This design comes from an exercise in tuning for small area, a short achievable clock period and few clock cycles on the open sky130 flow, not from production work. At most, simulation tests tie the RTL to the original design; equivalence was not proved. Not every run is shown, and edits may drop behaviour that the tests do not exercise. No functional check of the RTL was part of run 4. Power and IR-drop figures of this design are not reliable: the tool's default activity estimate is inflated in some of its runs.

===== flow/run.sh =====
#!/bin/bash
# synth_recipe.tcl (not shown) runs the flow's synth.tcl, then flattens the netlist and writes it again
# the make line also repeats each setting of config.mk as NAME=value (left out here)
make -C /OpenROAD-flow-scripts/flow DESIGN_CONFIG=/design/flow/config.mk WORK_HOME=/design/flow/orfs CLKGATE_MAP_FILE= SYNTH_SCRIPT=/design/flow/synth_recipe.tcl finish

===== flow/config.mk =====
export PLATFORM = sky130hd
export DESIGN_NAME = cpu
export DESIGN_NICKNAME = cpu
export VERILOG_FILES = /design/flow/design.v
export SDC_FILE = /design/flow/constraint.sdc
export NUM_CORES = 4
export LEC_CHECK = 0
export CAP_MARGIN = 20
export CORE_MARGIN = 2
export CORE_UTILIZATION = 40
export SLEW_MARGIN = 20

===== flow/constraint.sdc =====
create_clock -name core_clock -period 19.0 [get_ports {clock}]
set_input_delay 3.8000 -clock core_clock [delete_from_list [all_inputs] [get_ports {clock}]]
set_output_delay 3.8000 -clock core_clock [all_outputs]
set_load 0.01 [all_outputs]

===== flow/design.v =====
module ula32(
    input wire [31:0] A,
    input wire [31:0] B,
    input wire [2:0] Seletor,
    output reg [31:0] S,
    output wire Overflow,
    output wire Negativo,
    output wire z,
    output wire Igual,
    output wire Maior,
    output wire Menor
);
    reg [31:0] novo_B;
    wire [31:0] soma_temp;
    wire [31:0] carry_temp;
    wire overflow_temp;
    wire igual_temp;
    always @(*) begin
        case (Seletor)
            3'b001: novo_B = B;
            3'b100: novo_B = 32'd1;
            default: novo_B = ~B;
        endcase
    end
    assign soma_temp[0] = A[0] ^ novo_B[0] ^ Seletor[1];
    assign carry_temp[0] = (Seletor[1] & (A[0] | novo_B[0])) | (A[0] & novo_B[0]);
    genvar k;
    generate
        for (k = 1; k < 32; k = k + 1) begin : adder
            assign soma_temp[k] = A[k] ^ novo_B[k] ^ carry_temp[k-1];
            assign carry_temp[k] = (carry_temp[k-1] & (A[k] | novo_B[k])) | (A[k] & novo_B[k]);
        end
    endgenerate
    always @(*) begin
        case (Seletor)
            3'b000: S = A;
            3'b001: S = soma_temp;
            3'b010: S = soma_temp;
            3'b011: S = A & B;
            3'b110: S = A ^ B;
            3'b101: S = ~A;
            3'b100: S = soma_temp;
            default: S = 32'd0;
        endcase
    end
    assign Negativo = S[31];
    assign z = (S == 32'd0);
    assign overflow_temp = carry_temp[31] ^ carry_temp[30];
    assign Overflow = overflow_temp;
    assign igual_temp = (soma_temp == 32'd0) ? ~overflow_temp : 1'b0;
    assign Igual = igual_temp;
    assign Maior = ((~soma_temp[31] & ~overflow_temp) | (overflow_temp & ~A[31])) & ~igual_temp;
    assign Menor = (soma_temp[31] & ~overflow_temp) | (overflow_temp & A[31]);
endmodule
module Registrador(
    input wire Clk,
    input wire Reset,
    input wire Load,
    input wire [31:0] Entrada,
    output reg [31:0] Saida
);
    always @(posedge Clk) begin
        if (Reset)
            Saida <= 32'd0;
        else if (Load)
            Saida <= Entrada;
    end
endmodule
module Instr_Reg(
    input wire Clk,
    input wire Reset,
    input wire Load_ir,
    input wire [31:0] Entrada,
    output reg [5:0] Instr31_26,
    output reg [4:0] Instr25_21,
    output reg [4:0] Instr20_16,
    output reg [15:0] Instr15_0
);
    always @(posedge Clk) begin
        if (Reset) begin
            Instr31_26 <= 6'd0;
            Instr25_21 <= 5'd0;
            Instr20_16 <= 5'd0;
            Instr15_0 <= 16'd0;
        end else if (Load_ir) begin
            Instr31_26 <= Entrada[31:26];
            Instr25_21 <= Entrada[25:21];
            Instr20_16 <= Entrada[20:16];
            Instr15_0 <= Entrada[15:0];
        end
    end
endmodule
module Banco_reg(
    input wire Clk,
    input wire Reset,
    input wire RegWrite,
    input wire [4:0] ReadReg1,
    input wire [4:0] ReadReg2,
    input wire [4:0] WriteReg,
    input wire [31:0] WriteData,
    output wire [31:0] ReadData1,
    output wire [31:0] ReadData2
);
    reg [31:0] Cluster [0:31];
    integer i;
    assign ReadData1 = Cluster[ReadReg1];
    assign ReadData2 = Cluster[ReadReg2];
    always @(posedge Clk) begin
        if (Reset) begin
            for (i = 0; i < 32; i = i + 1)
                Cluster[i] <= 32'd0;
        end else if (RegWrite) begin
            Cluster[WriteReg] <= WriteData;
        end
    end
endmodule
module RegDesloc(
    input wire Clk,
    input wire Reset,
    input wire [2:0] Shift,
    input wire [4:0] N,
    input wire [31:0] Entrada,
    output wire [31:0] Saida
);
    reg [31:0] temp;
    reg [4:0] n_shift;
    assign Saida = temp;
    always @(posedge Clk) begin
        if (Reset) begin
            temp <= 32'd0;
        end else begin
            case (Shift)
                3'b001: begin
                    temp <= Entrada;
                    n_shift <= N;
                end
                3'b010: temp <= temp << n_shift;
                3'b011: temp <= temp >> n_shift;
                3'b100: temp <= $signed(temp) >>> n_shift;
                3'b101: temp <= (temp >> n_shift) | (temp << (6'd32 - {1'b0, n_shift}));
                3'b110: temp <= (temp << n_shift) | (temp >> (6'd32 - {1'b0, n_shift}));
                default: temp <= temp;
            endcase
        end
    end
endmodule
module LoadSize(
    input wire [1:0] LScontrol,
    input wire [31:0] MemDataReg_out,
    output reg [31:0] LScontrol_output
);
    always @(*) begin
        case (LScontrol)
            2'b01:  
                LScontrol_output <= MemDataReg_out;
            2'b10:  
                LScontrol_output <= {16'd0, MemDataReg_out[15:0]};
            2'b11:  
                LScontrol_output <= {24'd0, MemDataReg_out[7:0]};
            default:
                LScontrol_output <= MemDataReg_out;
        endcase
    end
endmodule
module StoreSize(
    input wire [1:0] SScontrol,
    input wire [31:0] B_output,
    input wire [31:0] MemDataReg_out,
    output reg [31:0] SScontrol_output
);
    always @(*) begin
        case (SScontrol)
            2'b01:  
                SScontrol_output <= B_output;
            2'b10:  
                SScontrol_output <= {MemDataReg_out[31:16], B_output[15:0]};
            2'b11:  
                SScontrol_output <= {MemDataReg_out[31:8], B_output[7:0]};
            default:
                SScontrol_output <= B_output;
        endcase
    end
endmodule
module SL_16to32(
    input wire [15:0] OFFSET,
    output wire [31:0] SL_16to32_output
);
    wire [31:0] A1;
    assign A1 = {{16{1'b0}}, OFFSET};
    assign SL_16to32_output = A1 << 16; 
endmodule
module SL_26to28_PC(
    input wire [25:21] RS,
    input wire [20:16] RT,
    input wire [15:0] OFFSET,
    input wire [31:0] PC_output,
    output wire [31:0] conc_SL26_PC_output
);
    assign conc_SL26_PC_output = {PC_output[31:28], RT, RS, OFFSET, 2'b00};
endmodule
module sign_extend8_32 (
    input wire [31:0] mem_output,
    output wire [31:0] se8_32_output
);
    assign se8_32_output = {{24{1'b0}}, mem_output[7:0]};
endmodule
module shift_left_2(
    input wire [31:0] sign_extend_out,
    output wire [31:0] shiftLft2_output
);
    assign shiftLft2_output = sign_extend_out << 2; 
endmodule
module sign_extend1_32(
    input wire lt_out,
    output wire [31:0] extend_out1
);
    assign extend_out1 = {{32{1'b0}}, lt_out};
endmodule
module sign_extend_1(
    input  wire [15:0] data_in,
    output wire [31:0] data_out
);
    assign data_out = (data_in[15]) ? {{16{1'b1}}, data_in} : {{16{1'b0}}, data_in};
endmodule
module ulasrcA(
    input wire srcA_selector,
    input wire [31:0] PC_output,  
    input wire [31:0] A_output,  
    output wire [31:0] srcA_output
);
    assign srcA_output = (srcA_selector) ? A_output : PC_output;
endmodule
module ulasrcB(
    input wire [1:0] srcB_selector,
    input wire [31:0] B_output,  
    input wire [31:0] extend_16,  
    input wire [31:0] shift_left_2_output,  
    output wire [31:0] srcB_output 
);
    assign srcB_output = (srcB_selector[1]) ? (srcB_selector[0] ? shift_left_2_output : extend_16) : (srcB_selector[0] ? 32'd4 : B_output);
endmodule
module excpCtrl (
    input wire [1:0] excp,
    output wire [31:0] excpCtrl_output
);
    assign excpCtrl_output = excp == 2'b00 ? 32'd253 : excp == 2'b001 ? 32'd254 : 32'd255;
endmodule
module excpCtrl2 (
    input wire [1:0] excp2,
    output wire [31:0] excpCtrl2_output
);
    assign excpCtrl2_output = excp2 == 2'b00 ? 32'd1 : excp2 == 2'b001 ? 32'd2 : 32'd3;
endmodule
module iord(
    input wire [1:0] iord_selector,
    input wire [31:0] PC_output,         
    input wire [31:0] ULAresult,         
    input wire [31:0] ULAout,            
    input wire [31:0] excpCtrl_output,   
    output wire [31:0] iord_output
);
    assign iord_output = (iord_selector[1]) ? (iord_selector[0] ? excpCtrl_output : ULAout) : (iord_selector[0] ? ULAresult : PC_output);
endmodule
module mem_to_reg(
    input wire [3:0] MEMtoREG_SELETOR,
    input wire [31:0] ULA_output,          
    input wire [31:0] sign_extend1_32_output,  
    input wire [31:0] shift_reg_output,    
    input wire [31:0] HI_output,  
    input wire [31:0] LO_output,      
    input wire [31:0] SL_16to32_output,               
    input wire [31:0] LScontrol_output,                  
    input wire [31:0] excpCtrl2_output,                  
    output wire [31:0] MEMtoREG_output
);
    assign MEMtoREG_output = MEMtoREG_SELETOR[2] ? (MEMtoREG_SELETOR[1] ? (MEMtoREG_SELETOR[0] ? excpCtrl2_output : LScontrol_output) : (MEMtoREG_SELETOR[0] ? SL_16to32_output : LO_output)) : (MEMtoREG_SELETOR[1] ? (MEMtoREG_SELETOR[0] ? HI_output : shift_reg_output) : (MEMtoREG_SELETOR[0] ? sign_extend1_32_output : ULA_output));
endmodule
module pcsrc(
    input wire [2:0] pcsrc_selector,
    input wire [31:0] ULAresult,                             
    input wire [31:0] conc_SL26_PC_output,                   
    input wire [31:0] RegULAout,                             
    input wire [31:0] EPC_output,                            
    input wire [31:0] sign_extend8_32_output,                
    output wire [31:0] PCSrc_output
);
    assign PCSrc_output = pcsrc_selector[2] ? sign_extend8_32_output : (pcsrc_selector[1] ? (pcsrc_selector[0] ? EPC_output : RegULAout) : (pcsrc_selector[0] ? conc_SL26_PC_output : ULAresult));
endmodule
module reg_destination(
    input wire [1:0] seletor_regdest,
    input wire [20:16] RT,               
    input wire [15:11] OFFSET,          
    output wire [4:0] regDest_output
);
    assign regDest_output = seletor_regdest[1] ? (seletor_regdest[0] ? 5'd30 : 5'd31) : (seletor_regdest[0] ? OFFSET : RT);
endmodule
module shift_amount(
    input  wire seletor,
    input wire [31:0] B_output,           
    input wire [10:6] entrada_1,           
    output wire [4:0] saida
);
    assign saida = (seletor ? entrada_1 : B_output);
endmodule
module shift_src(
    input  wire seletor,
    input wire [31:0] A_output,           
    input wire [31:0] B_output,           
    output wire [31:0] saida
);
    assign saida = (seletor ? B_output : A_output);
endmodule
module control(
    input wire clock,
    input wire reset,
    input wire [31:26] OPCODE,
    input wire [15:0] OFFSET,
    output reg PC_control,
    output reg ReadWrite,
    output reg IRWrite,
    output reg RegWrite,
    output reg AWrite,
    output reg BWrite,
    output reg ULAout_ctrl,
    output reg [2:0] ULAop,
    output reg srcA_selector,
    output reg [1:0] srcB_selector,
    output reg HI_write,
    output reg LO_write,
    output reg [1:0] REGDEST_SELETOR,
    output reg [3:0] MEMtoREG_SELETOR,
    output reg [2:0] pcsrc_selector,
    output reg [1:0] iord_selector,
    output reg [1:0] SScontrol,
    output reg [1:0] LScontrol,
    output reg MemDataReg_write,
    output reg shiftAmt,
    output reg shiftSrc,
    output reg [2:0] shiftCtrl,
    input wire EQ,
    input wire GT,
    input wire Overflow,
    output reg [1:0] excpCtrl,
    output reg [1:0] excpCtrl2,
    output reg EPCCtrl,
    output reg reset_out,
    input wire reset_ext
);
reg [6:0] state;
reg [2:0] counter;
parameter common_st = 7'b0000000;
parameter add_st = 7'b0000101;
parameter addi_st = 7'b0000110;
parameter sub_st = 7'b0000111;
parameter and_st = 7'b0001000;
parameter sll_st = 7'b0001001;
parameter slt_st = 7'b0001010;
parameter sra_st = 7'b0001011;
parameter srl_st = 7'b0001100;
parameter sllv_st = 7'b0001101;
parameter srav_st = 7'b0001110;
parameter slti_st = 7'b0001111;
parameter reset_st = 7'b1111111;
parameter j_st = 7'b0101001;
parameter jal_st = 7'b0111101;
parameter jr_st = 7'b0111001;
parameter beq_st = 7'b0010000;
parameter bne_st = 7'b0010001;
parameter mfhi_st = 7'b0011001;
parameter mflo_st = 7'b0011101;
parameter break_st = 7'b1000000;
parameter lui_st = 7'b1011101;
parameter ble_st = 7'b0010010;
parameter bgt_st = 7'b0010011;
parameter addiu_st = 7'b0010100;
parameter loads_st = 7'b0110001;
parameter lw_st = 7'b1011001;
parameter lh_st = 7'b1001001;
parameter lb_st = 7'b1001011;
parameter stores_st = 7'b0110011;
parameter sw_st = 7'b1111001;
parameter sh_st = 7'b1101001;
parameter sb_st = 7'b1101011;
parameter overflow_st = 7'b0010101;
parameter rte_st = 7'b0010110;
parameter R = 6'b000000;
parameter addi_op = 6'b001000;
parameter addiu_op = 6'b001001;
parameter j_op = 6'b000010;
parameter jal_op = 6'b000011;
parameter slti_op = 6'b001010;
parameter beq_op = 6'b000100;
parameter bne_op = 6'b000101;
parameter ble_op = 6'b000110;
parameter bgt_op = 6'b000111;
parameter reset_op = 6'b111111;
parameter lui_op = 6'b001111;
parameter lw_op = 6'b100011;
parameter lh_op = 6'b100001;
parameter lb_op = 6'b100000;
parameter sw_op = 6'b101011;
parameter sh_op = 6'b101001;
parameter sb_op = 6'b101000;
parameter add_funct = 6'b100000;
parameter sub_funct = 6'b100010;
parameter and_funct = 6'b100100;
parameter sll_funct = 6'b000000;
parameter slt_funct = 6'b101010;
parameter sra_funct = 6'b000011;
parameter srl_funct = 6'b000010;
parameter sllv_funct = 6'b000100;
parameter srav_funct = 6'b000111;
parameter jr_funct = 6'b001000;
parameter mfhi_funct = 6'b010000;
parameter mflo_funct = 6'b010010;
parameter break_funct = 6'b001101;
parameter rte_funct = 6'b010011;
always @(posedge clock) begin
    if (reset == 1'b1) begin
        if (reset_ext == 1'b0 && state  != reset_st) begin
            state <= reset_st;
            PC_control <= 1'b0;
            ReadWrite <= 1'b0;
            IRWrite <= 1'b0;
            RegWrite <= 1'b0;
            AWrite <= 1'b0;
            BWrite <= 1'b0;
            ULAop <= 3'b000;
            ULAout_ctrl <= 1'b0;
            srcA_selector <= 1'b0;
            srcB_selector <= 2'b00;
            HI_write <= 1'b0;
            LO_write <= 1'b0;
            REGDEST_SELETOR <= 2'b00;
            MEMtoREG_SELETOR <= 4'b0000;
            pcsrc_selector <= 3'b000;
            iord_selector <= 2'b00;
            SScontrol <= 2'b00;
            LScontrol <= 2'b00;
            MemDataReg_write <= 1'b0;
            shiftAmt <= 1'b0;
            shiftSrc <= 1'b0;
            shiftCtrl <= 3'b000;
            excpCtrl <= 2'b00;
            excpCtrl2 <= 2'b00;
            EPCCtrl <= 1'b0;
            reset_out <= 1'b1;  
            counter <= 3'b000;
        end
        else begin
            state <= common_st;
            PC_control <= 1'b0;
            ReadWrite <= 1'b0;
            IRWrite <= 1'b0;
            RegWrite <= 1'b0;
            AWrite <= 1'b0;
            BWrite <= 1'b0;
            ULAop <= 3'b000;
            ULAout_ctrl <= 1'b0;
            srcA_selector <= 1'b0;
            srcB_selector <= 2'b00;
            HI_write <= 1'b0;
            LO_write <= 1'b0;
            REGDEST_SELETOR <= 2'b00;
            MEMtoREG_SELETOR <= 4'b0000;
            pcsrc_selector <= 3'b000;
            iord_selector <= 2'b00;
            SScontrol <= 2'b00;
            LScontrol <= 2'b00;
            MemDataReg_write <= 1'b0;
            shiftAmt <= 1'b0;
            shiftSrc <= 1'b0;
            shiftCtrl <= 3'b000;
            excpCtrl <= 2'b00;
            excpCtrl2 <= 2'b00;
            EPCCtrl <= 1'b0;
            reset_out <= 1'b0;  
            counter <= 3'b000;
        end
    end
    else begin
        case (state)
            common_st: begin
                if (counter == 3'b000 || counter == 3'b001 || counter == 3'b010) begin
                    state <= common_st;
                    PC_control <= 1'b0;
                    ReadWrite <= 1'b0;      
                    IRWrite <= 1'b0;
                    RegWrite <= 1'b0;
                    AWrite <= 1'b0;
                    BWrite <= 1'b0;
                    ULAop <= 3'b001;  
                    ULAout_ctrl <= 1'b0;
                    srcA_selector <= 1'b0;       
                    srcB_selector <= 2'b01;      
                    HI_write <= 1'b0;
                    LO_write <= 1'b0;
                    REGDEST_SELETOR <= 2'b00;
                    MEMtoREG_SELETOR <= 4'b0000;
                    pcsrc_selector <= 3'b000;
                    iord_selector <= 2'b00;
                    SScontrol <= 2'b00;
                    LScontrol <= 2'b00;
                    MemDataReg_write <= 1'b0;
                    shiftAmt <= 1'b0;
                    shiftSrc <= 1'b0;
                    shiftCtrl <= 3'b000;
                    excpCtrl <= 2'b00;
                    excpCtrl2 <= 2'b00;
                    EPCCtrl <= 1'b0;
                    reset_out <= 1'b0;
                    counter <= counter + 1;
                end
                else if (counter == 3'b011) begin
                    state <= common_st;
                    PC_control <= 1'b1;       
                    ReadWrite <= 1'b0;
                    IRWrite <= 1'b1;       
                    RegWrite <= 1'b0;
                    AWrite <= 1'b0;
                    BWrite <= 1'b0;
                    ULAop <= 3'b001;
                    ULAout_ctrl <= 1'b0;
                    srcA_selector <= 1'b0;
                    srcB_selector <= 2'b01;
                    HI_write <= 1'b0;
                    LO_write <= 1'b0;
                    REGDEST_SELETOR <= 2'b00;
                    MEMtoREG_SELETOR <= 4'b0000;
                    pcsrc_selector <= 3'b000;
                    iord_selector <= 2'b00;
                    SScontrol <= 2'b00;
                    LScontrol <= 2'b00;
                    MemDataReg_write <= 1'b0;
                    shiftAmt <= 1'b0;
                    shiftSrc <= 1'b0;
                    shiftCtrl <= 3'b000;
                    excpCtrl <= 2'b00;
                    excpCtrl2 <= 2'b00;
                    EPCCtrl <= 1'b0;
                    reset_out <= 1'b0;
                    counter <= counter + 1;
                end
                else if (counter == 3'b100) begin
                    state <= common_st;
                    PC_control <= 1'b0;       
                    ReadWrite <= 1'b0;
                    IRWrite <= 1'b0;       
                    RegWrite <= 1'b0;       
                    AWrite <= 1'b1;        
                    BWrite <= 1'b1;        
                    ULAop <= 3'b001;  
                    ULAout_ctrl <= 1'b1;
                    srcA_selector <= 1'b0;
                    srcB_selector <= 2'b11;
                    HI_write <= 1'b0;
                    LO_write <= 1'b0;
                    REGDEST_SELETOR <= 2'b00;
                    MEMtoREG_SELETOR <= 4'b0000;
                    pcsrc_selector <= 3'b000;
                    iord_selector <= 2'b00;
                    SScontrol <= 2'b00;
                    LScontrol <= 2'b00;
                    MemDataReg_write <= 1'b0;
                    shiftAmt <= 1'b0;
                    shiftSrc <= 1'b0;
                    shiftCtrl <= 3'b000;
                    excpCtrl <= 2'b00;
                    excpCtrl2 <= 2'b00;
                    EPCCtrl <= 1'b0;
                    reset_out <= 1'b0;
                    counter <= counter + 1;
                end
                else if (counter == 3'b101) begin
                    case (OPCODE)
                        R: begin
                            case (OFFSET[5:0])
                                add_funct: begin
                                    state <= add_st;
                                end
                                sub_funct: begin
                                    state <= sub_st;
                                end
                                and_funct: begin
                                    state <= and_st;
                                end
                                sll_funct: begin
                                    state <= sll_st;
                                end
                                slt_funct: begin
                                    state <= slt_st;
                                end
                                sra_funct: begin
                                    state <= sra_st;
                                end
                                srl_funct: begin
                                    state <= srl_st;
                                end
                                sllv_funct: begin
                                    state <= sllv_st;
                                end
                                srav_funct: begin
                                    state <= srav_st;
                                end
                                jr_funct: begin
                                    state <= jr_st;
                                end
                                mfhi_funct: begin
                                    state <= mfhi_st;
                                end
                                mflo_funct: begin
                                    state <= mflo_st;
                                end
                                break_funct: begin
                                    state <= break_st;
                                end
                                rte_funct: begin
                                    state <= rte_st;
                                end
                            endcase
                        end
                        reset_op: begin
                            state <= reset_st;
                        end
                        addi_op: begin
                            state <= addi_st;
                        end
                        addiu_op: begin
                            state <= addiu_st;
                        end
                        j_op: begin
                            state <= j_st;
                        end
                        jal_op: begin
                            state <= jal_st;
                        end
                        slti_op: begin
                            state <= slti_st;
                        end
                        beq_op: begin
                            state <= beq_st;
                        end
                        bne_op: begin
                            state <= bne_st;
                        end
                        ble_op: begin
                            state <= ble_st;
                        end
                        bgt_op: begin
                            state <= bgt_st;
                        end
                        lui_op: begin
                            state <= lui_st;
                        end
                        lw_op: begin
                            state <= loads_st;
                        end
                        lh_op: begin
                            state <= loads_st;
                        end
                        lb_op: begin
                            state <= loads_st;
                        end
                        sw_op: begin
                            state <= stores_st;
                        end
                        sh_op: begin
                            state <= stores_st;
                        end
                        sb_op: begin
                            state <= stores_st;
                        end
                    endcase
                    PC_control <= 1'b0;
                    ReadWrite <= 1'b0;
                    IRWrite <= 1'b0;      
                    RegWrite <= 1'b0;       
                    AWrite <= 1'b0;        
                    BWrite <= 1'b0;       
                    ULAop <= 3'b000;  
                    ULAout_ctrl <= 1'b0;
                    srcA_selector <= 1'b0;
                    srcB_selector <= 2'b00;
                    HI_write <= 1'b0;
                    LO_write <= 1'b0;
                    REGDEST_SELETOR <= 2'b00;
                    MEMtoREG_SELETOR <= 4'b0000;
                    pcsrc_selector <= 3'b000;
                    iord_selector <= 2'b00;
                    SScontrol <= 2'b00;
                    LScontrol <= 2'b00;
                    MemDataReg_write <= 1'b0;
                    shiftAmt <= 1'b0;
                    shiftSrc <= 1'b0;
                    shiftCtrl <= 3'b000;
                    excpCtrl <= 2'b00;
                    excpCtrl2 <= 2'b00;
                    EPCCtrl <= 1'b0;
                    reset_out <= 1'b0;
                    counter <= 3'b000;
                end
            end
            add_st: begin
                if (counter == 3'b000) begin
                    state <= add_st;
                    PC_control <= 1'b0;
                    ReadWrite <= 1'b0;
                    IRWrite <= 1'b0;
                    RegWrite <= 1'b0;
                    AWrite <= 1'b0;
                    BWrite <= 1'b0;
                    ULAop <= 3'b001;
                    ULAout_ctrl <= 1'b1;
                    srcA_selector <= 1'b1;
                    srcB_selector <= 2'b00;
                    HI_write <= 1'b0;
                    LO_write <= 1'b0;
                    REGDEST_SELETOR <= 2'b00;
                    MEMtoREG_SELETOR <= 4'b0000;
                    pcsrc_selector <= 3'b000;
                    iord_selector <= 2'b00;
                    SScontrol <= 2'b00;
                    LScontrol <= 2'b00;
                    MemDataReg_write <= 1'b0;
                    shiftAmt <= 1'b0;
                    shiftSrc <= 1'b0;
                    shiftCtrl <= 3'b000;
                    excpCtrl <= 2'b00;
                    excpCtrl2 <= 2'b00;
                    EPCCtrl <= 1'b0;
                    reset_out <= 1'b0;
                    counter <= counter + 1;
                end
                else if (counter == 3'b001) begin
                    if (Overflow) begin
                        state <= overflow_st;
                    end else begin
                        state <= common_st;   
                    end
                    PC_control <= 1'b0;
                    ReadWrite <= 1'b0;
                    IRWrite <= 1'b0;
                    RegWrite <= 1'b1;
                    AWrite <= 1'b0;
                    BWrite <= 1'b0;
                    ULAop <= 3'b001;
                    ULAout_ctrl <= 1'b1;
                    srcA_selector <= 1'b1;
                    srcB_selector <= 2'b00;
                    HI_write <= 1'b0;
                    LO_write <= 1'b0;
                    REGDEST_SELETOR <= 2'b01;
                    MEMtoREG_SELETOR <= 4'b0000;
                    pcsrc_selector <= 3'b000;
                    iord_selector <= 2'b00;
                    SScontrol <= 2'b00;
                    LScontrol <= 2'b00;
                    MemDataReg_write <= 1'b0;
                    shiftAmt <= 1'b0;
                    shiftSrc <= 1'b0;
                    shiftCtrl <= 3'b000;
                    excpCtrl <= 2'b00;
                    excpCtrl2 <= 2'b00;
                    EPCCtrl <= 1'b0;
                    reset_out <= 1'b0;
                    counter <= 3'b000;
                end
            end
            reset_st: begin
                if (counter == 3'b000) begin
                    state <= reset_st;
                    PC_control <= 1'b0;
                    ReadWrite <= 1'b0;
                    IRWrite <= 1'b0;
                    RegWrite <= 1'b0;
                    AWrite <= 1'b0;
                    BWrite <= 1'b0;
                    ULAop <= 3'b000;
                    ULAout_ctrl <= 1'b0;
                    srcA_selector <= 1'b0;
                    srcB_selector <= 2'b00;
                    HI_write <= 1'b0;
                    LO_write <= 1'b0;
                    REGDEST_SELETOR <= 2'b00;
                    MEMtoREG_SELETOR <= 4'b0000;
                    pcsrc_selector <= 3'b000;
                    iord_selector <= 2'b00;
                    SScontrol <= 2'b00;
                    LScontrol <= 2'b00;
                    MemDataReg_write <= 1'b0;
                    shiftAmt <= 1'b0;
                    shiftSrc <= 1'b0;
                    shiftCtrl <= 3'b000;
                    excpCtrl <= 2'b00;
                    excpCtrl2 <= 2'b00;
                    EPCCtrl <= 1'b0;
                    reset_out <= 1'b1;
                    counter <= 3'b000;
                end
            end
            addi_st: begin
                if (counter == 3'b000) begin
                    state <= addi_st;
                    PC_control <= 1'b0;
                    ReadWrite <= 1'b0;
                    IRWrite <= 1'b0;
                    RegWrite <= 1'b0;
                    AWrite <= 1'b0;
                    BWrite <= 1'b0;
                    ULAop <= 3'b001;
                    ULAout_ctrl <= 1'b1;
                    srcA_selector <= 1'b1;
                    srcB_selector <= 2'b10;
                    HI_write <= 1'b0;
                    LO_write <= 1'b0;
                    REGDEST_SELETOR <= 2'b00;
                    MEMtoREG_SELETOR <= 4'b0000;
                    pcsrc_selector <= 3'b000;
                    iord_selector <= 2'b00;
                    SScontrol <= 2'b00;
                    LScontrol <= 2'b00;
                    MemDataReg_write <= 1'b0;
                    shiftAmt <= 1'b0;
                    shiftSrc <= 1'b0;
                    shiftCtrl <= 3'b000;
                    excpCtrl <= 2'b00;
                    excpCtrl2 <= 2'b00;
                    EPCCtrl <= 1'b0;
                    reset_out <= 1'b0;
                    counter <= counter + 1;
                end
                else if (counter == 3'b001) begin
                    if (Overflow) begin
                        state <= overflow_st;
                    end else begin
                        state <= common_st;   
                    end
                    PC_control <= 1'b0;
                    ReadWrite <= 1'b0;
                    IRWrite <= 1'b0;
                    RegWrite <= 1'b1;
                    AWrite <= 1'b0;
                    BWrite <= 1'b0;
                    ULAop <= 3'b001;
                    ULAout_ctrl <= 1'b0;
                    srcA_selector <= 1'b1;
                    srcB_selector <= 2'b00;
                    HI_write <= 1'b0;
                    LO_write <= 1'b0;
                    REGDEST_SELETOR <= 2'b00;
                    MEMtoREG_SELETOR <= 4'b0000;
                    pcsrc_selector <= 3'b000;
                    iord_selector <= 2'b00;
                    SScontrol <= 2'b00;
                    LScontrol <= 2'b00;
                    MemDataReg_write <= 1'b0;
                    shiftAmt <= 1'b0;
                    shiftSrc <= 1'b0;
                    shiftCtrl <= 3'b000;
                    excpCtrl <= 2'b00;
                    excpCtrl2 <= 2'b00;
                    EPCCtrl <= 1'b0;
                    reset_out <= 1'b0;
                    counter <= 3'b000;
                end
            end
            addiu_st: begin
                if (counter == 3'b000) begin
                    state <= addiu_st;
                    PC_control <= 1'b0;
                    ReadWrite <= 1'b0;
                    IRWrite <= 1'b0;
                    RegWrite <= 1'b0;
                    AWrite <= 1'b0;
                    BWrite <= 1'b0;
                    ULAop <= 3'b001;
                    ULAout_ctrl <= 1'b1;
                    srcA_selector <= 1'b1;
                    srcB_selector <= 2'b10;
                    HI_write <= 1'b0;
                    LO_write <= 1'b0;
                    REGDEST_SELETOR <= 2'b00;
                    MEMtoREG_SELETOR <= 4'b0000;
                    pcsrc_selector <= 3'b000;
                    iord_selector <= 2'b00;
                    SScontrol <= 2'b00;
                    LScontrol <= 2'b00;
                    MemDataReg_write <= 1'b0;
                    shiftAmt <= 1'b0;
                    shiftSrc <= 1'b0;
                    shiftCtrl <= 3'b000;
                    excpCtrl <= 2'b00;
                    excpCtrl2 <= 2'b00;
                    EPCCtrl <= 1'b0;
                    reset_out <= 1'b0;
                    counter <= counter + 1;
                end
                else if (counter == 3'b001) begin
                    state <= common_st;
                    PC_control <= 1'b0;
                    ReadWrite <= 1'b0;
                    IRWrite <= 1'b0;
                    RegWrite <= 1'b1;
                    AWrite <= 1'b0;
                    BWrite <= 1'b0;
                    ULAop <= 3'b001;
                    ULAout_ctrl <= 1'b0;
                    srcA_selector <= 1'b1;
                    srcB_selector <= 2'b00;
                    HI_write <= 1'b0;
                    LO_write <= 1'b0;
                    REGDEST_SELETOR <= 2'b00;
                    MEMtoREG_SELETOR <= 4'b0000;
                    pcsrc_selector <= 3'b000;
                    iord_selector <= 2'b00;
                    SScontrol <= 2'b00;
                    LScontrol <= 2'b00;
                    MemDataReg_write <= 1'b0;
                    shiftAmt <= 1'b0;
                    shiftSrc <= 1'b0;
                    shiftCtrl <= 3'b000;
                    excpCtrl <= 2'b00;
                    excpCtrl2 <= 2'b00;
                    EPCCtrl <= 1'b0;
                    reset_out <= 1'b0;
                    counter <= 3'b000;
                end
            end
            sub_st: begin
                if (counter == 3'b000) begin
                    state <= sub_st;
                    PC_control <= 1'b0;
                    ReadWrite <= 1'b0;
                    IRWrite <= 1'b0;
                    RegWrite <= 1'b0;
                    AWrite <= 1'b0;
                    BWrite <= 1'b0;
                    ULAop <= 3'b010;
                    ULAout_ctrl <= 1'b1;
                    srcA_selector <= 1'b1;
                    srcB_selector <= 2'b00;
                    HI_write <= 1'b0;
                    LO_write <= 1'b0;
                    REGDEST_SELETOR <= 2'b00;
                    MEMtoREG_SELETOR <= 4'b0000;
                    pcsrc_selector <= 3'b000;
                    iord_selector <= 2'b00;
                    SScontrol <= 2'b00;
                    LScontrol <= 2'b00;
                    MemDataReg_write <= 1'b0;
                    shiftAmt <= 1'b0;
                    shiftSrc <= 1'b0;
                    shiftCtrl <= 3'b000;
                    excpCtrl <= 2'b00;
                    excpCtrl2 <= 2'b00;
                    EPCCtrl <= 1'b0;
                    reset_out <= 1'b0;
                    counter <= counter + 1;
                end
                else if (counter == 3'b001) begin
                    if (Overflow) begin
                        state <= overflow_st;
                    end else begin
                        state <= common_st;   
                    end
                    PC_control <= 1'b0;
                    ReadWrite <= 1'b0;
                    IRWrite <= 1'b0;
                    RegWrite <= 1'b1;
                    AWrite <= 1'b0;
                    BWrite <= 1'b0;
                    ULAop <= 3'b010;
                    ULAout_ctrl <= 1'b1;
                    srcA_selector <= 1'b1;
                    srcB_selector <= 2'b00;
                    HI_write <= 1'b0;
                    LO_write <= 1'b0;
                    REGDEST_SELETOR <= 2'b01;
                    MEMtoREG_SELETOR <= 4'b0000;
                    pcsrc_selector <= 3'b000;
                    iord_selector <= 2'b00;
                    SScontrol <= 2'b00;
                    LScontrol <= 2'b00;
                    MemDataReg_write <= 1'b0;
                    shiftAmt <= 1'b0;
                    shiftSrc <= 1'b0;
                    shiftCtrl <= 3'b000;
                    excpCtrl <= 2'b00;
                    excpCtrl2 <= 2'b00;
                    EPCCtrl <= 1'b0;
                    reset_out <= 1'b0;
                    counter <= 3'b000;
                end
            end
            and_st: begin
                if (counter == 3'b000) begin
                    state <= and_st;
                    PC_control <= 1'b0;
                    ReadWrite <= 1'b0;
                    IRWrite <= 1'b0;
                    RegWrite <= 1'b0;
                    AWrite <= 1'b0;
                    BWrite <= 1'b0;
                    ULAop <= 3'b011;
                    ULAout_ctrl <= 1'b1;
                    srcA_selector <= 1'b1;
                    srcB_selector <= 2'b00;
                    HI_write <= 1'b0;
                    LO_write <= 1'b0;
                    REGDEST_SELETOR <= 2'b00;
                    MEMtoREG_SELETOR <= 4'b0000;
                    pcsrc_selector <= 3'b000;
                    iord_selector <= 2'b00;
                    SScontrol <= 2'b00;
                    LScontrol <= 2'b00;
                    MemDataReg_write <= 1'b0;
                    shiftAmt <= 1'b0;
                    shiftSrc <= 1'b0;
                    shiftCtrl <= 3'b000;
                    excpCtrl <= 2'b00;
                    excpCtrl2 <= 2'b00;
                    EPCCtrl <= 1'b0;
                    reset_out <= 1'b0;
                    counter <= counter + 1;
                end
                else if (counter == 3'b001) begin
                    state <= common_st;
                    PC_control <= 1'b0;
                    ReadWrite <= 1'b0;
                    IRWrite <= 1'b0;
                    RegWrite <= 1'b1;
                    AWrite <= 1'b0;
                    BWrite <= 1'b0;
                    ULAop <= 3'b011;
                    ULAout_ctrl <= 1'b1;
                    srcA_selector <= 1'b1;
                    srcB_selector <= 2'b00;
                    HI_write <= 1'b0;
                    LO_write <= 1'b0;
                    REGDEST_SELETOR <= 2'b01;
                    MEMtoREG_SELETOR <= 4'b0000;
                    pcsrc_selector <= 3'b000;
                    iord_selector <= 2'b00;
                    SScontrol <= 2'b00;
                    LScontrol <= 2'b00;
                    MemDataReg_write <= 1'b0;
                    shiftAmt <= 1'b0;
                    shiftSrc <= 1'b0;
                    shiftCtrl <= 3'b000;
                    excpCtrl <= 2'b00;
                    excpCtrl2 <= 2'b00;
                    EPCCtrl <= 1'b0;
                    reset_out <= 1'b0;
                    counter <= 3'b000;
                end
            end
            sll_st: begin
                if (counter == 3'b000) begin
                    state <= sll_st;
                    PC_control <= 1'b0;
                    ReadWrite <= 1'b0;
                    IRWrite <= 1'b0;
                    RegWrite <= 1'b0;
                    AWrite <= 1'b0;
                    BWrite <= 1'b0;
                    ULAop <= 3'b000;
                    ULAout_ctrl <= 1'b0;
                    srcA_selector <= 1'b0;
                    srcB_selector <= 2'b00;
                    HI_write <= 1'b0;
                    LO_write <= 1'b0;
                    REGDEST_SELETOR <= 2'b01;
                    MEMtoREG_SELETOR <= 4'b1000;
                    pcsrc_selector <= 3'b000;
                    iord_selector <= 2'b00;
                    SScontrol <= 2'b00;
                    LScontrol <= 2'b00;
                    MemDataReg_write <= 1'b0;
                    shiftAmt <= 1'b1;
                    shiftSrc <= 1'b1;
                    shiftCtrl <= 3'b001;
                    excpCtrl <= 2'b00;
                    excpCtrl2 <= 2'b00;
                    EPCCtrl <= 1'b0;
                    reset_out <= 1'b0;
                    counter <= counter + 1;
                end
                else if (counter == 3'b001) begin
                    state <= sll_st;
                    PC_control <= 1'b0;
                    ReadWrite <= 1'b0;
                    IRWrite <= 1'b0;
                    RegWrite <= 1'b0;
                    AWrite <= 1'b0;
                    BWrite <= 1'b0;
                    ULAop <= 3'b000;
                    ULAout_ctrl <= 1'b0;
                    srcA_selector <= 1'b0;
                    srcB_selector <= 2'b00;
                    HI_write <= 1'b0;
                    LO_write <= 1'b0;
                    REGDEST_SELETOR <= 2'b01;
                    MEMtoREG_SELETOR <= 4'b1000;
                    pcsrc_selector <= 3'b000;
                    iord_selector <= 2'b00;
                    SScontrol <= 2'b00;
                    LScontrol <= 2'b00;
                    MemDataReg_write <= 1'b0;
                    shiftAmt <= 1'b0;
                    shiftSrc <= 1'b0;
                    shiftCtrl <= 3'b010;
                    excpCtrl <= 2'b00;
                    excpCtrl2 <= 2'b00;
                    EPCCtrl <= 1'b0;
                    reset_out <= 1'b0;
                    counter <= counter + 1;
                end
                else if (counter == 3'b010) begin
                    state <= common_st;
                    PC_control <= 1'b0;
                    ReadWrite <= 1'b0;
                    IRWrite <= 1'b0;
                    RegWrite <= 1'b1;
                    AWrite <= 1'b0;
                    BWrite <= 1'b0;
                    ULAop <= 3'b000;
                    ULAout_ctrl <= 1'b0;
                    srcA_selector <= 1'b0;
                    srcB_selector <= 2'b00;
                    HI_write <= 1'b0;
                    LO_write <= 1'b0;
                    REGDEST_SELETOR <= 2'b01;
                    MEMtoREG_SELETOR <= 4'b0010;
                    pcsrc_selector <= 3'b000;
                    iord_selector <= 2'b00;
                    SScontrol <= 2'b00;
                    LScontrol <= 2'b00;
                    MemDataReg_write <= 1'b0;
                    shiftAmt <= 1'b0;
                    shiftSrc <= 1'b0;
                    shiftCtrl <= 3'b010;
                    excpCtrl <= 2'b00;
                    excpCtrl2 <= 2'b00;
                    EPCCtrl <= 1'b0;
                    reset_out <= 1'b0;
                    counter <= 3'b000;
                end
            end
            slt_st: begin
                state <= common_st;
                PC_control <= 1'b0;
                ReadWrite <= 1'b0;
                IRWrite <= 1'b0;
                RegWrite <= 1'b1;
                AWrite <= 1'b0;
                BWrite <= 1'b0;
                ULAop <= 3'b111;
                ULAout_ctrl <= 1'b0;
                srcA_selector <= 1'b1;
                srcB_selector <= 2'b00;
                HI_write <= 1'b0;
                LO_write <= 1'b0;
                REGDEST_SELETOR <= 2'b01;
                MEMtoREG_SELETOR <= 4'b0001;
                pcsrc_selector <= 3'b000;
                iord_selector <= 2'b00;
                SScontrol <= 2'b00;
                LScontrol <= 2'b00;
                MemDataReg_write <= 1'b0;
                shiftAmt <= 1'b0;
                shiftSrc <= 1'b0;
                shiftCtrl <= 3'b000;
                excpCtrl <= 2'b00;
                excpCtrl2 <= 2'b00;
                EPCCtrl <= 1'b0;
                reset_out <= 1'b0;
                counter <= 3'b000;
            end
            sra_st: begin
                if (counter == 3'b000) begin
                    state <= sra_st;
                    PC_control <= 1'b0;
                    ReadWrite <= 1'b0;
                    IRWrite <= 1'b0;
                    RegWrite <= 1'b0;
                    AWrite <= 1'b0;
                    BWrite <= 1'b0;
                    ULAop <= 3'b000;
                    ULAout_ctrl <= 1'b0;
                    srcA_selector <= 1'b0;
                    srcB_selector <= 2'b00;
                    HI_write <= 1'b0;
                    LO_write <= 1'b0;
                    REGDEST_SELETOR <= 2'b01;
                    MEMtoREG_SELETOR <= 4'b1000;
                    pcsrc_selector <= 3'b000;
                    iord_selector <= 2'b00;
                    SScontrol <= 2'b00;
                    LScontrol <= 2'b00;
                    MemDataReg_write <= 1'b0;
                    shiftAmt <= 1'b1;
                    shiftSrc <= 1'b1;
                    shiftCtrl <= 3'b001;
                    excpCtrl <= 2'b00;
                    excpCtrl2 <= 2'b00;
                    EPCCtrl <= 1'b0;
                    reset_out <= 1'b0;
                    counter <= counter + 1;
                end
                else if (counter == 3'b001) begin
                    state <= sra_st;
                    PC_control <= 1'b0;
                    ReadWrite <= 1'b0;
                    IRWrite <= 1'b0;
                    RegWrite <= 1'b0;
                    AWrite <= 1'b0;
                    BWrite <= 1'b0;
                    ULAop <= 3'b000;
                    ULAout_ctrl <= 1'b0;
                    srcA_selector <= 1'b0;
                    srcB_selector <= 2'b00;
                    HI_write <= 1'b0;
                    LO_write <= 1'b0;
                    REGDEST_SELETOR <= 2'b01;
                    MEMtoREG_SELETOR <= 4'b1000;
                    pcsrc_selector <= 3'b000;
                    iord_selector <= 2'b00;
                    SScontrol <= 2'b00;
                    LScontrol <= 2'b00;
                    MemDataReg_write <= 1'b0;
                    shiftAmt <= 1'b0;
                    shiftSrc <= 1'b0;
                    shiftCtrl <= 3'b100;
                    excpCtrl <= 2'b00;
                    excpCtrl2 <= 2'b00;
                    EPCCtrl <= 1'b0;
                    reset_out <= 1'b0;
                    counter <= counter + 1;
                end
                else if (counter == 3'b010) begin
                    state <= common_st;
                    PC_control <= 1'b0;
                    ReadWrite <= 1'b0;
                    IRWrite <= 1'b0;
                    RegWrite <= 1'b1;
                    AWrite <= 1'b0;
                    BWrite <= 1'b0;
                    ULAop <= 3'b000;
                    ULAout_ctrl <= 1'b0;
                    srcA_selector <= 1'b0;
                    srcB_selector <= 2'b00;
                    HI_write <= 1'b0;
                    LO_write <= 1'b0;
                    REGDEST_SELETOR <= 2'b01;
                    MEMtoREG_SELETOR <= 4'b0010;
                    pcsrc_selector <= 3'b000;
                    iord_selector <= 2'b00;
                    SScontrol <= 2'b00;
                    LScontrol <= 2'b00;
                    MemDataReg_write <= 1'b0;
                    shiftAmt <= 1'b0;
                    shiftSrc <= 1'b0;
                    shiftCtrl <= 3'b010;
                    excpCtrl <= 2'b00;
                    excpCtrl2 <= 2'b00;
                    EPCCtrl <= 1'b0;
                    reset_out <= 1'b0;
                    counter <= 3'b000;
                end
            end
            srl_st: begin
                if (counter == 3'b000) begin
                    state <= srl_st;
                    PC_control <= 1'b0;
                    ReadWrite <= 1'b0;
                    IRWrite <= 1'b0;
                    RegWrite <= 1'b0;
                    AWrite <= 1'b0;
                    BWrite <= 1'b0;
                    ULAop <= 3'b000;
                    ULAout_ctrl <= 1'b0;
                    srcA_selector <= 1'b0;
                    srcB_selector <= 2'b00;
                    HI_write <= 1'b0;
                    LO_write <= 1'b0;
                    REGDEST_SELETOR <= 2'b01;
                    MEMtoREG_SELETOR <= 4'b1000;
                    pcsrc_selector <= 3'b000;
                    iord_selector <= 2'b00;
                    SScontrol <= 2'b00;
                    LScontrol <= 2'b00;
                    MemDataReg_write <= 1'b0;
                    shiftAmt <= 1'b1;
                    shiftSrc <= 1'b1;
                    shiftCtrl <= 3'b001;
                    excpCtrl <= 2'b00;
                    excpCtrl2 <= 2'b00;
                    EPCCtrl <= 1'b0;
                    reset_out <= 1'b0;
                    counter <= counter + 1;
                end
                else if (counter == 3'b001) begin
                    state <= srl_st;
                    PC_control <= 1'b0;
                    ReadWrite <= 1'b0;
                    IRWrite <= 1'b0;
                    RegWrite <= 1'b0;
                    AWrite <= 1'b0;
                    BWrite <= 1'b0;
                    ULAop <= 3'b000;
                    ULAout_ctrl <= 1'b0;
                    srcA_selector <= 1'b0;
                    srcB_selector <= 2'b00;
                    HI_write <= 1'b0;
                    LO_write <= 1'b0;
                    REGDEST_SELETOR <= 2'b01;
                    MEMtoREG_SELETOR <= 4'b1000;
                    pcsrc_selector <= 3'b000;
                    iord_selector <= 2'b00;
                    SScontrol <= 2'b00;
                    LScontrol <= 2'b00;
                    MemDataReg_write <= 1'b0;
                    shiftAmt <= 1'b0;
                    shiftSrc <= 1'b0;
                    shiftCtrl <= 3'b011;
                    excpCtrl <= 2'b00;
                    excpCtrl2 <= 2'b00;
                    EPCCtrl <= 1'b0;
                    reset_out <= 1'b0;
                    counter <= counter + 1;
                end
                else if (counter == 3'b010) begin
                    state <= common_st;
                    PC_control <= 1'b0;
                    ReadWrite <= 1'b0;
                    IRWrite <= 1'b0;
                    RegWrite <= 1'b1;
                    AWrite <= 1'b0;
                    BWrite <= 1'b0;
                    ULAop <= 3'b000;
                    ULAout_ctrl <= 1'b0;
                    srcA_selector <= 1'b0;
                    srcB_selector <= 2'b00;
                    HI_write <= 1'b0;
                    LO_write <= 1'b0;
                    REGDEST_SELETOR <= 2'b01;
                    MEMtoREG_SELETOR <= 4'b0010;
                    pcsrc_selector <= 3'b000;
                    iord_selector <= 2'b00;
                    SScontrol <= 2'b00;
                    LScontrol <= 2'b00;
                    MemDataReg_write <= 1'b0;
                    shiftAmt <= 1'b0;
                    shiftSrc <= 1'b0;
                    shiftCtrl <= 3'b010;
                    excpCtrl <= 2'b00;
                    excpCtrl2 <= 2'b00;
                    EPCCtrl <= 1'b0;
                    reset_out <= 1'b0;
                    counter <= 3'b000;
                end
            end
            sllv_st: begin
                if (counter == 3'b000) begin
                    state <= sllv_st;
                    PC_control <= 1'b0;
                    ReadWrite <= 1'b0;
                    IRWrite <= 1'b0;
                    RegWrite <= 1'b0;
                    AWrite <= 1'b0;
                    BWrite <= 1'b0;
                    ULAop <= 3'b000;
                    ULAout_ctrl <= 1'b0;
                    srcA_selector <= 1'b0;
                    srcB_selector <= 2'b00;
                    HI_write <= 1'b0;
                    LO_write <= 1'b0;
                    REGDEST_SELETOR <= 2'b01;
                    MEMtoREG_SELETOR <= 4'b1000;
                    pcsrc_selector <= 3'b000;
                    iord_selector <= 2'b00;
                    SScontrol <= 2'b00;
                    LScontrol <= 2'b00;
                    MemDataReg_write <= 1'b0;
                    shiftAmt <= 1'b0;
                    shiftSrc <= 1'b0;
                    shiftCtrl <= 3'b001;
                    excpCtrl <= 2'b00;
                    excpCtrl2 <= 2'b00;
                    EPCCtrl <= 1'b0;
                    reset_out <= 1'b0;
                    counter <= counter + 1;
                end
                else if (counter == 3'b001) begin
                    state <= sllv_st;
                    PC_control <= 1'b0;
                    ReadWrite <= 1'b0;
                    IRWrite <= 1'b0;
                    RegWrite <= 1'b0;
                    AWrite <= 1'b0;
                    BWrite <= 1'b0;
                    ULAop <= 3'b000;
                    ULAout_ctrl <= 1'b0;
                    srcA_selector <= 1'b0;
                    srcB_selector <= 2'b00;
                    HI_write <= 1'b0;
                    LO_write <= 1'b0;
                    REGDEST_SELETOR <= 2'b01;
                    MEMtoREG_SELETOR <= 4'b1000;
                    pcsrc_selector <= 3'b000;
                    iord_selector <= 2'b00;
                    SScontrol <= 2'b00;
                    LScontrol <= 2'b00;
                    MemDataReg_write <= 1'b0;
                    shiftAmt <= 1'b0;
                    shiftSrc <= 1'b0;
                    shiftCtrl <= 3'b010;
                    excpCtrl <= 2'b00;
                    excpCtrl2 <= 2'b00;
                    EPCCtrl <= 1'b0;
                    reset_out <= 1'b0;
                    counter <= counter + 1;
                end
                else if (counter == 3'b010) begin
                    state <= common_st;
                    PC_control <= 1'b0;
                    ReadWrite <= 1'b0;
                    IRWrite <= 1'b0;
                    RegWrite <= 1'b1;
                    AWrite <= 1'b0;
                    BWrite <= 1'b0;
                    ULAop <= 3'b000;
                    ULAout_ctrl <= 1'b0;
                    srcA_selector <= 1'b0;
                    srcB_selector <= 2'b00;
                    HI_write <= 1'b0;
                    LO_write <= 1'b0;
                    REGDEST_SELETOR <= 2'b01;
                    MEMtoREG_SELETOR <= 4'b0010;
                    pcsrc_selector <= 3'b000;
                    iord_selector <= 2'b00;
                    SScontrol <= 2'b00;
                    LScontrol <= 2'b00;
                    MemDataReg_write <= 1'b0;
                    shiftAmt <= 1'b0;
                    shiftSrc <= 1'b0;
                    shiftCtrl <= 3'b010;
                    excpCtrl <= 2'b00;
                    excpCtrl2 <= 2'b00;
                    EPCCtrl <= 1'b0;
                    reset_out <= 1'b0;
                    counter <= 3'b000;
                end
            end
            srav_st: begin
                if (counter == 3'b000) begin
                    state <= srav_st;
                    PC_control <= 1'b0;
                    ReadWrite <= 1'b0;
                    IRWrite <= 1'b0;
                    RegWrite <= 1'b0;
                    AWrite <= 1'b0;
                    BWrite <= 1'b0;
                    ULAop <= 3'b000;
                    ULAout_ctrl <= 1'b0;
                    srcA_selector <= 1'b0;
                    srcB_selector <= 2'b00;
                    HI_write <= 1'b0;
                    LO_write <= 1'b0;
                    REGDEST_SELETOR <= 2'b01;
                    MEMtoREG_SELETOR <= 4'b1000;
                    pcsrc_selector <= 3'b000;
                    iord_selector <= 2'b00;
                    SScontrol <= 2'b00;
                    LScontrol <= 2'b00;
                    MemDataReg_write <= 1'b0;
                    shiftAmt <= 1'b0;
                    shiftSrc <= 1'b0;
                    shiftCtrl <= 3'b001;
                    excpCtrl <= 2'b00;
                    excpCtrl2 <= 2'b00;
                    EPCCtrl <= 1'b0;
                    reset_out <= 1'b0;
                    counter <= counter + 1;
                end
                else if (counter == 3'b001) begin
                    state <= srav_st;
                    PC_control <= 1'b0;
                    ReadWrite <= 1'b0;
                    IRWrite <= 1'b0;
                    RegWrite <= 1'b0;
                    AWrite <= 1'b0;
                    BWrite <= 1'b0;
                    ULAop <= 3'b000;
                    ULAout_ctrl <= 1'b0;
                    srcA_selector <= 1'b0;
                    srcB_selector <= 2'b00;
                    HI_write <= 1'b0;
                    LO_write <= 1'b0;
                    REGDEST_SELETOR <= 2'b01;
                    MEMtoREG_SELETOR <= 4'b1000;
                    pcsrc_selector <= 3'b000;
                    iord_selector <= 2'b00;
                    SScontrol <= 2'b00;
                    LScontrol <= 2'b00;
                    MemDataReg_write <= 1'b0;
                    shiftAmt <= 1'b0;
                    shiftSrc <= 1'b0;
                    shiftCtrl <= 3'b100;
                    excpCtrl <= 2'b00;
                    excpCtrl2 <= 2'b00;
                    EPCCtrl <= 1'b0;
                    reset_out <= 1'b0;
                    counter <= counter + 1;
                end
                else if (counter == 3'b010) begin
                    state <= common_st;
                    PC_control <= 1'b0;
                    ReadWrite <= 1'b0;
                    IRWrite <= 1'b0;
                    RegWrite <= 1'b1;
                    AWrite <= 1'b0;
                    BWrite <= 1'b0;
                    ULAop <= 3'b000;
                    ULAout_ctrl <= 1'b0;
                    srcA_selector <= 1'b0;
                    srcB_selector <= 2'b00;
                    HI_write <= 1'b0;
                    LO_write <= 1'b0;
                    REGDEST_SELETOR <= 2'b01;
                    MEMtoREG_SELETOR <= 4'b0010;
                    pcsrc_selector <= 3'b000;
                    iord_selector <= 2'b00;
                    SScontrol <= 2'b00;
                    LScontrol <= 2'b00;
                    MemDataReg_write <= 1'b0;
                    shiftAmt <= 1'b0;
                    shiftSrc <= 1'b0;
                    shiftCtrl <= 3'b010;
                    excpCtrl <= 2'b00;
                    excpCtrl2 <= 2'b00;
                    EPCCtrl <= 1'b0;
                    reset_out <= 1'b0;
                    counter <= 3'b000;
                end
            end
            slti_st: begin
                state <= common_st;
                PC_control <= 1'b0;
                ReadWrite <= 1'b0;
                IRWrite <= 1'b0;
                RegWrite <= 1'b1;
                AWrite <= 1'b0;
                BWrite <= 1'b0;
                ULAop <= 3'b111;
                ULAout_ctrl <= 1'b0;
                srcA_selector <= 1'b1;
                srcB_selector <= 2'b10;
                HI_write <= 1'b0;
                LO_write <= 1'b0;
                REGDEST_SELETOR <= 2'b00;
                MEMtoREG_SELETOR <= 4'b0001;
                pcsrc_selector <= 3'b000;
                iord_selector <= 2'b00;
                SScontrol <= 2'b00;
                LScontrol <= 2'b00;
                MemDataReg_write <= 1'b0;
                shiftAmt <= 1'b0;
                shiftSrc <= 1'b0;
                shiftCtrl <= 3'b000;
                excpCtrl <= 2'b00;
                excpCtrl2 <= 2'b00;
                EPCCtrl <= 1'b0;
                reset_out <= 1'b0;
                counter <= 3'b000;
            end
            j_st: begin
                state <= common_st;
                PC_control <= 1'b1;              
                ReadWrite <= 1'b0;
                IRWrite <= 1'b0;
                RegWrite <= 1'b0;
                AWrite <= 1'b0;
                BWrite <= 1'b0;
                ULAop <= 3'b000;
                ULAout_ctrl <= 1'b0;
                srcA_selector <= 1'b0;
                srcB_selector <= 2'b00;
                HI_write <= 1'b0;
                LO_write <= 1'b0;
                REGDEST_SELETOR <= 2'b00;
                MEMtoREG_SELETOR <= 4'b0000;
                pcsrc_selector <= 3'b001;          
                iord_selector <= 2'b00;
                SScontrol <= 2'b00;
                LScontrol <= 2'b00;
                MemDataReg_write <= 1'b0;
                shiftAmt <= 1'b0;
                shiftSrc <= 1'b0;
                shiftCtrl <= 3'b000;
                excpCtrl <= 2'b00;
                excpCtrl2 <= 2'b00;
                EPCCtrl <= 1'b0;
                reset_out <= 1'b0;
                counter <= 3'b000;
            end
            jal_st: begin
                if (counter == 3'b000) begin
                    state <= jal_st;
                    PC_control <= 1'b0;
                    ReadWrite <= 1'b0;
                    IRWrite <= 1'b0;
                    RegWrite <= 1'b0;
                    AWrite <= 1'b0;
                    BWrite <= 1'b0;
                    ULAop <= 3'b000;
                    ULAout_ctrl <= 1'b1;     
                    srcA_selector <= 1'b0;   
                    srcB_selector <= 2'b00;
                    HI_write <= 1'b0;
                    LO_write <= 1'b0;
                    REGDEST_SELETOR <= 2'b00;
                    MEMtoREG_SELETOR <= 4'b0000;
                    pcsrc_selector <= 3'b000;
                    iord_selector <= 2'b00;
                    SScontrol <= 2'b00;
                    LScontrol <= 2'b00;
                    MemDataReg_write <= 1'b0;
                    shiftAmt <= 1'b0;
                    shiftSrc <= 1'b0;
                    shiftCtrl <= 3'b000;
                    excpCtrl <= 2'b00;
                    excpCtrl2 <= 2'b00;
                    EPCCtrl <= 1'b0;
                    reset_out <= 1'b0;
                    counter <= counter + 1;
                end
                else if (3'b001) begin
                    state <= common_st;    
                    PC_control <= 1'b1;    
                    ReadWrite <= 1'b0;
                    IRWrite <= 1'b0;
                    RegWrite <= 1'b1;      
                    AWrite <= 1'b0;
                    BWrite <= 1'b0;
                    ULAop <= 3'b000;
                    ULAout_ctrl <= 1'b0; 
                    srcA_selector <= 1'b0;
                    srcB_selector <= 2'b00;
                    HI_write <= 1'b0;
                    LO_write <= 1'b0;
                    REGDEST_SELETOR <= 2'b10;    
                    MEMtoREG_SELETOR <= 4'b0000; 
                    pcsrc_selector <= 3'b001;     
                    iord_selector <= 2'b00;
                    SScontrol <= 2'b00;
                    LScontrol <= 2'b00;
                    MemDataReg_write <= 1'b0;
                    shiftAmt <= 1'b0;
                    shiftSrc <= 1'b0;
                    shiftCtrl <= 3'b000;
                    excpCtrl <= 2'b00;
                    excpCtrl2 <= 2'b00;
                    EPCCtrl <= 1'b0;
                    reset_out <= 1'b0;
                    counter <= 3'b000;  
                end
            end
            jr_st: begin
                state <= common_st;
                PC_control <= 1'b1;              
                ReadWrite <= 1'b0;
                IRWrite <= 1'b0;
                RegWrite <= 1'b0;
                AWrite <= 1'b0;
                BWrite <= 1'b0;
                ULAop <= 3'b000;                 
                ULAout_ctrl <= 1'b0;
                srcA_selector <= 1'b1;           
                srcB_selector <= 2'b00;
                HI_write <= 1'b0;
                LO_write <= 1'b0;
                REGDEST_SELETOR <= 2'b00;
                MEMtoREG_SELETOR <= 4'b0000;
                pcsrc_selector <= 3'b000;          
                iord_selector <= 2'b00;
                SScontrol <= 2'b00;
                LScontrol <= 2'b00;
                MemDataReg_write <= 1'b0;
                shiftAmt <= 1'b0;
                shiftSrc <= 1'b0;
                shiftCtrl <= 3'b000;
                excpCtrl <= 2'b00;
                excpCtrl2 <= 2'b00;
                EPCCtrl <= 1'b0;
                reset_out <= 1'b0;
                counter <= 3'b000;
            end
            beq_st: begin
                if (counter == 3'b000) begin
                    state <= beq_st;
                    PC_control <= 1'b0;
                    ReadWrite <= 1'b0;
                    IRWrite <= 1'b0;
                    RegWrite <= 1'b0;
                    AWrite <= 1'b0;
                    BWrite <= 1'b0;
                    ULAop <= 3'b111;
                    ULAout_ctrl <= 1'b0;
                    srcA_selector <= 1'b1;
                    srcB_selector <= 2'b00;
                    REGDEST_SELETOR <= 2'b00;
                    MEMtoREG_SELETOR <= 4'b0000;
                    pcsrc_selector <= 3'b010;
                    iord_selector <= 2'b00;
                    SScontrol <= 2'b00;
                    LScontrol <= 2'b00;
                    MemDataReg_write <= 1'b0;
                    shiftAmt <= 1'b0;
                    shiftSrc <= 1'b0;
                    shiftCtrl <= 3'b000;
                    excpCtrl <= 2'b00;
                    excpCtrl2 <= 2'b00;
                    EPCCtrl <= 1'b0;
                    reset_out <= 1'b0;
                    counter <= counter + 1;
                end
                else if (counter == 3'b001) begin
                    state <= common_st;
                    PC_control <= 1'b0;
                    ReadWrite <= 1'b0;
                    IRWrite <= 1'b0;
                    RegWrite <= 1'b0;
                    AWrite <= 1'b0;
                    BWrite <= 1'b0;
                    ULAop <= 3'b111;
                    ULAout_ctrl <= 1'b0;
                    srcA_selector <= 1'b1;
                    srcB_selector <= 2'b00;
                    REGDEST_SELETOR <= 2'b00;
                    MEMtoREG_SELETOR <= 4'b0000;
                    pcsrc_selector <= 3'b010;
                    iord_selector <= 2'b00;
                    SScontrol <= 2'b00;
                    LScontrol <= 2'b00;
                    MemDataReg_write <= 1'b0;
                    shiftAmt <= 1'b0;
                    shiftSrc <= 1'b0;
                    shiftCtrl <= 3'b000;
                    excpCtrl <= 2'b00;
                    excpCtrl2 <= 2'b00;
                    EPCCtrl <= 1'b0;
                    reset_out <= 1'b0;
                    counter <= 3'b000;
                    if (EQ == 1'b1) begin
                        PC_control <= 1'b1;
                    end
                    else if (EQ == 1'b0) begin
                        PC_control <= 1'b0;
                    end
                end
            end
            bne_st: begin
                if (counter == 3'b000) begin
                    state <= bne_st;
                    PC_control <= 1'b0;
                    ReadWrite <= 1'b0;
                    IRWrite <= 1'b0;
                    RegWrite <= 1'b0;
                    AWrite <= 1'b0;
                    BWrite <= 1'b0;
                    ULAop <= 3'b111;
                    ULAout_ctrl <= 1'b0;
                    srcA_selector <= 1'b1;
                    srcB_selector <= 2'b00;
                    REGDEST_SELETOR <= 2'b00;
                    MEMtoREG_SELETOR <= 4'b0000;
                    pcsrc_selector <= 3'b010;
                    iord_selector <= 2'b00;
                    SScontrol <= 2'b00;
                    LScontrol <= 2'b00;
                    MemDataReg_write <= 1'b0;
                    shiftAmt <= 1'b0;
                    shiftSrc <= 1'b0;
                    shiftCtrl <= 3'b000;
                    excpCtrl <= 2'b00;
                    excpCtrl2 <= 2'b00;
                    EPCCtrl <= 1'b0;
                    reset_out <= 1'b0;
                    counter <= counter + 1;
                end
                else if (counter == 3'b001) begin
                    state <= common_st;
                    PC_control <= 1'b0;
                    ReadWrite <= 1'b0;
                    IRWrite <= 1'b0;
                    RegWrite <= 1'b0;
                    AWrite <= 1'b0;
                    BWrite <= 1'b0;
                    ULAop <= 3'b111;
                    ULAout_ctrl <= 1'b0;
                    srcA_selector <= 1'b1;
                    srcB_selector <= 2'b00;
                    REGDEST_SELETOR <= 2'b00;
                    MEMtoREG_SELETOR <= 4'b0000;
                    pcsrc_selector <= 3'b010;
                    iord_selector <= 2'b00;
                    SScontrol <= 2'b00;
                    LScontrol <= 2'b00;
                    MemDataReg_write <= 1'b0;
                    shiftAmt <= 1'b0;
                    shiftSrc <= 1'b0;
                    shiftCtrl <= 3'b000;
                    excpCtrl <= 2'b00;
                    excpCtrl2 <= 2'b00;
                    EPCCtrl <= 1'b0;
                    reset_out <= 1'b0;
                    counter <= 3'b000;
                    if (EQ == 1'b0) begin
                        PC_control <= 1'b1;
                    end
                    else if (EQ == 1'b1) begin
                        PC_control <= 1'b0;
                    end
                end
            end
            ble_st: begin
                if (counter == 3'b000) begin
                    state <= ble_st;
                    PC_control <= 1'b0;
                    ReadWrite <= 1'b0;
                    IRWrite <= 1'b0;
                    RegWrite <= 1'b0;
                    AWrite <= 1'b0;
                    BWrite <= 1'b0;
                    ULAop <= 3'b111;
                    ULAout_ctrl <= 1'b0;
                    srcA_selector <= 1'b1;
                    srcB_selector <= 2'b00;
                    REGDEST_SELETOR <= 2'b00;
                    MEMtoREG_SELETOR <= 4'b0000;
                    pcsrc_selector <= 3'b010;
                    iord_selector <= 2'b00;
                    SScontrol <= 2'b00;
                    LScontrol <= 2'b00;
                    MemDataReg_write <= 1'b0;
                    shiftAmt <= 1'b0;
                    shiftSrc <= 1'b0;
                    shiftCtrl <= 3'b000;
                    excpCtrl <= 2'b00;
                    excpCtrl2 <= 2'b00;
                    EPCCtrl <= 1'b0;
                    reset_out <= 1'b0;
                    counter <= counter + 1;
                end
                else if (counter == 3'b001) begin
                    state <= common_st;
                    PC_control <= 1'b0;
                    ReadWrite <= 1'b0;
                    IRWrite <= 1'b0;
                    RegWrite <= 1'b0;
                    AWrite <= 1'b0;
                    BWrite <= 1'b0;
                    ULAop <= 3'b111;
                    ULAout_ctrl <= 1'b0;
                    srcA_selector <= 1'b1;
                    srcB_selector <= 2'b00;
                    REGDEST_SELETOR <= 2'b00;
                    MEMtoREG_SELETOR <= 4'b0000;
                    pcsrc_selector <= 3'b010;
                    iord_selector <= 2'b00;
                    SScontrol <= 2'b00;
                    LScontrol <= 2'b00;
                    MemDataReg_write <= 1'b0;
                    shiftAmt <= 1'b0;
                    shiftSrc <= 1'b0;
                    shiftCtrl <= 3'b000;
                    excpCtrl <= 2'b00;
                    excpCtrl2 <= 2'b00;
                    EPCCtrl <= 1'b0;
                    reset_out <= 1'b0;
                    counter <= 3'b000;
                    if (GT == 1'b0) begin
                        PC_control <= 1'b1;
                    end
                    else if (GT == 1'b1) begin
                        PC_control <= 1'b0;
                    end
                end
            end
            bgt_st: begin
                if (counter == 3'b000) begin
                    state <= bgt_st;
                    PC_control <= 1'b0;
                    ReadWrite <= 1'b0;
                    IRWrite <= 1'b0;
                    RegWrite <= 1'b0;
                    AWrite <= 1'b0;
                    BWrite <= 1'b0;
                    ULAop <= 3'b111;
                    ULAout_ctrl <= 1'b0;
                    srcA_selector <= 1'b1;
                    srcB_selector <= 2'b00;
                    REGDEST_SELETOR <= 2'b00;
                    MEMtoREG_SELETOR <= 4'b0000;
                    pcsrc_selector <= 3'b010;
                    iord_selector <= 2'b00;
                    SScontrol <= 2'b00;
                    LScontrol <= 2'b00;
                    MemDataReg_write <= 1'b0;
                    shiftAmt <= 1'b0;
                    shiftSrc <= 1'b0;
                    shiftCtrl <= 3'b000;
                    excpCtrl <= 2'b00;
                    excpCtrl2 <= 2'b00;
                    EPCCtrl <= 1'b0;
                    reset_out <= 1'b0;
                    counter <= counter + 1;
                end
                else if (counter == 3'b001) begin
                    state <= common_st;
                    PC_control <= 1'b0;
                    ReadWrite <= 1'b0;
                    IRWrite <= 1'b0;
                    RegWrite <= 1'b0;
                    AWrite <= 1'b0;
                    BWrite <= 1'b0;
                    ULAop <= 3'b111;
                    ULAout_ctrl <= 1'b0;
                    srcA_selector <= 1'b1;
                    srcB_selector <= 2'b00;
                    REGDEST_SELETOR <= 2'b00;
                    MEMtoREG_SELETOR <= 4'b0000;
                    pcsrc_selector <= 3'b010;
                    iord_selector <= 2'b00;
                    SScontrol <= 2'b00;
                    LScontrol <= 2'b00;
                    MemDataReg_write <= 1'b0;
                    shiftAmt <= 1'b0;
                    shiftSrc <= 1'b0;
                    shiftCtrl <= 3'b000;
                    excpCtrl <= 2'b00;
                    excpCtrl2 <= 2'b00;
                    EPCCtrl <= 1'b0;
                    reset_out <= 1'b0;
                    counter <= 3'b000;
                    if (GT == 1'b1) begin
                        PC_control <= 1'b1;
                    end
                    else if (GT == 1'b0) begin
                        PC_control <= 1'b0;
                    end
                end
            end
            mfhi_st: begin
                state <= common_st;
                PC_control <= 1'b0;
                ReadWrite <= 1'b0;
                IRWrite <= 1'b0;
                RegWrite <= 1'b1; 
                AWrite <= 1'b0;
                BWrite <= 1'b0;
                ULAop <= 3'b000;
                ULAout_ctrl <= 1'b0;
                srcA_selector <= 1'b0;
                srcB_selector <= 2'b00;
                HI_write <= 1'b0;
                LO_write <= 1'b0;
                REGDEST_SELETOR <= 2'b01; 
                MEMtoREG_SELETOR <= 4'b0011; 
                pcsrc_selector <= 3'b000;
                iord_selector <= 2'b00;
                SScontrol <= 2'b00;
                LScontrol <= 2'b00;
                MemDataReg_write <= 1'b0;
                shiftAmt <= 1'b0;
                shiftSrc <= 1'b0;
                shiftCtrl <= 3'b000;
                excpCtrl <= 2'b00;
                excpCtrl2 <= 2'b00;
                EPCCtrl <= 1'b0;
                reset_out <= 1'b0;
                counter <= 3'b000;
            end
            mflo_st: begin
                state <= common_st;
                PC_control <= 1'b0;
                ReadWrite <= 1'b0;
                IRWrite <= 1'b0;
                RegWrite <= 1'b1; 
                AWrite <= 1'b0;
                BWrite <= 1'b0;
                ULAop <= 3'b000;
                ULAout_ctrl <= 1'b0;
                srcA_selector <= 1'b0;
                srcB_selector <= 2'b00;
                HI_write <= 1'b0;
                LO_write <= 1'b0;
                REGDEST_SELETOR <= 2'b01; 
                MEMtoREG_SELETOR <= 4'b0100; 
                pcsrc_selector <= 3'b000;
                iord_selector <= 2'b00;
                SScontrol <= 2'b00;
                LScontrol <= 2'b00;
                MemDataReg_write <= 1'b0;
                shiftAmt <= 1'b0;
                shiftSrc <= 1'b0;
                shiftCtrl <= 3'b000;
                excpCtrl <= 2'b00;
                excpCtrl2 <= 2'b00;
                EPCCtrl <= 1'b0;
                reset_out <= 1'b0;
                counter <= 3'b000;
            end
            break_st: begin
                if (counter == 3'b000) begin
                    state <= break_st;
                    PC_control <= 1'b1; 
                    ReadWrite <= 1'b0;
                    IRWrite <= 1'b0;
                    RegWrite <= 1'b0;
                    AWrite <= 1'b0;
                    BWrite <= 1'b0;
                    ULAop <= 3'b010; 
                    ULAout_ctrl <= 1'b0;
                    srcA_selector <= 1'b0;
                    srcB_selector <= 2'b01; 
                    HI_write <= 1'b0;
                    LO_write <= 1'b0;
                    REGDEST_SELETOR <= 2'b00;
                    MEMtoREG_SELETOR <= 4'b0000;
                    pcsrc_selector <= 3'b000;
                    iord_selector <= 2'b00;
                    SScontrol <= 2'b00;
                    LScontrol <= 2'b00;
                    MemDataReg_write <= 1'b0;
                    shiftAmt <= 1'b0;
                    shiftSrc <= 1'b0;
                    shiftCtrl <= 3'b000;
                    excpCtrl <= 2'b00;
                    excpCtrl2 <= 2'b00;
                    EPCCtrl <= 1'b0;
                    reset_out <= 1'b0;
                    counter <= counter + 1;
                end
                else if (counter == 3'b001) begin
                    state <= break_st;
                    PC_control <= 1'b0; 
                    ReadWrite <= 1'b0;
                    IRWrite <= 1'b0;
                    RegWrite <= 1'b0;
                    AWrite <= 1'b0;
                    BWrite <= 1'b0;
                    ULAop <= 3'b000; 
                    ULAout_ctrl <= 1'b0;
                    srcA_selector <= 1'b0;
                    srcB_selector <= 2'b00; 
                    HI_write <= 1'b0;
                    LO_write <= 1'b0;
                    REGDEST_SELETOR <= 2'b00;
                    MEMtoREG_SELETOR <= 4'b0000;
                    pcsrc_selector <= 3'b000;
                    iord_selector <= 2'b00;
                    SScontrol <= 2'b00;
                    LScontrol <= 2'b00;
                    MemDataReg_write <= 1'b0;
                    shiftAmt <= 1'b0;
                    shiftSrc <= 1'b0;
                    shiftCtrl <= 3'b000;
                    excpCtrl <= 2'b00;
                    excpCtrl2 <= 2'b00;
                    EPCCtrl <= 1'b0;
                    reset_out <= 1'b0;
                end
            end
            lui_st: begin
                state <= common_st;
                PC_control <= 1'b0;  
                ReadWrite <= 1'b0;
                IRWrite <= 1'b0;
                RegWrite <= 1'b1; 
                AWrite <= 1'b0;
                BWrite <= 1'b0;
                ULAop <= 3'b000;  
                ULAout_ctrl <= 1'b0;
                srcA_selector <= 1'b0;
                srcB_selector <= 2'b00;
                HI_write <= 1'b0;
                LO_write <= 1'b0;
                REGDEST_SELETOR <= 2'b00; 
                MEMtoREG_SELETOR <= 4'b0101; 
                pcsrc_selector <= 3'b000; 
                iord_selector <= 2'b00;
                SScontrol <= 2'b00;
                LScontrol <= 2'b00;
                MemDataReg_write <= 1'b0;
                shiftAmt <= 1'b0;
                shiftSrc <= 1'b0;
                shiftCtrl <= 3'b000;
                excpCtrl <= 2'b00;
                excpCtrl2 <= 2'b00;
                EPCCtrl <= 1'b0;
                reset_out <= 1'b0;
                counter <= 3'b000;
            end
            loads_st: begin
                if (counter == 3'b000) begin
                    state <= loads_st;
                    PC_control <= 1'b0;
                    ReadWrite <= 1'b0; 
                    IRWrite <= 1'b0;
                    RegWrite <= 1'b0;
                    AWrite <= 1'b0;
                    BWrite <= 1'b0;
                    ULAop <= 3'b001;  
                    ULAout_ctrl <= 1'b1; 
                    srcA_selector <= 1'b1; 
                    srcB_selector <= 2'b10; 
                    HI_write <= 1'b0;
                    LO_write <= 1'b0;
                    REGDEST_SELETOR <= 2'b00;
                    MEMtoREG_SELETOR <= 4'b0000;
                    pcsrc_selector <= 3'b000;
                    iord_selector <= 2'b00;
                    SScontrol <= 2'b00;
                    LScontrol <= 2'b00;
                    MemDataReg_write <= 1'b0;
                    shiftAmt <= 1'b0;
                    shiftSrc <= 1'b0;
                    shiftCtrl <= 3'b000;
                    excpCtrl <= 2'b00;
                    excpCtrl2 <= 2'b00;
                    EPCCtrl <= 1'b0;
                    reset_out <= 1'b0;
                    counter <= counter + 1;
                end
                else if (counter == 3'b001) begin
                    state <= loads_st;
                    PC_control <= 1'b0;
                    ReadWrite <= 1'b0; 
                    IRWrite <= 1'b0;
                    RegWrite <= 1'b0;
                    AWrite <= 1'b0;
                    BWrite <= 1'b0;
                    ULAop <= 3'b000;
                    ULAout_ctrl <= 1'b0; 
                    srcA_selector <= 1'b0;
                    srcB_selector <= 2'b00;
                    HI_write <= 1'b0;
                    LO_write <= 1'b0;
                    REGDEST_SELETOR <= 2'b00;
                    MEMtoREG_SELETOR <= 4'b0000;
                    pcsrc_selector <= 3'b000;
                    iord_selector <= 2'b10; 
                    SScontrol <= 2'b00;
                    LScontrol <= 2'b00;
                    MemDataReg_write <= 1'b1; 
                    shiftAmt <= 1'b0;
                    shiftSrc <= 1'b0;
                    shiftCtrl <= 3'b000;
                    excpCtrl <= 2'b00;
                    excpCtrl2 <= 2'b00;
                    EPCCtrl <= 1'b0;
                    reset_out <= 1'b0;
                    counter <= counter + 1;
                end
                else if (counter == 3'b010) begin
                    case(OPCODE)
                        lw_op : begin
                            state <= lw_st;
                        end
                        lh_op: begin
                            state <= lh_st;
                        end
                        lb_op: begin
                            state <= lb_st;
                        end
                    endcase
                    PC_control <= 1'b0;
                    ReadWrite <= 1'b0; 
                    IRWrite <= 1'b0;
                    RegWrite <= 1'b0;
                    AWrite <= 1'b0;
                    BWrite <= 1'b0;
                    ULAop <= 3'b000;
                    ULAout_ctrl <= 1'b0; 
                    srcA_selector <= 1'b0;
                    srcB_selector <= 2'b00;
                    HI_write <= 1'b0;
                    LO_write <= 1'b0;
                    REGDEST_SELETOR <= 2'b00;
                    MEMtoREG_SELETOR <= 4'b0000;
                    pcsrc_selector <= 3'b000;
                    iord_selector <= 2'b10; 
                    SScontrol <= 2'b00;
                    LScontrol <= 2'b00;
                    MemDataReg_write <= 1'b1; 
                    shiftAmt <= 1'b0;
                    shiftSrc <= 1'b0;
                    shiftCtrl <= 3'b000;
                    excpCtrl <= 2'b00;
                    excpCtrl2 <= 2'b00;
                    EPCCtrl <= 1'b0;
                    reset_out <= 1'b0;
                    counter <= 3'b000;
                end
            end
            lw_st: begin
                if (counter == 3'b000) begin
                    state <= lw_st;
                    PC_control <= 1'b0;
                    ReadWrite <= 1'b0;
                    IRWrite <= 1'b0;
                    RegWrite <= 1'b1; 
                    AWrite <= 1'b0;
                    BWrite <= 1'b0;
                    ULAop <= 3'b000;
                    ULAout_ctrl <= 1'b0;
                    srcA_selector <= 1'b0;
                    srcB_selector <= 2'b00;
                    HI_write <= 1'b0;
                    LO_write <= 1'b0;
                    REGDEST_SELETOR <= 2'b00; 
                    MEMtoREG_SELETOR <= 4'b0110; 
                    pcsrc_selector <= 3'b000;
                    iord_selector <= 2'b00; 
                    SScontrol <= 2'b00;
                    LScontrol <= 2'b01; 
                    MemDataReg_write <= 1'b1;  
                    shiftAmt <= 1'b0;
                    shiftSrc <= 1'b0;
                    shiftCtrl <= 3'b000;
                    excpCtrl <= 2'b00;
                    excpCtrl2 <= 2'b00;
                    EPCCtrl <= 1'b0;
                    reset_out <= 1'b0;
                    counter <= counter + 1;
                end
                else if (counter == 3'b001) begin
                    state <= common_st;
                    PC_control <= 1'b0;
                    ReadWrite <= 1'b0;
                    IRWrite <= 1'b0;
                    RegWrite <= 1'b1; 
                    AWrite <= 1'b0;
                    BWrite <= 1'b0;
                    ULAop <= 3'b000;
                    ULAout_ctrl <= 1'b0;
                    srcA_selector <= 1'b0;
                    srcB_selector <= 2'b00;
                    HI_write <= 1'b0;
                    LO_write <= 1'b0;
                    REGDEST_SELETOR <= 2'b00; 
                    MEMtoREG_SELETOR <= 4'b0110; 
                    pcsrc_selector <= 3'b000;
                    iord_selector <= 2'b00; 
                    SScontrol <= 2'b00;
                    LScontrol <= 2'b01; 
                    MemDataReg_write <= 1'b0; 
                    shiftAmt <= 1'b0;
                    shiftSrc <= 1'b0;
                    shiftCtrl <= 3'b000;
                    excpCtrl <= 2'b00;
                    excpCtrl2 <= 2'b00;
                    EPCCtrl <= 1'b0;
                    reset_out <= 1'b0;
                    counter <= 3'b000;
                end
            end
            lh_st: begin
                if (counter == 3'b000) begin
                    state <= lh_st;
                    PC_control <= 1'b0;
                    ReadWrite <= 1'b0;
                    IRWrite <= 1'b0;
                    RegWrite <= 1'b1; 
                    AWrite <= 1'b0;
                    BWrite <= 1'b0;
                    ULAop <= 3'b000;
                    ULAout_ctrl <= 1'b0;
                    srcA_selector <= 1'b0;
                    srcB_selector <= 2'b00;
                    HI_write <= 1'b0;
                    LO_write <= 1'b0;
                    REGDEST_SELETOR <= 2'b00; 
                    MEMtoREG_SELETOR <= 4'b0110; 
                    pcsrc_selector <= 3'b000;
                    iord_selector <= 2'b00; 
                    SScontrol <= 2'b00;
                    LScontrol <= 2'b10; 
                    MemDataReg_write <= 1'b1;  
                    shiftAmt <= 1'b0;
                    shiftSrc <= 1'b0;
                    shiftCtrl <= 3'b000;
                    excpCtrl <= 2'b00;
                    excpCtrl2 <= 2'b00;
                    EPCCtrl <= 1'b0;
                    reset_out <= 1'b0;
                    counter <= counter + 1;
                end
                else if (counter == 3'b001) begin
                    state <= common_st;
                    PC_control <= 1'b0;
                    ReadWrite <= 1'b0;
                    IRWrite <= 1'b0;
                    RegWrite <= 1'b1; 
                    AWrite <= 1'b0;
                    BWrite <= 1'b0;
                    ULAop <= 3'b000;
                    ULAout_ctrl <= 1'b0;
                    srcA_selector <= 1'b0;
                    srcB_selector <= 2'b00;
                    HI_write <= 1'b0;
                    LO_write <= 1'b0;
                    REGDEST_SELETOR <= 2'b00; 
                    MEMtoREG_SELETOR <= 4'b0110; 
                    pcsrc_selector <= 3'b000;
                    iord_selector <= 2'b00; 
                    SScontrol <= 2'b00;
                    LScontrol <= 2'b10; 
                    MemDataReg_write <= 1'b0; 
                    shiftAmt <= 1'b0;
                    shiftSrc <= 1'b0;
                    shiftCtrl <= 3'b000;
                    excpCtrl <= 2'b00;
                    excpCtrl2 <= 2'b00;
                    EPCCtrl <= 1'b0;
                    reset_out <= 1'b0;
                    counter <= 3'b000;
                end
            end
            lb_st: begin
                if (counter == 3'b000) begin
                    state <= lb_st;
                    PC_control <= 1'b0;
                    ReadWrite <= 1'b0;
                    IRWrite <= 1'b0;
                    RegWrite <= 1'b1; 
                    AWrite <= 1'b0;
                    BWrite <= 1'b0;
                    ULAop <= 3'b000;
                    ULAout_ctrl <= 1'b0;
                    srcA_selector <= 1'b0;
                    srcB_selector <= 2'b00;
                    HI_write <= 1'b0;
                    LO_write <= 1'b0;
                    REGDEST_SELETOR <= 2'b00; 
                    MEMtoREG_SELETOR <= 4'b0110; 
                    pcsrc_selector <= 3'b000;
                    iord_selector <= 2'b00; 
                    SScontrol <= 2'b00;
                    LScontrol <= 2'b11; 
                    MemDataReg_write <= 1'b1;  
                    shiftAmt <= 1'b0;
                    shiftSrc <= 1'b0;
                    shiftCtrl <= 3'b000;
                    excpCtrl <= 2'b00;
                    excpCtrl2 <= 2'b00;
                    EPCCtrl <= 1'b0;
                    reset_out <= 1'b0;
                    counter <= counter + 1;
                end
                else if (counter == 3'b001) begin
                    state <= common_st;
                    PC_control <= 1'b0;
                    ReadWrite <= 1'b0;
                    IRWrite <= 1'b0;
                    RegWrite <= 1'b1; 
                    AWrite <= 1'b0;
                    BWrite <= 1'b0;
                    ULAop <= 3'b000;
                    ULAout_ctrl <= 1'b0;
                    srcA_selector <= 1'b0;
                    srcB_selector <= 2'b00;
                    HI_write <= 1'b0;
                    LO_write <= 1'b0;
                    REGDEST_SELETOR <= 2'b00; 
                    MEMtoREG_SELETOR <= 4'b0110; 
                    pcsrc_selector <= 3'b000;
                    iord_selector <= 2'b00; 
                    SScontrol <= 2'b00;
                    LScontrol <= 2'b11; 
                    MemDataReg_write <= 1'b0; 
                    shiftAmt <= 1'b0;
                    shiftSrc <= 1'b0;
                    shiftCtrl <= 3'b000;
                    excpCtrl <= 2'b00;
                    excpCtrl2 <= 2'b00;
                    EPCCtrl <= 1'b0;
                    reset_out <= 1'b0;
                    counter <= 3'b000;
                end
            end
            stores_st: begin
                if (counter == 3'b000) begin
                    state <= stores_st;
                    PC_control <= 1'b0;
                    ReadWrite <= 1'b0; 
                    IRWrite <= 1'b0;
                    RegWrite <= 1'b0;
                    AWrite <= 1'b0;
                    BWrite <= 1'b0;
                    ULAop <= 3'b001; 
                    ULAout_ctrl <= 1'b1; 
                    srcA_selector <= 1'b1; 
                    srcB_selector <= 2'b10; 
                    HI_write <= 1'b0;
                    LO_write <= 1'b0;
                    REGDEST_SELETOR <= 2'b00;
                    MEMtoREG_SELETOR <= 4'b0000;
                    pcsrc_selector <= 3'b000;
                    iord_selector <= 2'b10; 
                    SScontrol <= 2'b00;
                    LScontrol <= 2'b00;
                    MemDataReg_write <= 1'b0;
                    shiftAmt <= 1'b0;
                    shiftSrc <= 1'b0;
                    shiftCtrl <= 3'b000;
                    excpCtrl <= 2'b00;
                    excpCtrl2 <= 2'b00;
                    EPCCtrl <= 1'b0;
                    reset_out <= 1'b0;
                    counter <= counter + 1;
                end
                else if (counter == 3'b001) begin
                    state <= stores_st;
                    PC_control <= 1'b0;
                    ReadWrite <= 1'b0; 
                    IRWrite <= 1'b0;
                    RegWrite <= 1'b0;
                    AWrite <= 1'b0;
                    BWrite <= 1'b0;
                    ULAop <= 3'b001; 
                    ULAout_ctrl <= 1'b0; 
                    srcA_selector <= 1'b1; 
                    srcB_selector <= 2'b10; 
                    HI_write <= 1'b0;
                    LO_write <= 1'b0;
                    REGDEST_SELETOR <= 2'b00;
                    MEMtoREG_SELETOR <= 4'b0000;
                    pcsrc_selector <= 3'b000;
                    iord_selector <= 2'b10; 
                    SScontrol <= 2'b00;
                    LScontrol <= 2'b00;
                    MemDataReg_write <= 1'b0;
                    shiftAmt <= 1'b0;
                    shiftSrc <= 1'b0;
                    shiftCtrl <= 3'b000;
                    excpCtrl <= 2'b00;
                    excpCtrl2 <= 2'b00;
                    EPCCtrl <= 1'b0;
                    reset_out <= 1'b0;
                    counter <= counter + 1;
                end
                else if (counter == 3'b010) begin
                    state <= stores_st;
                    PC_control <= 1'b0;
                    ReadWrite <= 1'b0; 
                    IRWrite <= 1'b0;
                    RegWrite <= 1'b0;
                    AWrite <= 1'b0;
                    BWrite <= 1'b0;
                    ULAop <= 3'b001; 
                    ULAout_ctrl <= 1'b0;
                    srcA_selector <= 1'b1; 
                    srcB_selector <= 2'b10; 
                    HI_write <= 1'b0;
                    LO_write <= 1'b0;
                    REGDEST_SELETOR <= 2'b00;
                    MEMtoREG_SELETOR <= 4'b0000;
                    pcsrc_selector <= 3'b000;
                    iord_selector <= 2'b10; 
                    SScontrol <= 2'b00;
                    LScontrol <= 2'b00;
                    MemDataReg_write <= 1'b0;
                    shiftAmt <= 1'b0;
                    shiftSrc <= 1'b0;
                    shiftCtrl <= 3'b000;
                    excpCtrl <= 2'b00;
                    excpCtrl2 <= 2'b00;
                    EPCCtrl <= 1'b0;
                    reset_out <= 1'b0;
                    counter <= counter + 1;
                end
                else if (counter == 3'b011) begin
                    case(OPCODE)
                        sw_op : begin
                            state <= sw_st;
                        end
                        sh_op: begin
                            state <= sh_st;
                        end
                        sb_op: begin
                            state <= sb_st;
                        end
                    endcase
                    PC_control <= 1'b0;
                    ReadWrite <= 1'b0; 
                    IRWrite <= 1'b0;
                    RegWrite <= 1'b0;
                    AWrite <= 1'b0;
                    BWrite <= 1'b0;
                    ULAop <= 3'b001; 
                    ULAout_ctrl <= 1'b0;
                    srcA_selector <= 1'b1; 
                    srcB_selector <= 2'b10; 
                    HI_write <= 1'b0;
                    LO_write <= 1'b0;
                    REGDEST_SELETOR <= 2'b00;
                    MEMtoREG_SELETOR <= 4'b0000;
                    pcsrc_selector <= 3'b000;
                    iord_selector <= 2'b10; 
                    SScontrol <= 2'b00;
                    LScontrol <= 2'b00;
                    MemDataReg_write <= 1'b1; 
                    shiftAmt <= 1'b0;
                    shiftSrc <= 1'b0;
                    shiftCtrl <= 3'b000;
                    excpCtrl <= 2'b00;
                    excpCtrl2 <= 2'b00;
                    EPCCtrl <= 1'b0;
                    reset_out <= 1'b0;
                    counter <= 3'b000;
                end
            end
            sw_st: begin
                state <= common_st;
                PC_control <= 1'b0;
                ReadWrite <= 1'b1; 
                IRWrite <= 1'b0;
                RegWrite <= 1'b0;
                AWrite <= 1'b0;
                BWrite <= 1'b0;
                ULAop <= 3'b000; 
                ULAout_ctrl <= 1'b0;
                srcA_selector <= 1'b0;
                srcB_selector <= 2'b00;
                HI_write <= 1'b0;
                LO_write <= 1'b0;
                REGDEST_SELETOR <= 2'b00;
                MEMtoREG_SELETOR <= 4'b0000;
                pcsrc_selector <= 3'b000;
                iord_selector <= 2'b10; 
                SScontrol <= 2'b01; 
                LScontrol <= 2'b00;
                MemDataReg_write <= 1'b0;
                shiftAmt <= 1'b0;
                shiftSrc <= 1'b0;
                shiftCtrl <= 3'b000;
                excpCtrl <= 2'b00;
                excpCtrl2 <= 2'b00;
                EPCCtrl <= 1'b0;
                reset_out <= 1'b0;
                counter <= 3'b000;
            end
            sh_st: begin
                state <= common_st;
                PC_control <= 1'b0;
                ReadWrite <= 1'b1; 
                IRWrite <= 1'b0;
                RegWrite <= 1'b0;
                AWrite <= 1'b0;
                BWrite <= 1'b0;
                ULAop <= 3'b000; 
                ULAout_ctrl <= 1'b0;
                srcA_selector <= 1'b0;
                srcB_selector <= 2'b00;
                HI_write <= 1'b0;
                LO_write <= 1'b0;
                REGDEST_SELETOR <= 2'b00;
                MEMtoREG_SELETOR <= 4'b0000;
                pcsrc_selector <= 3'b000;
                iord_selector <= 2'b10; 
                SScontrol <= 2'b10; 
                LScontrol <= 2'b00;
                MemDataReg_write <= 1'b0;
                shiftAmt <= 1'b0;
                shiftSrc <= 1'b0;
                shiftCtrl <= 3'b000;
                excpCtrl <= 2'b00;
                excpCtrl2 <= 2'b00;
                EPCCtrl <= 1'b0;
                reset_out <= 1'b0;
                counter <= 3'b000;
            end
            sb_st: begin
                state <= common_st;
                PC_control <= 1'b0;
                ReadWrite <= 1'b1; 
                IRWrite <= 1'b0;
                RegWrite <= 1'b0;
                AWrite <= 1'b0;
                BWrite <= 1'b0;
                ULAop <= 3'b000; 
                ULAout_ctrl <= 1'b0;
                srcA_selector <= 1'b0;
                srcB_selector <= 2'b00;
                HI_write <= 1'b0;
                LO_write <= 1'b0;
                REGDEST_SELETOR <= 2'b00;
                MEMtoREG_SELETOR <= 4'b0000;
                pcsrc_selector <= 3'b000;
                iord_selector <= 2'b10; 
                SScontrol <= 2'b11; 
                LScontrol <= 2'b00;
                MemDataReg_write <= 1'b0;
                shiftAmt <= 1'b0;
                shiftSrc <= 1'b0;
                shiftCtrl <= 3'b000;
                excpCtrl <= 2'b00;
                excpCtrl2 <= 2'b00;
                EPCCtrl <= 1'b0;
                reset_out <= 1'b0;
                counter <= 3'b000;
            end
            overflow_st: begin
                if (counter == 3'b000) begin
                    state <= overflow_st;
                    PC_control <= 1'b0;
                    ReadWrite <= 1'b0; 
                    IRWrite <= 1'b0;
                    RegWrite <= 1'b1;
                    AWrite <= 1'b0;
                    BWrite <= 1'b0;
                    ULAop <= 3'b010; 
                    ULAout_ctrl <= 1'b0;
                    srcA_selector <= 1'b0;
                    srcB_selector <= 2'b01;
                    HI_write <= 1'b0;
                    LO_write <= 1'b0;
                    REGDEST_SELETOR <= 2'b11;
                    MEMtoREG_SELETOR <= 4'b0111;
                    pcsrc_selector <= 3'b000;
                    iord_selector <= 2'b11; 
                    SScontrol <= 2'b11; 
                    LScontrol <= 2'b00;
                    MemDataReg_write <= 1'b0;
                    shiftAmt <= 1'b0;
                    shiftSrc <= 1'b0;
                    shiftCtrl <= 3'b000;
                    excpCtrl <= 2'b01;
                    excpCtrl2 <= 2'b01;
                    EPCCtrl <= 1'b1;
                    reset_out <= 1'b0;
                    counter <= counter + 1;
                end
                else if (counter == 3'b001) begin
                    state <= common_st;
                    PC_control <= 1'b1;
                    ReadWrite <= 1'b1; 
                    IRWrite <= 1'b0;
                    RegWrite <= 1'b0;
                    AWrite <= 1'b0;
                    BWrite <= 1'b0;
                    ULAop <= 3'b010; 
                    ULAout_ctrl <= 1'b0;
                    srcA_selector <= 1'b0;
                    srcB_selector <= 2'b01;
                    HI_write <= 1'b0;
                    LO_write <= 1'b0;
                    REGDEST_SELETOR <= 2'b11;
                    MEMtoREG_SELETOR <= 4'b0111;
                    pcsrc_selector <= 3'b100;
                    iord_selector <= 2'b11; 
                    SScontrol <= 2'b11; 
                    LScontrol <= 2'b00;
                    MemDataReg_write <= 1'b0;
                    shiftAmt <= 1'b0;
                    shiftSrc <= 1'b0;
                    shiftCtrl <= 3'b000;
                    excpCtrl <= 2'b01;
                    excpCtrl2 <= 2'b01;
                    EPCCtrl <= 1'b0;
                    reset_out <= 1'b0;
                    counter <= 3'b000;
                end
            end
            rte_st: begin
                state <= common_st; 
                PC_control <= 1'b1; 
                ReadWrite <= 1'b0; 
                IRWrite <= 1'b0;
                RegWrite <= 1'b0;
                AWrite <= 1'b0;
                BWrite <= 1'b0;
                ULAop <= 3'b000; 
                ULAout_ctrl <= 1'b0;
                srcA_selector <= 1'b0;
                srcB_selector <= 2'b00;
                HI_write <= 1'b0;
                LO_write <= 1'b0;
                REGDEST_SELETOR <= 2'b00;
                MEMtoREG_SELETOR <= 4'b0000;
                pcsrc_selector <= 3'b011; 
                iord_selector <= 2'b00;
                SScontrol <= 2'b00;
                LScontrol <= 2'b00;
                MemDataReg_write <= 1'b0;
                shiftAmt <= 1'b0;
                shiftSrc <= 1'b0;
                shiftCtrl <= 3'b000;
                excpCtrl <= 2'b00;
                excpCtrl2 <= 2'b00;
                EPCCtrl <= 1'b0; 
                reset_out <= 1'b0;
                counter <= 3'b000; 
            end
        endcase
    end
end
endmodule
module cpu(
    input wire clock,
    input wire reset,
    output wire [31:0] mem_addr,
    output wire mem_wr,
    output wire [31:0] mem_wdata,
    input wire [31:0] mem_rdata
);
    wire reset_out;
    wire rst;
    assign rst = reset | reset_out;
    wire Overflow;
    wire Neg;
    wire Zero;
    wire EQ;
    wire GT;
    wire LT;
    wire PC_control;
    wire ReadWrite;
    wire IRWrite;
    wire RegWrite;
    wire AWrite;
    wire BWrite;
    wire ULAout_ctrl;
    wire [2:0] ULAop;
    wire srcA_selector;
    wire [1:0] srcB_selector;
    wire HI_write;
    wire LO_write;
    wire [31:0] PCSrc_output;
    wire [31:0] ULAout;
    wire [31:0] PC_output;
    wire [31:0] Mem_output;
    wire [31:26] OPCODE;
    wire [25:21] RS;
    wire [20:16] RT;
    wire [15:0] OFFSET;
    wire [31:0] ReadDataA;
    wire [31:0] ReadDataB;
    wire [31:0] A_output;
    wire [31:0] B_output;
    wire [31:0] sign_extend_1_out;
    wire [31:0] scrA_output;
    wire [31:0] srcB_output;
    wire [1:0] REGDEST_SELETOR;    
    wire [4:0] regDest_output;
    wire [3:0] MEMtoREG_SELETOR;
    wire [31:0] memToReg_output;
    wire [2:0] shiftCtrl;
    wire [31:0] shiftReg_output;
    wire shiftAmt;
    wire [4:0] shiftAmt_output;
    wire shiftSrc;
    wire [31:0] shiftSrc_output;
    wire [31:0] sign_extend1_32_output;
    wire [2:0] pcsrc_selector;
    wire [31:0] conc_SL26_PC_output;
    wire [31:0] ULAresult;
    wire [31:0] MultDiv_output;
    wire [31:0] HI_output;
    wire [31:0] LO_output;
    wire [31:0] SL_16to32_output;
    wire [1:0] iord_selector;
    wire [31:0] iord_output;
    wire [1:0] SScontrol;
    wire [31:0] MemDataReg_out;
    wire [31:0] SScontrol_output;
    wire [1:0] LScontrol;
    wire [31:0] LScontrol_output;
    wire MemDataReg_write;
    wire EPCCtrl;
    wire [31:0] EPC_output;
    wire [1:0] excpCtrl;
    wire [31:0] excpCtrl_output;
    wire [1:0] excpCtrl2;
    wire [31:0] excpCtrl2_output;
    wire [31:0] sign_extend8_32_output;
    wire [31:0] shift_left_2_output;
    Registrador PC_(
        clock,
        rst,
        PC_control,
        PCSrc_output,
        PC_output
    );
    iord IorD(
        iord_selector,
        PC_output,
        ULAresult,
        ULAout,
        excpCtrl_output,
        iord_output
    );
    StoreSize SS(
        SScontrol,
        B_output,
        MemDataReg_out,
        SScontrol_output
    );
    LoadSize LS(
        LScontrol,
        MemDataReg_out,
        LScontrol_output
    );
    assign mem_addr = iord_output;
    assign mem_wr = ReadWrite;
    assign mem_wdata = SScontrol_output;
    assign Mem_output = mem_rdata;
    assign MultDiv_output = 32'd0;
    sign_extend8_32 sign_extend8_32_(
        Mem_output,
        sign_extend8_32_output
    );
    Instr_Reg IR_(
        clock,
        rst,
        IRWrite,
        Mem_output,
        OPCODE,
        RS,
        RT,
        OFFSET
    );
    reg_destination reg_destination_(
        REGDEST_SELETOR,
        RT,
        OFFSET[15:11],
        regDest_output
    );
    shift_amount shift_amount_(
        shiftAmt,
        B_output,
        OFFSET[10:6],
        shiftAmt_output
    );
    shift_src shift_src_(
        shiftSrc,
        A_output,
        B_output,
        shiftSrc_output
    );
    RegDesloc shift_reg_(
        clock,
        rst,
        shiftCtrl,
        shiftAmt_output,
        shiftSrc_output,
        shiftReg_output
    );
    Banco_reg Registradores_(
        clock,
        rst,
        RegWrite,
        RS,
        RT,
        regDest_output,
        memToReg_output,
        ReadDataA,
        ReadDataB
    );
    Registrador HI(
        clock,
        rst,
        HI_write,
        MultDiv_output,
        HI_output
    );
    Registrador LO(
        clock,
        rst,
        LO_write,
        MultDiv_output,
        LO_output
    );
    Registrador A_(
        clock,
        rst,
        AWrite,
        ReadDataA,
        A_output
    );
    shift_left_2 SL2_(
        sign_extend_1_out,
        shift_left_2_output
    );
    Registrador B_(
        clock,
        rst,
        BWrite,
        ReadDataB,
        B_output
    );
    Registrador ULAoutput_(
        clock,
        rst,
        ULAout_ctrl,
        ULAresult,
        ULAout
    );
    Registrador MemDataReg(
        clock,
        rst,
        MemDataReg_write,
        Mem_output,
        MemDataReg_out
    );
    Registrador EPC(
        clock,
        rst,
        EPCCtrl,
        ULAresult,
        EPC_output
    );
    sign_extend_1 Sign_extend_1(
        OFFSET,
        sign_extend_1_out
    );
    sign_extend1_32 sign_extend1_32_(
        LT,
        sign_extend1_32_output
    );
    mem_to_reg mem_to_reg_(
        MEMtoREG_SELETOR,
        ULAout,
        sign_extend1_32_output,
        shiftReg_output,
        HI_output,
        LO_output,
        SL_16to32_output,
        LScontrol_output,
        excpCtrl2_output,
        memToReg_output
    );
    ulasrcA ulasrcA(
        srcA_selector,
        PC_output,
        A_output,
        scrA_output
    );
    ulasrcB ulasrcB(
        srcB_selector,
        B_output,
        sign_extend_1_out,
        shift_left_2_output,
        srcB_output
    );
    ula32 ULA_(
        scrA_output,
        srcB_output,
        ULAop,
        ULAresult,
        Overflow,
        Neg,
        Zero,
        EQ,
        GT,
        LT
    );
    SL_26to28_PC concatenacao(
        RS,
        RT,
        OFFSET,
        PC_output,
        conc_SL26_PC_output
    );
    SL_16to32 shiftleft16(
        OFFSET,
        SL_16to32_output
    );
    pcsrc PcSrc_(
        pcsrc_selector,
        ULAresult,
        conc_SL26_PC_output,
        ULAout,
        EPC_output,
        sign_extend8_32_output,
        PCSrc_output
    );
    excpCtrl excpCtrl_(
        excpCtrl,
        excpCtrl_output
    );
    excpCtrl2 excpCtrl2_(
        excpCtrl2,
        excpCtrl2_output
    );
    control control(
        clock,
        rst,
        OPCODE,
        OFFSET,
        PC_control,
        ReadWrite,
        IRWrite,
        RegWrite,
        AWrite,
        BWrite,
        ULAout_ctrl,
        ULAop,
        srcA_selector,
        srcB_selector,
        HI_write,
        LO_write,
        REGDEST_SELETOR,
        MEMtoREG_SELETOR,
        pcsrc_selector,
        iord_selector,
        SScontrol,
        LScontrol,
        MemDataReg_write,
        shiftAmt,
        shiftSrc,
        shiftCtrl,
        EQ,
        GT,
        Overflow,
        excpCtrl,
        excpCtrl2,
        EPCCtrl,
        reset_out,
        reset
    );
endmodule

==> run_1/flops_by_reg.png <==
The bar under the picture is 100 um long. Other sequential cells in the stronger grey, the rest of the logic in the fainter grey.
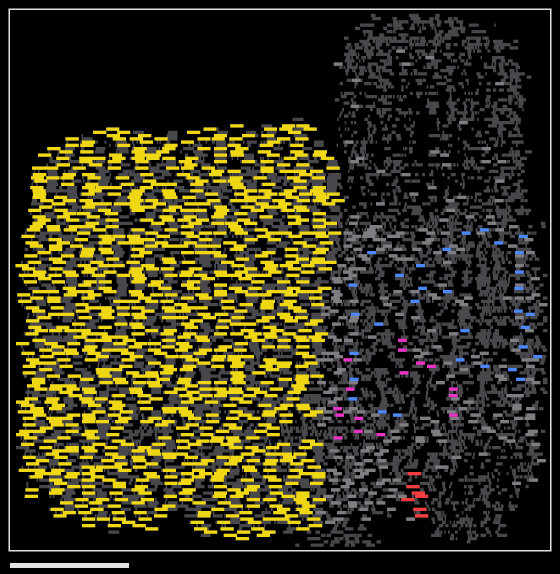
- red: `control.state` (placed flops 7; where lower right)
- yellow: `Registradores_.Cluster` (placed flops 1,024)
- magenta: `IR_.Instr15_0` (placed flops 16)
- blue: `PC_.Saida` (placed flops 32; where middle right)
- not coloured: 251
register area: 37,070 um^2
sequential cell area share: 41.54%
fin util: 44.70%

==> run_1/routing.png <==
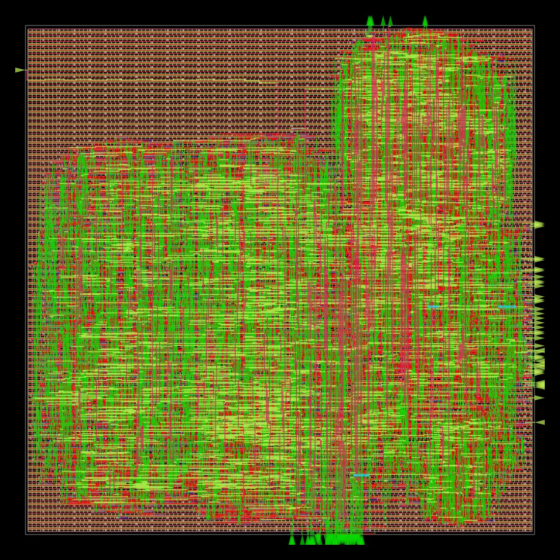
Routed WL per cell: 36.28 um
DR top layer: met5
WL met3: 42,210 um

==> run_1/io_placement.png <==
Pins as bars across the die edge, other pins in grey.
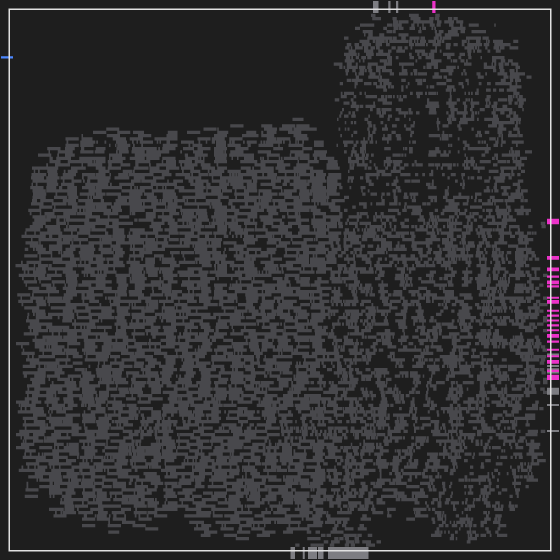
- magenta: `mem_addr` (pins 32; direction output; edge 30 right, 2 top)
- blue: `clock` (pins 1; direction input; edge left)
- all pins by edge: 50 bottom, 40 right, 8 top, 1 left
Die X: 452.0 um
Port Buffers: 98
Die Y: 452.0 um

==> results_dict.tcl, run 1 <==
set metrics [dict create \
    hold_viol 0 \
    syn_area_um2 80290 \
    vias 63331 \
    drt-initial-drc-count 10150 \
    timing.final.crit_share_pct 96.84 \
    wl_met2_um 153300 \
    grt_pass1_wl_um 476500 \
    worst_pin_slew_ns 1.274 \
    synthDistinctLibCells 95 \
    finalClockSkew_ns 0.04201 \
    detail-route-antenna-nets 0 \
    routed_wirelength_um 341700 \
    synth.area.top_cells "edfxtp_1 (39%), mux4_2 (20%), dfxtp_1 (7.3%), nor2_1 (6.8%), mux2i_1 (6.2%)" \
    ys.flop_type "edfxtp_1" \
    nNetsFinal 6735 \
    met2_usage_pct 50.06 \
    fin_crit_ns 18.40 \
    outcome "complete, no violations" \
    insertion_delay_ns 0.82 \
    antenna_found_initial 14 \
    row_count 164 \
    synth_edf_count 1037 \
    worstReg2RegStart "control.srcB_selector[1]" \
    ys_seq_elements 1330 \
    htree_levels 4 \
    drt-pass1-iter-count 5 \
    stdcell_count 9418 \
    die_area_um2 204300 \
    crit_fanout 2 \
    grt_max_degree 130 \
    synthCells 6836 \
    slew_viol_final 0 \
    synth_most_common_cell "nor2_1" \
    layout_commonest_cell "nor2_1" \
    async_flop_share_pct 0 \
    drc 0 \
    syn_nets 6941 \
    vias_per_cell 6.724 \
    crit_path_top_delay_cell "fa_1" \
    min-delay-start "EPC.Saida[1]" \
    dp_hpwl_um 217400 \
    tritoncts "yes" \
    start_util_pct 40.21 \
    hold_class "flip-flop to flip-flop" \
    grt_use_met1_pct 42.95 \
    core_um2 199700 \
    max_stage_delay_ns 0.46 \
    grt_pass1_vias 61477 \
    clockBufferDepth 3 \
    clk_pin_slew_worst_paths_ns 0.06 \
    ios 99 \
    grt-ovfl-total 0 \
    grtUsageTotal_pct 32.92 \
    clock-root-buffer "clkbuf_16" \
    wl_met1_um 124100 \
    drv_cap 0 \
    yosys.area.top_type "edfxtp_1" \
    setup_violations 0 \
    most-common-layout-cells "nor2_1 (1,449), edfxtp_1 (1,037), mux4_2 (718)" \
    worst_path_most_repeated_cell "fa_2" \
    syn_avg_cell_area_um2 11.75 \
    top_usage_layer "met2" \
]
Testbench counts for the RTL of run 1, summed over its fixed seeds: cycles 159,565.
run 1: kinds of logic after synthesis:
| family | share of synthesized area [%] |
|---|---|
| xor gates and xnor gates | 0.1403 |
| muxes | 28.41 |
| buffers and inverters | 3.950 |
| adders and majority gates | 1.415 |
| and+or+nand+nor | 11.40 |
| AOI/OAI and AO/OA | 8.591 |
| DFF | 46.09 |
run 1: registers in the layout (all words and copies together) (netlist names), 5 cells and up:
signal	cells
control.state	7
IR_.Instr25_21	5
EPC.Saida	32
Registradores_.Cluster	1024
PC_.Saida	32
ULAoutput_.Saida	32
IR_.Instr20_16	5
A_.Saida	32
IR_.Instr31_26	6
MemDataReg.Saida	32
IR_.Instr15_0	16
shift_reg_.temp	32
B_.Saida	32
shift_reg_.n_shift	5
run 1: critical path: cells and delay by family (launching register included):
kind | cells | cell delay [ns]
flip-flops | 1 | 0.35
AND/OR/NAND/NOR | 2 | 0.22
AO/OA/AOI/OAI | 5 | 0.68
buffers and inverters | 9 | 0.82
adder cells (fa/ha/maj) | 32 | 11.25
multiplexers | 2 | 0.45
run 1: what timing repair did:
item,CTS,global route
gates resized for setup,20,11
setup endpoints to repair,4,4
gates cloned,0,0
pin swaps,2,5
buffers inserted,1,0
hold buffers,0,0
run 1: layout make-up:
class	instances	area, um^2	area share, %
antenna	11	27.53	0.03085
clock buffer	198	4113	4.609
clock inverter	77	853.3	0.9562
inverter	68	260.3	0.2916
multi-input combinational	4713	40530	45.42
sequential	1330	37070	41.54
tap	2656	3323	3.724
timing repair buffer	365	3065	3.435
run 1: metrics by stage:
stage	hold slack [ns]	worst slack [ns]	TNS, ns	instance area (um^2)
6_report	0.4797	0.6010	0	89240
5_1_grt	0.5073	-0.005429	-0.005429	89210
4_1_cts	0.4822	0.009200	0	89190
3_5_place_dp	0.4535	-0.1366	-0.1366	84170
3_3_place_gp	0.4645	-0.2245	-0.2763	84140
2_1_floorplan	0.4319	0.3325	0	80290
run 1: final timing paths:
| check | slack (ns) | depth (start not counted) | endpoint |
|---|---|---|---|
| max | 0.60 | 50 | mem_addr[31] |
| min | 0.48 | 2 | PC_.Saida[1] |
| max reg2reg | 3.68 | 50 | control.PC_control |
| min reg2reg | 0.48 | 2 | PC_.Saida[1] |
## Run 2: files that changed since run 1, shown whole
removed: flow/run.sh
==> flow/design.v <==
module cpu(
    input wire clock,
    input wire reset,
    output wire [31:0] mem_addr,
    output wire mem_wr,
    output wire [31:0] mem_wdata,
    input wire [31:0] mem_rdata
);
    localparam K_NONE  = 3'd0;
    localparam K_FETCH = 3'd1;
    localparam K_LOAD  = 3'd2;
    localparam K_SWOLD = 3'd3;    
    localparam K_SHOLD = 3'd4;    
    localparam K_EXCB  = 3'd5;    
    localparam X_RUN  = 3'd0;
    localparam X_SH1  = 3'd1;
    localparam X_SH2  = 3'd2;
    localparam X_E1   = 3'd3;
    localparam X_E2   = 3'd4;
    localparam X_HALT = 3'd5;
    reg [31:0] mar;
    reg        mwr;
    reg [31:0] mwd;
    reg [2:0]  mk, rk;
    reg [4:0]  mrt, rrt;
    reg [1:0]  msz, rsz;
    reg [31:0] pma;           
    reg [31:0] fp;            
    reg [31:0] ir;
    reg        irv;
    reg [31:0] p4;            
    reg [31:0] epc;
    reg [31:8] mdr;
    reg [2:0]  xs;
    reg [31:0] rf [0:31];
    reg [31:0] rfv;           
    assign mem_addr  = mar;
    assign mem_wr    = mwr;
    assign mem_wdata = mwd;
    wire [5:0]  op  = ir[31:26];
    wire [4:0]  rs  = ir[25:21];
    wire [4:0]  rt  = ir[20:16];
    wire [4:0]  rd  = ir[15:11];
    wire [4:0]  sha = ir[10:6];
    wire [5:0]  fn  = ir[5:0];
    wire [15:0] imm = ir[15:0];
    wire [31:0] sext = {{16{imm[15]}}, imm};
    wire isR    = (op == 6'h00);
    wire f_add  = isR & (fn == 6'h20);
    wire f_sub  = isR & (fn == 6'h22);
    wire f_and  = isR & (fn == 6'h24);
    wire f_sll  = isR & (fn == 6'h00);
    wire f_srl  = isR & (fn == 6'h02);
    wire f_sra  = isR & (fn == 6'h03);
    wire f_sllv = isR & (fn == 6'h04);
    wire f_srav = isR & (fn == 6'h07);
    wire f_slt  = isR & (fn == 6'h2a);
    wire f_jr   = isR & (fn == 6'h08);
    wire f_mfhi = isR & (fn == 6'h10);
    wire f_mflo = isR & (fn == 6'h12);
    wire f_brk  = isR & (fn == 6'h0d);
    wire f_rte  = isR & (fn == 6'h13);
    wire o_addi  = (op == 6'h08);
    wire o_addiu = (op == 6'h09);
    wire o_slti  = (op == 6'h0a);
    wire o_lui   = (op == 6'h0f);
    wire o_beq   = (op == 6'h04);
    wire o_bne   = (op == 6'h05);
    wire o_ble   = (op == 6'h06);
    wire o_bgt   = (op == 6'h07);
    wire o_j     = (op == 6'h02);
    wire o_jal   = (op == 6'h03);
    wire o_lw    = (op == 6'h23);
    wire o_lh    = (op == 6'h21);
    wire o_lb    = (op == 6'h20);
    wire o_sw    = (op == 6'h2b);
    wire o_sh    = (op == 6'h29);
    wire o_sb    = (op == 6'h28);
    wire o_rst   = (op == 6'h3f);
    wire isBr    = o_beq | o_bne | o_ble | o_bgt;
    wire isLoad  = o_lw | o_lh | o_lb;
    wire isShSb  = o_sh | o_sb;
    wire [31:0] A = rfv[rs] ? rf[rs] : 32'd0;
    wire [31:0] B = rfv[rt] ? rf[rt] : 32'd0;
    wire useB = isR | isBr;
    wire inv  = f_sub | f_slt | o_slti | isBr;
    wire [31:0] Y  = useB ? B : sext;
    wire [31:0] Yx = inv ? ~Y : Y;
    wire [31:0] sum = A + Yx + {31'd0, inv};
    wire ovf = (A[31] == Yx[31]) & (sum[31] != A[31]);
    wire lt  = sum[31] ^ ovf;
    wire eq  = (A == B);
    wire gt  = ~lt & ~eq;
    wire shv = f_sllv | f_srav;
    wire [31:0] shsrc = shv ? A : B;
    wire [4:0]  shamt = shv ? B[4:0] : sha;
    wire [31:0] shl = shsrc << shamt;
    wire signed [31:0] shsrc_s = shsrc;
    wire [31:0] sra_v = shsrc_s >>> shamt;
    wire [31:0] srl_v = shsrc >> shamt;
    wire [31:0] shr = (f_sra | f_srav) ? sra_v : srl_v;
    reg [31:0] res;
    always @(*) begin
        if (f_and)                 res = A & B;
        else if (f_slt | o_slti)   res = {31'd0, lt};
        else if (o_lui)            res = {imm, 16'd0};
        else if (f_sll | f_sllv)   res = shl;
        else if (f_srl | f_sra | f_srav) res = shr;
        else if (f_mfhi | f_mflo)  res = 32'd0;
        else if (o_jal)            res = p4;
        else                       res = sum;
    end
    wire wr_instr = f_add | f_sub | f_and | f_sll | f_srl | f_sra | f_sllv | f_srav |
                    f_slt | f_mfhi | f_mflo | o_addi | o_addiu | o_slti | o_lui | o_jal;
    wire [4:0] dest = o_jal ? 5'd31 : (isR ? rd : rt);
    wire [11:0] d_ir = mar[11:0] - p4[11:0] + 12'd7;     
    wire [11:0] d_rd = mar[11:0] - pma[11:0] + 12'd3;    
    wire ovl_ir = mwr & irv & (d_ir < 12'd7);
    wire ovl_rd = mwr & (d_rd < 12'd7);
    wire hazard = (mk == K_LOAD) &
                  ((mrt == rs) | (mrt == rt) | (isR & (mrt == rd)) | (o_jal & (mrt == 5'd31)));
    wire ex = irv & (xs == X_RUN) & (rk != K_LOAD) & ~hazard & ~ovl_ir;
    wire taken = (o_beq & eq) | (o_bne & ~eq) | (o_ble & ~gt) | (o_bgt & gt);
    wire x_exc   = ex & (f_add | f_sub | o_addi) & ovf;
    wire x_redir = ex & (taken | o_j | o_jal | f_jr | f_rte);
    wire x_halt  = ex & f_brk;
    wire x_rst   = ex & o_rst;
    wire x_load  = ex & isLoad;
    wire x_sw    = ex & o_sw;
    wire x_shsb  = ex & isShSb;
    wire [31:0] br_tgt = p4 + {sext[29:0], 2'b00};
    wire [31:0] j_tgt  = {p4[31:28], ir[20:16], ir[25:21], ir[15:0], 2'b00};
    wire [31:0] x_tgt  = (o_j | o_jal) ? j_tgt : f_jr ? A : f_rte ? epc : br_tgt;
    wire e2 = (xs == X_E2);
    wire [31:0] handler = {24'd0, mem_rdata[7:0]};
    wire redirect = x_redir | e2;
    wire [31:0] r_tgt = e2 ? handler : x_tgt;
    wire consumed = ex;      
    wire seq_on   = ~irv | (ex & ~x_redir & ~x_exc & ~x_halt & ~x_rst);
    wire acc      = (rk == K_FETCH) & ~ovl_rd & seq_on & ~ovl_ir;
    wire drop     = (rk == K_FETCH) & ~acc & ~redirect & ~x_exc;
    wire rewind   = ovl_ir | drop;
    wire [31:0] raddr = ovl_ir ? (p4 - 32'd4) : pma;
    wire kill     = redirect | x_exc | rewind;
    wire x_mem = x_load | x_sw | x_shsb | x_exc | (xs == X_SH1) | (xs == X_SH2) | (xs == X_E1);
    wire [31:0] fa = redirect ? r_tgt : rewind ? raddr : fp;
    wire [31:8] mdr_n = ((rk == K_LOAD) | (rk == K_SWOLD) | (rk == K_SHOLD)) ? mem_rdata[31:8] : mdr;
    wire rst = reset | x_rst;
    wire wb_load = (rk == K_LOAD);
    reg [31:0] ld_val;
    always @(*) begin
        case (rsz)
            2'b10:   ld_val = {16'd0, mem_rdata[15:0]};
            2'b11:   ld_val = {24'd0, mem_rdata[7:0]};
            default: ld_val = mem_rdata;
        endcase
    end
    wire        rf_we = wb_load | e2 | (ex & wr_instr);
    wire [4:0]  rf_wa = wb_load ? rrt : e2 ? 5'd30 : dest;
    wire [31:0] rf_wd = wb_load ? ld_val : e2 ? 32'd2 : res;
    always @(posedge clock) begin
        if (rf_we)
            rf[rf_wa] <= rf_wd;
    end
    always @(posedge clock) begin
        if (rst)
            rfv <= 32'd0;
        else if (rf_we)
            rfv[rf_wa] <= 1'b1;
    end
    always @(posedge clock) begin
        pma <= mar;
        rrt <= mrt;
        rsz <= msz;
        if (acc) begin
            ir <= mem_rdata;
            p4 <= pma + 32'd4;
        end
        if (x_mem) begin
            mwr <= 1'b0;
            mk  <= K_NONE;
            if (x_load) begin
                mar <= sum;
                mk  <= K_LOAD;
                mrt <= rt;
                msz <= o_lw ? 2'b01 : o_lh ? 2'b10 : 2'b11;
            end else if (x_sw) begin
                mar <= sum;
                mwr <= 1'b1;
                mwd <= B;
                mk  <= K_SWOLD;
            end else if (x_shsb) begin
                mar <= sum;
                mwd <= B;
                mk  <= K_SHOLD;
                msz <= o_sh ? 2'b10 : 2'b11;
            end else if (x_exc) begin
                mar <= 32'd254;
                mwd[7:0] <= B[7:0];
                mk  <= K_EXCB;
            end else if (xs == X_SH2) begin
                mwr <= 1'b1;
                mwd <= (rsz == 2'b10) ? {mem_rdata[31:16], mwd[15:0]} : {mem_rdata[31:8], mwd[7:0]};
            end else if (xs == X_E1) begin
                mwr <= 1'b1;
                mwd[31:8] <= mdr_n;
            end
            if (rewind)
                fp <= raddr;
        end else begin
            mar <= fa;
            mwr <= 1'b0;
            mk  <= K_FETCH;
            fp  <= fa + 32'd4;
        end
        rk <= (kill & (mk == K_FETCH)) ? K_NONE : mk;
        if (x_exc)
            epc <= p4 - 32'd4;
        mdr <= mdr_n;
        if (acc)
            irv <= 1'b1;
        else if (consumed | ovl_ir)
            irv <= 1'b0;
        case (xs)
            X_RUN:  xs <= x_exc ? X_E1 : x_shsb ? X_SH1 : x_halt ? X_HALT : X_RUN;
            X_SH1:  xs <= X_SH2;
            X_SH2:  xs <= X_RUN;
            X_E1:   xs <= X_E2;
            X_E2:   xs <= X_RUN;
            default: xs <= X_HALT;
        endcase
        if (rst) begin
            mar <= 32'd0;
            mwr <= 1'b0;
            mk  <= K_FETCH;
            rk  <= K_NONE;
            fp  <= 32'd4;
            irv <= 1'b0;
            xs  <= X_RUN;
            epc <= 32'd0;
            mdr <= 24'd0;
        end
    end
endmodule
==> flow/flow/run.sh <==
#!/bin/bash
set -euo pipefail
bash standard.sh SETUP_SLACK_MARGIN=12 finish > make_finish.log 2>&1
==> flow/standard.sh <==
#!/bin/bash
# synth_recipe.tcl (not shown) runs the flow's synth.tcl, then flattens the netlist and writes it again
# the make line also repeats each setting of config.mk as NAME=value (left out here)
make -C /OpenROAD-flow-scripts/flow DESIGN_CONFIG=/design/flow/config.mk WORK_HOME=/design/flow/orfs CLKGATE_MAP_FILE= SYNTH_SCRIPT=/design/flow/synth_recipe.tcl "${@:-finish}"
==> run_2/io_placement.png <==
Pins as bars across the die edge, other pins in grey.
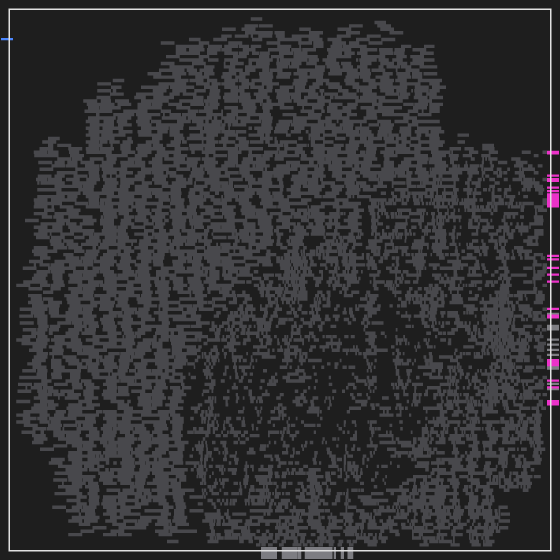
- blue: `clock` (pins 1; direction input; edge left)
- magenta: `mem_addr` (pins 32; direction output; edge right)
- all pins by edge: 54 bottom, 44 right, 1 left
Die Y: 430.2 um
Die X: 430.2 um

==> run_2/flops_by_reg.png <==
The bar under the picture is 100 um long. Other sequential cells in the stronger grey, the rest of the logic in the fainter grey.
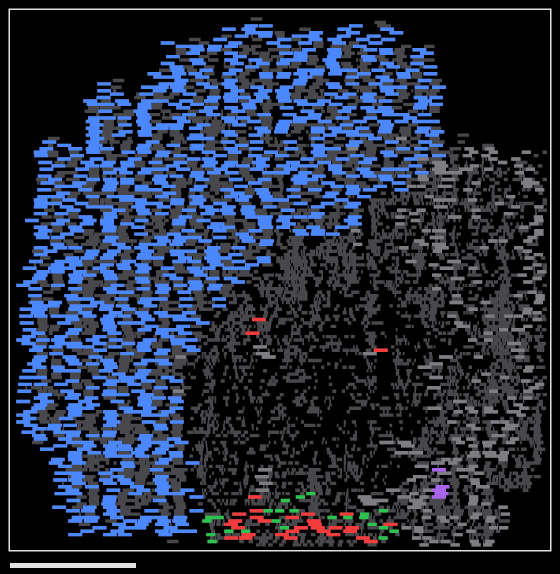
- green: `mdr` (placed flops 24; where bottom centre)
- purple: `mrt` (placed flops 5; where lower right)
- blue: `rf` (placed flops 1,024)
- red: `mwd` (placed flops 32; where bottom centre)
- not coloured: 254
sequential cell area share: 43.09%
register area: 38,120 um^2
fin util: 48.99%

==> run 2 against run 1 <==
  * Global-route usage up 0.43 points
  * Sequential share of layout area is 1.6 points higher
  * Routed wire length decreased by 7.5%
  * Register-to-register slack improved by 8.2 ns
  * Flip-flop and latch count grew 9
  * Largest cell class is now sequential cells
==> results_dict.tcl, run 2 <==
set metrics [dict create \
    syn_area_um2 72650 \
    grt_pass1_vias 52792 \
    core_um2 180500 \
    max_stage_delay_ns 0.51 \
    die_area_um2 185000 \
    pre_cts_ws_ns 8.574 \
    slew_viol_final 0 \
    critical-path-top-delay-family "compound AO/OA/AOI/OAI gates" \
    grt_max_degree 73 \
    synthDistinctLibCells 97 \
    ios 99 \
    hold_class "flip-flop to flip-flop" \
    htree_levels 4 \
    clk_pin_slew_worst_paths_ns 0.06 \
    reg2reg_slack_ns 11.83 \
    crit_fanout 6 \
    crit_cells 33 \
    ctsHoldBuffers 0 \
    crit_path_top_delay_cell "mux4_2" \
    clockBufferDepth 3 \
    worst_pin_slew_ns 1.372 \
    cp-endpoint "fp[29]" \
    clock-root-buffer "clkbuf_16" \
    start_util_pct 40.24 \
    drt-initial-drc-count 8103 \
    drc 0 \
    yosys.area.top_type "edfxtp_1" \
    drt-pass1-iter-count 8 \
    grt-ovfl-total 0 \
    fin_crit_ns 7.165 \
    synth_most_common_cell "edfxtp_1" \
    row_count 156 \
    crit_buf_inv 11 \
    timing.final.crit_share_pct 37.71 \
    synth_edf_count 1127 \
    ys_seq_elements 1339 \
    detail-route-antenna-nets 0 \
    stdcell_count 8245 \
    synth-seq-area-share_pct 52.43 \
    largest_reg_flops 1024 \
    dp_hpwl_um 196700 \
    grt_pass1_wl_um 428900 \
    syn_avg_cell_area_um2 13.55 \
    regMostFlops "rf" \
    setup_violations 0 \
    setup_tns_ns 0 \
    io_buffers 98 \
    antenna_found_initial 13 \
    hold_viol 0 \
    insertion_delay_ns 0.86 \
    layout_commonest_cell "edfxtp_1" \
    multiInputGateArea_um2 35460 \
    outcome "complete, no violations" \
    finalClockSkew_ns 0.06576 \
    synth.area.top_cells "edfxtp_1 (47%), mux4_2 (20%), dfxtp_1 (5.8%), mux2i_1 (2.8%), nand2_1 (2.7%)" \
    r2r_end "fp[29]" \
    async_flop_share_pct 0 \
    nNetsFinal 5920 \
    drv_cap 0 \
    vias_per_cell 6.694 \
    ff2ff_path_depth 33 \
    worst_slack_ns 11.83 \
    syn_nets 5540 \
    synthCells 5362 \
    ys.flop_type "edfxtp_1" \
    most-common-layout-cells "edfxtp_1 (1,127), mux4_2 (644), nand2_1 (495)" \
]
Testbench counts for the RTL of run 2, summed over its fixed seeds: cycles 26,961.
==> run_2/wires.png <==
Two of the layers only.
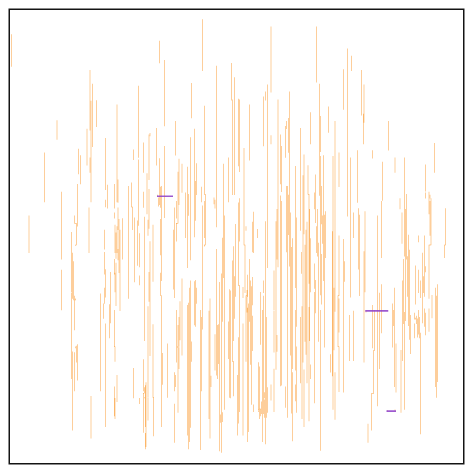
- purple: metal 5 (wire length 41.4 um)
- orange: metal 4 (wire length 21.1 mm)
Tot GR Track Use: 33.35%
drt total wl: 315,900 um
Routed WL per cell: 38.32 um
via count: 55.19k

==> run 2: kinds of logic after synthesis <==
| kind of cell | Yosys count | share of synthesized area, % |
|---|---|---|
| buffers and inverters | 451 | 2.489 |
| XOR/XNOR | 200 | 2.411 |
| adder cells (fa/ha/maj) | 145 | 2.537 |
| flip-flops | 1339 | 52.43 |
| multiplexers | 869 | 23.11 |
| AO/OA/AOI/OAI | 983 | 8.570 |
| AND/OR/NAND/NOR | 1375 | 8.451 |
==> run 2: final cells by class <==
cell class,count,area share [%]
flip-flops and latches,1339,43.09
inverters,88,0.4201
multi-input cells,3587,40.08
repair buffers,574,7.515
well taps,2370,3.352
diodes,7,0.01980
clock buffers,192,4.504
clock inverters,87,1.006
repair inverters,1,0.009901
==> run 2: timing repair <==
item / CTS / global route
buffers inserted: 157 / 87
cloned: 48 / 11
endpoints found under the setup margin: 1209 / 969
gates resized for setup: 400 / 154
pin swaps: 90 / 97
==> run 2: through the flow <==
| step | hold WS, ns | utilization [%] | area [um^2] |
|---|---|---|---|
| global placement | 0.3275 | 42.73 | 77150 |
| global route | 0.3630 | 48.98 | 88440 |
| finish | 0.3425 | 48.99 | 88460 |
| floorplan | 0.3233 | - | 72980 |
| CTS | 0.3431 | 48.01 | 86680 |
| detailed placement | 0.3348 | 42.76 | 77200 |
==> run 2: metal layers <==
| metal | GRT usage, % | share of wire, % | vias up |
|---|---|---|---|
| met5 | 0 | 0.013 | - |
| met4 | 18.24 | 6.7 | 6 |
| met3 | 6.544 | 10 | 815 |
| met2 | 50.99 | 45 | 3790 |
| met1 | 44.86 | 38 | 28517 |
| li1 | - | - | 22060 |
==> run 2: worst min-delay path by stage <==
stage                     slack [ns]      to    from  cells past startpoint
after floorplan                 0.32  rsz[0]  msz[0]                      0
after global placement          0.33  rsz[1]  msz[1]                      0
after detailed placement        0.33  rsz[0]  msz[0]                      0
after CTS                       0.34  rsz[0]  msz[0]                      0
after global routing            0.36  rsz[1]  msz[1]                      0
final                           0.34  rsz[0]  msz[0]                      0
## Run 3: what changed since run 2
==> flow/run.sh (new file) <==
#!/bin/bash
# synth_recipe.tcl (not shown) runs the flow's synth.tcl, then flattens the netlist and writes it again
# the make line also repeats each setting of config.mk as NAME=value (left out here)
make -C /OpenROAD-flow-scripts/flow DESIGN_CONFIG=/design/flow/config.mk WORK_HOME=/design/flow/orfs CLKGATE_MAP_FILE= SYNTH_SCRIPT=/design/flow/synth_recipe.tcl finish
removed: flow/flow/run.sh
removed: flow/standard.sh
==> run_3/flops_by_reg.png <==
The bar under the picture is 100 um long. Other sequential cells in the stronger grey, the rest of the logic in the fainter grey.
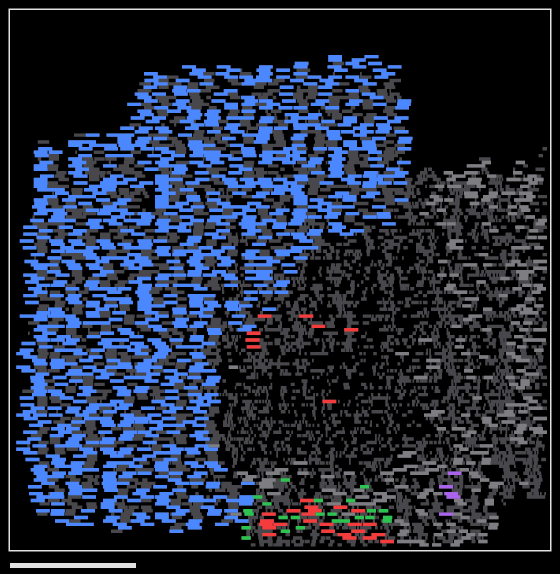
- blue: `rf` (placed flops 1,024)
- green: `mdr` (placed flops 24; where bottom centre)
- red: `mwd` (placed flops 32)
- purple: `mrt` (placed flops 5; where lower right)
- not coloured: 254
sequential cell area share: 46.46%
fin util: 45.44%

==> run_3/wires.png <==
Two of the layers only.
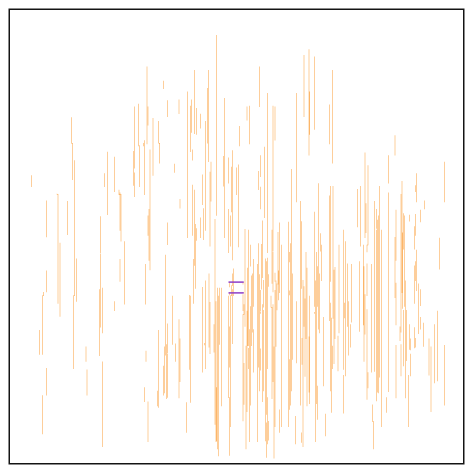
- purple: metal 5 (wire length 25.8 um)
- orange: metal 4 (wire length 18,100 um)
Tot GR Track Use: 29.88%
via count: 52.02k
Routed WL per cell: 35.43 um
drt total wl: 280,200 um

==> run 3 against run 2 <==
  * Still clean
  * Synthesized cell count unchanged
  * Utilization down 3.6 points
  * Register-to-register slack worse by 3.5 ns
  * Fmax down 33%
  * Flip-flop and latch count unchanged
  * Clock-buffer cell count up 2
  * Non-clock buffer count down 305
  * Global-route usage down 3.5 points
  * Largest cell class unchanged
==> results_dict.tcl, run 3 <==
set metrics [dict create \
    numCtsBuffers 146 \
    die_h_um 430.2 \
    async_flop_share_pct 0 \
    worstSetupEndpointType "flip-flop" \
    antenna_found_initial 10 \
    grt-ovfl-total 0 \
    synth_edf_count 1127 \
    drive_gt1_share_pct 21.42 \
    clock-root-buffer "clkbuf_16" \
    fin_crit_ns 10.71 \
    syn_nets 5540 \
    synthDistinctLibCells 97 \
    grt_pass1_vias 50172 \
    worst_hold_slack_ns 0.3626 \
    synth-seq-area-share_pct 52.43 \
    layout_commonest_cell "edfxtp_1" \
    synth_most_common_cell "edfxtp_1" \
    hold_class "flip-flop to flip-flop" \
    ctsHoldBuffers 0 \
    syn_avg_cell_area_um2 13.55 \
    clockBufferDepth 3 \
    insertion_delay_ns 0.84 \
    die_area_um2 185000 \
    detail-route-antenna-nets 0 \
    drt-pass1-iter-count 7 \
    grt_pass1_wl_um 390700 \
    drv_cap 0 \
    yosysWarnings 1 \
    tritoncts "yes" \
    clk_pin_slew_worst_paths_ns 0.06 \
    syn_area_um2 72650 \
    nNetsFinal 5594 \
    cts_setup_buffers 0 \
    crit_path_top_delay_cell "dfxtp_4" \
    most-common-layout-cells "edfxtp_1 (1,127), mux4_2 (644), nand2_1 (515)" \
    timing.final.crit_share_pct 56.36 \
    slew_viol_final 0 \
    vias_per_cell 6.578 \
    synthCells 5362 \
    clock-sinks 1339 \
    cp-start-kind "flip-flop" \
    start_util_pct 40.24 \
    hold_viol 0 \
    ys_seq_elements 1339 \
    grt_max_degree 122 \
    regMostFlops "rf" \
    gp_congestion 1.086 \
    area_growth_pct 12.93 \
    cts_resized 0 \
    max_freq_mhz 93.38 \
    drt-initial-drc-count 7443 \
    dp_hpwl_um 182300 \
    htree_levels 4 \
    outcome "complete, no violations" \
    finalClockSkew_ns 0.08686 \
    crit_fanout 102 \
    core_um2 180500 \
    ios 99 \
    drc 0 \
    ys.flop_type "edfxtp_1" \
    arrival_ns 11.34 \
    max_stage_delay_ns 0.86 \
    largest_reg_flops 1024 \
    worst_slack_ns 8.291 \
    slew_headroom_pct 16.10 \
    yosys.area.top_type_share_pct 46.59 \
    critical_path_required_ns 19.63 \
    synthTopCellsByCount "edfxtp_1 (1,127), mux4_2 (644), nand2_1 (516)" \
    pre_cts_ws_ns 8.404 \
    setup_tns_ns 0 \
    worst_pin_slew_ns 1.254 \
    critical_path_class "flip-flop to flip-flop" \
    yosys.area.top_type "edfxtp_1" \
    row_count 156 \
    reg2reg_slack_ns 8.29 \
    io_buffers 98 \
    setup_violations 0 \
    rsz0062_at_grt "false" \
    chipWidth_um 430.2 \
    synth.area.top_cells "edfxtp_1 (47%), mux4_2 (20%), dfxtp_1 (5.8%), mux2i_1 (2.8%), nand2_1 (2.7%)" \
]
==> run_3/io_placement.png <==
Pins as bars across the die edge, other pins in grey.
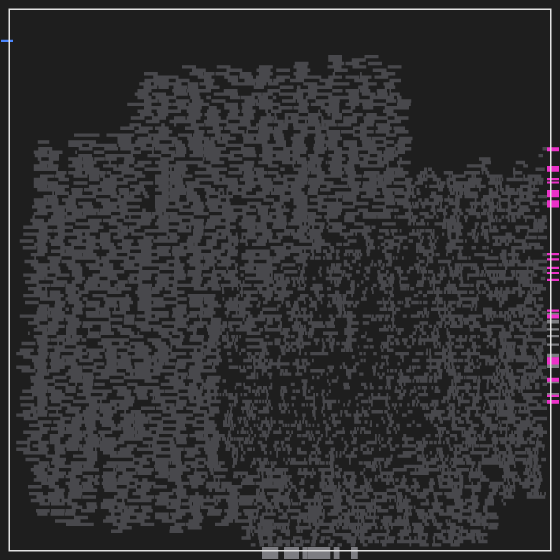
- blue: `clock` (pins 1; direction input; edge left)
- magenta: `mem_addr` (pins 32; direction output; edge right)
- all pins by edge: 54 bottom, 44 right, 1 left

==> run 3: cell count changes in the layout (fill, tap and decap cells not counted), sizes merged, moves of 5 or more <==
cell,previous run,this run
bufbuf,14,0
inv,99,92
clkinv,64,51
diode,7,2
a22o,14,9
bufinv,12,17
buf,457,171
==> run 3: stage by stage <==
stage | std cells | area (um^2)
after global routing | 7906 | 82030
final | 7908 | 82040
after floorplan | 5362 | 72650
after detailed placement | 7633 | 76930
after global placement | 7632 | 76920
after CTS | 7901 | 81960
==> run 3: routing by layer <==
metal  part of all wire, %  GRT usage (%)  up-vias
met5                0.0089              0        -
met4                   6.4          16.67        4
met3                   9.8          5.971      676
met2                    45          45.74     3329
met1                    39          39.94    26704
li1                      -              -    21302
==> run 3: path summary, 6_finish.rpt <==
path              startpoint  cells after the start       to
hold reg to reg      mar[22]                      0  pma[22]
setup / recovery   flip-flop                     25   fp[31]
hold / removal       mar[22]                      0  pma[22]
setup reg to reg   flip-flop                     25   fp[31]
==> run 3: cells by family after synthesis <==
group | count (synthesis) | synth area share, %
xor gates and xnor gates | 200 | 2.411
muxes | 869 | 23.11
buffers and inverters | 451 | 2.489
AOI/OAI and AO/OA | 983 | 8.570
and+or+nand+nor | 1375 | 8.451
adders and majority gates | 145 | 2.537
DFF | 1339 | 52.43
==> run 3: critical path: cells and delay by family, from the launching register on <==
family	cells	cell delay, ns
xor+xnor	2	0.37
simple gates	9	3.16
compound gates	6	1.87
mux	4	1.67
flops	1	0.86
buf+inv	3	1.89
fa+ha+maj	1	0.44
==> run 3: area by class of cell <==
class                           instances  area [um^2]
Fill cell                           15888        98510
Sequential cell                      1339        38120
Multi-Input combinational cell       3572        33290
Clock buffer                          194         4010
Tap cell                             2370         2965
Timing Repair Buffer                  269         2301
Clock inverter                         74         1018
Inverter                               88        336.6
Antenna cell                            2        5.005
## Run 4: files that changed since run 3, shown whole
removed: flow/run.sh
==> flow/design.v <==
module cpu(
    input wire clock,
    input wire reset,
    output wire [31:0] mem_addr,
    output wire mem_wr,
    output wire [31:0] mem_wdata,
    input wire [31:0] mem_rdata
);
    localparam K_NONE  = 3'd0;
    localparam K_FETCH = 3'd1;
    localparam K_LOAD  = 3'd2;
    localparam K_SWOLD = 3'd3;    
    localparam K_SHOLD = 3'd4;    
    localparam K_EXCB  = 3'd5;    
    localparam X_RUN  = 3'd0;
    localparam X_SH1  = 3'd1;
    localparam X_SH2  = 3'd2;
    localparam X_E1   = 3'd3;
    localparam X_E2   = 3'd4;
    localparam X_HALT = 3'd5;
    localparam X_E0   = 3'd6;
    reg [31:0] mar;
    reg        mwr;
    reg [31:0] mwd;
    reg [2:0]  mk, rk;
    reg [4:0]  mrt, rrt;
    reg [1:0]  msz, rsz;
    reg [31:0] fpm4;          
    wire [31:0] fp = fpm4 + 32'd4;
    reg [31:0] ir;
    reg        irv;
    reg [31:0] p4;            
    reg [31:0] epc;
    reg [31:8] mdr;
    reg [2:0]  xs;
    reg [31:0] rf [0:31];
    reg [31:0] rfv;           
    assign mem_addr  = mar;
    assign mem_wr    = mwr;
    assign mem_wdata = mwd;
    wire [5:0]  op  = ir[31:26];
    wire [4:0]  rs  = ir[25:21];
    wire [4:0]  rt  = ir[20:16];
    wire [4:0]  rd  = ir[15:11];
    wire [4:0]  sha = ir[10:6];
    wire [5:0]  fn  = ir[5:0];
    wire [15:0] imm = ir[15:0];
    wire [31:0] sext = {{16{imm[15]}}, imm};
    wire isR    = (op == 6'h00);
    wire f_add  = isR & (fn == 6'h20);
    wire f_sub  = isR & (fn == 6'h22);
    wire f_and  = isR & (fn == 6'h24);
    wire f_sll  = isR & (fn == 6'h00);
    wire f_srl  = isR & (fn == 6'h02);
    wire f_sra  = isR & (fn == 6'h03);
    wire f_sllv = isR & (fn == 6'h04);
    wire f_srav = isR & (fn == 6'h07);
    wire f_slt  = isR & (fn == 6'h2a);
    wire f_jr   = isR & (fn == 6'h08);
    wire f_mfhi = isR & (fn == 6'h10);
    wire f_mflo = isR & (fn == 6'h12);
    wire f_brk  = isR & (fn == 6'h0d);
    wire f_rte  = isR & (fn == 6'h13);
    wire o_addi  = (op == 6'h08);
    wire o_addiu = (op == 6'h09);
    wire o_slti  = (op == 6'h0a);
    wire o_lui   = (op == 6'h0f);
    wire o_beq   = (op == 6'h04);
    wire o_bne   = (op == 6'h05);
    wire o_ble   = (op == 6'h06);
    wire o_bgt   = (op == 6'h07);
    wire o_j     = (op == 6'h02);
    wire o_jal   = (op == 6'h03);
    wire o_lw    = (op == 6'h23);
    wire o_lh    = (op == 6'h21);
    wire o_lb    = (op == 6'h20);
    wire o_sw    = (op == 6'h2b);
    wire o_sh    = (op == 6'h29);
    wire o_sb    = (op == 6'h28);
    wire o_rst   = (op == 6'h3f);
    wire isBr    = o_beq | o_bne | o_ble | o_bgt;
    wire isLoad  = o_lw | o_lh | o_lb;
    wire isShSb  = o_sh | o_sb;
    wire [4:0] n_rs = mem_rdata[25:21];
    wire [4:0] n_rt = mem_rdata[20:16];
    wire [31:0] rs_oh = (32'd1 << n_rs) & rfv;
    wire [31:0] rt_oh = (32'd1 << n_rt) & rfv;
    reg [31:0] rA, rB;
    integer k;
    always @(*) begin
        rA = 32'd0;
        rB = 32'd0;
        for (k = 0; k < 32; k = k + 1) begin
            rA = rA | (rf[k] & {32{rs_oh[k]}});
            rB = rB | (rf[k] & {32{rt_oh[k]}});
        end
    end
    reg [31:0] A, B;
    wire useB = isR | isBr;
    wire inv  = f_sub | f_slt | o_slti | isBr;
    wire [31:0] Y  = useB ? B : sext;
    wire [31:0] Yx = inv ? ~Y : Y;
    wire [31:0] sum = A + Yx + {31'd0, inv};
    wire ovf = (A[31] == Yx[31]) & (sum[31] != A[31]);
    wire lt  = sum[31] ^ ovf;
    wire eq  = (A == B);
    wire gt  = ~lt & ~eq;
    wire shv = f_sllv | f_srav;
    wire [31:0] shsrc = shv ? A : B;
    wire [4:0]  shamt = shv ? B[4:0] : sha;
    wire shleft = f_sll | f_sllv;
    wire [31:0] shsrc_r, shout_r;
    genvar g;
    generate
        for (g = 0; g < 32; g = g + 1) begin : rev
            assign shsrc_r[g] = shsrc[31 - g];
            assign shout_r[g] = shout[31 - g];
        end
    endgenerate
    wire [31:0] shin = shleft ? shsrc_r : shsrc;
    wire shfill = (f_sra | f_srav) & shsrc[31];
    wire signed [32:0] shin_s = {shfill, shin};
    wire [32:0] shout_w = shin_s >>> shamt;
    wire [31:0] shout = shout_w[31:0];
    wire [31:0] shres = shleft ? shout_r : shout;
    reg [31:0] res;
    always @(*) begin
        if (f_and)                 res = A & B;
        else if (f_slt | o_slti)   res = {31'd0, lt};
        else if (o_lui)            res = {imm, 16'd0};
        else if (f_sll | f_sllv | f_srl | f_sra | f_srav) res = shres;
        else if (f_mfhi | f_mflo)  res = 32'd0;
        else if (o_jal)            res = p4;
        else                       res = sum;
    end
    wire wr_instr = f_add | f_sub | f_and | f_sll | f_srl | f_sra | f_sllv | f_srav |
                    f_slt | f_mfhi | f_mflo | o_addi | o_addiu | o_slti | o_lui | o_jal;
    wire [4:0] dest = o_jal ? 5'd31 : (isR ? rd : rt);
    wire [11:0] d_ir = mar[11:0] - p4[11:0] + 12'd7;     
    wire [31:0] rp4 = (mk == K_FETCH) ? mar : fp;
    wire [11:0] d_rd = mar[11:0] - rp4[11:0] + 12'd7;
    wire ovl_ir = mwr & irv & (d_ir < 12'd7);
    wire ovl_rd = mwr & (d_rd < 12'd7);
    wire hazard = (mk == K_LOAD) &
                  ((mrt == rs) | (mrt == rt) | (isR & (mrt == rd)) | (o_jal & (mrt == 5'd31)));
    wire ex = irv & (xs == X_RUN) & (rk != K_LOAD) & ~hazard & ~ovl_ir;
    wire taken = (o_beq & eq) | (o_bne & ~eq) | (o_ble & ~gt) | (o_bgt & gt);
    wire x_exc   = ex & (f_add | f_sub | o_addi) & ovf;
    wire x_redir = ex & (taken | o_j | o_jal | f_jr | f_rte);
    wire x_halt  = ex & f_brk;
    wire x_rst   = ex & o_rst;
    wire x_load  = ex & isLoad;
    wire x_sw    = ex & o_sw;
    wire x_shsb  = ex & isShSb;
    wire [31:0] br_tgt = p4 + {sext[29:0], 2'b00};
    wire [31:0] j_tgt  = {p4[31:28], ir[20:16], ir[25:21], ir[15:0], 2'b00};
    wire [31:0] x_tgt  = (o_j | o_jal) ? j_tgt : f_jr ? A : f_rte ? epc : br_tgt;
    wire e2 = (xs == X_E2);
    wire [31:0] handler = {24'd0, mem_rdata[7:0]};
    wire redirect = x_redir | e2;
    wire e0 = (xs == X_E0);
    wire [31:0] r_tgt = e2 ? handler : x_tgt;
    wire consumed = ex;      
    wire seq_on   = ~irv | (ex & ~x_redir & ~x_halt & ~x_rst);
    wire acc      = (rk == K_FETCH) & ~ovl_rd & seq_on & ~ovl_ir;
    wire drop     = (rk == K_FETCH) & ~acc & ~redirect & ~e0;
    wire rewind   = ovl_ir | drop;
    wire [31:0] raddr = (ovl_ir ? p4 : rp4) - 32'd4;
    wire [31:0] raddr4 = (ovl_ir ? p4 : rp4) - 32'd8;
    wire kill     = redirect | e0 | rewind;
    wire x_mem = x_load | x_sw | x_shsb | e0 | (xs == X_SH1) | (xs == X_SH2) | (xs == X_E1);
    wire [31:0] fa = redirect ? r_tgt : rewind ? raddr : fp;
    wire [31:8] mdr_n = ((rk == K_LOAD) | (rk == K_SWOLD) | (rk == K_SHOLD)) ? mem_rdata[31:8] : mdr;
    wire rst = reset | x_rst;
    wire wb_load = (rk == K_LOAD);
    reg [31:0] ld_val;
    always @(*) begin
        case (rsz)
            2'b10:   ld_val = {16'd0, mem_rdata[15:0]};
            2'b11:   ld_val = {24'd0, mem_rdata[7:0]};
            default: ld_val = mem_rdata;
        endcase
    end
    wire        rf_we = wb_load | e2 | (ex & wr_instr);
    wire [4:0]  rf_wa = wb_load ? rrt : e2 ? 5'd30 : dest;
    wire [31:0] rf_wd = wb_load ? ld_val : e2 ? 32'd2 : res;
    always @(posedge clock) begin
        if (rf_we)
            rf[rf_wa] <= rf_wd;
    end
    always @(posedge clock) begin
        if (rst)
            rfv <= 32'd0;
        else if (rf_we)
            rfv[rf_wa] <= 1'b1;
    end
    always @(posedge clock) begin
        rrt <= mrt;
        rsz <= msz;
        if (acc)
            A <= (rf_we & (rf_wa == n_rs)) ? rf_wd : rA;
        else if (rf_we & (rf_wa == rs))
            A <= rf_wd;
        if (acc)
            B <= (rf_we & (rf_wa == n_rt)) ? rf_wd : rB;
        else if (rf_we & (rf_wa == rt))
            B <= rf_wd;
        if (acc) begin
            ir <= mem_rdata;
            p4 <= rp4;
        end
        if (x_mem) begin
            mwr <= 1'b0;
            mk  <= K_NONE;
            if (x_load) begin
                mar <= sum;
                mk  <= K_LOAD;
                mrt <= rt;
                msz <= o_lw ? 2'b01 : o_lh ? 2'b10 : 2'b11;
            end else if (x_sw) begin
                mar <= sum;
                mwr <= 1'b1;
                mwd <= B;
                mk  <= K_SWOLD;
            end else if (x_shsb) begin
                mar <= sum;
                mwd <= B;
                mk  <= K_SHOLD;
                msz <= o_sh ? 2'b10 : 2'b11;
            end else if (e0) begin
                mar <= 32'd254;
                mk  <= K_EXCB;
            end else if (xs == X_SH2) begin
                mwr <= 1'b1;
                mwd <= (rsz == 2'b10) ? {mem_rdata[31:16], mwd[15:0]} : {mem_rdata[31:8], mwd[7:0]};
            end else if (xs == X_E1) begin
                mwr <= 1'b1;
                mwd[31:8] <= mdr_n;
            end
            if (rewind)
                fpm4 <= raddr4;
        end else begin
            mar <= fa;
            mwr <= 1'b0;
            mk  <= K_FETCH;
            fpm4 <= fa;
        end
        rk <= (kill & (mk == K_FETCH)) ? K_NONE : mk;
        if (x_exc) begin
            epc <= p4 - 32'd4;
            mwd[7:0] <= B[7:0];
        end
        mdr <= mdr_n;
        if (e0)
            irv <= 1'b0;
        else if (acc)
            irv <= 1'b1;
        else if (consumed | ovl_ir)
            irv <= 1'b0;
        case (xs)
            X_RUN:  xs <= x_exc ? X_E0 : x_shsb ? X_SH1 : x_halt ? X_HALT : X_RUN;
            X_E0:   xs <= X_E1;
            X_SH1:  xs <= X_SH2;
            X_SH2:  xs <= X_RUN;
            X_E1:   xs <= X_E2;
            X_E2:   xs <= X_RUN;
            default: xs <= X_HALT;
        endcase
        if (rst) begin
            mar <= 32'd0;
            mwr <= 1'b0;
            mk  <= K_FETCH;
            rk  <= K_NONE;
            fpm4 <= 32'd0;
            irv <= 1'b0;
            xs  <= X_RUN;
            epc <= 32'd0;
            mdr <= 24'd0;
        end
    end
endmodule
==> flow/flow/run.sh <==
#!/bin/bash
set -euo pipefail
bash standard.sh SETUP_SLACK_MARGIN=14.5 finish > make_finish.log 2>&1
==> flow/standard.sh <==
#!/bin/bash
# synth_recipe.tcl (not shown) runs the flow's synth.tcl, then flattens the netlist and writes it again
# the make line also repeats each setting of config.mk as NAME=value (left out here)
make -C /OpenROAD-flow-scripts/flow DESIGN_CONFIG=/design/flow/config.mk WORK_HOME=/design/flow/orfs CLKGATE_MAP_FILE= SYNTH_SCRIPT=/design/flow/synth_recipe.tcl "${@:-finish}"
==> flow/config.mk <==
export PLATFORM = sky130hd
export DESIGN_NAME = cpu
export DESIGN_NICKNAME = cpu
export VERILOG_FILES = /design/flow/design.v
export SDC_FILE = /design/flow/constraint.sdc
export NUM_CORES = 4
export LEC_CHECK = 0
export ABC_AREA = 1
export CAP_MARGIN = 20
export CORE_MARGIN = 2
export CORE_UTILIZATION = 45
export SLEW_MARGIN = 20
==> run 4 against run 3 <==
  * The run now fails in global routing (5_1_grt)
  * Synthesized cell count increased by 49%
  * Area after synthesis rose by 0.53%
==> results_dict.tcl, run 4 <==
set metrics [dict create \
    synth_edf_count 1191 \
    pre_cts_ws_ns 9.329 \
    grtUsageTotal_pct 60.94 \
    ys_seq_elements 1361 \
    grt-ovfl-total 2 \
    synthCells 7969 \
    synth_most_common_cell "nand2_1" \
    io_buffers 98 \
    async_flop_share_pct 0 \
    error "[ERROR GRT-0232] Routing congestion too high. Check the congestion heatmap in the GUI." \
    yosys.area.top_type "edfxtp_1" \
    lastStage "global routing (5_1_grt)" \
    outcome "aborted with a tool error" \
    syn_area_um2 73030 \
    dp_hpwl_um 286800 \
    ctsHoldBuffers 0 \
    ys.flop_type "edfxtp_1" \
    htree_levels 4 \
    placed_cells 10089 \
    synthTopCellsByCount "nand2_1 (1,758), edfxtp_1 (1,191), inv_1 (961)" \
    clockBufferDepth 3 \
    syn_nets 8150 \
    synth.area.top_cells "edfxtp_1 (49%), nand2_1 (9.0%), inv_1 (4.9%), dfxtp_1 (4.7%), o21ai_0 (3.6%)" \
    chipWidth_um 406.8 \
    grt_max_degree 77 \
    clock-sinks 1361 \
    numCtsBuffers 153 \
    yosysWarnings 1 \
    synthDistinctLibCells 68 \
    die_h_um 406.8 \
    yosys.area.top_type_share_pct 48.97 \
    syn_avg_cell_area_um2 9.164 \
    clock-root-buffer "clkbuf_16" \
    ios 99 \
    gp_congestion 1.137 \
    synth-seq-area-share_pct 53.63 \
    start_util_pct 45.38 \
    row_count 147 \
    placed_area_um2 78700 \
]
-- run 4: cell types whose count changed after synthesis, sizes merged, moves of 77 or more --
cell    delta
nand2   +1261
inv      +897
mux4     -644
o21ai    +359
o22ai    +194
nand3    +193
a221oi   +192
mux2i    -187
a21oi    +169
nand4    +101
xnor2     -83
o211ai    +77
-- run 4: logic make-up after synthesis --
family                   after synthesis  share of synthesized area, %
multiplexers                          20                        0.2741
adder cells (fa/ha/maj)              147                         2.560
AND/OR/NAND/NOR                     2883                         16.67
buffers and inverters               1358                         7.213
XOR/XNOR                             176                         2.140
AO/OA/AOI/OAI                       2024                         17.51
flip-flops                          1361                         53.63
-- run 4: routing by layer --
layer | track usage [%] | GRT overflow
met5 | 15.70 | 0
met4 | 60.42 | 0
met3 | 38.77 | 0
met2 | 81.64 | 2
met1 | 61.77 | 0
-- run 4: how the worst max path moves through the flow --
stage	from	to	slack (ns)	depth (start not counted)
after CTS	mem_rdata[21]	A[24]	12.67	13
after detailed placement	mem_rdata[22]	A[24]	9.33	15
after global placement	mem_rdata[22]	A[1]	7.55	13
after floorplan	mem_rdata[19]	B[12]	13.24	14
-- run 4: what timing repair did --
action,CTS
endpoints found under the setup margin,2527
buffers inserted,568
gates cloned,136
resized for setup,2090
pin swaps,365
## Run 5: what changed since run 4
--- a/flow/design.v
+++ b/flow/design.v
@@ -27,12 +27,18 @@
     reg [1:0]  msz, rsz;
     reg [31:0] fpm4;          
     wire [31:0] fp = fpm4 + 32'd4;
-    reg [31:0] ir;
+    reg [31:0] ir0;           
+    reg        v0;
+    reg [31:0] p40;
+    reg        jq;            
+    reg        jx;            
+    reg [31:0] ir;            
     reg        irv;
     reg [31:0] p4;            
     reg [31:0] epc;
     reg [31:8] mdr;
     reg [2:0]  xs;
+    reg [31:0] daddr;         
     reg [31:0] rf [0:31];
     reg [31:0] rfv;           
     assign mem_addr  = mar;
@@ -81,8 +87,8 @@
     wire isBr    = o_beq | o_bne | o_ble | o_bgt;
     wire isLoad  = o_lw | o_lh | o_lb;
     wire isShSb  = o_sh | o_sb;
-    wire [4:0] n_rs = mem_rdata[25:21];
-    wire [4:0] n_rt = mem_rdata[20:16];
+    wire [4:0] n_rs = ir0[25:21];
+    wire [4:0] n_rt = ir0[20:16];
     wire [31:0] rs_oh = (32'd1 << n_rs) & rfv;
     wire [31:0] rt_oh = (32'd1 << n_rt) & rfv;
     reg [31:0] rA, rB;
@@ -140,13 +146,21 @@
     wire [31:0] rp4 = (mk == K_FETCH) ? mar : fp;
     wire [11:0] d_rd = mar[11:0] - rp4[11:0] + 12'd7;
     wire ovl_ir = mwr & irv & (d_ir < 12'd7);
+    wire [11:0] d_q = mar[11:0] - p40[11:0] + 12'd7;
+    wire ovl_q = mwr & v0 & (d_q < 12'd7);
     wire ovl_rd = mwr & (d_rd < 12'd7);
     wire hazard = (mk == K_LOAD) &
                   ((mrt == rs) | (mrt == rt) | (isR & (mrt == rd)) | (o_jal & (mrt == 5'd31)));
-    wire ex = irv & (xs == X_RUN) & (rk != K_LOAD) & ~hazard & ~ovl_ir;
+    wire shp = (xs == X_SH1) | (xs == X_SH2);
+    wire [11:0] d_pd = daddr[11:0] - p4[11:0] + 12'd7;
+    wire ovl_pend = d_pd < 12'd7;
+    wire complex_op = isLoad | o_sw | isShSb | isBr | o_j | o_jal | f_jr | f_rte |
+                      f_brk | o_rst | f_add | f_sub | o_addi;
+    wire ex = irv & ((xs == X_RUN) | (shp & ~complex_op & ~ovl_pend)) &
+              (rk != K_LOAD) & ~hazard & ~ovl_ir;
     wire taken = (o_beq & eq) | (o_bne & ~eq) | (o_ble & ~gt) | (o_bgt & gt);
     wire x_exc   = ex & (f_add | f_sub | o_addi) & ovf;
-    wire x_redir = ex & (taken | o_j | o_jal | f_jr | f_rte);
+    wire x_redir = ex & (taken | ((o_j | o_jal) & ~jx) | f_jr | f_rte);
     wire x_halt  = ex & f_brk;
     wire x_rst   = ex & o_rst;
     wire x_load  = ex & isLoad;
@@ -161,15 +175,21 @@
     wire e0 = (xs == X_E0);
     wire [31:0] r_tgt = e2 ? handler : x_tgt;
     wire consumed = ex;      
-    wire seq_on   = ~irv | (ex & ~x_redir & ~x_halt & ~x_rst);
-    wire acc      = (rk == K_FETCH) & ~ovl_rd & seq_on & ~ovl_ir;
+    wire x_free   = ~irv | (ex & ~x_redir & ~x_halt & ~x_rst);
+    wire flush_q  = redirect | e0 | ovl_ir | ovl_q;
+    wire mv       = v0 & x_free & ~flush_q;
+    wire acc      = (rk == K_FETCH) & ~ovl_rd & (~v0 | mv) & ~flush_q & ~jearly & ~(v0 & q_j & ~jq);
     wire drop     = (rk == K_FETCH) & ~acc & ~redirect & ~e0;
-    wire rewind   = ovl_ir | drop;
-    wire [31:0] raddr = (ovl_ir ? p4 : rp4) - 32'd4;
-    wire [31:0] raddr4 = (ovl_ir ? p4 : rp4) - 32'd8;
-    wire kill     = redirect | e0 | rewind;
-    wire x_mem = x_load | x_sw | x_shsb | e0 | (xs == X_SH1) | (xs == X_SH2) | (xs == X_E1);
-    wire [31:0] fa = redirect ? r_tgt : rewind ? raddr : fp;
+    wire rewind   = ovl_ir | ovl_q | drop;
+    wire [31:0] rbase = ovl_ir ? p4 : ovl_q ? p40 : rp4;
+    wire [31:0] raddr = rbase - 32'd4;
+    wire [31:0] raddr4 = rbase - 32'd8;
+    wire kill     = redirect | e0 | rewind | jearly;
+    wire x_mem = x_load | x_sw | x_shsb | e0 | (xs == X_SH2) | (xs == X_E1);
+    wire q_j = (ir0[31:27] == 5'b00001);
+    wire [31:0] q_tgt = {p40[31:28], ir0[20:16], ir0[25:21], ir0[15:0], 2'b00};
+    wire jearly = v0 & q_j & ~jq & ~flush_q & ~x_mem;
+    wire [31:0] fa = redirect ? r_tgt : jearly ? q_tgt : rewind ? raddr : fp;
     wire [31:8] mdr_n = ((rk == K_LOAD) | (rk == K_SWOLD) | (rk == K_SHOLD)) ? mem_rdata[31:8] : mdr;
     wire rst = reset | x_rst;
     wire wb_load = (rk == K_LOAD);
@@ -197,18 +217,31 @@
     always @(posedge clock) begin
         rrt <= mrt;
         rsz <= msz;
-        if (acc)
+        if (mv)
             A <= (rf_we & (rf_wa == n_rs)) ? rf_wd : rA;
         else if (rf_we & (rf_wa == rs))
             A <= rf_wd;
-        if (acc)
+        if (mv)
             B <= (rf_we & (rf_wa == n_rt)) ? rf_wd : rB;
         else if (rf_we & (rf_wa == rt))
             B <= rf_wd;
+        if (mv) begin
+            ir <= ir0;
+            p4 <= p40;
+            jx <= jq | jearly;
+        end
+        if (acc)
+            jq <= 1'b0;
+        else if (jearly)
+            jq <= 1'b1;
         if (acc) begin
-            ir <= mem_rdata;
-            p4 <= rp4;
-        end
+            ir0 <= mem_rdata;
+            p40 <= rp4;
+        end
+        if (acc)
+            v0 <= 1'b1;
+        else if (mv | flush_q)
+            v0 <= 1'b0;
         if (x_mem) begin
             mwr <= 1'b0;
             mk  <= K_NONE;
@@ -224,6 +257,7 @@
                 mk  <= K_SWOLD;
             end else if (x_shsb) begin
                 mar <= sum;
+                daddr <= sum;
                 mwd <= B;
                 mk  <= K_SHOLD;
                 msz <= o_sh ? 2'b10 : 2'b11;
@@ -231,6 +265,7 @@
                 mar <= 32'd254;
                 mk  <= K_EXCB;
             end else if (xs == X_SH2) begin
+                mar <= daddr;
                 mwr <= 1'b1;
                 mwd <= (rsz == 2'b10) ? {mem_rdata[31:16], mwd[15:0]} : {mem_rdata[31:8], mwd[7:0]};
             end else if (xs == X_E1) begin
@@ -253,7 +288,7 @@
         mdr <= mdr_n;
         if (e0)
             irv <= 1'b0;
-        else if (acc)
+        else if (mv)
             irv <= 1'b1;
         else if (consumed | ovl_ir)
             irv <= 1'b0;
@@ -273,6 +308,7 @@
             rk  <= K_NONE;
             fpm4 <= 32'd0;
             irv <= 1'b0;
+            v0  <= 1'b0;
             xs  <= X_RUN;
             epc <= 32'd0;
             mdr <= 24'd0;
==> flow/flow/run.sh (replaced) <==
#!/bin/bash
set -euo pipefail
bash standard.sh SETUP_SLACK_MARGIN=13.5 finish > make_finish.log 2>&1
--- a/flow/config.mk
+++ b/flow/config.mk
@@ -8,5 +8,5 @@
 export ABC_AREA = 1
 export CAP_MARGIN = 20
 export CORE_MARGIN = 2
-export CORE_UTILIZATION = 45
+export CORE_UTILIZATION = 35
 export SLEW_MARGIN = 20
==> run_5/ir_drop.png <==
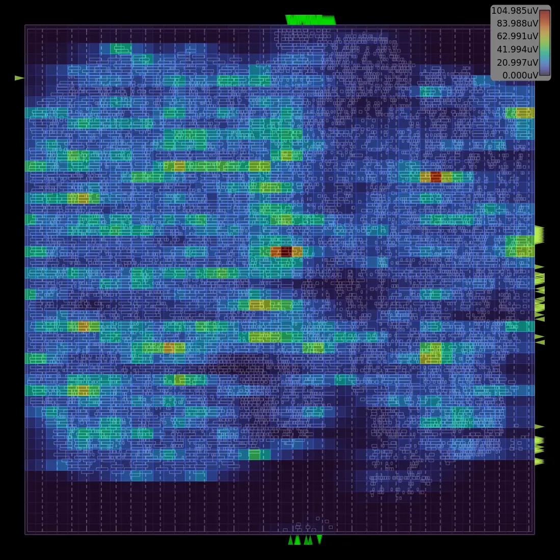

==> run_5/wires.png <==
Two of the layers only.
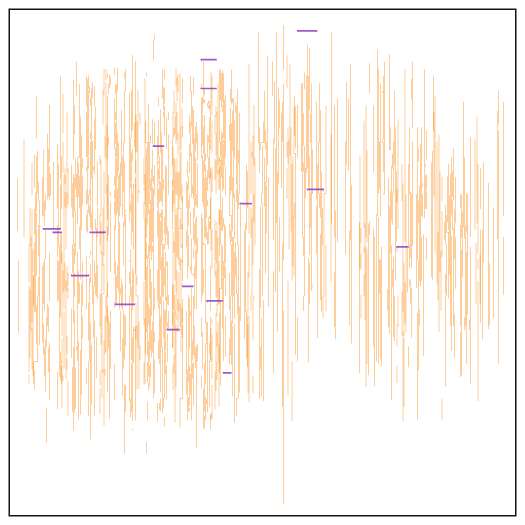
- purple: metal 5 (wire length 200 um)
- orange: metal 4 (wire length 47.3 mm)
via count: 76.40k
Routed WL per cell: 37.36 um

==> run 5 against run 4 <==
  * Now clean on timing, DRC and antenna
  * Area after synthesis up 7.3%
  * Synthesized cell count is 4.8% higher
==> results_dict.tcl, run 5 <==
set metrics [dict create \
    vias_per_cell 6.473 \
    htree_levels 4 \
    antenna_found_initial 41 \
    hold_viol 0 \
    yosys.area.top_type_share_pct 49.38 \
    io_buffers 98 \
    slew_viol_final 0 \
    numCtsBuffers 158 \
    worstSetupEndpointType "flip-flop" \
    start_util_pct 35.23 \
    drc 0 \
    routed_wirelength_um 441000 \
    drt-pass1-iter-count 11 \
    drive_gt1_share_pct 12.40 \
    detail-route-antenna-nets 0 \
    critical_path_required_ns 19.54 \
    worstReg2RegStart "ir[14]" \
    grt_max_degree 68 \
    synth-simple-area-share_pct 15.80 \
    synthMuxAreaShare_pct 0.3834 \
    synth_top_family_by_area "compound AO/OA/AOI/OAI gates" \
    core_um2 222300 \
    drt-initial-drc-count 13530 \
    clock-root-buffer "clkbuf_16" \
    clockBufferDepth 3 \
    postLayoutCoreUtil_pct 41.45 \
    synth_edf_count 1288 \
    drv_cap 0 \
    grtUsageTotal_pct 37.06 \
    dp_hpwl_um 292400 \
    async_flop_share_pct 0 \
    outcome "complete, no violations" \
    finalClockSkew_ns 0.07480 \
    syn_avg_cell_area_um2 9.376 \
    synthCells 8354 \
    nNetsFinal 8888 \
    hold_class "flip-flop to flip-flop" \
    worst_slack_ns 13.30 \
    timing.final.crit_share_pct 30.01 \
    synthTopCellsByCount "nand2_1 (1,677), edfxtp_1 (1,288), inv_1 (1,036)" \
    setup_tns_ns 0 \
    cp-start-kind "flip-flop" \
    min-delay-start "msz[0]" \
    pre_cts_ws_ns 11.90 \
    setup_violations 0 \
    grt_pass1_wl_um 583900 \
    grt_pass1_vias 69972 \
    placed_cells 11328 \
    worst_pin_slew_ns 1.336 \
    rsz0062_at_grt "true" \
    row_count 173 \
    worstPathCellList "inv_1 -> o21ai_0 -> xor2_1 -> ha_1 -> a21oi_1 -> nand2_4 -> nand2_2 -> nand3_2 -> nand4_1 -> nand3_1 -> nand2_2 -> nand3_2 -> nor2_4 -> inv_4 -> nor2_4 -> buf_12 -> nand2_8 -> buf_8 -> nor4_4 -> a21oi_2" \
    crit_path_top_delay_cell "edfxtp_1" \
    arrival_ns 6.24 \
    synth_compound_area_share_pct 17.45 \
    yosys.area.top_type "edfxtp_1" \
    clk_pin_slew_worst_paths_ns 0.06 \
    crit_fanout 35 \
    syn_area_um2 78330 \
    synth-seq-area-share_pct 53.78 \
    ys_seq_elements 1460 \
    startpoint "ir[14]" \
    synthDistinctLibCells 74 \
    nFillCells 21759 \
    synth.area.top_cells "edfxtp_1 (49%), nand2_1 (8.0%), inv_1 (5.0%), dfxtp_1 (4.4%), o21ai_0 (3.9%)" \
    gp_congestion 1.037 \
    clock-sinks 1460 \
    ios 99 \
    yosysWarnings 1 \
    insertion_delay_ns 0.86 \
    fin_crit_ns 5.702 \
    area_growth_pct 17.64 \
    max_stage_delay_ns 0.94 \
    stdcell_count 11803 \
    ys.flop_type "edfxtp_1" \
    syn_nets 8578 \
    multiInputGateArea_um2 32060 \
    regMostFlops "rf" \
    seq_area_um2 42170 \
    synthXorXnorAreaFrac_pct 2.280 \
    layout_commonest_cell "nand2_1" \
    most-common-layout-cells "nand2_1 (1,649), edfxtp_1 (1,288), inv_1 (1,012)" \
    tritoncts "yes" \
    largest_reg_flops 1024 \
    grt-ovfl-total 0 \
    max_freq_mhz 175.4 \
    slew_headroom_pct 10.81 \
    critical_path_class "flip-flop to flip-flop" \
    synth_most_common_cell "nand2_1" \
    synth_fa_ha_area_share_pct 3.093 \
    die_area_um2 227600 \
]
Testbench counts for the RTL of run 5, summed over its fixed seeds: cycles 26,980.
==> run_5/io_placement.png <==
Pins as bars across the die edge, other pins in grey.
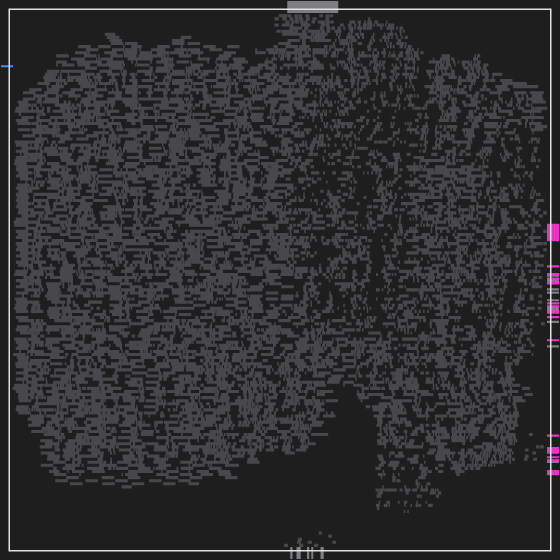
- magenta: `mem_addr` (pins 32; direction output; edge right)
- blue: `clock` (pins 1; direction input; edge left)
Die Y: 477.1 um
Die X: 477.1 um

[run 5: metal layers]
metal,track usage [%],part of all wire (%),vias up
met5,0,0.045,-
met4,30.80,11,32
met3,14.18,14,2174
met2,54.45,42,7117
met1,42.64,33,36480
li1,-,-,30597
[run 5: path summary, 6_finish.rpt]
kind / endpoint / slack [ns] / cells past startpoint
setup / recovery: B[17] / 13.30 / 20
hold / removal: rsz[0] / 0.35 / 0
setup reg to reg: B[17] / 13.30 / 20
hold reg to reg: rsz[0] / 0.35 / 0
[run 5: logic make-up after synthesis]
group | count (synthesis)
compound gates | 2155
mux | 30
xor+xnor | 203
buf+inv | 1466
flops | 1460
fa+ha+maj | 190
simple gates | 2850
[run 5: cell type report]
class,count,area share [%]
flip-flops and latches,1460,45.76
multi-input cells,5436,34.79
repair buffers,509,4.929
inverters,1094,4.571
clock buffers,197,4.539
well taps,2975,4.040
clock inverters,94,1.233
diodes,33,0.08962
repair inverters,5,0.04074
[run 5: what timing repair did]
action / CTS / global route
gates resized for setup: 235 / 131
cloned: 16 / 5
setup buffers: 55 / 74
hold buffers: 0 / 0
pin swaps: 25 / 35
endpoints found under the setup margin: 1497 / 1861
[run 5: critical path, delay by kind of cell, from the launching register on]
family	cells	cell delay [ns]
DFF	1	0.94
xor gates and xnor gates	1	0.24
adders and majority gates	1	0.33
buffers and inverters	4	0.99
and+or+nand+nor	11	1.97
AOI/OAI and AO/OA	3	0.82
[run 5: per-stage QoR]
stage	cell area, um^2	hold WS [ns]
after detailed placement	84240	0.3285
after floorplan	78340	0.3233
after global routing	92070	0.3593
final	92140	0.3504
after CTS	90850	0.3427
after global placement	84210	0.3265
## Run 6: what changed since run 5
==> flow/flow/run.sh (replaced) <==
#!/bin/bash
set -euo pipefail
bash standard.sh SETUP_SLACK_MARGIN=13.0 finish > make_finish.log 2>&1
==> run_6/io_placement.png <==
Pins as bars across the die edge, other pins in grey.
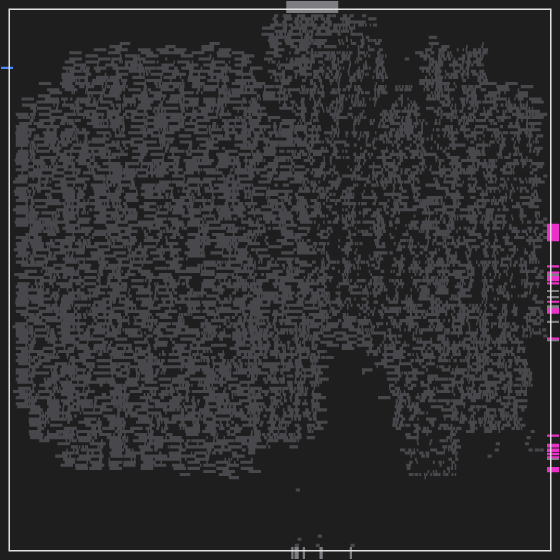
- magenta: `mem_addr` (pins 32; direction output; edge right)
- blue: `clock` (pins 1; direction input; edge left)
- all pins by edge: 49 top, 41 right, 8 bottom, 1 left

==> run_6/ir_drop.png <==
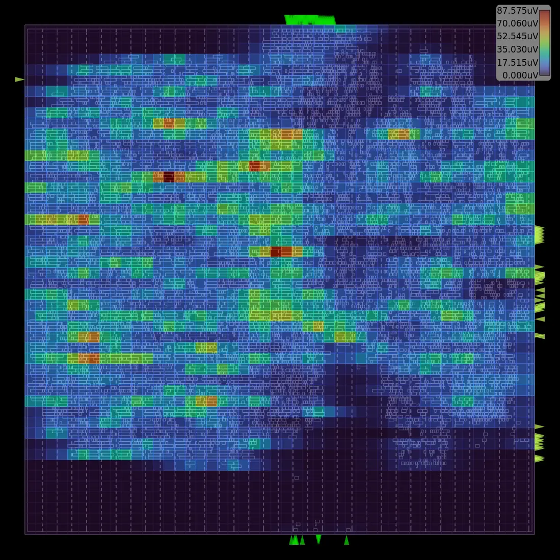

==> run 6 against run 5 <==
  * Still clean
  * Design area fell by 2.2%
  * Flip-flop and latch count unchanged
  * Worst hold slack improved by 0.00081 ns
  * Highest routed layer unchanged
==> results_dict.tcl, run 6 <==
set metrics [dict create \
    synth.area.top_cells "edfxtp_1 (49%), nand2_1 (8.0%), inv_1 (5.0%), dfxtp_1 (4.4%), o21ai_0 (3.9%)" \
    worst_pin_slew_ns 1.310 \
    worst_hold_slack_ns 0.3512 \
    largest_reg_flops 1024 \
    crit_path_top_delay_cell "clkdlybuf4s50_1" \
    multiInputGateArea_um2 31460 \
    rsz0062_at_grt "true" \
    syn_nets 8578 \
    layout_commonest_cell "nand2_1" \
    numCtsBuffers 160 \
    regMostFlops "rf" \
    vias_per_cell 6.464 \
    core_um2 222300 \
    start_util_pct 35.23 \
    synth-simple-area-share_pct 15.80 \
    worstPathCellList "clkdlybuf4s50_1" \
    syn_area_um2 78330 \
    finalClockSkew_ns 0.09636 \
    clockBufferDepth 3 \
    clk_pin_slew_worst_paths_ns 0.07 \
    critical_path_required_ns 15.20 \
    grt-ovfl-total 0 \
    tritoncts "yes" \
    max_stage_delay_ns 0.65 \
    arrival_ns 2.15 \
    worstSetupEndpointType "primary output" \
    vias 75442 \
    slew_viol_final 0 \
    grt_pass1_vias 69010 \
    hold_viol 0 \
    placed_cells 11319 \
    wire_per_inst_um 36.25 \
    yosys.area.top_type "edfxtp_1" \
    synth_fa_ha_area_share_pct 3.093 \
    dp_hpwl_um 278800 \
    grtUsageTotal_pct 35.53 \
    grt_pass1_wl_um 563700 \
    crit_buf_inv 1 \
    setup_tns_ns 0 \
    clock-sinks 1460 \
    yosysWarnings 1 \
    nNetsFinal 8752 \
    stdcell_count 11671 \
    ios 99 \
    hold_class "flip-flop to flip-flop" \
    grt_max_degree 95 \
    synth_edf_count 1288 \
    clock-root-buffer "clkbuf_16" \
    die_h_um 477.1 \
    area_growth_pct 15.02 \
    gp_congestion 1.075 \
    insertion_delay_ns 0.88 \
    drt-initial-drc-count 14516 \
    synth_most_common_cell "nand2_1" \
    timing.final.crit_share_pct 31.29 \
    row_count 173 \
    synth_top_family_by_area "compound AO/OA/AOI/OAI gates" \
    ys_seq_elements 1460 \
    die_area_um2 227600 \
    syn_avg_cell_area_um2 9.376 \
    cp-start-kind "flip-flop" \
    synthXorXnorAreaFrac_pct 2.280 \
    drc 0 \
    chipWidth_um 477.1 \
    synthDistinctLibCells 74 \
    io_buffers 98 \
    critical-path-top-delay-family "buffers and inverters" \
    slew_headroom_pct 12.11 \
    synth_compound_area_share_pct 17.45 \
    ys.flop_type "edfxtp_1" \
    nFillCells 21806 \
    outcome "complete, no violations" \
    async_flop_share_pct 0 \
    setup_violations 0 \
    fin_crit_ns 5.946 \
    detail-route-antenna-nets 0 \
    critical_path_class "flip-flop to primary output" \
    yosys.area.top_type_share_pct 49.38 \
    synthTopCellsByCount "nand2_1 (1,677), edfxtp_1 (1,288), inv_1 (1,036)" \
    crit_fanout 4 \
    antenna_found_initial 57 \
    max_freq_mhz 168.2 \
    synth-seq-area-share_pct 53.78 \
    ctsHoldBuffers 0 \
    routed_wirelength_um 423100 \
    most-common-layout-cells "nand2_1 (1,661), edfxtp_1 (1,288), inv_1 (1,020)" \
    htree_levels 4 \
    drt-pass1-iter-count 8 \
    synthCells 8354 \
    drive_gt1_share_pct 9.911 \
    drv_cap 0 \
    synthMuxAreaShare_pct 0.3834 \
]
==> run_6/flops_by_reg.png <==
The bar under the picture is 100 um long. Other sequential cells in the stronger grey, the rest of the logic in the fainter grey.
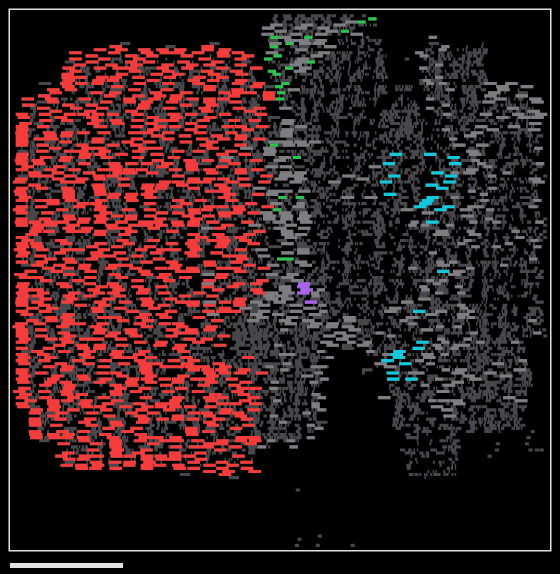
- cyan: `daddr` (placed flops 32)
- red: `rf` (placed flops 1,024)
- green: `mdr` (placed flops 24; where top centre)
- purple: `mrt` (placed flops 5; where centre)
- not coloured: 375
fin util: 40.53%
sequential cell area share: 46.76%
register area: 42,120 um^2

## run 6: cell types whose count changed in the layout (fill, tap and decap cells not counted), moves of 10 or more
cell / before / now
buf_12: 22 / 3
buf_6: 22 / 39
dfxtp_1: 151 / 169
dlygate4sd2_1: 62 / 0
o21ai_1: 114 / 104
buf_4: 356 / 233
clkdlybuf4s50_1: 33 / 98
o21ai_0: 586 / 604
clkinvlp_4: 22 / 12
nand2_1: 1649 / 1661
nand2_4: 23 / 12
## run 6: cells by family after synthesis
kind of cell | after synthesis
AND/OR/NAND/NOR | 2850
flip-flops | 1460
multiplexers | 30
buffers and inverters | 1466
AO/OA/AOI/OAI | 2155
adder cells (fa/ha/maj) | 190
XOR/XNOR | 203
## run 6: stage by stage
step | setup slack, ns | util [%] | instance area (um^2)
CTS | 12.94 | 40.27 | 89520
global route | 12.95 | 40.49 | 90020
detailed placement | 12.62 | 37.88 | 84220
floorplan | 12.79 | - | 78330
global placement | 12.23 | 37.84 | 84110
finish | 13.05 | 40.53 | 90090
## run 6: layer usage
metal	vias to the layer above	routed length, um	global-route usage, %
met2	7140	173900	51.69
met3	2195	65960	15.32
li1	30285	-	-
met1	35776	139400	40.67
met4	46	43300	28.24
met5	-	482	0.5672
## run 6: cell type report
type                    count  area share, %
flip-flops and latches   1460          46.76
multi-input cells        5431          34.91
clock buffers             202          4.746
inverters                1094          4.594
well taps                2975          4.132
repair buffers            379          3.690
clock inverters            89          1.046
diodes                     39         0.1083
repair inverters            2        0.01389
## run 6: worst paths after layout
| path | slack (ns) | startpoint | to | depth (start not counted) |
|---|---|---|---|---|
| worst max-delay path | 13.05 | mwr | mem_wr | 1 |
| worst min-delay path | 0.35 | msz[0] | rsz[0] | 0 |
| worst max register to register | 13.14 | ir[4] | B[8] | 21 |
| worst min register to register | 0.35 | msz[0] | rsz[0] | 0 |
## run 6: timing repair
item | 4_1_cts | 5_1_grt
hold endpoints to repair | 0 | 0
cloned | 0 | 5
endpoints found under the setup margin | 458 | 1750
buffers inserted | 1 | 16
gates resized for setup | 22 | 80
pin swaps | 1 | 3
## Run 7: what changed since run 6
--- a/flow/design.v
+++ b/flow/design.v
@@ -102,8 +102,13 @@
         end
     end
     reg [31:0] A, B;
-    wire useB = isR | isBr;
-    wire inv  = f_sub | f_slt | o_slti | isBr;
+    reg useB, inv;
+    wire [5:0] q_op = ir0[31:26];
+    wire [5:0] q_fn = ir0[5:0];
+    wire q_isR  = (q_op == 6'h00);
+    wire q_isBr = (q_op[5:2] == 4'b0001);
+    wire q_useB = q_isR | q_isBr;
+    wire q_inv  = (q_isR & ((q_fn == 6'h22) | (q_fn == 6'h2a))) | (q_op == 6'h0a) | q_isBr;
     wire [31:0] Y  = useB ? B : sext;
     wire [31:0] Yx = inv ? ~Y : Y;
     wire [31:0] sum = A + Yx + {31'd0, inv};
@@ -175,10 +180,10 @@
     wire e0 = (xs == X_E0);
     wire [31:0] r_tgt = e2 ? handler : x_tgt;
     wire consumed = ex;      
-    wire x_free   = ~irv | (ex & ~x_redir & ~x_halt & ~x_rst);
+    wire x_free   = ~irv | ex;
     wire flush_q  = redirect | e0 | ovl_ir | ovl_q;
-    wire mv       = v0 & x_free & ~flush_q;
-    wire acc      = (rk == K_FETCH) & ~ovl_rd & (~v0 | mv) & ~flush_q & ~jearly & ~(v0 & q_j & ~jq);
+    wire mv       = v0 & x_free;
+    wire acc      = (rk == K_FETCH) & ~ovl_rd & (~v0 | mv) & ~(v0 & q_j & ~jq);
     wire drop     = (rk == K_FETCH) & ~acc & ~redirect & ~e0;
     wire rewind   = ovl_ir | ovl_q | drop;
     wire [31:0] rbase = ovl_ir ? p4 : ovl_q ? p40 : rp4;
@@ -226,6 +231,8 @@
         else if (rf_we & (rf_wa == rt))
             B <= rf_wd;
         if (mv) begin
+            useB <= q_useB;
+            inv <= q_inv;
             ir <= ir0;
             p4 <= p40;
             jx <= jq | jearly;
@@ -238,7 +245,7 @@
             ir0 <= mem_rdata;
             p40 <= rp4;
         end
-        if (acc)
+        if (acc & ~flush_q)
             v0 <= 1'b1;
         else if (mv | flush_q)
             v0 <= 1'b0;
@@ -289,7 +296,7 @@
         if (e0)
             irv <= 1'b0;
         else if (mv)
-            irv <= 1'b1;
+            irv <= ~flush_q;
         else if (consumed | ovl_ir)
             irv <= 1'b0;
         case (xs)
==> flow/flow/run.sh (replaced) <==
#!/bin/bash
set -euo pipefail
bash standard.sh SETUP_SLACK_MARGIN=13.7 finish > make_finish.log 2>&1
--- a/flow/config.mk
+++ b/flow/config.mk
@@ -8,5 +8,5 @@
 export ABC_AREA = 1
 export CAP_MARGIN = 20
 export CORE_MARGIN = 2
-export CORE_UTILIZATION = 35
+export CORE_UTILIZATION = 40
 export SLEW_MARGIN = 20
==> run_7/routing.png <==
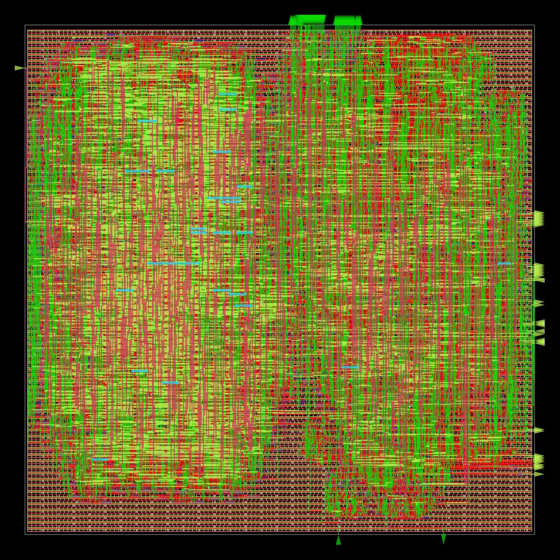
wl on met1: 149,300 um
Met2 Wirelength: 185,100 um
WL met3: 62,300 um
Tot GR Track Use: 42.26%
Routed WL per cell: 37.46 um

==> run_7/ir_drop.png <==
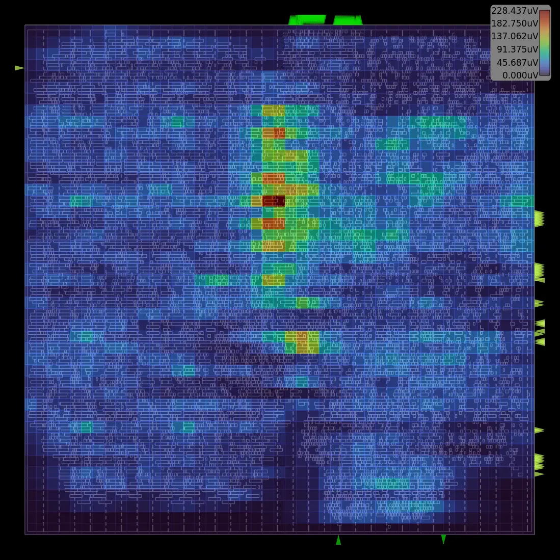

==> run 7 against run 6 <==
  * Still clean
  * Worst hold slack got worse by 0.024 ns
  * Via count rose by 4.7%
  * Synthesized cell count rose by 4.8%
  * Clock skew fell by 0.0068 ns
==> results_dict.tcl, run 7 <==
set metrics [dict create \
    outcome "complete, no violations" \
    cp-start-kind "flip-flop" \
    synth-seq-area-share_pct 52.90 \
    die_h_um 450.5 \
    worst_pin_slew_ns 1.279 \
    worstSetupEndpointType "flip-flop" \
    worst_hold_slack_ns 0.3271 \
    reg2reg_slack_ns 13.49 \
    ys_seq_elements 1462 \
    syn_area_um2 79740 \
    setup_violations 0 \
    synth_edf_count 1290 \
    pre_cts_ws_ns 11.59 \
    syn_avg_cell_area_um2 9.106 \
    clock-sinks 1462 \
    syn_nets 8981 \
    critical_path_required_ns 19.52 \
    layout_commonest_cell "nand2_1" \
    htree_levels 4 \
    synthCells 8756 \
    drt-pass1-iter-count 10 \
    placed_cells 11373 \
    top_usage_layer "met2" \
    seq_area_um2 42250 \
    vias_per_cell 6.646 \
    arrival_ns 6.03 \
    row_count 163 \
    placed_area_um2 84920 \
    finalClockSkew_ns 0.08953 \
    slew_headroom_pct 12.56 \
    hold_viol 0 \
    nNetsFinal 9301 \
    multiInputGateArea_um2 33880 \
    synth.area.top_cells "edfxtp_1 (49%), nand2_1 (9.6%), inv_1 (4.8%), dfxtp_1 (4.3%), nand3_1 (3.5%)" \
    grt_use_met1_pct 49.60 \
    worst_slack_ns 13.49 \
    area_growth_pct 17.42 \
    yosysWarnings 1 \
    clock-root-buffer "clkbuf_16" \
    fin_crit_ns 5.511 \
    gp_congestion 1.058 \
    detail-route-antenna-nets 0 \
    drc 0 \
    rsz0062_at_grt "true" \
    tritoncts "yes" \
    slew_viol_final 0 \
    antenna_found_initial 49 \
    setup_tns_ns 0 \
    final_area_um2 93630 \
    stdcell_count 11886 \
    yosys.area.top_type "edfxtp_1" \
    nFillCells 18693 \
    chipWidth_um 450.5 \
    most-common-layout-cells "nand2_1 (1,969), edfxtp_1 (1,290), inv_1 (998)" \
    ctsHoldBuffers 0 \
    grtUsageMet3_pct 14.99 \
    largest_reg_flops 1024 \
    async_flop_share_pct 0 \
    grt_pass1_vias 72108 \
    drv_cap 0 \
    critical_path_class "flip-flop to flip-flop" \
    clockBufferDepth 3 \
    io_buffers 98 \
    ys.flop_type "edfxtp_1" \
    timing.final.crit_share_pct 29.01 \
    synth_most_common_cell "nand2_1" \
    max_freq_mhz 181.4 \
    ios 99 \
    yosys.area.top_type_share_pct 48.58 \
    core_um2 197600 \
    regMostFlops "rf" \
    grt_max_degree 83 \
    hold_class "flip-flop to flip-flop" \
    die_area_um2 202900 \
    dp_hpwl_um 297900 \
    clk_pin_slew_worst_paths_ns 0.06 \
    grt_pass1_wl_um 594100 \
    numCtsBuffers 164 \
    postLayoutCoreUtil_pct 47.38 \
    drt-initial-drc-count 14503 \
    synthTopCellsByCount "nand2_1 (2,045), edfxtp_1 (1,290), inv_1 (1,022)" \
    synthDistinctLibCells 80 \
    highest_layer "met5" \
    insertion_delay_ns 0.90 \
    met2_usage_pct 61.94 \
    grt-ovfl-total 0 \
    drive_gt1_share_pct 13.87 \
    crit_fanout 19 \
    start_util_pct 40.35 \
]
Testbench counts for the RTL of run 7, summed over its fixed seeds: cycles 26,980.
==> run_7/wires.png <==
Two of the layers only.
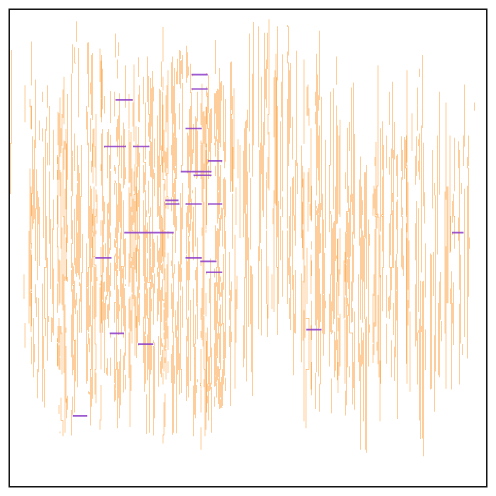
- purple: metal 5 (wire length 352 um)
- orange: metal 4 (wire length 48.2 mm)
via count: 79.00k
drt total wl: 445,200 um

[run 7: changes by cell type after synthesis, sizes merged, moves of 13 or more]
cell / previous run / this run
a21oi: 405 / 430
a221oi: 308 / 232
nand2: 1708 / 2072
nand3: 291 / 565
nor4: 64 / 46
o21ai: 731 / 577
or2: 32 / 19
xnor2: 62 / 47
xor2: 141 / 123
[run 7: cell families (layout without fill, tap and decap cells)]
| logic type | Yosys count | in the layout | synth area share (%) |
|---|---|---|---|
| other | 0 | 32 | 0 |
| and+or+nand+nor | 3458 | 3479 | 18.76 |
| AOI/OAI and AO/OA | 1986 | 1986 | 15.87 |
| DFF | 1462 | 1462 | 52.90 |
| buffers and inverters | 1465 | 1902 | 7.236 |
| xor gates and xnor gates | 170 | 170 | 1.867 |
| adders and majority gates | 191 | 191 | 3.063 |
| muxes | 24 | 24 | 0.3013 |
[run 7: worst paths after layout]
check             endpoint    start  depth (start not counted)
setup reg to reg     B[17]  ir0[16]                         16
hold / removal      rsz[1]   msz[1]                          0
hold reg to reg     rsz[1]   msz[1]                          0
setup / recovery     B[17]  ir0[16]                         16
[run 7: critical path, stage by stage (launching register included)]
cell and delay [ns]:
edfxtp_1 0.77, inv_1 0.27, nor3_1 0.07, inv_1 0.08, nor2_1 0.06, inv_1 0.19, nor3_4 0.04, buf_4 0.32
inv_1 0.52, buf_4 0.35, o22ai_1 0.10, a211oi_1 0.24, nand4_1 0.15, nor4_1 0.87, nand4_1 0.56, nor2_1 0.34
a31oi_1 0.17
[run 7: layout make-up]
type                       instances  area share (%)
timing repair buffer             501           4.667
inverter                        1093           4.526
antenna                           32         0.08553
multi-input combinational       5850           36.19
sequential                      1462           45.13
tap                             2640           3.528
timing repair inverter             4         0.04276
clock inverter                   100           1.205
clock buffer                     204           4.630
[run 7: timing repair]
action | 4_1_cts | 5_1_grt
pin swaps | 54 | 83
endpoints found under the setup margin | 2427 | 966
cloned | 24 | 5
resized for setup | 413 | 282
buffers inserted | 87 | 58
## Run 8: what changed since run 7
--- a/flow/design.v
+++ b/flow/design.v
@@ -161,8 +161,9 @@
     wire ovl_pend = d_pd < 12'd7;
     wire complex_op = isLoad | o_sw | isShSb | isBr | o_j | o_jal | f_jr | f_rte |
                       f_brk | o_rst | f_add | f_sub | o_addi;
+    wire wb_ok = ~wr_instr & (rs != rrt) & (rt != rrt);
     wire ex = irv & ((xs == X_RUN) | (shp & ~complex_op & ~ovl_pend)) &
-              (rk != K_LOAD) & ~hazard & ~ovl_ir;
+              ((rk != K_LOAD) | wb_ok) & ~hazard & ~ovl_ir;
     wire taken = (o_beq & eq) | (o_bne & ~eq) | (o_ble & ~gt) | (o_bgt & gt);
     wire x_exc   = ex & (f_add | f_sub | o_addi) & ovf;
     wire x_redir = ex & (taken | ((o_j | o_jal) & ~jx) | f_jr | f_rte);
--- a/flow/config.mk
+++ b/flow/config.mk
@@ -8,5 +8,5 @@
 export ABC_AREA = 1
 export CAP_MARGIN = 20
 export CORE_MARGIN = 2
-export CORE_UTILIZATION = 40
+export CORE_UTILIZATION = 45
 export SLEW_MARGIN = 20
==> run_8/flops_by_reg.png <==
The bar under the picture is 100 um long. Other sequential cells in the stronger grey, the rest of the logic in the fainter grey.
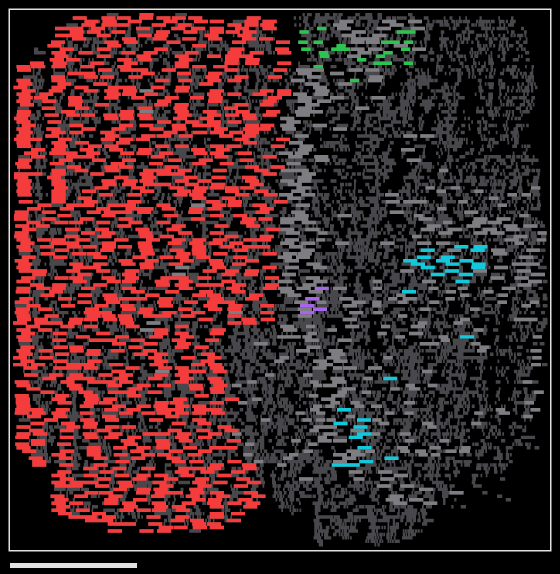
- green: `mdr` (placed flops 24)
- purple: `mrt` (placed flops 5; where centre)
- red: `rf` (placed flops 1,024)
- cyan: `daddr` (placed flops 32; where middle right)
- not coloured: 377
register area: 42,250 um^2
fin util: 52.63%
sequential cell area share: 45.69%

==> run_8/io_placement.png <==
Pins as bars across the die edge, other pins in grey.
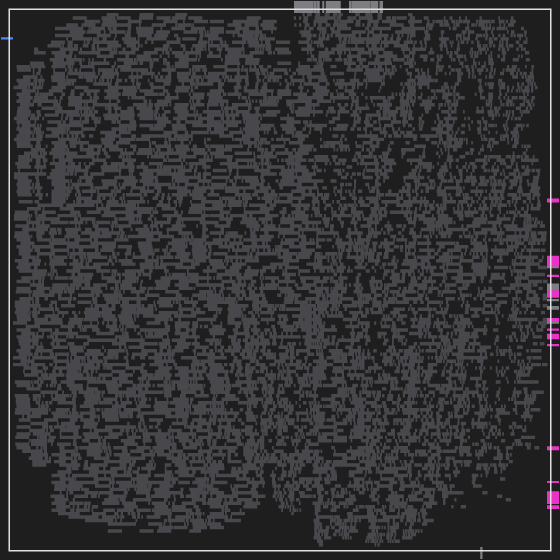
- blue: `clock` (pins 1; direction input; edge left)
- magenta: `mem_addr` (pins 32; direction output; edge right)
Die X: 423.9 um
Die Y: 423.9 um

==> run 8 against run 7 <==
  * Via count fell by 0.91%
  * Die area fell by 11%
  * Still clean on timing, DRC and antenna
  * Worst hold slack improved by 0.063 ns
  * Critical endpoint is now fpm4[14]
  * Highest routed layer unchanged
==> results_dict.tcl, run 8 <==
set metrics [dict create \
    outcome "complete, no violations" \
    slew_viol_final 0 \
    arrival_ns 6.11 \
    most-common-layout-cells "nand2_1 (2,139), edfxtp_1 (1,290), inv_1 (942)" \
    insertion_delay_ns 0.86 \
    syn_nets 8999 \
    hold_class "flip-flop to flip-flop" \
    finalClockSkew_ns 0.06781 \
    syn_avg_cell_area_um2 9.042 \
    io_buffers 98 \
    layout_commonest_cell "nand2_1" \
    tritoncts "yes" \
    setup_tns_ns 0 \
    drt-pass1-iter-count 11 \
    grt_max_degree 83 \
    fin_crit_ns 5.350 \
    syn_area_um2 79330 \
    clock-sinks 1462 \
    highest_layer "met5" \
    placed_cells 11075 \
    crit_path_top_delay_cell "a211oi_4" \
    synth_edf_count 1290 \
    yosys.area.top_type "edfxtp_1" \
    synth_most_common_cell "nand2_1" \
    worst_pin_slew_ns 1.271 \
    ctsHoldBuffers 0 \
    stdcell_count 11554 \
    routed-wl-met3_um 61500 \
    grt-ovfl-total 0 \
    largest_reg_flops 1024 \
    nNetsFinal 9290 \
    wl_met2_um 173400 \
    max_stage_delay_ns 0.40 \
    row_count 154 \
    grtUsageTotal_pct 45.43 \
    async_flop_share_pct 0 \
    gp_congestion 1.087 \
    dp_hpwl_um 276800 \
    nFillCells 16261 \
    worst_path_most_repeated_cell "nand2_1" \
    slew_headroom_pct 15.01 \
    drive_gt1_share_pct 12.44 \
    numCtsBuffers 162 \
    cp-start-kind "flip-flop" \
    die_area_um2 179700 \
    synthCells 8774 \
    critical-path-top-delay-family "simple AND/OR/NAND/NOR gates" \
    antenna_found_initial 32 \
    max_freq_mhz 186.9 \
    drt-initial-drc-count 14991 \
    start_util_pct 45.15 \
    clk_pin_slew_worst_paths_ns 0.07 \
    hold_viol 0 \
    worstSetupEndpointType "flip-flop" \
    synthTopCellsByCount "nand2_1 (2,187), edfxtp_1 (1,290), inv_1 (965)" \
    ios 99 \
    detail-route-antenna-nets 0 \
    rsz0062_at_grt "true" \
    timing.final.crit_share_pct 28.16 \
    area_growth_pct 16.58 \
    yosysWarnings 1 \
    crit_buf_inv 9 \
    grt_pass1_vias 71263 \
    crit_fanout 10 \
    regMostFlops "rf" \
    synth.area.top_cells "edfxtp_1 (49%), nand2_1 (10%), inv_1 (4.6%), dfxtp_1 (4.3%), nand3_1 (3.3%)" \
    synthDistinctLibCells 74 \
    critical_path_required_ns 19.76 \
    vias_per_cell 6.775 \
    drc 0 \
    clock-root-buffer "clkbuf_16" \
    critical_path_class "flip-flop to flip-flop" \
    ys.flop_type "edfxtp_1" \
    synth-seq-area-share_pct 53.17 \
    grt_pass1_wl_um 567200 \
    setup_violations 0 \
    core_um2 175700 \
    htree_levels 4 \
    yosys.area.top_type_share_pct 48.83 \
    drv_cap 0 \
    clockBufferDepth 3 \
    ys_seq_elements 1462 \
]
Testbench counts for the RTL of run 8, summed over its fixed seeds: cycles 26,894.
==> run_8/routing.png <==
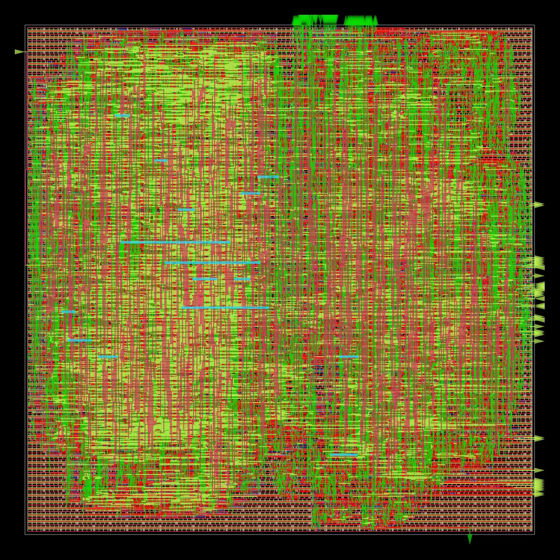
drt total wl: 424,300 um
Routed WL per cell: 36.72 um
via count: 78.28k
wl on met1: 141,200 um

==> run 8: final cells by class <==
type                       count  area [um^2]  area share [%]
timing repair buffer         493         4427           4.786
antenna                       19        47.55         0.05141
sequential                  1462        42250           45.69
clock buffer                 211         4332           4.684
tap                         2340         2928           3.166
timing repair inverter         6        72.57         0.07847
inverter                    1023         3965           4.287
multi-input combinational   5917        33620           36.35
clock inverter                83        839.6          0.9078
==> run 8: metrics by stage <==
step / setup slack (ns) / hold WS [ns] / instance area, um^2
floorplan: 12.68 / 0.3233 / 79330
global placement: 11.10 / 0.3624 / 84130
detailed placement: 11.00 / 0.3767 / 84190
CTS: 13.69 / 0.3919 / 90860
global route: 13.55 / 0.3981 / 92450
finish: 13.65 / 0.3900 / 92490
==> run 8: kinds of logic (layout without fill, tap and decap cells) <==
logic type	Yosys count	in the layout	share of synthesized area (%)
adders and majority gates	191	191	3.079
AOI/OAI and AO/OA	1876	1877	14.99
xor gates and xnor gates	180	180	1.997
and+or+nand+nor	3633	3645	19.54
buffers and inverters	1408	1816	6.920
DFF	1462	1462	53.17
other	0	19	0
muxes	24	24	0.3028
==> run 8: worst paths after layout <==
kind	from	to	slack, ns	depth (start not counted)
setup / recovery	useB	fpm4[14]	13.65	36
hold / removal	msz[0]	rsz[0]	0.39	0
setup reg to reg	useB	fpm4[14]	13.65	36
hold reg to reg	msz[0]	rsz[0]	0.39	0
==> run 8: per-layer routing <==
layer | vias to the layer above | global-route usage [%]
li1 | 31641 | -
met1 | 37150 | 53.86
met2 | 7146 | 65.53
met3 | 2315 | 15.73
met4 | 30 | 39.40
met5 | - | 0.5376
==> run 8: timing repair <==
action	4_1_cts	5_1_grt
gates cloned	13	10
buffers inserted	67	75
pin swaps	39	57
setup endpoints to repair	2439	1639
gates resized for setup	390	229

==> notes/layouts.md <==
Pictures saved along the way, in no particular order.

Wires after detailed routing.
Plate I
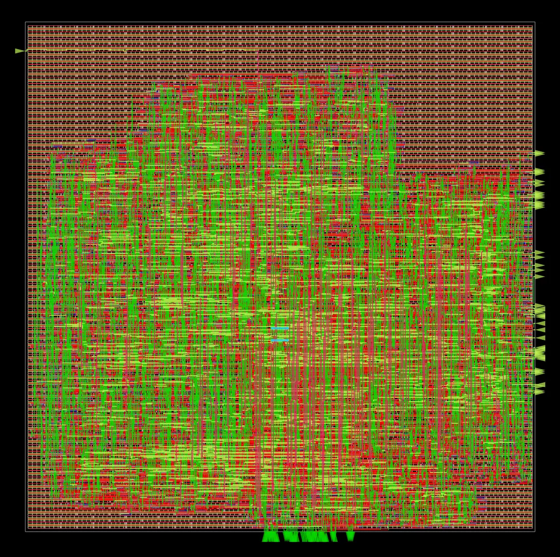
Plate II
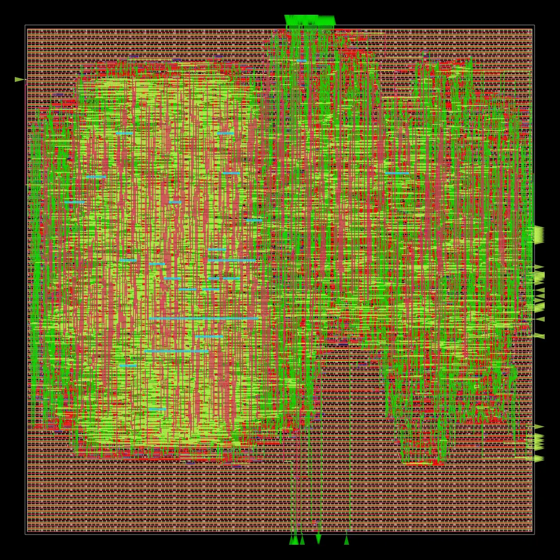
run 6 -> Plate II
run 3 -> Plate I
The one with the most wire is Plate II.


## Gallery

IR drop map.
(a)
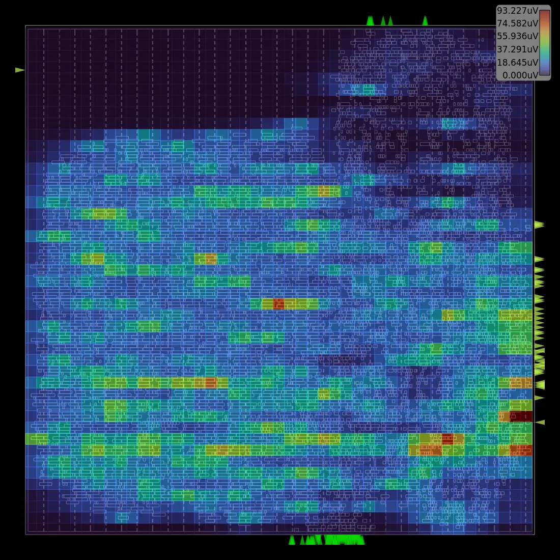
(b)
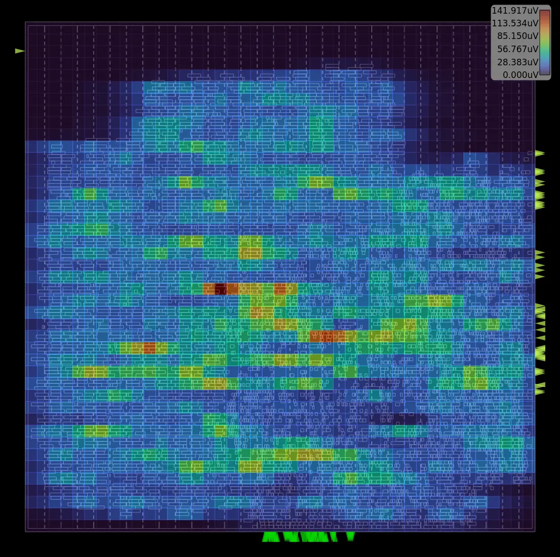
(c)
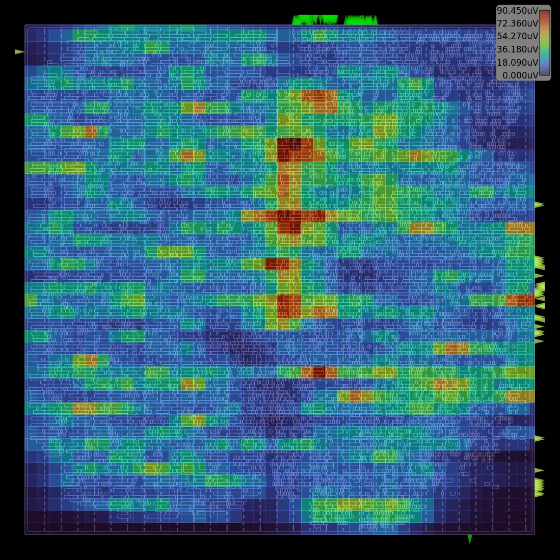
(a) comes from run 1.
(c) comes from run 8.
(b) comes from run 3.

[static timing again, ports no longer ideal]
The results above use ideal ports. As a check the final layouts listed here were re-extracted and re-timed, cells and wires unchanged. Step 1, drivers: a clkbuf_16 drives clock and a buf_2 each remaining input, both assumed. Step 2 adds t to the input delays and takes it off the output delays; t is the mean of the earliest and latest rising clock arrival at the registers after step 1. Input paths then give back, and output paths get back, about the clock's delay inside the block. Slacks: ideal ports / drivers / drivers and shift; pairs: ideal ports / drivers.
run	t, ns	setup slack, ns	hold slack, ns	slew at the worst register clock pin (ns)	cell pins on the clock port's net
run 1	0.887	0.601 / 0.514 / 1.401	0.480 / 0.480 / 0.480	0.07 / 0.07	1
run 2	0.911	11.835 / 11.835 / 11.835	0.343 / 0.343 / 0.343	0.07 / 0.07	1
run 3	0.887	8.291 / 8.291 / 8.291	0.363 / 0.363 / 0.363	0.07 / 0.07	1
run 5	0.919	13.298 / 13.298 / 12.771	0.350 / 0.350 / 0.350	0.07 / 0.07	1
run 6	0.929	13.054 / 12.962 / 12.806	0.351 / 0.351 / 0.351	0.07 / 0.07	1
run 7	0.952	13.489 / 13.489 / 12.890	0.327 / 0.327 / 0.327	0.07 / 0.07	1
run 8	0.912	13.650 / 13.612 / 12.832	0.390 / 0.390 / 0.390	0.07 / 0.07	1
After both steps every run listed still meets setup and hold. The setup slack of run 8, which loses most, moves by -0.038 ns with the drivers and by -0.818 ns with both steps.
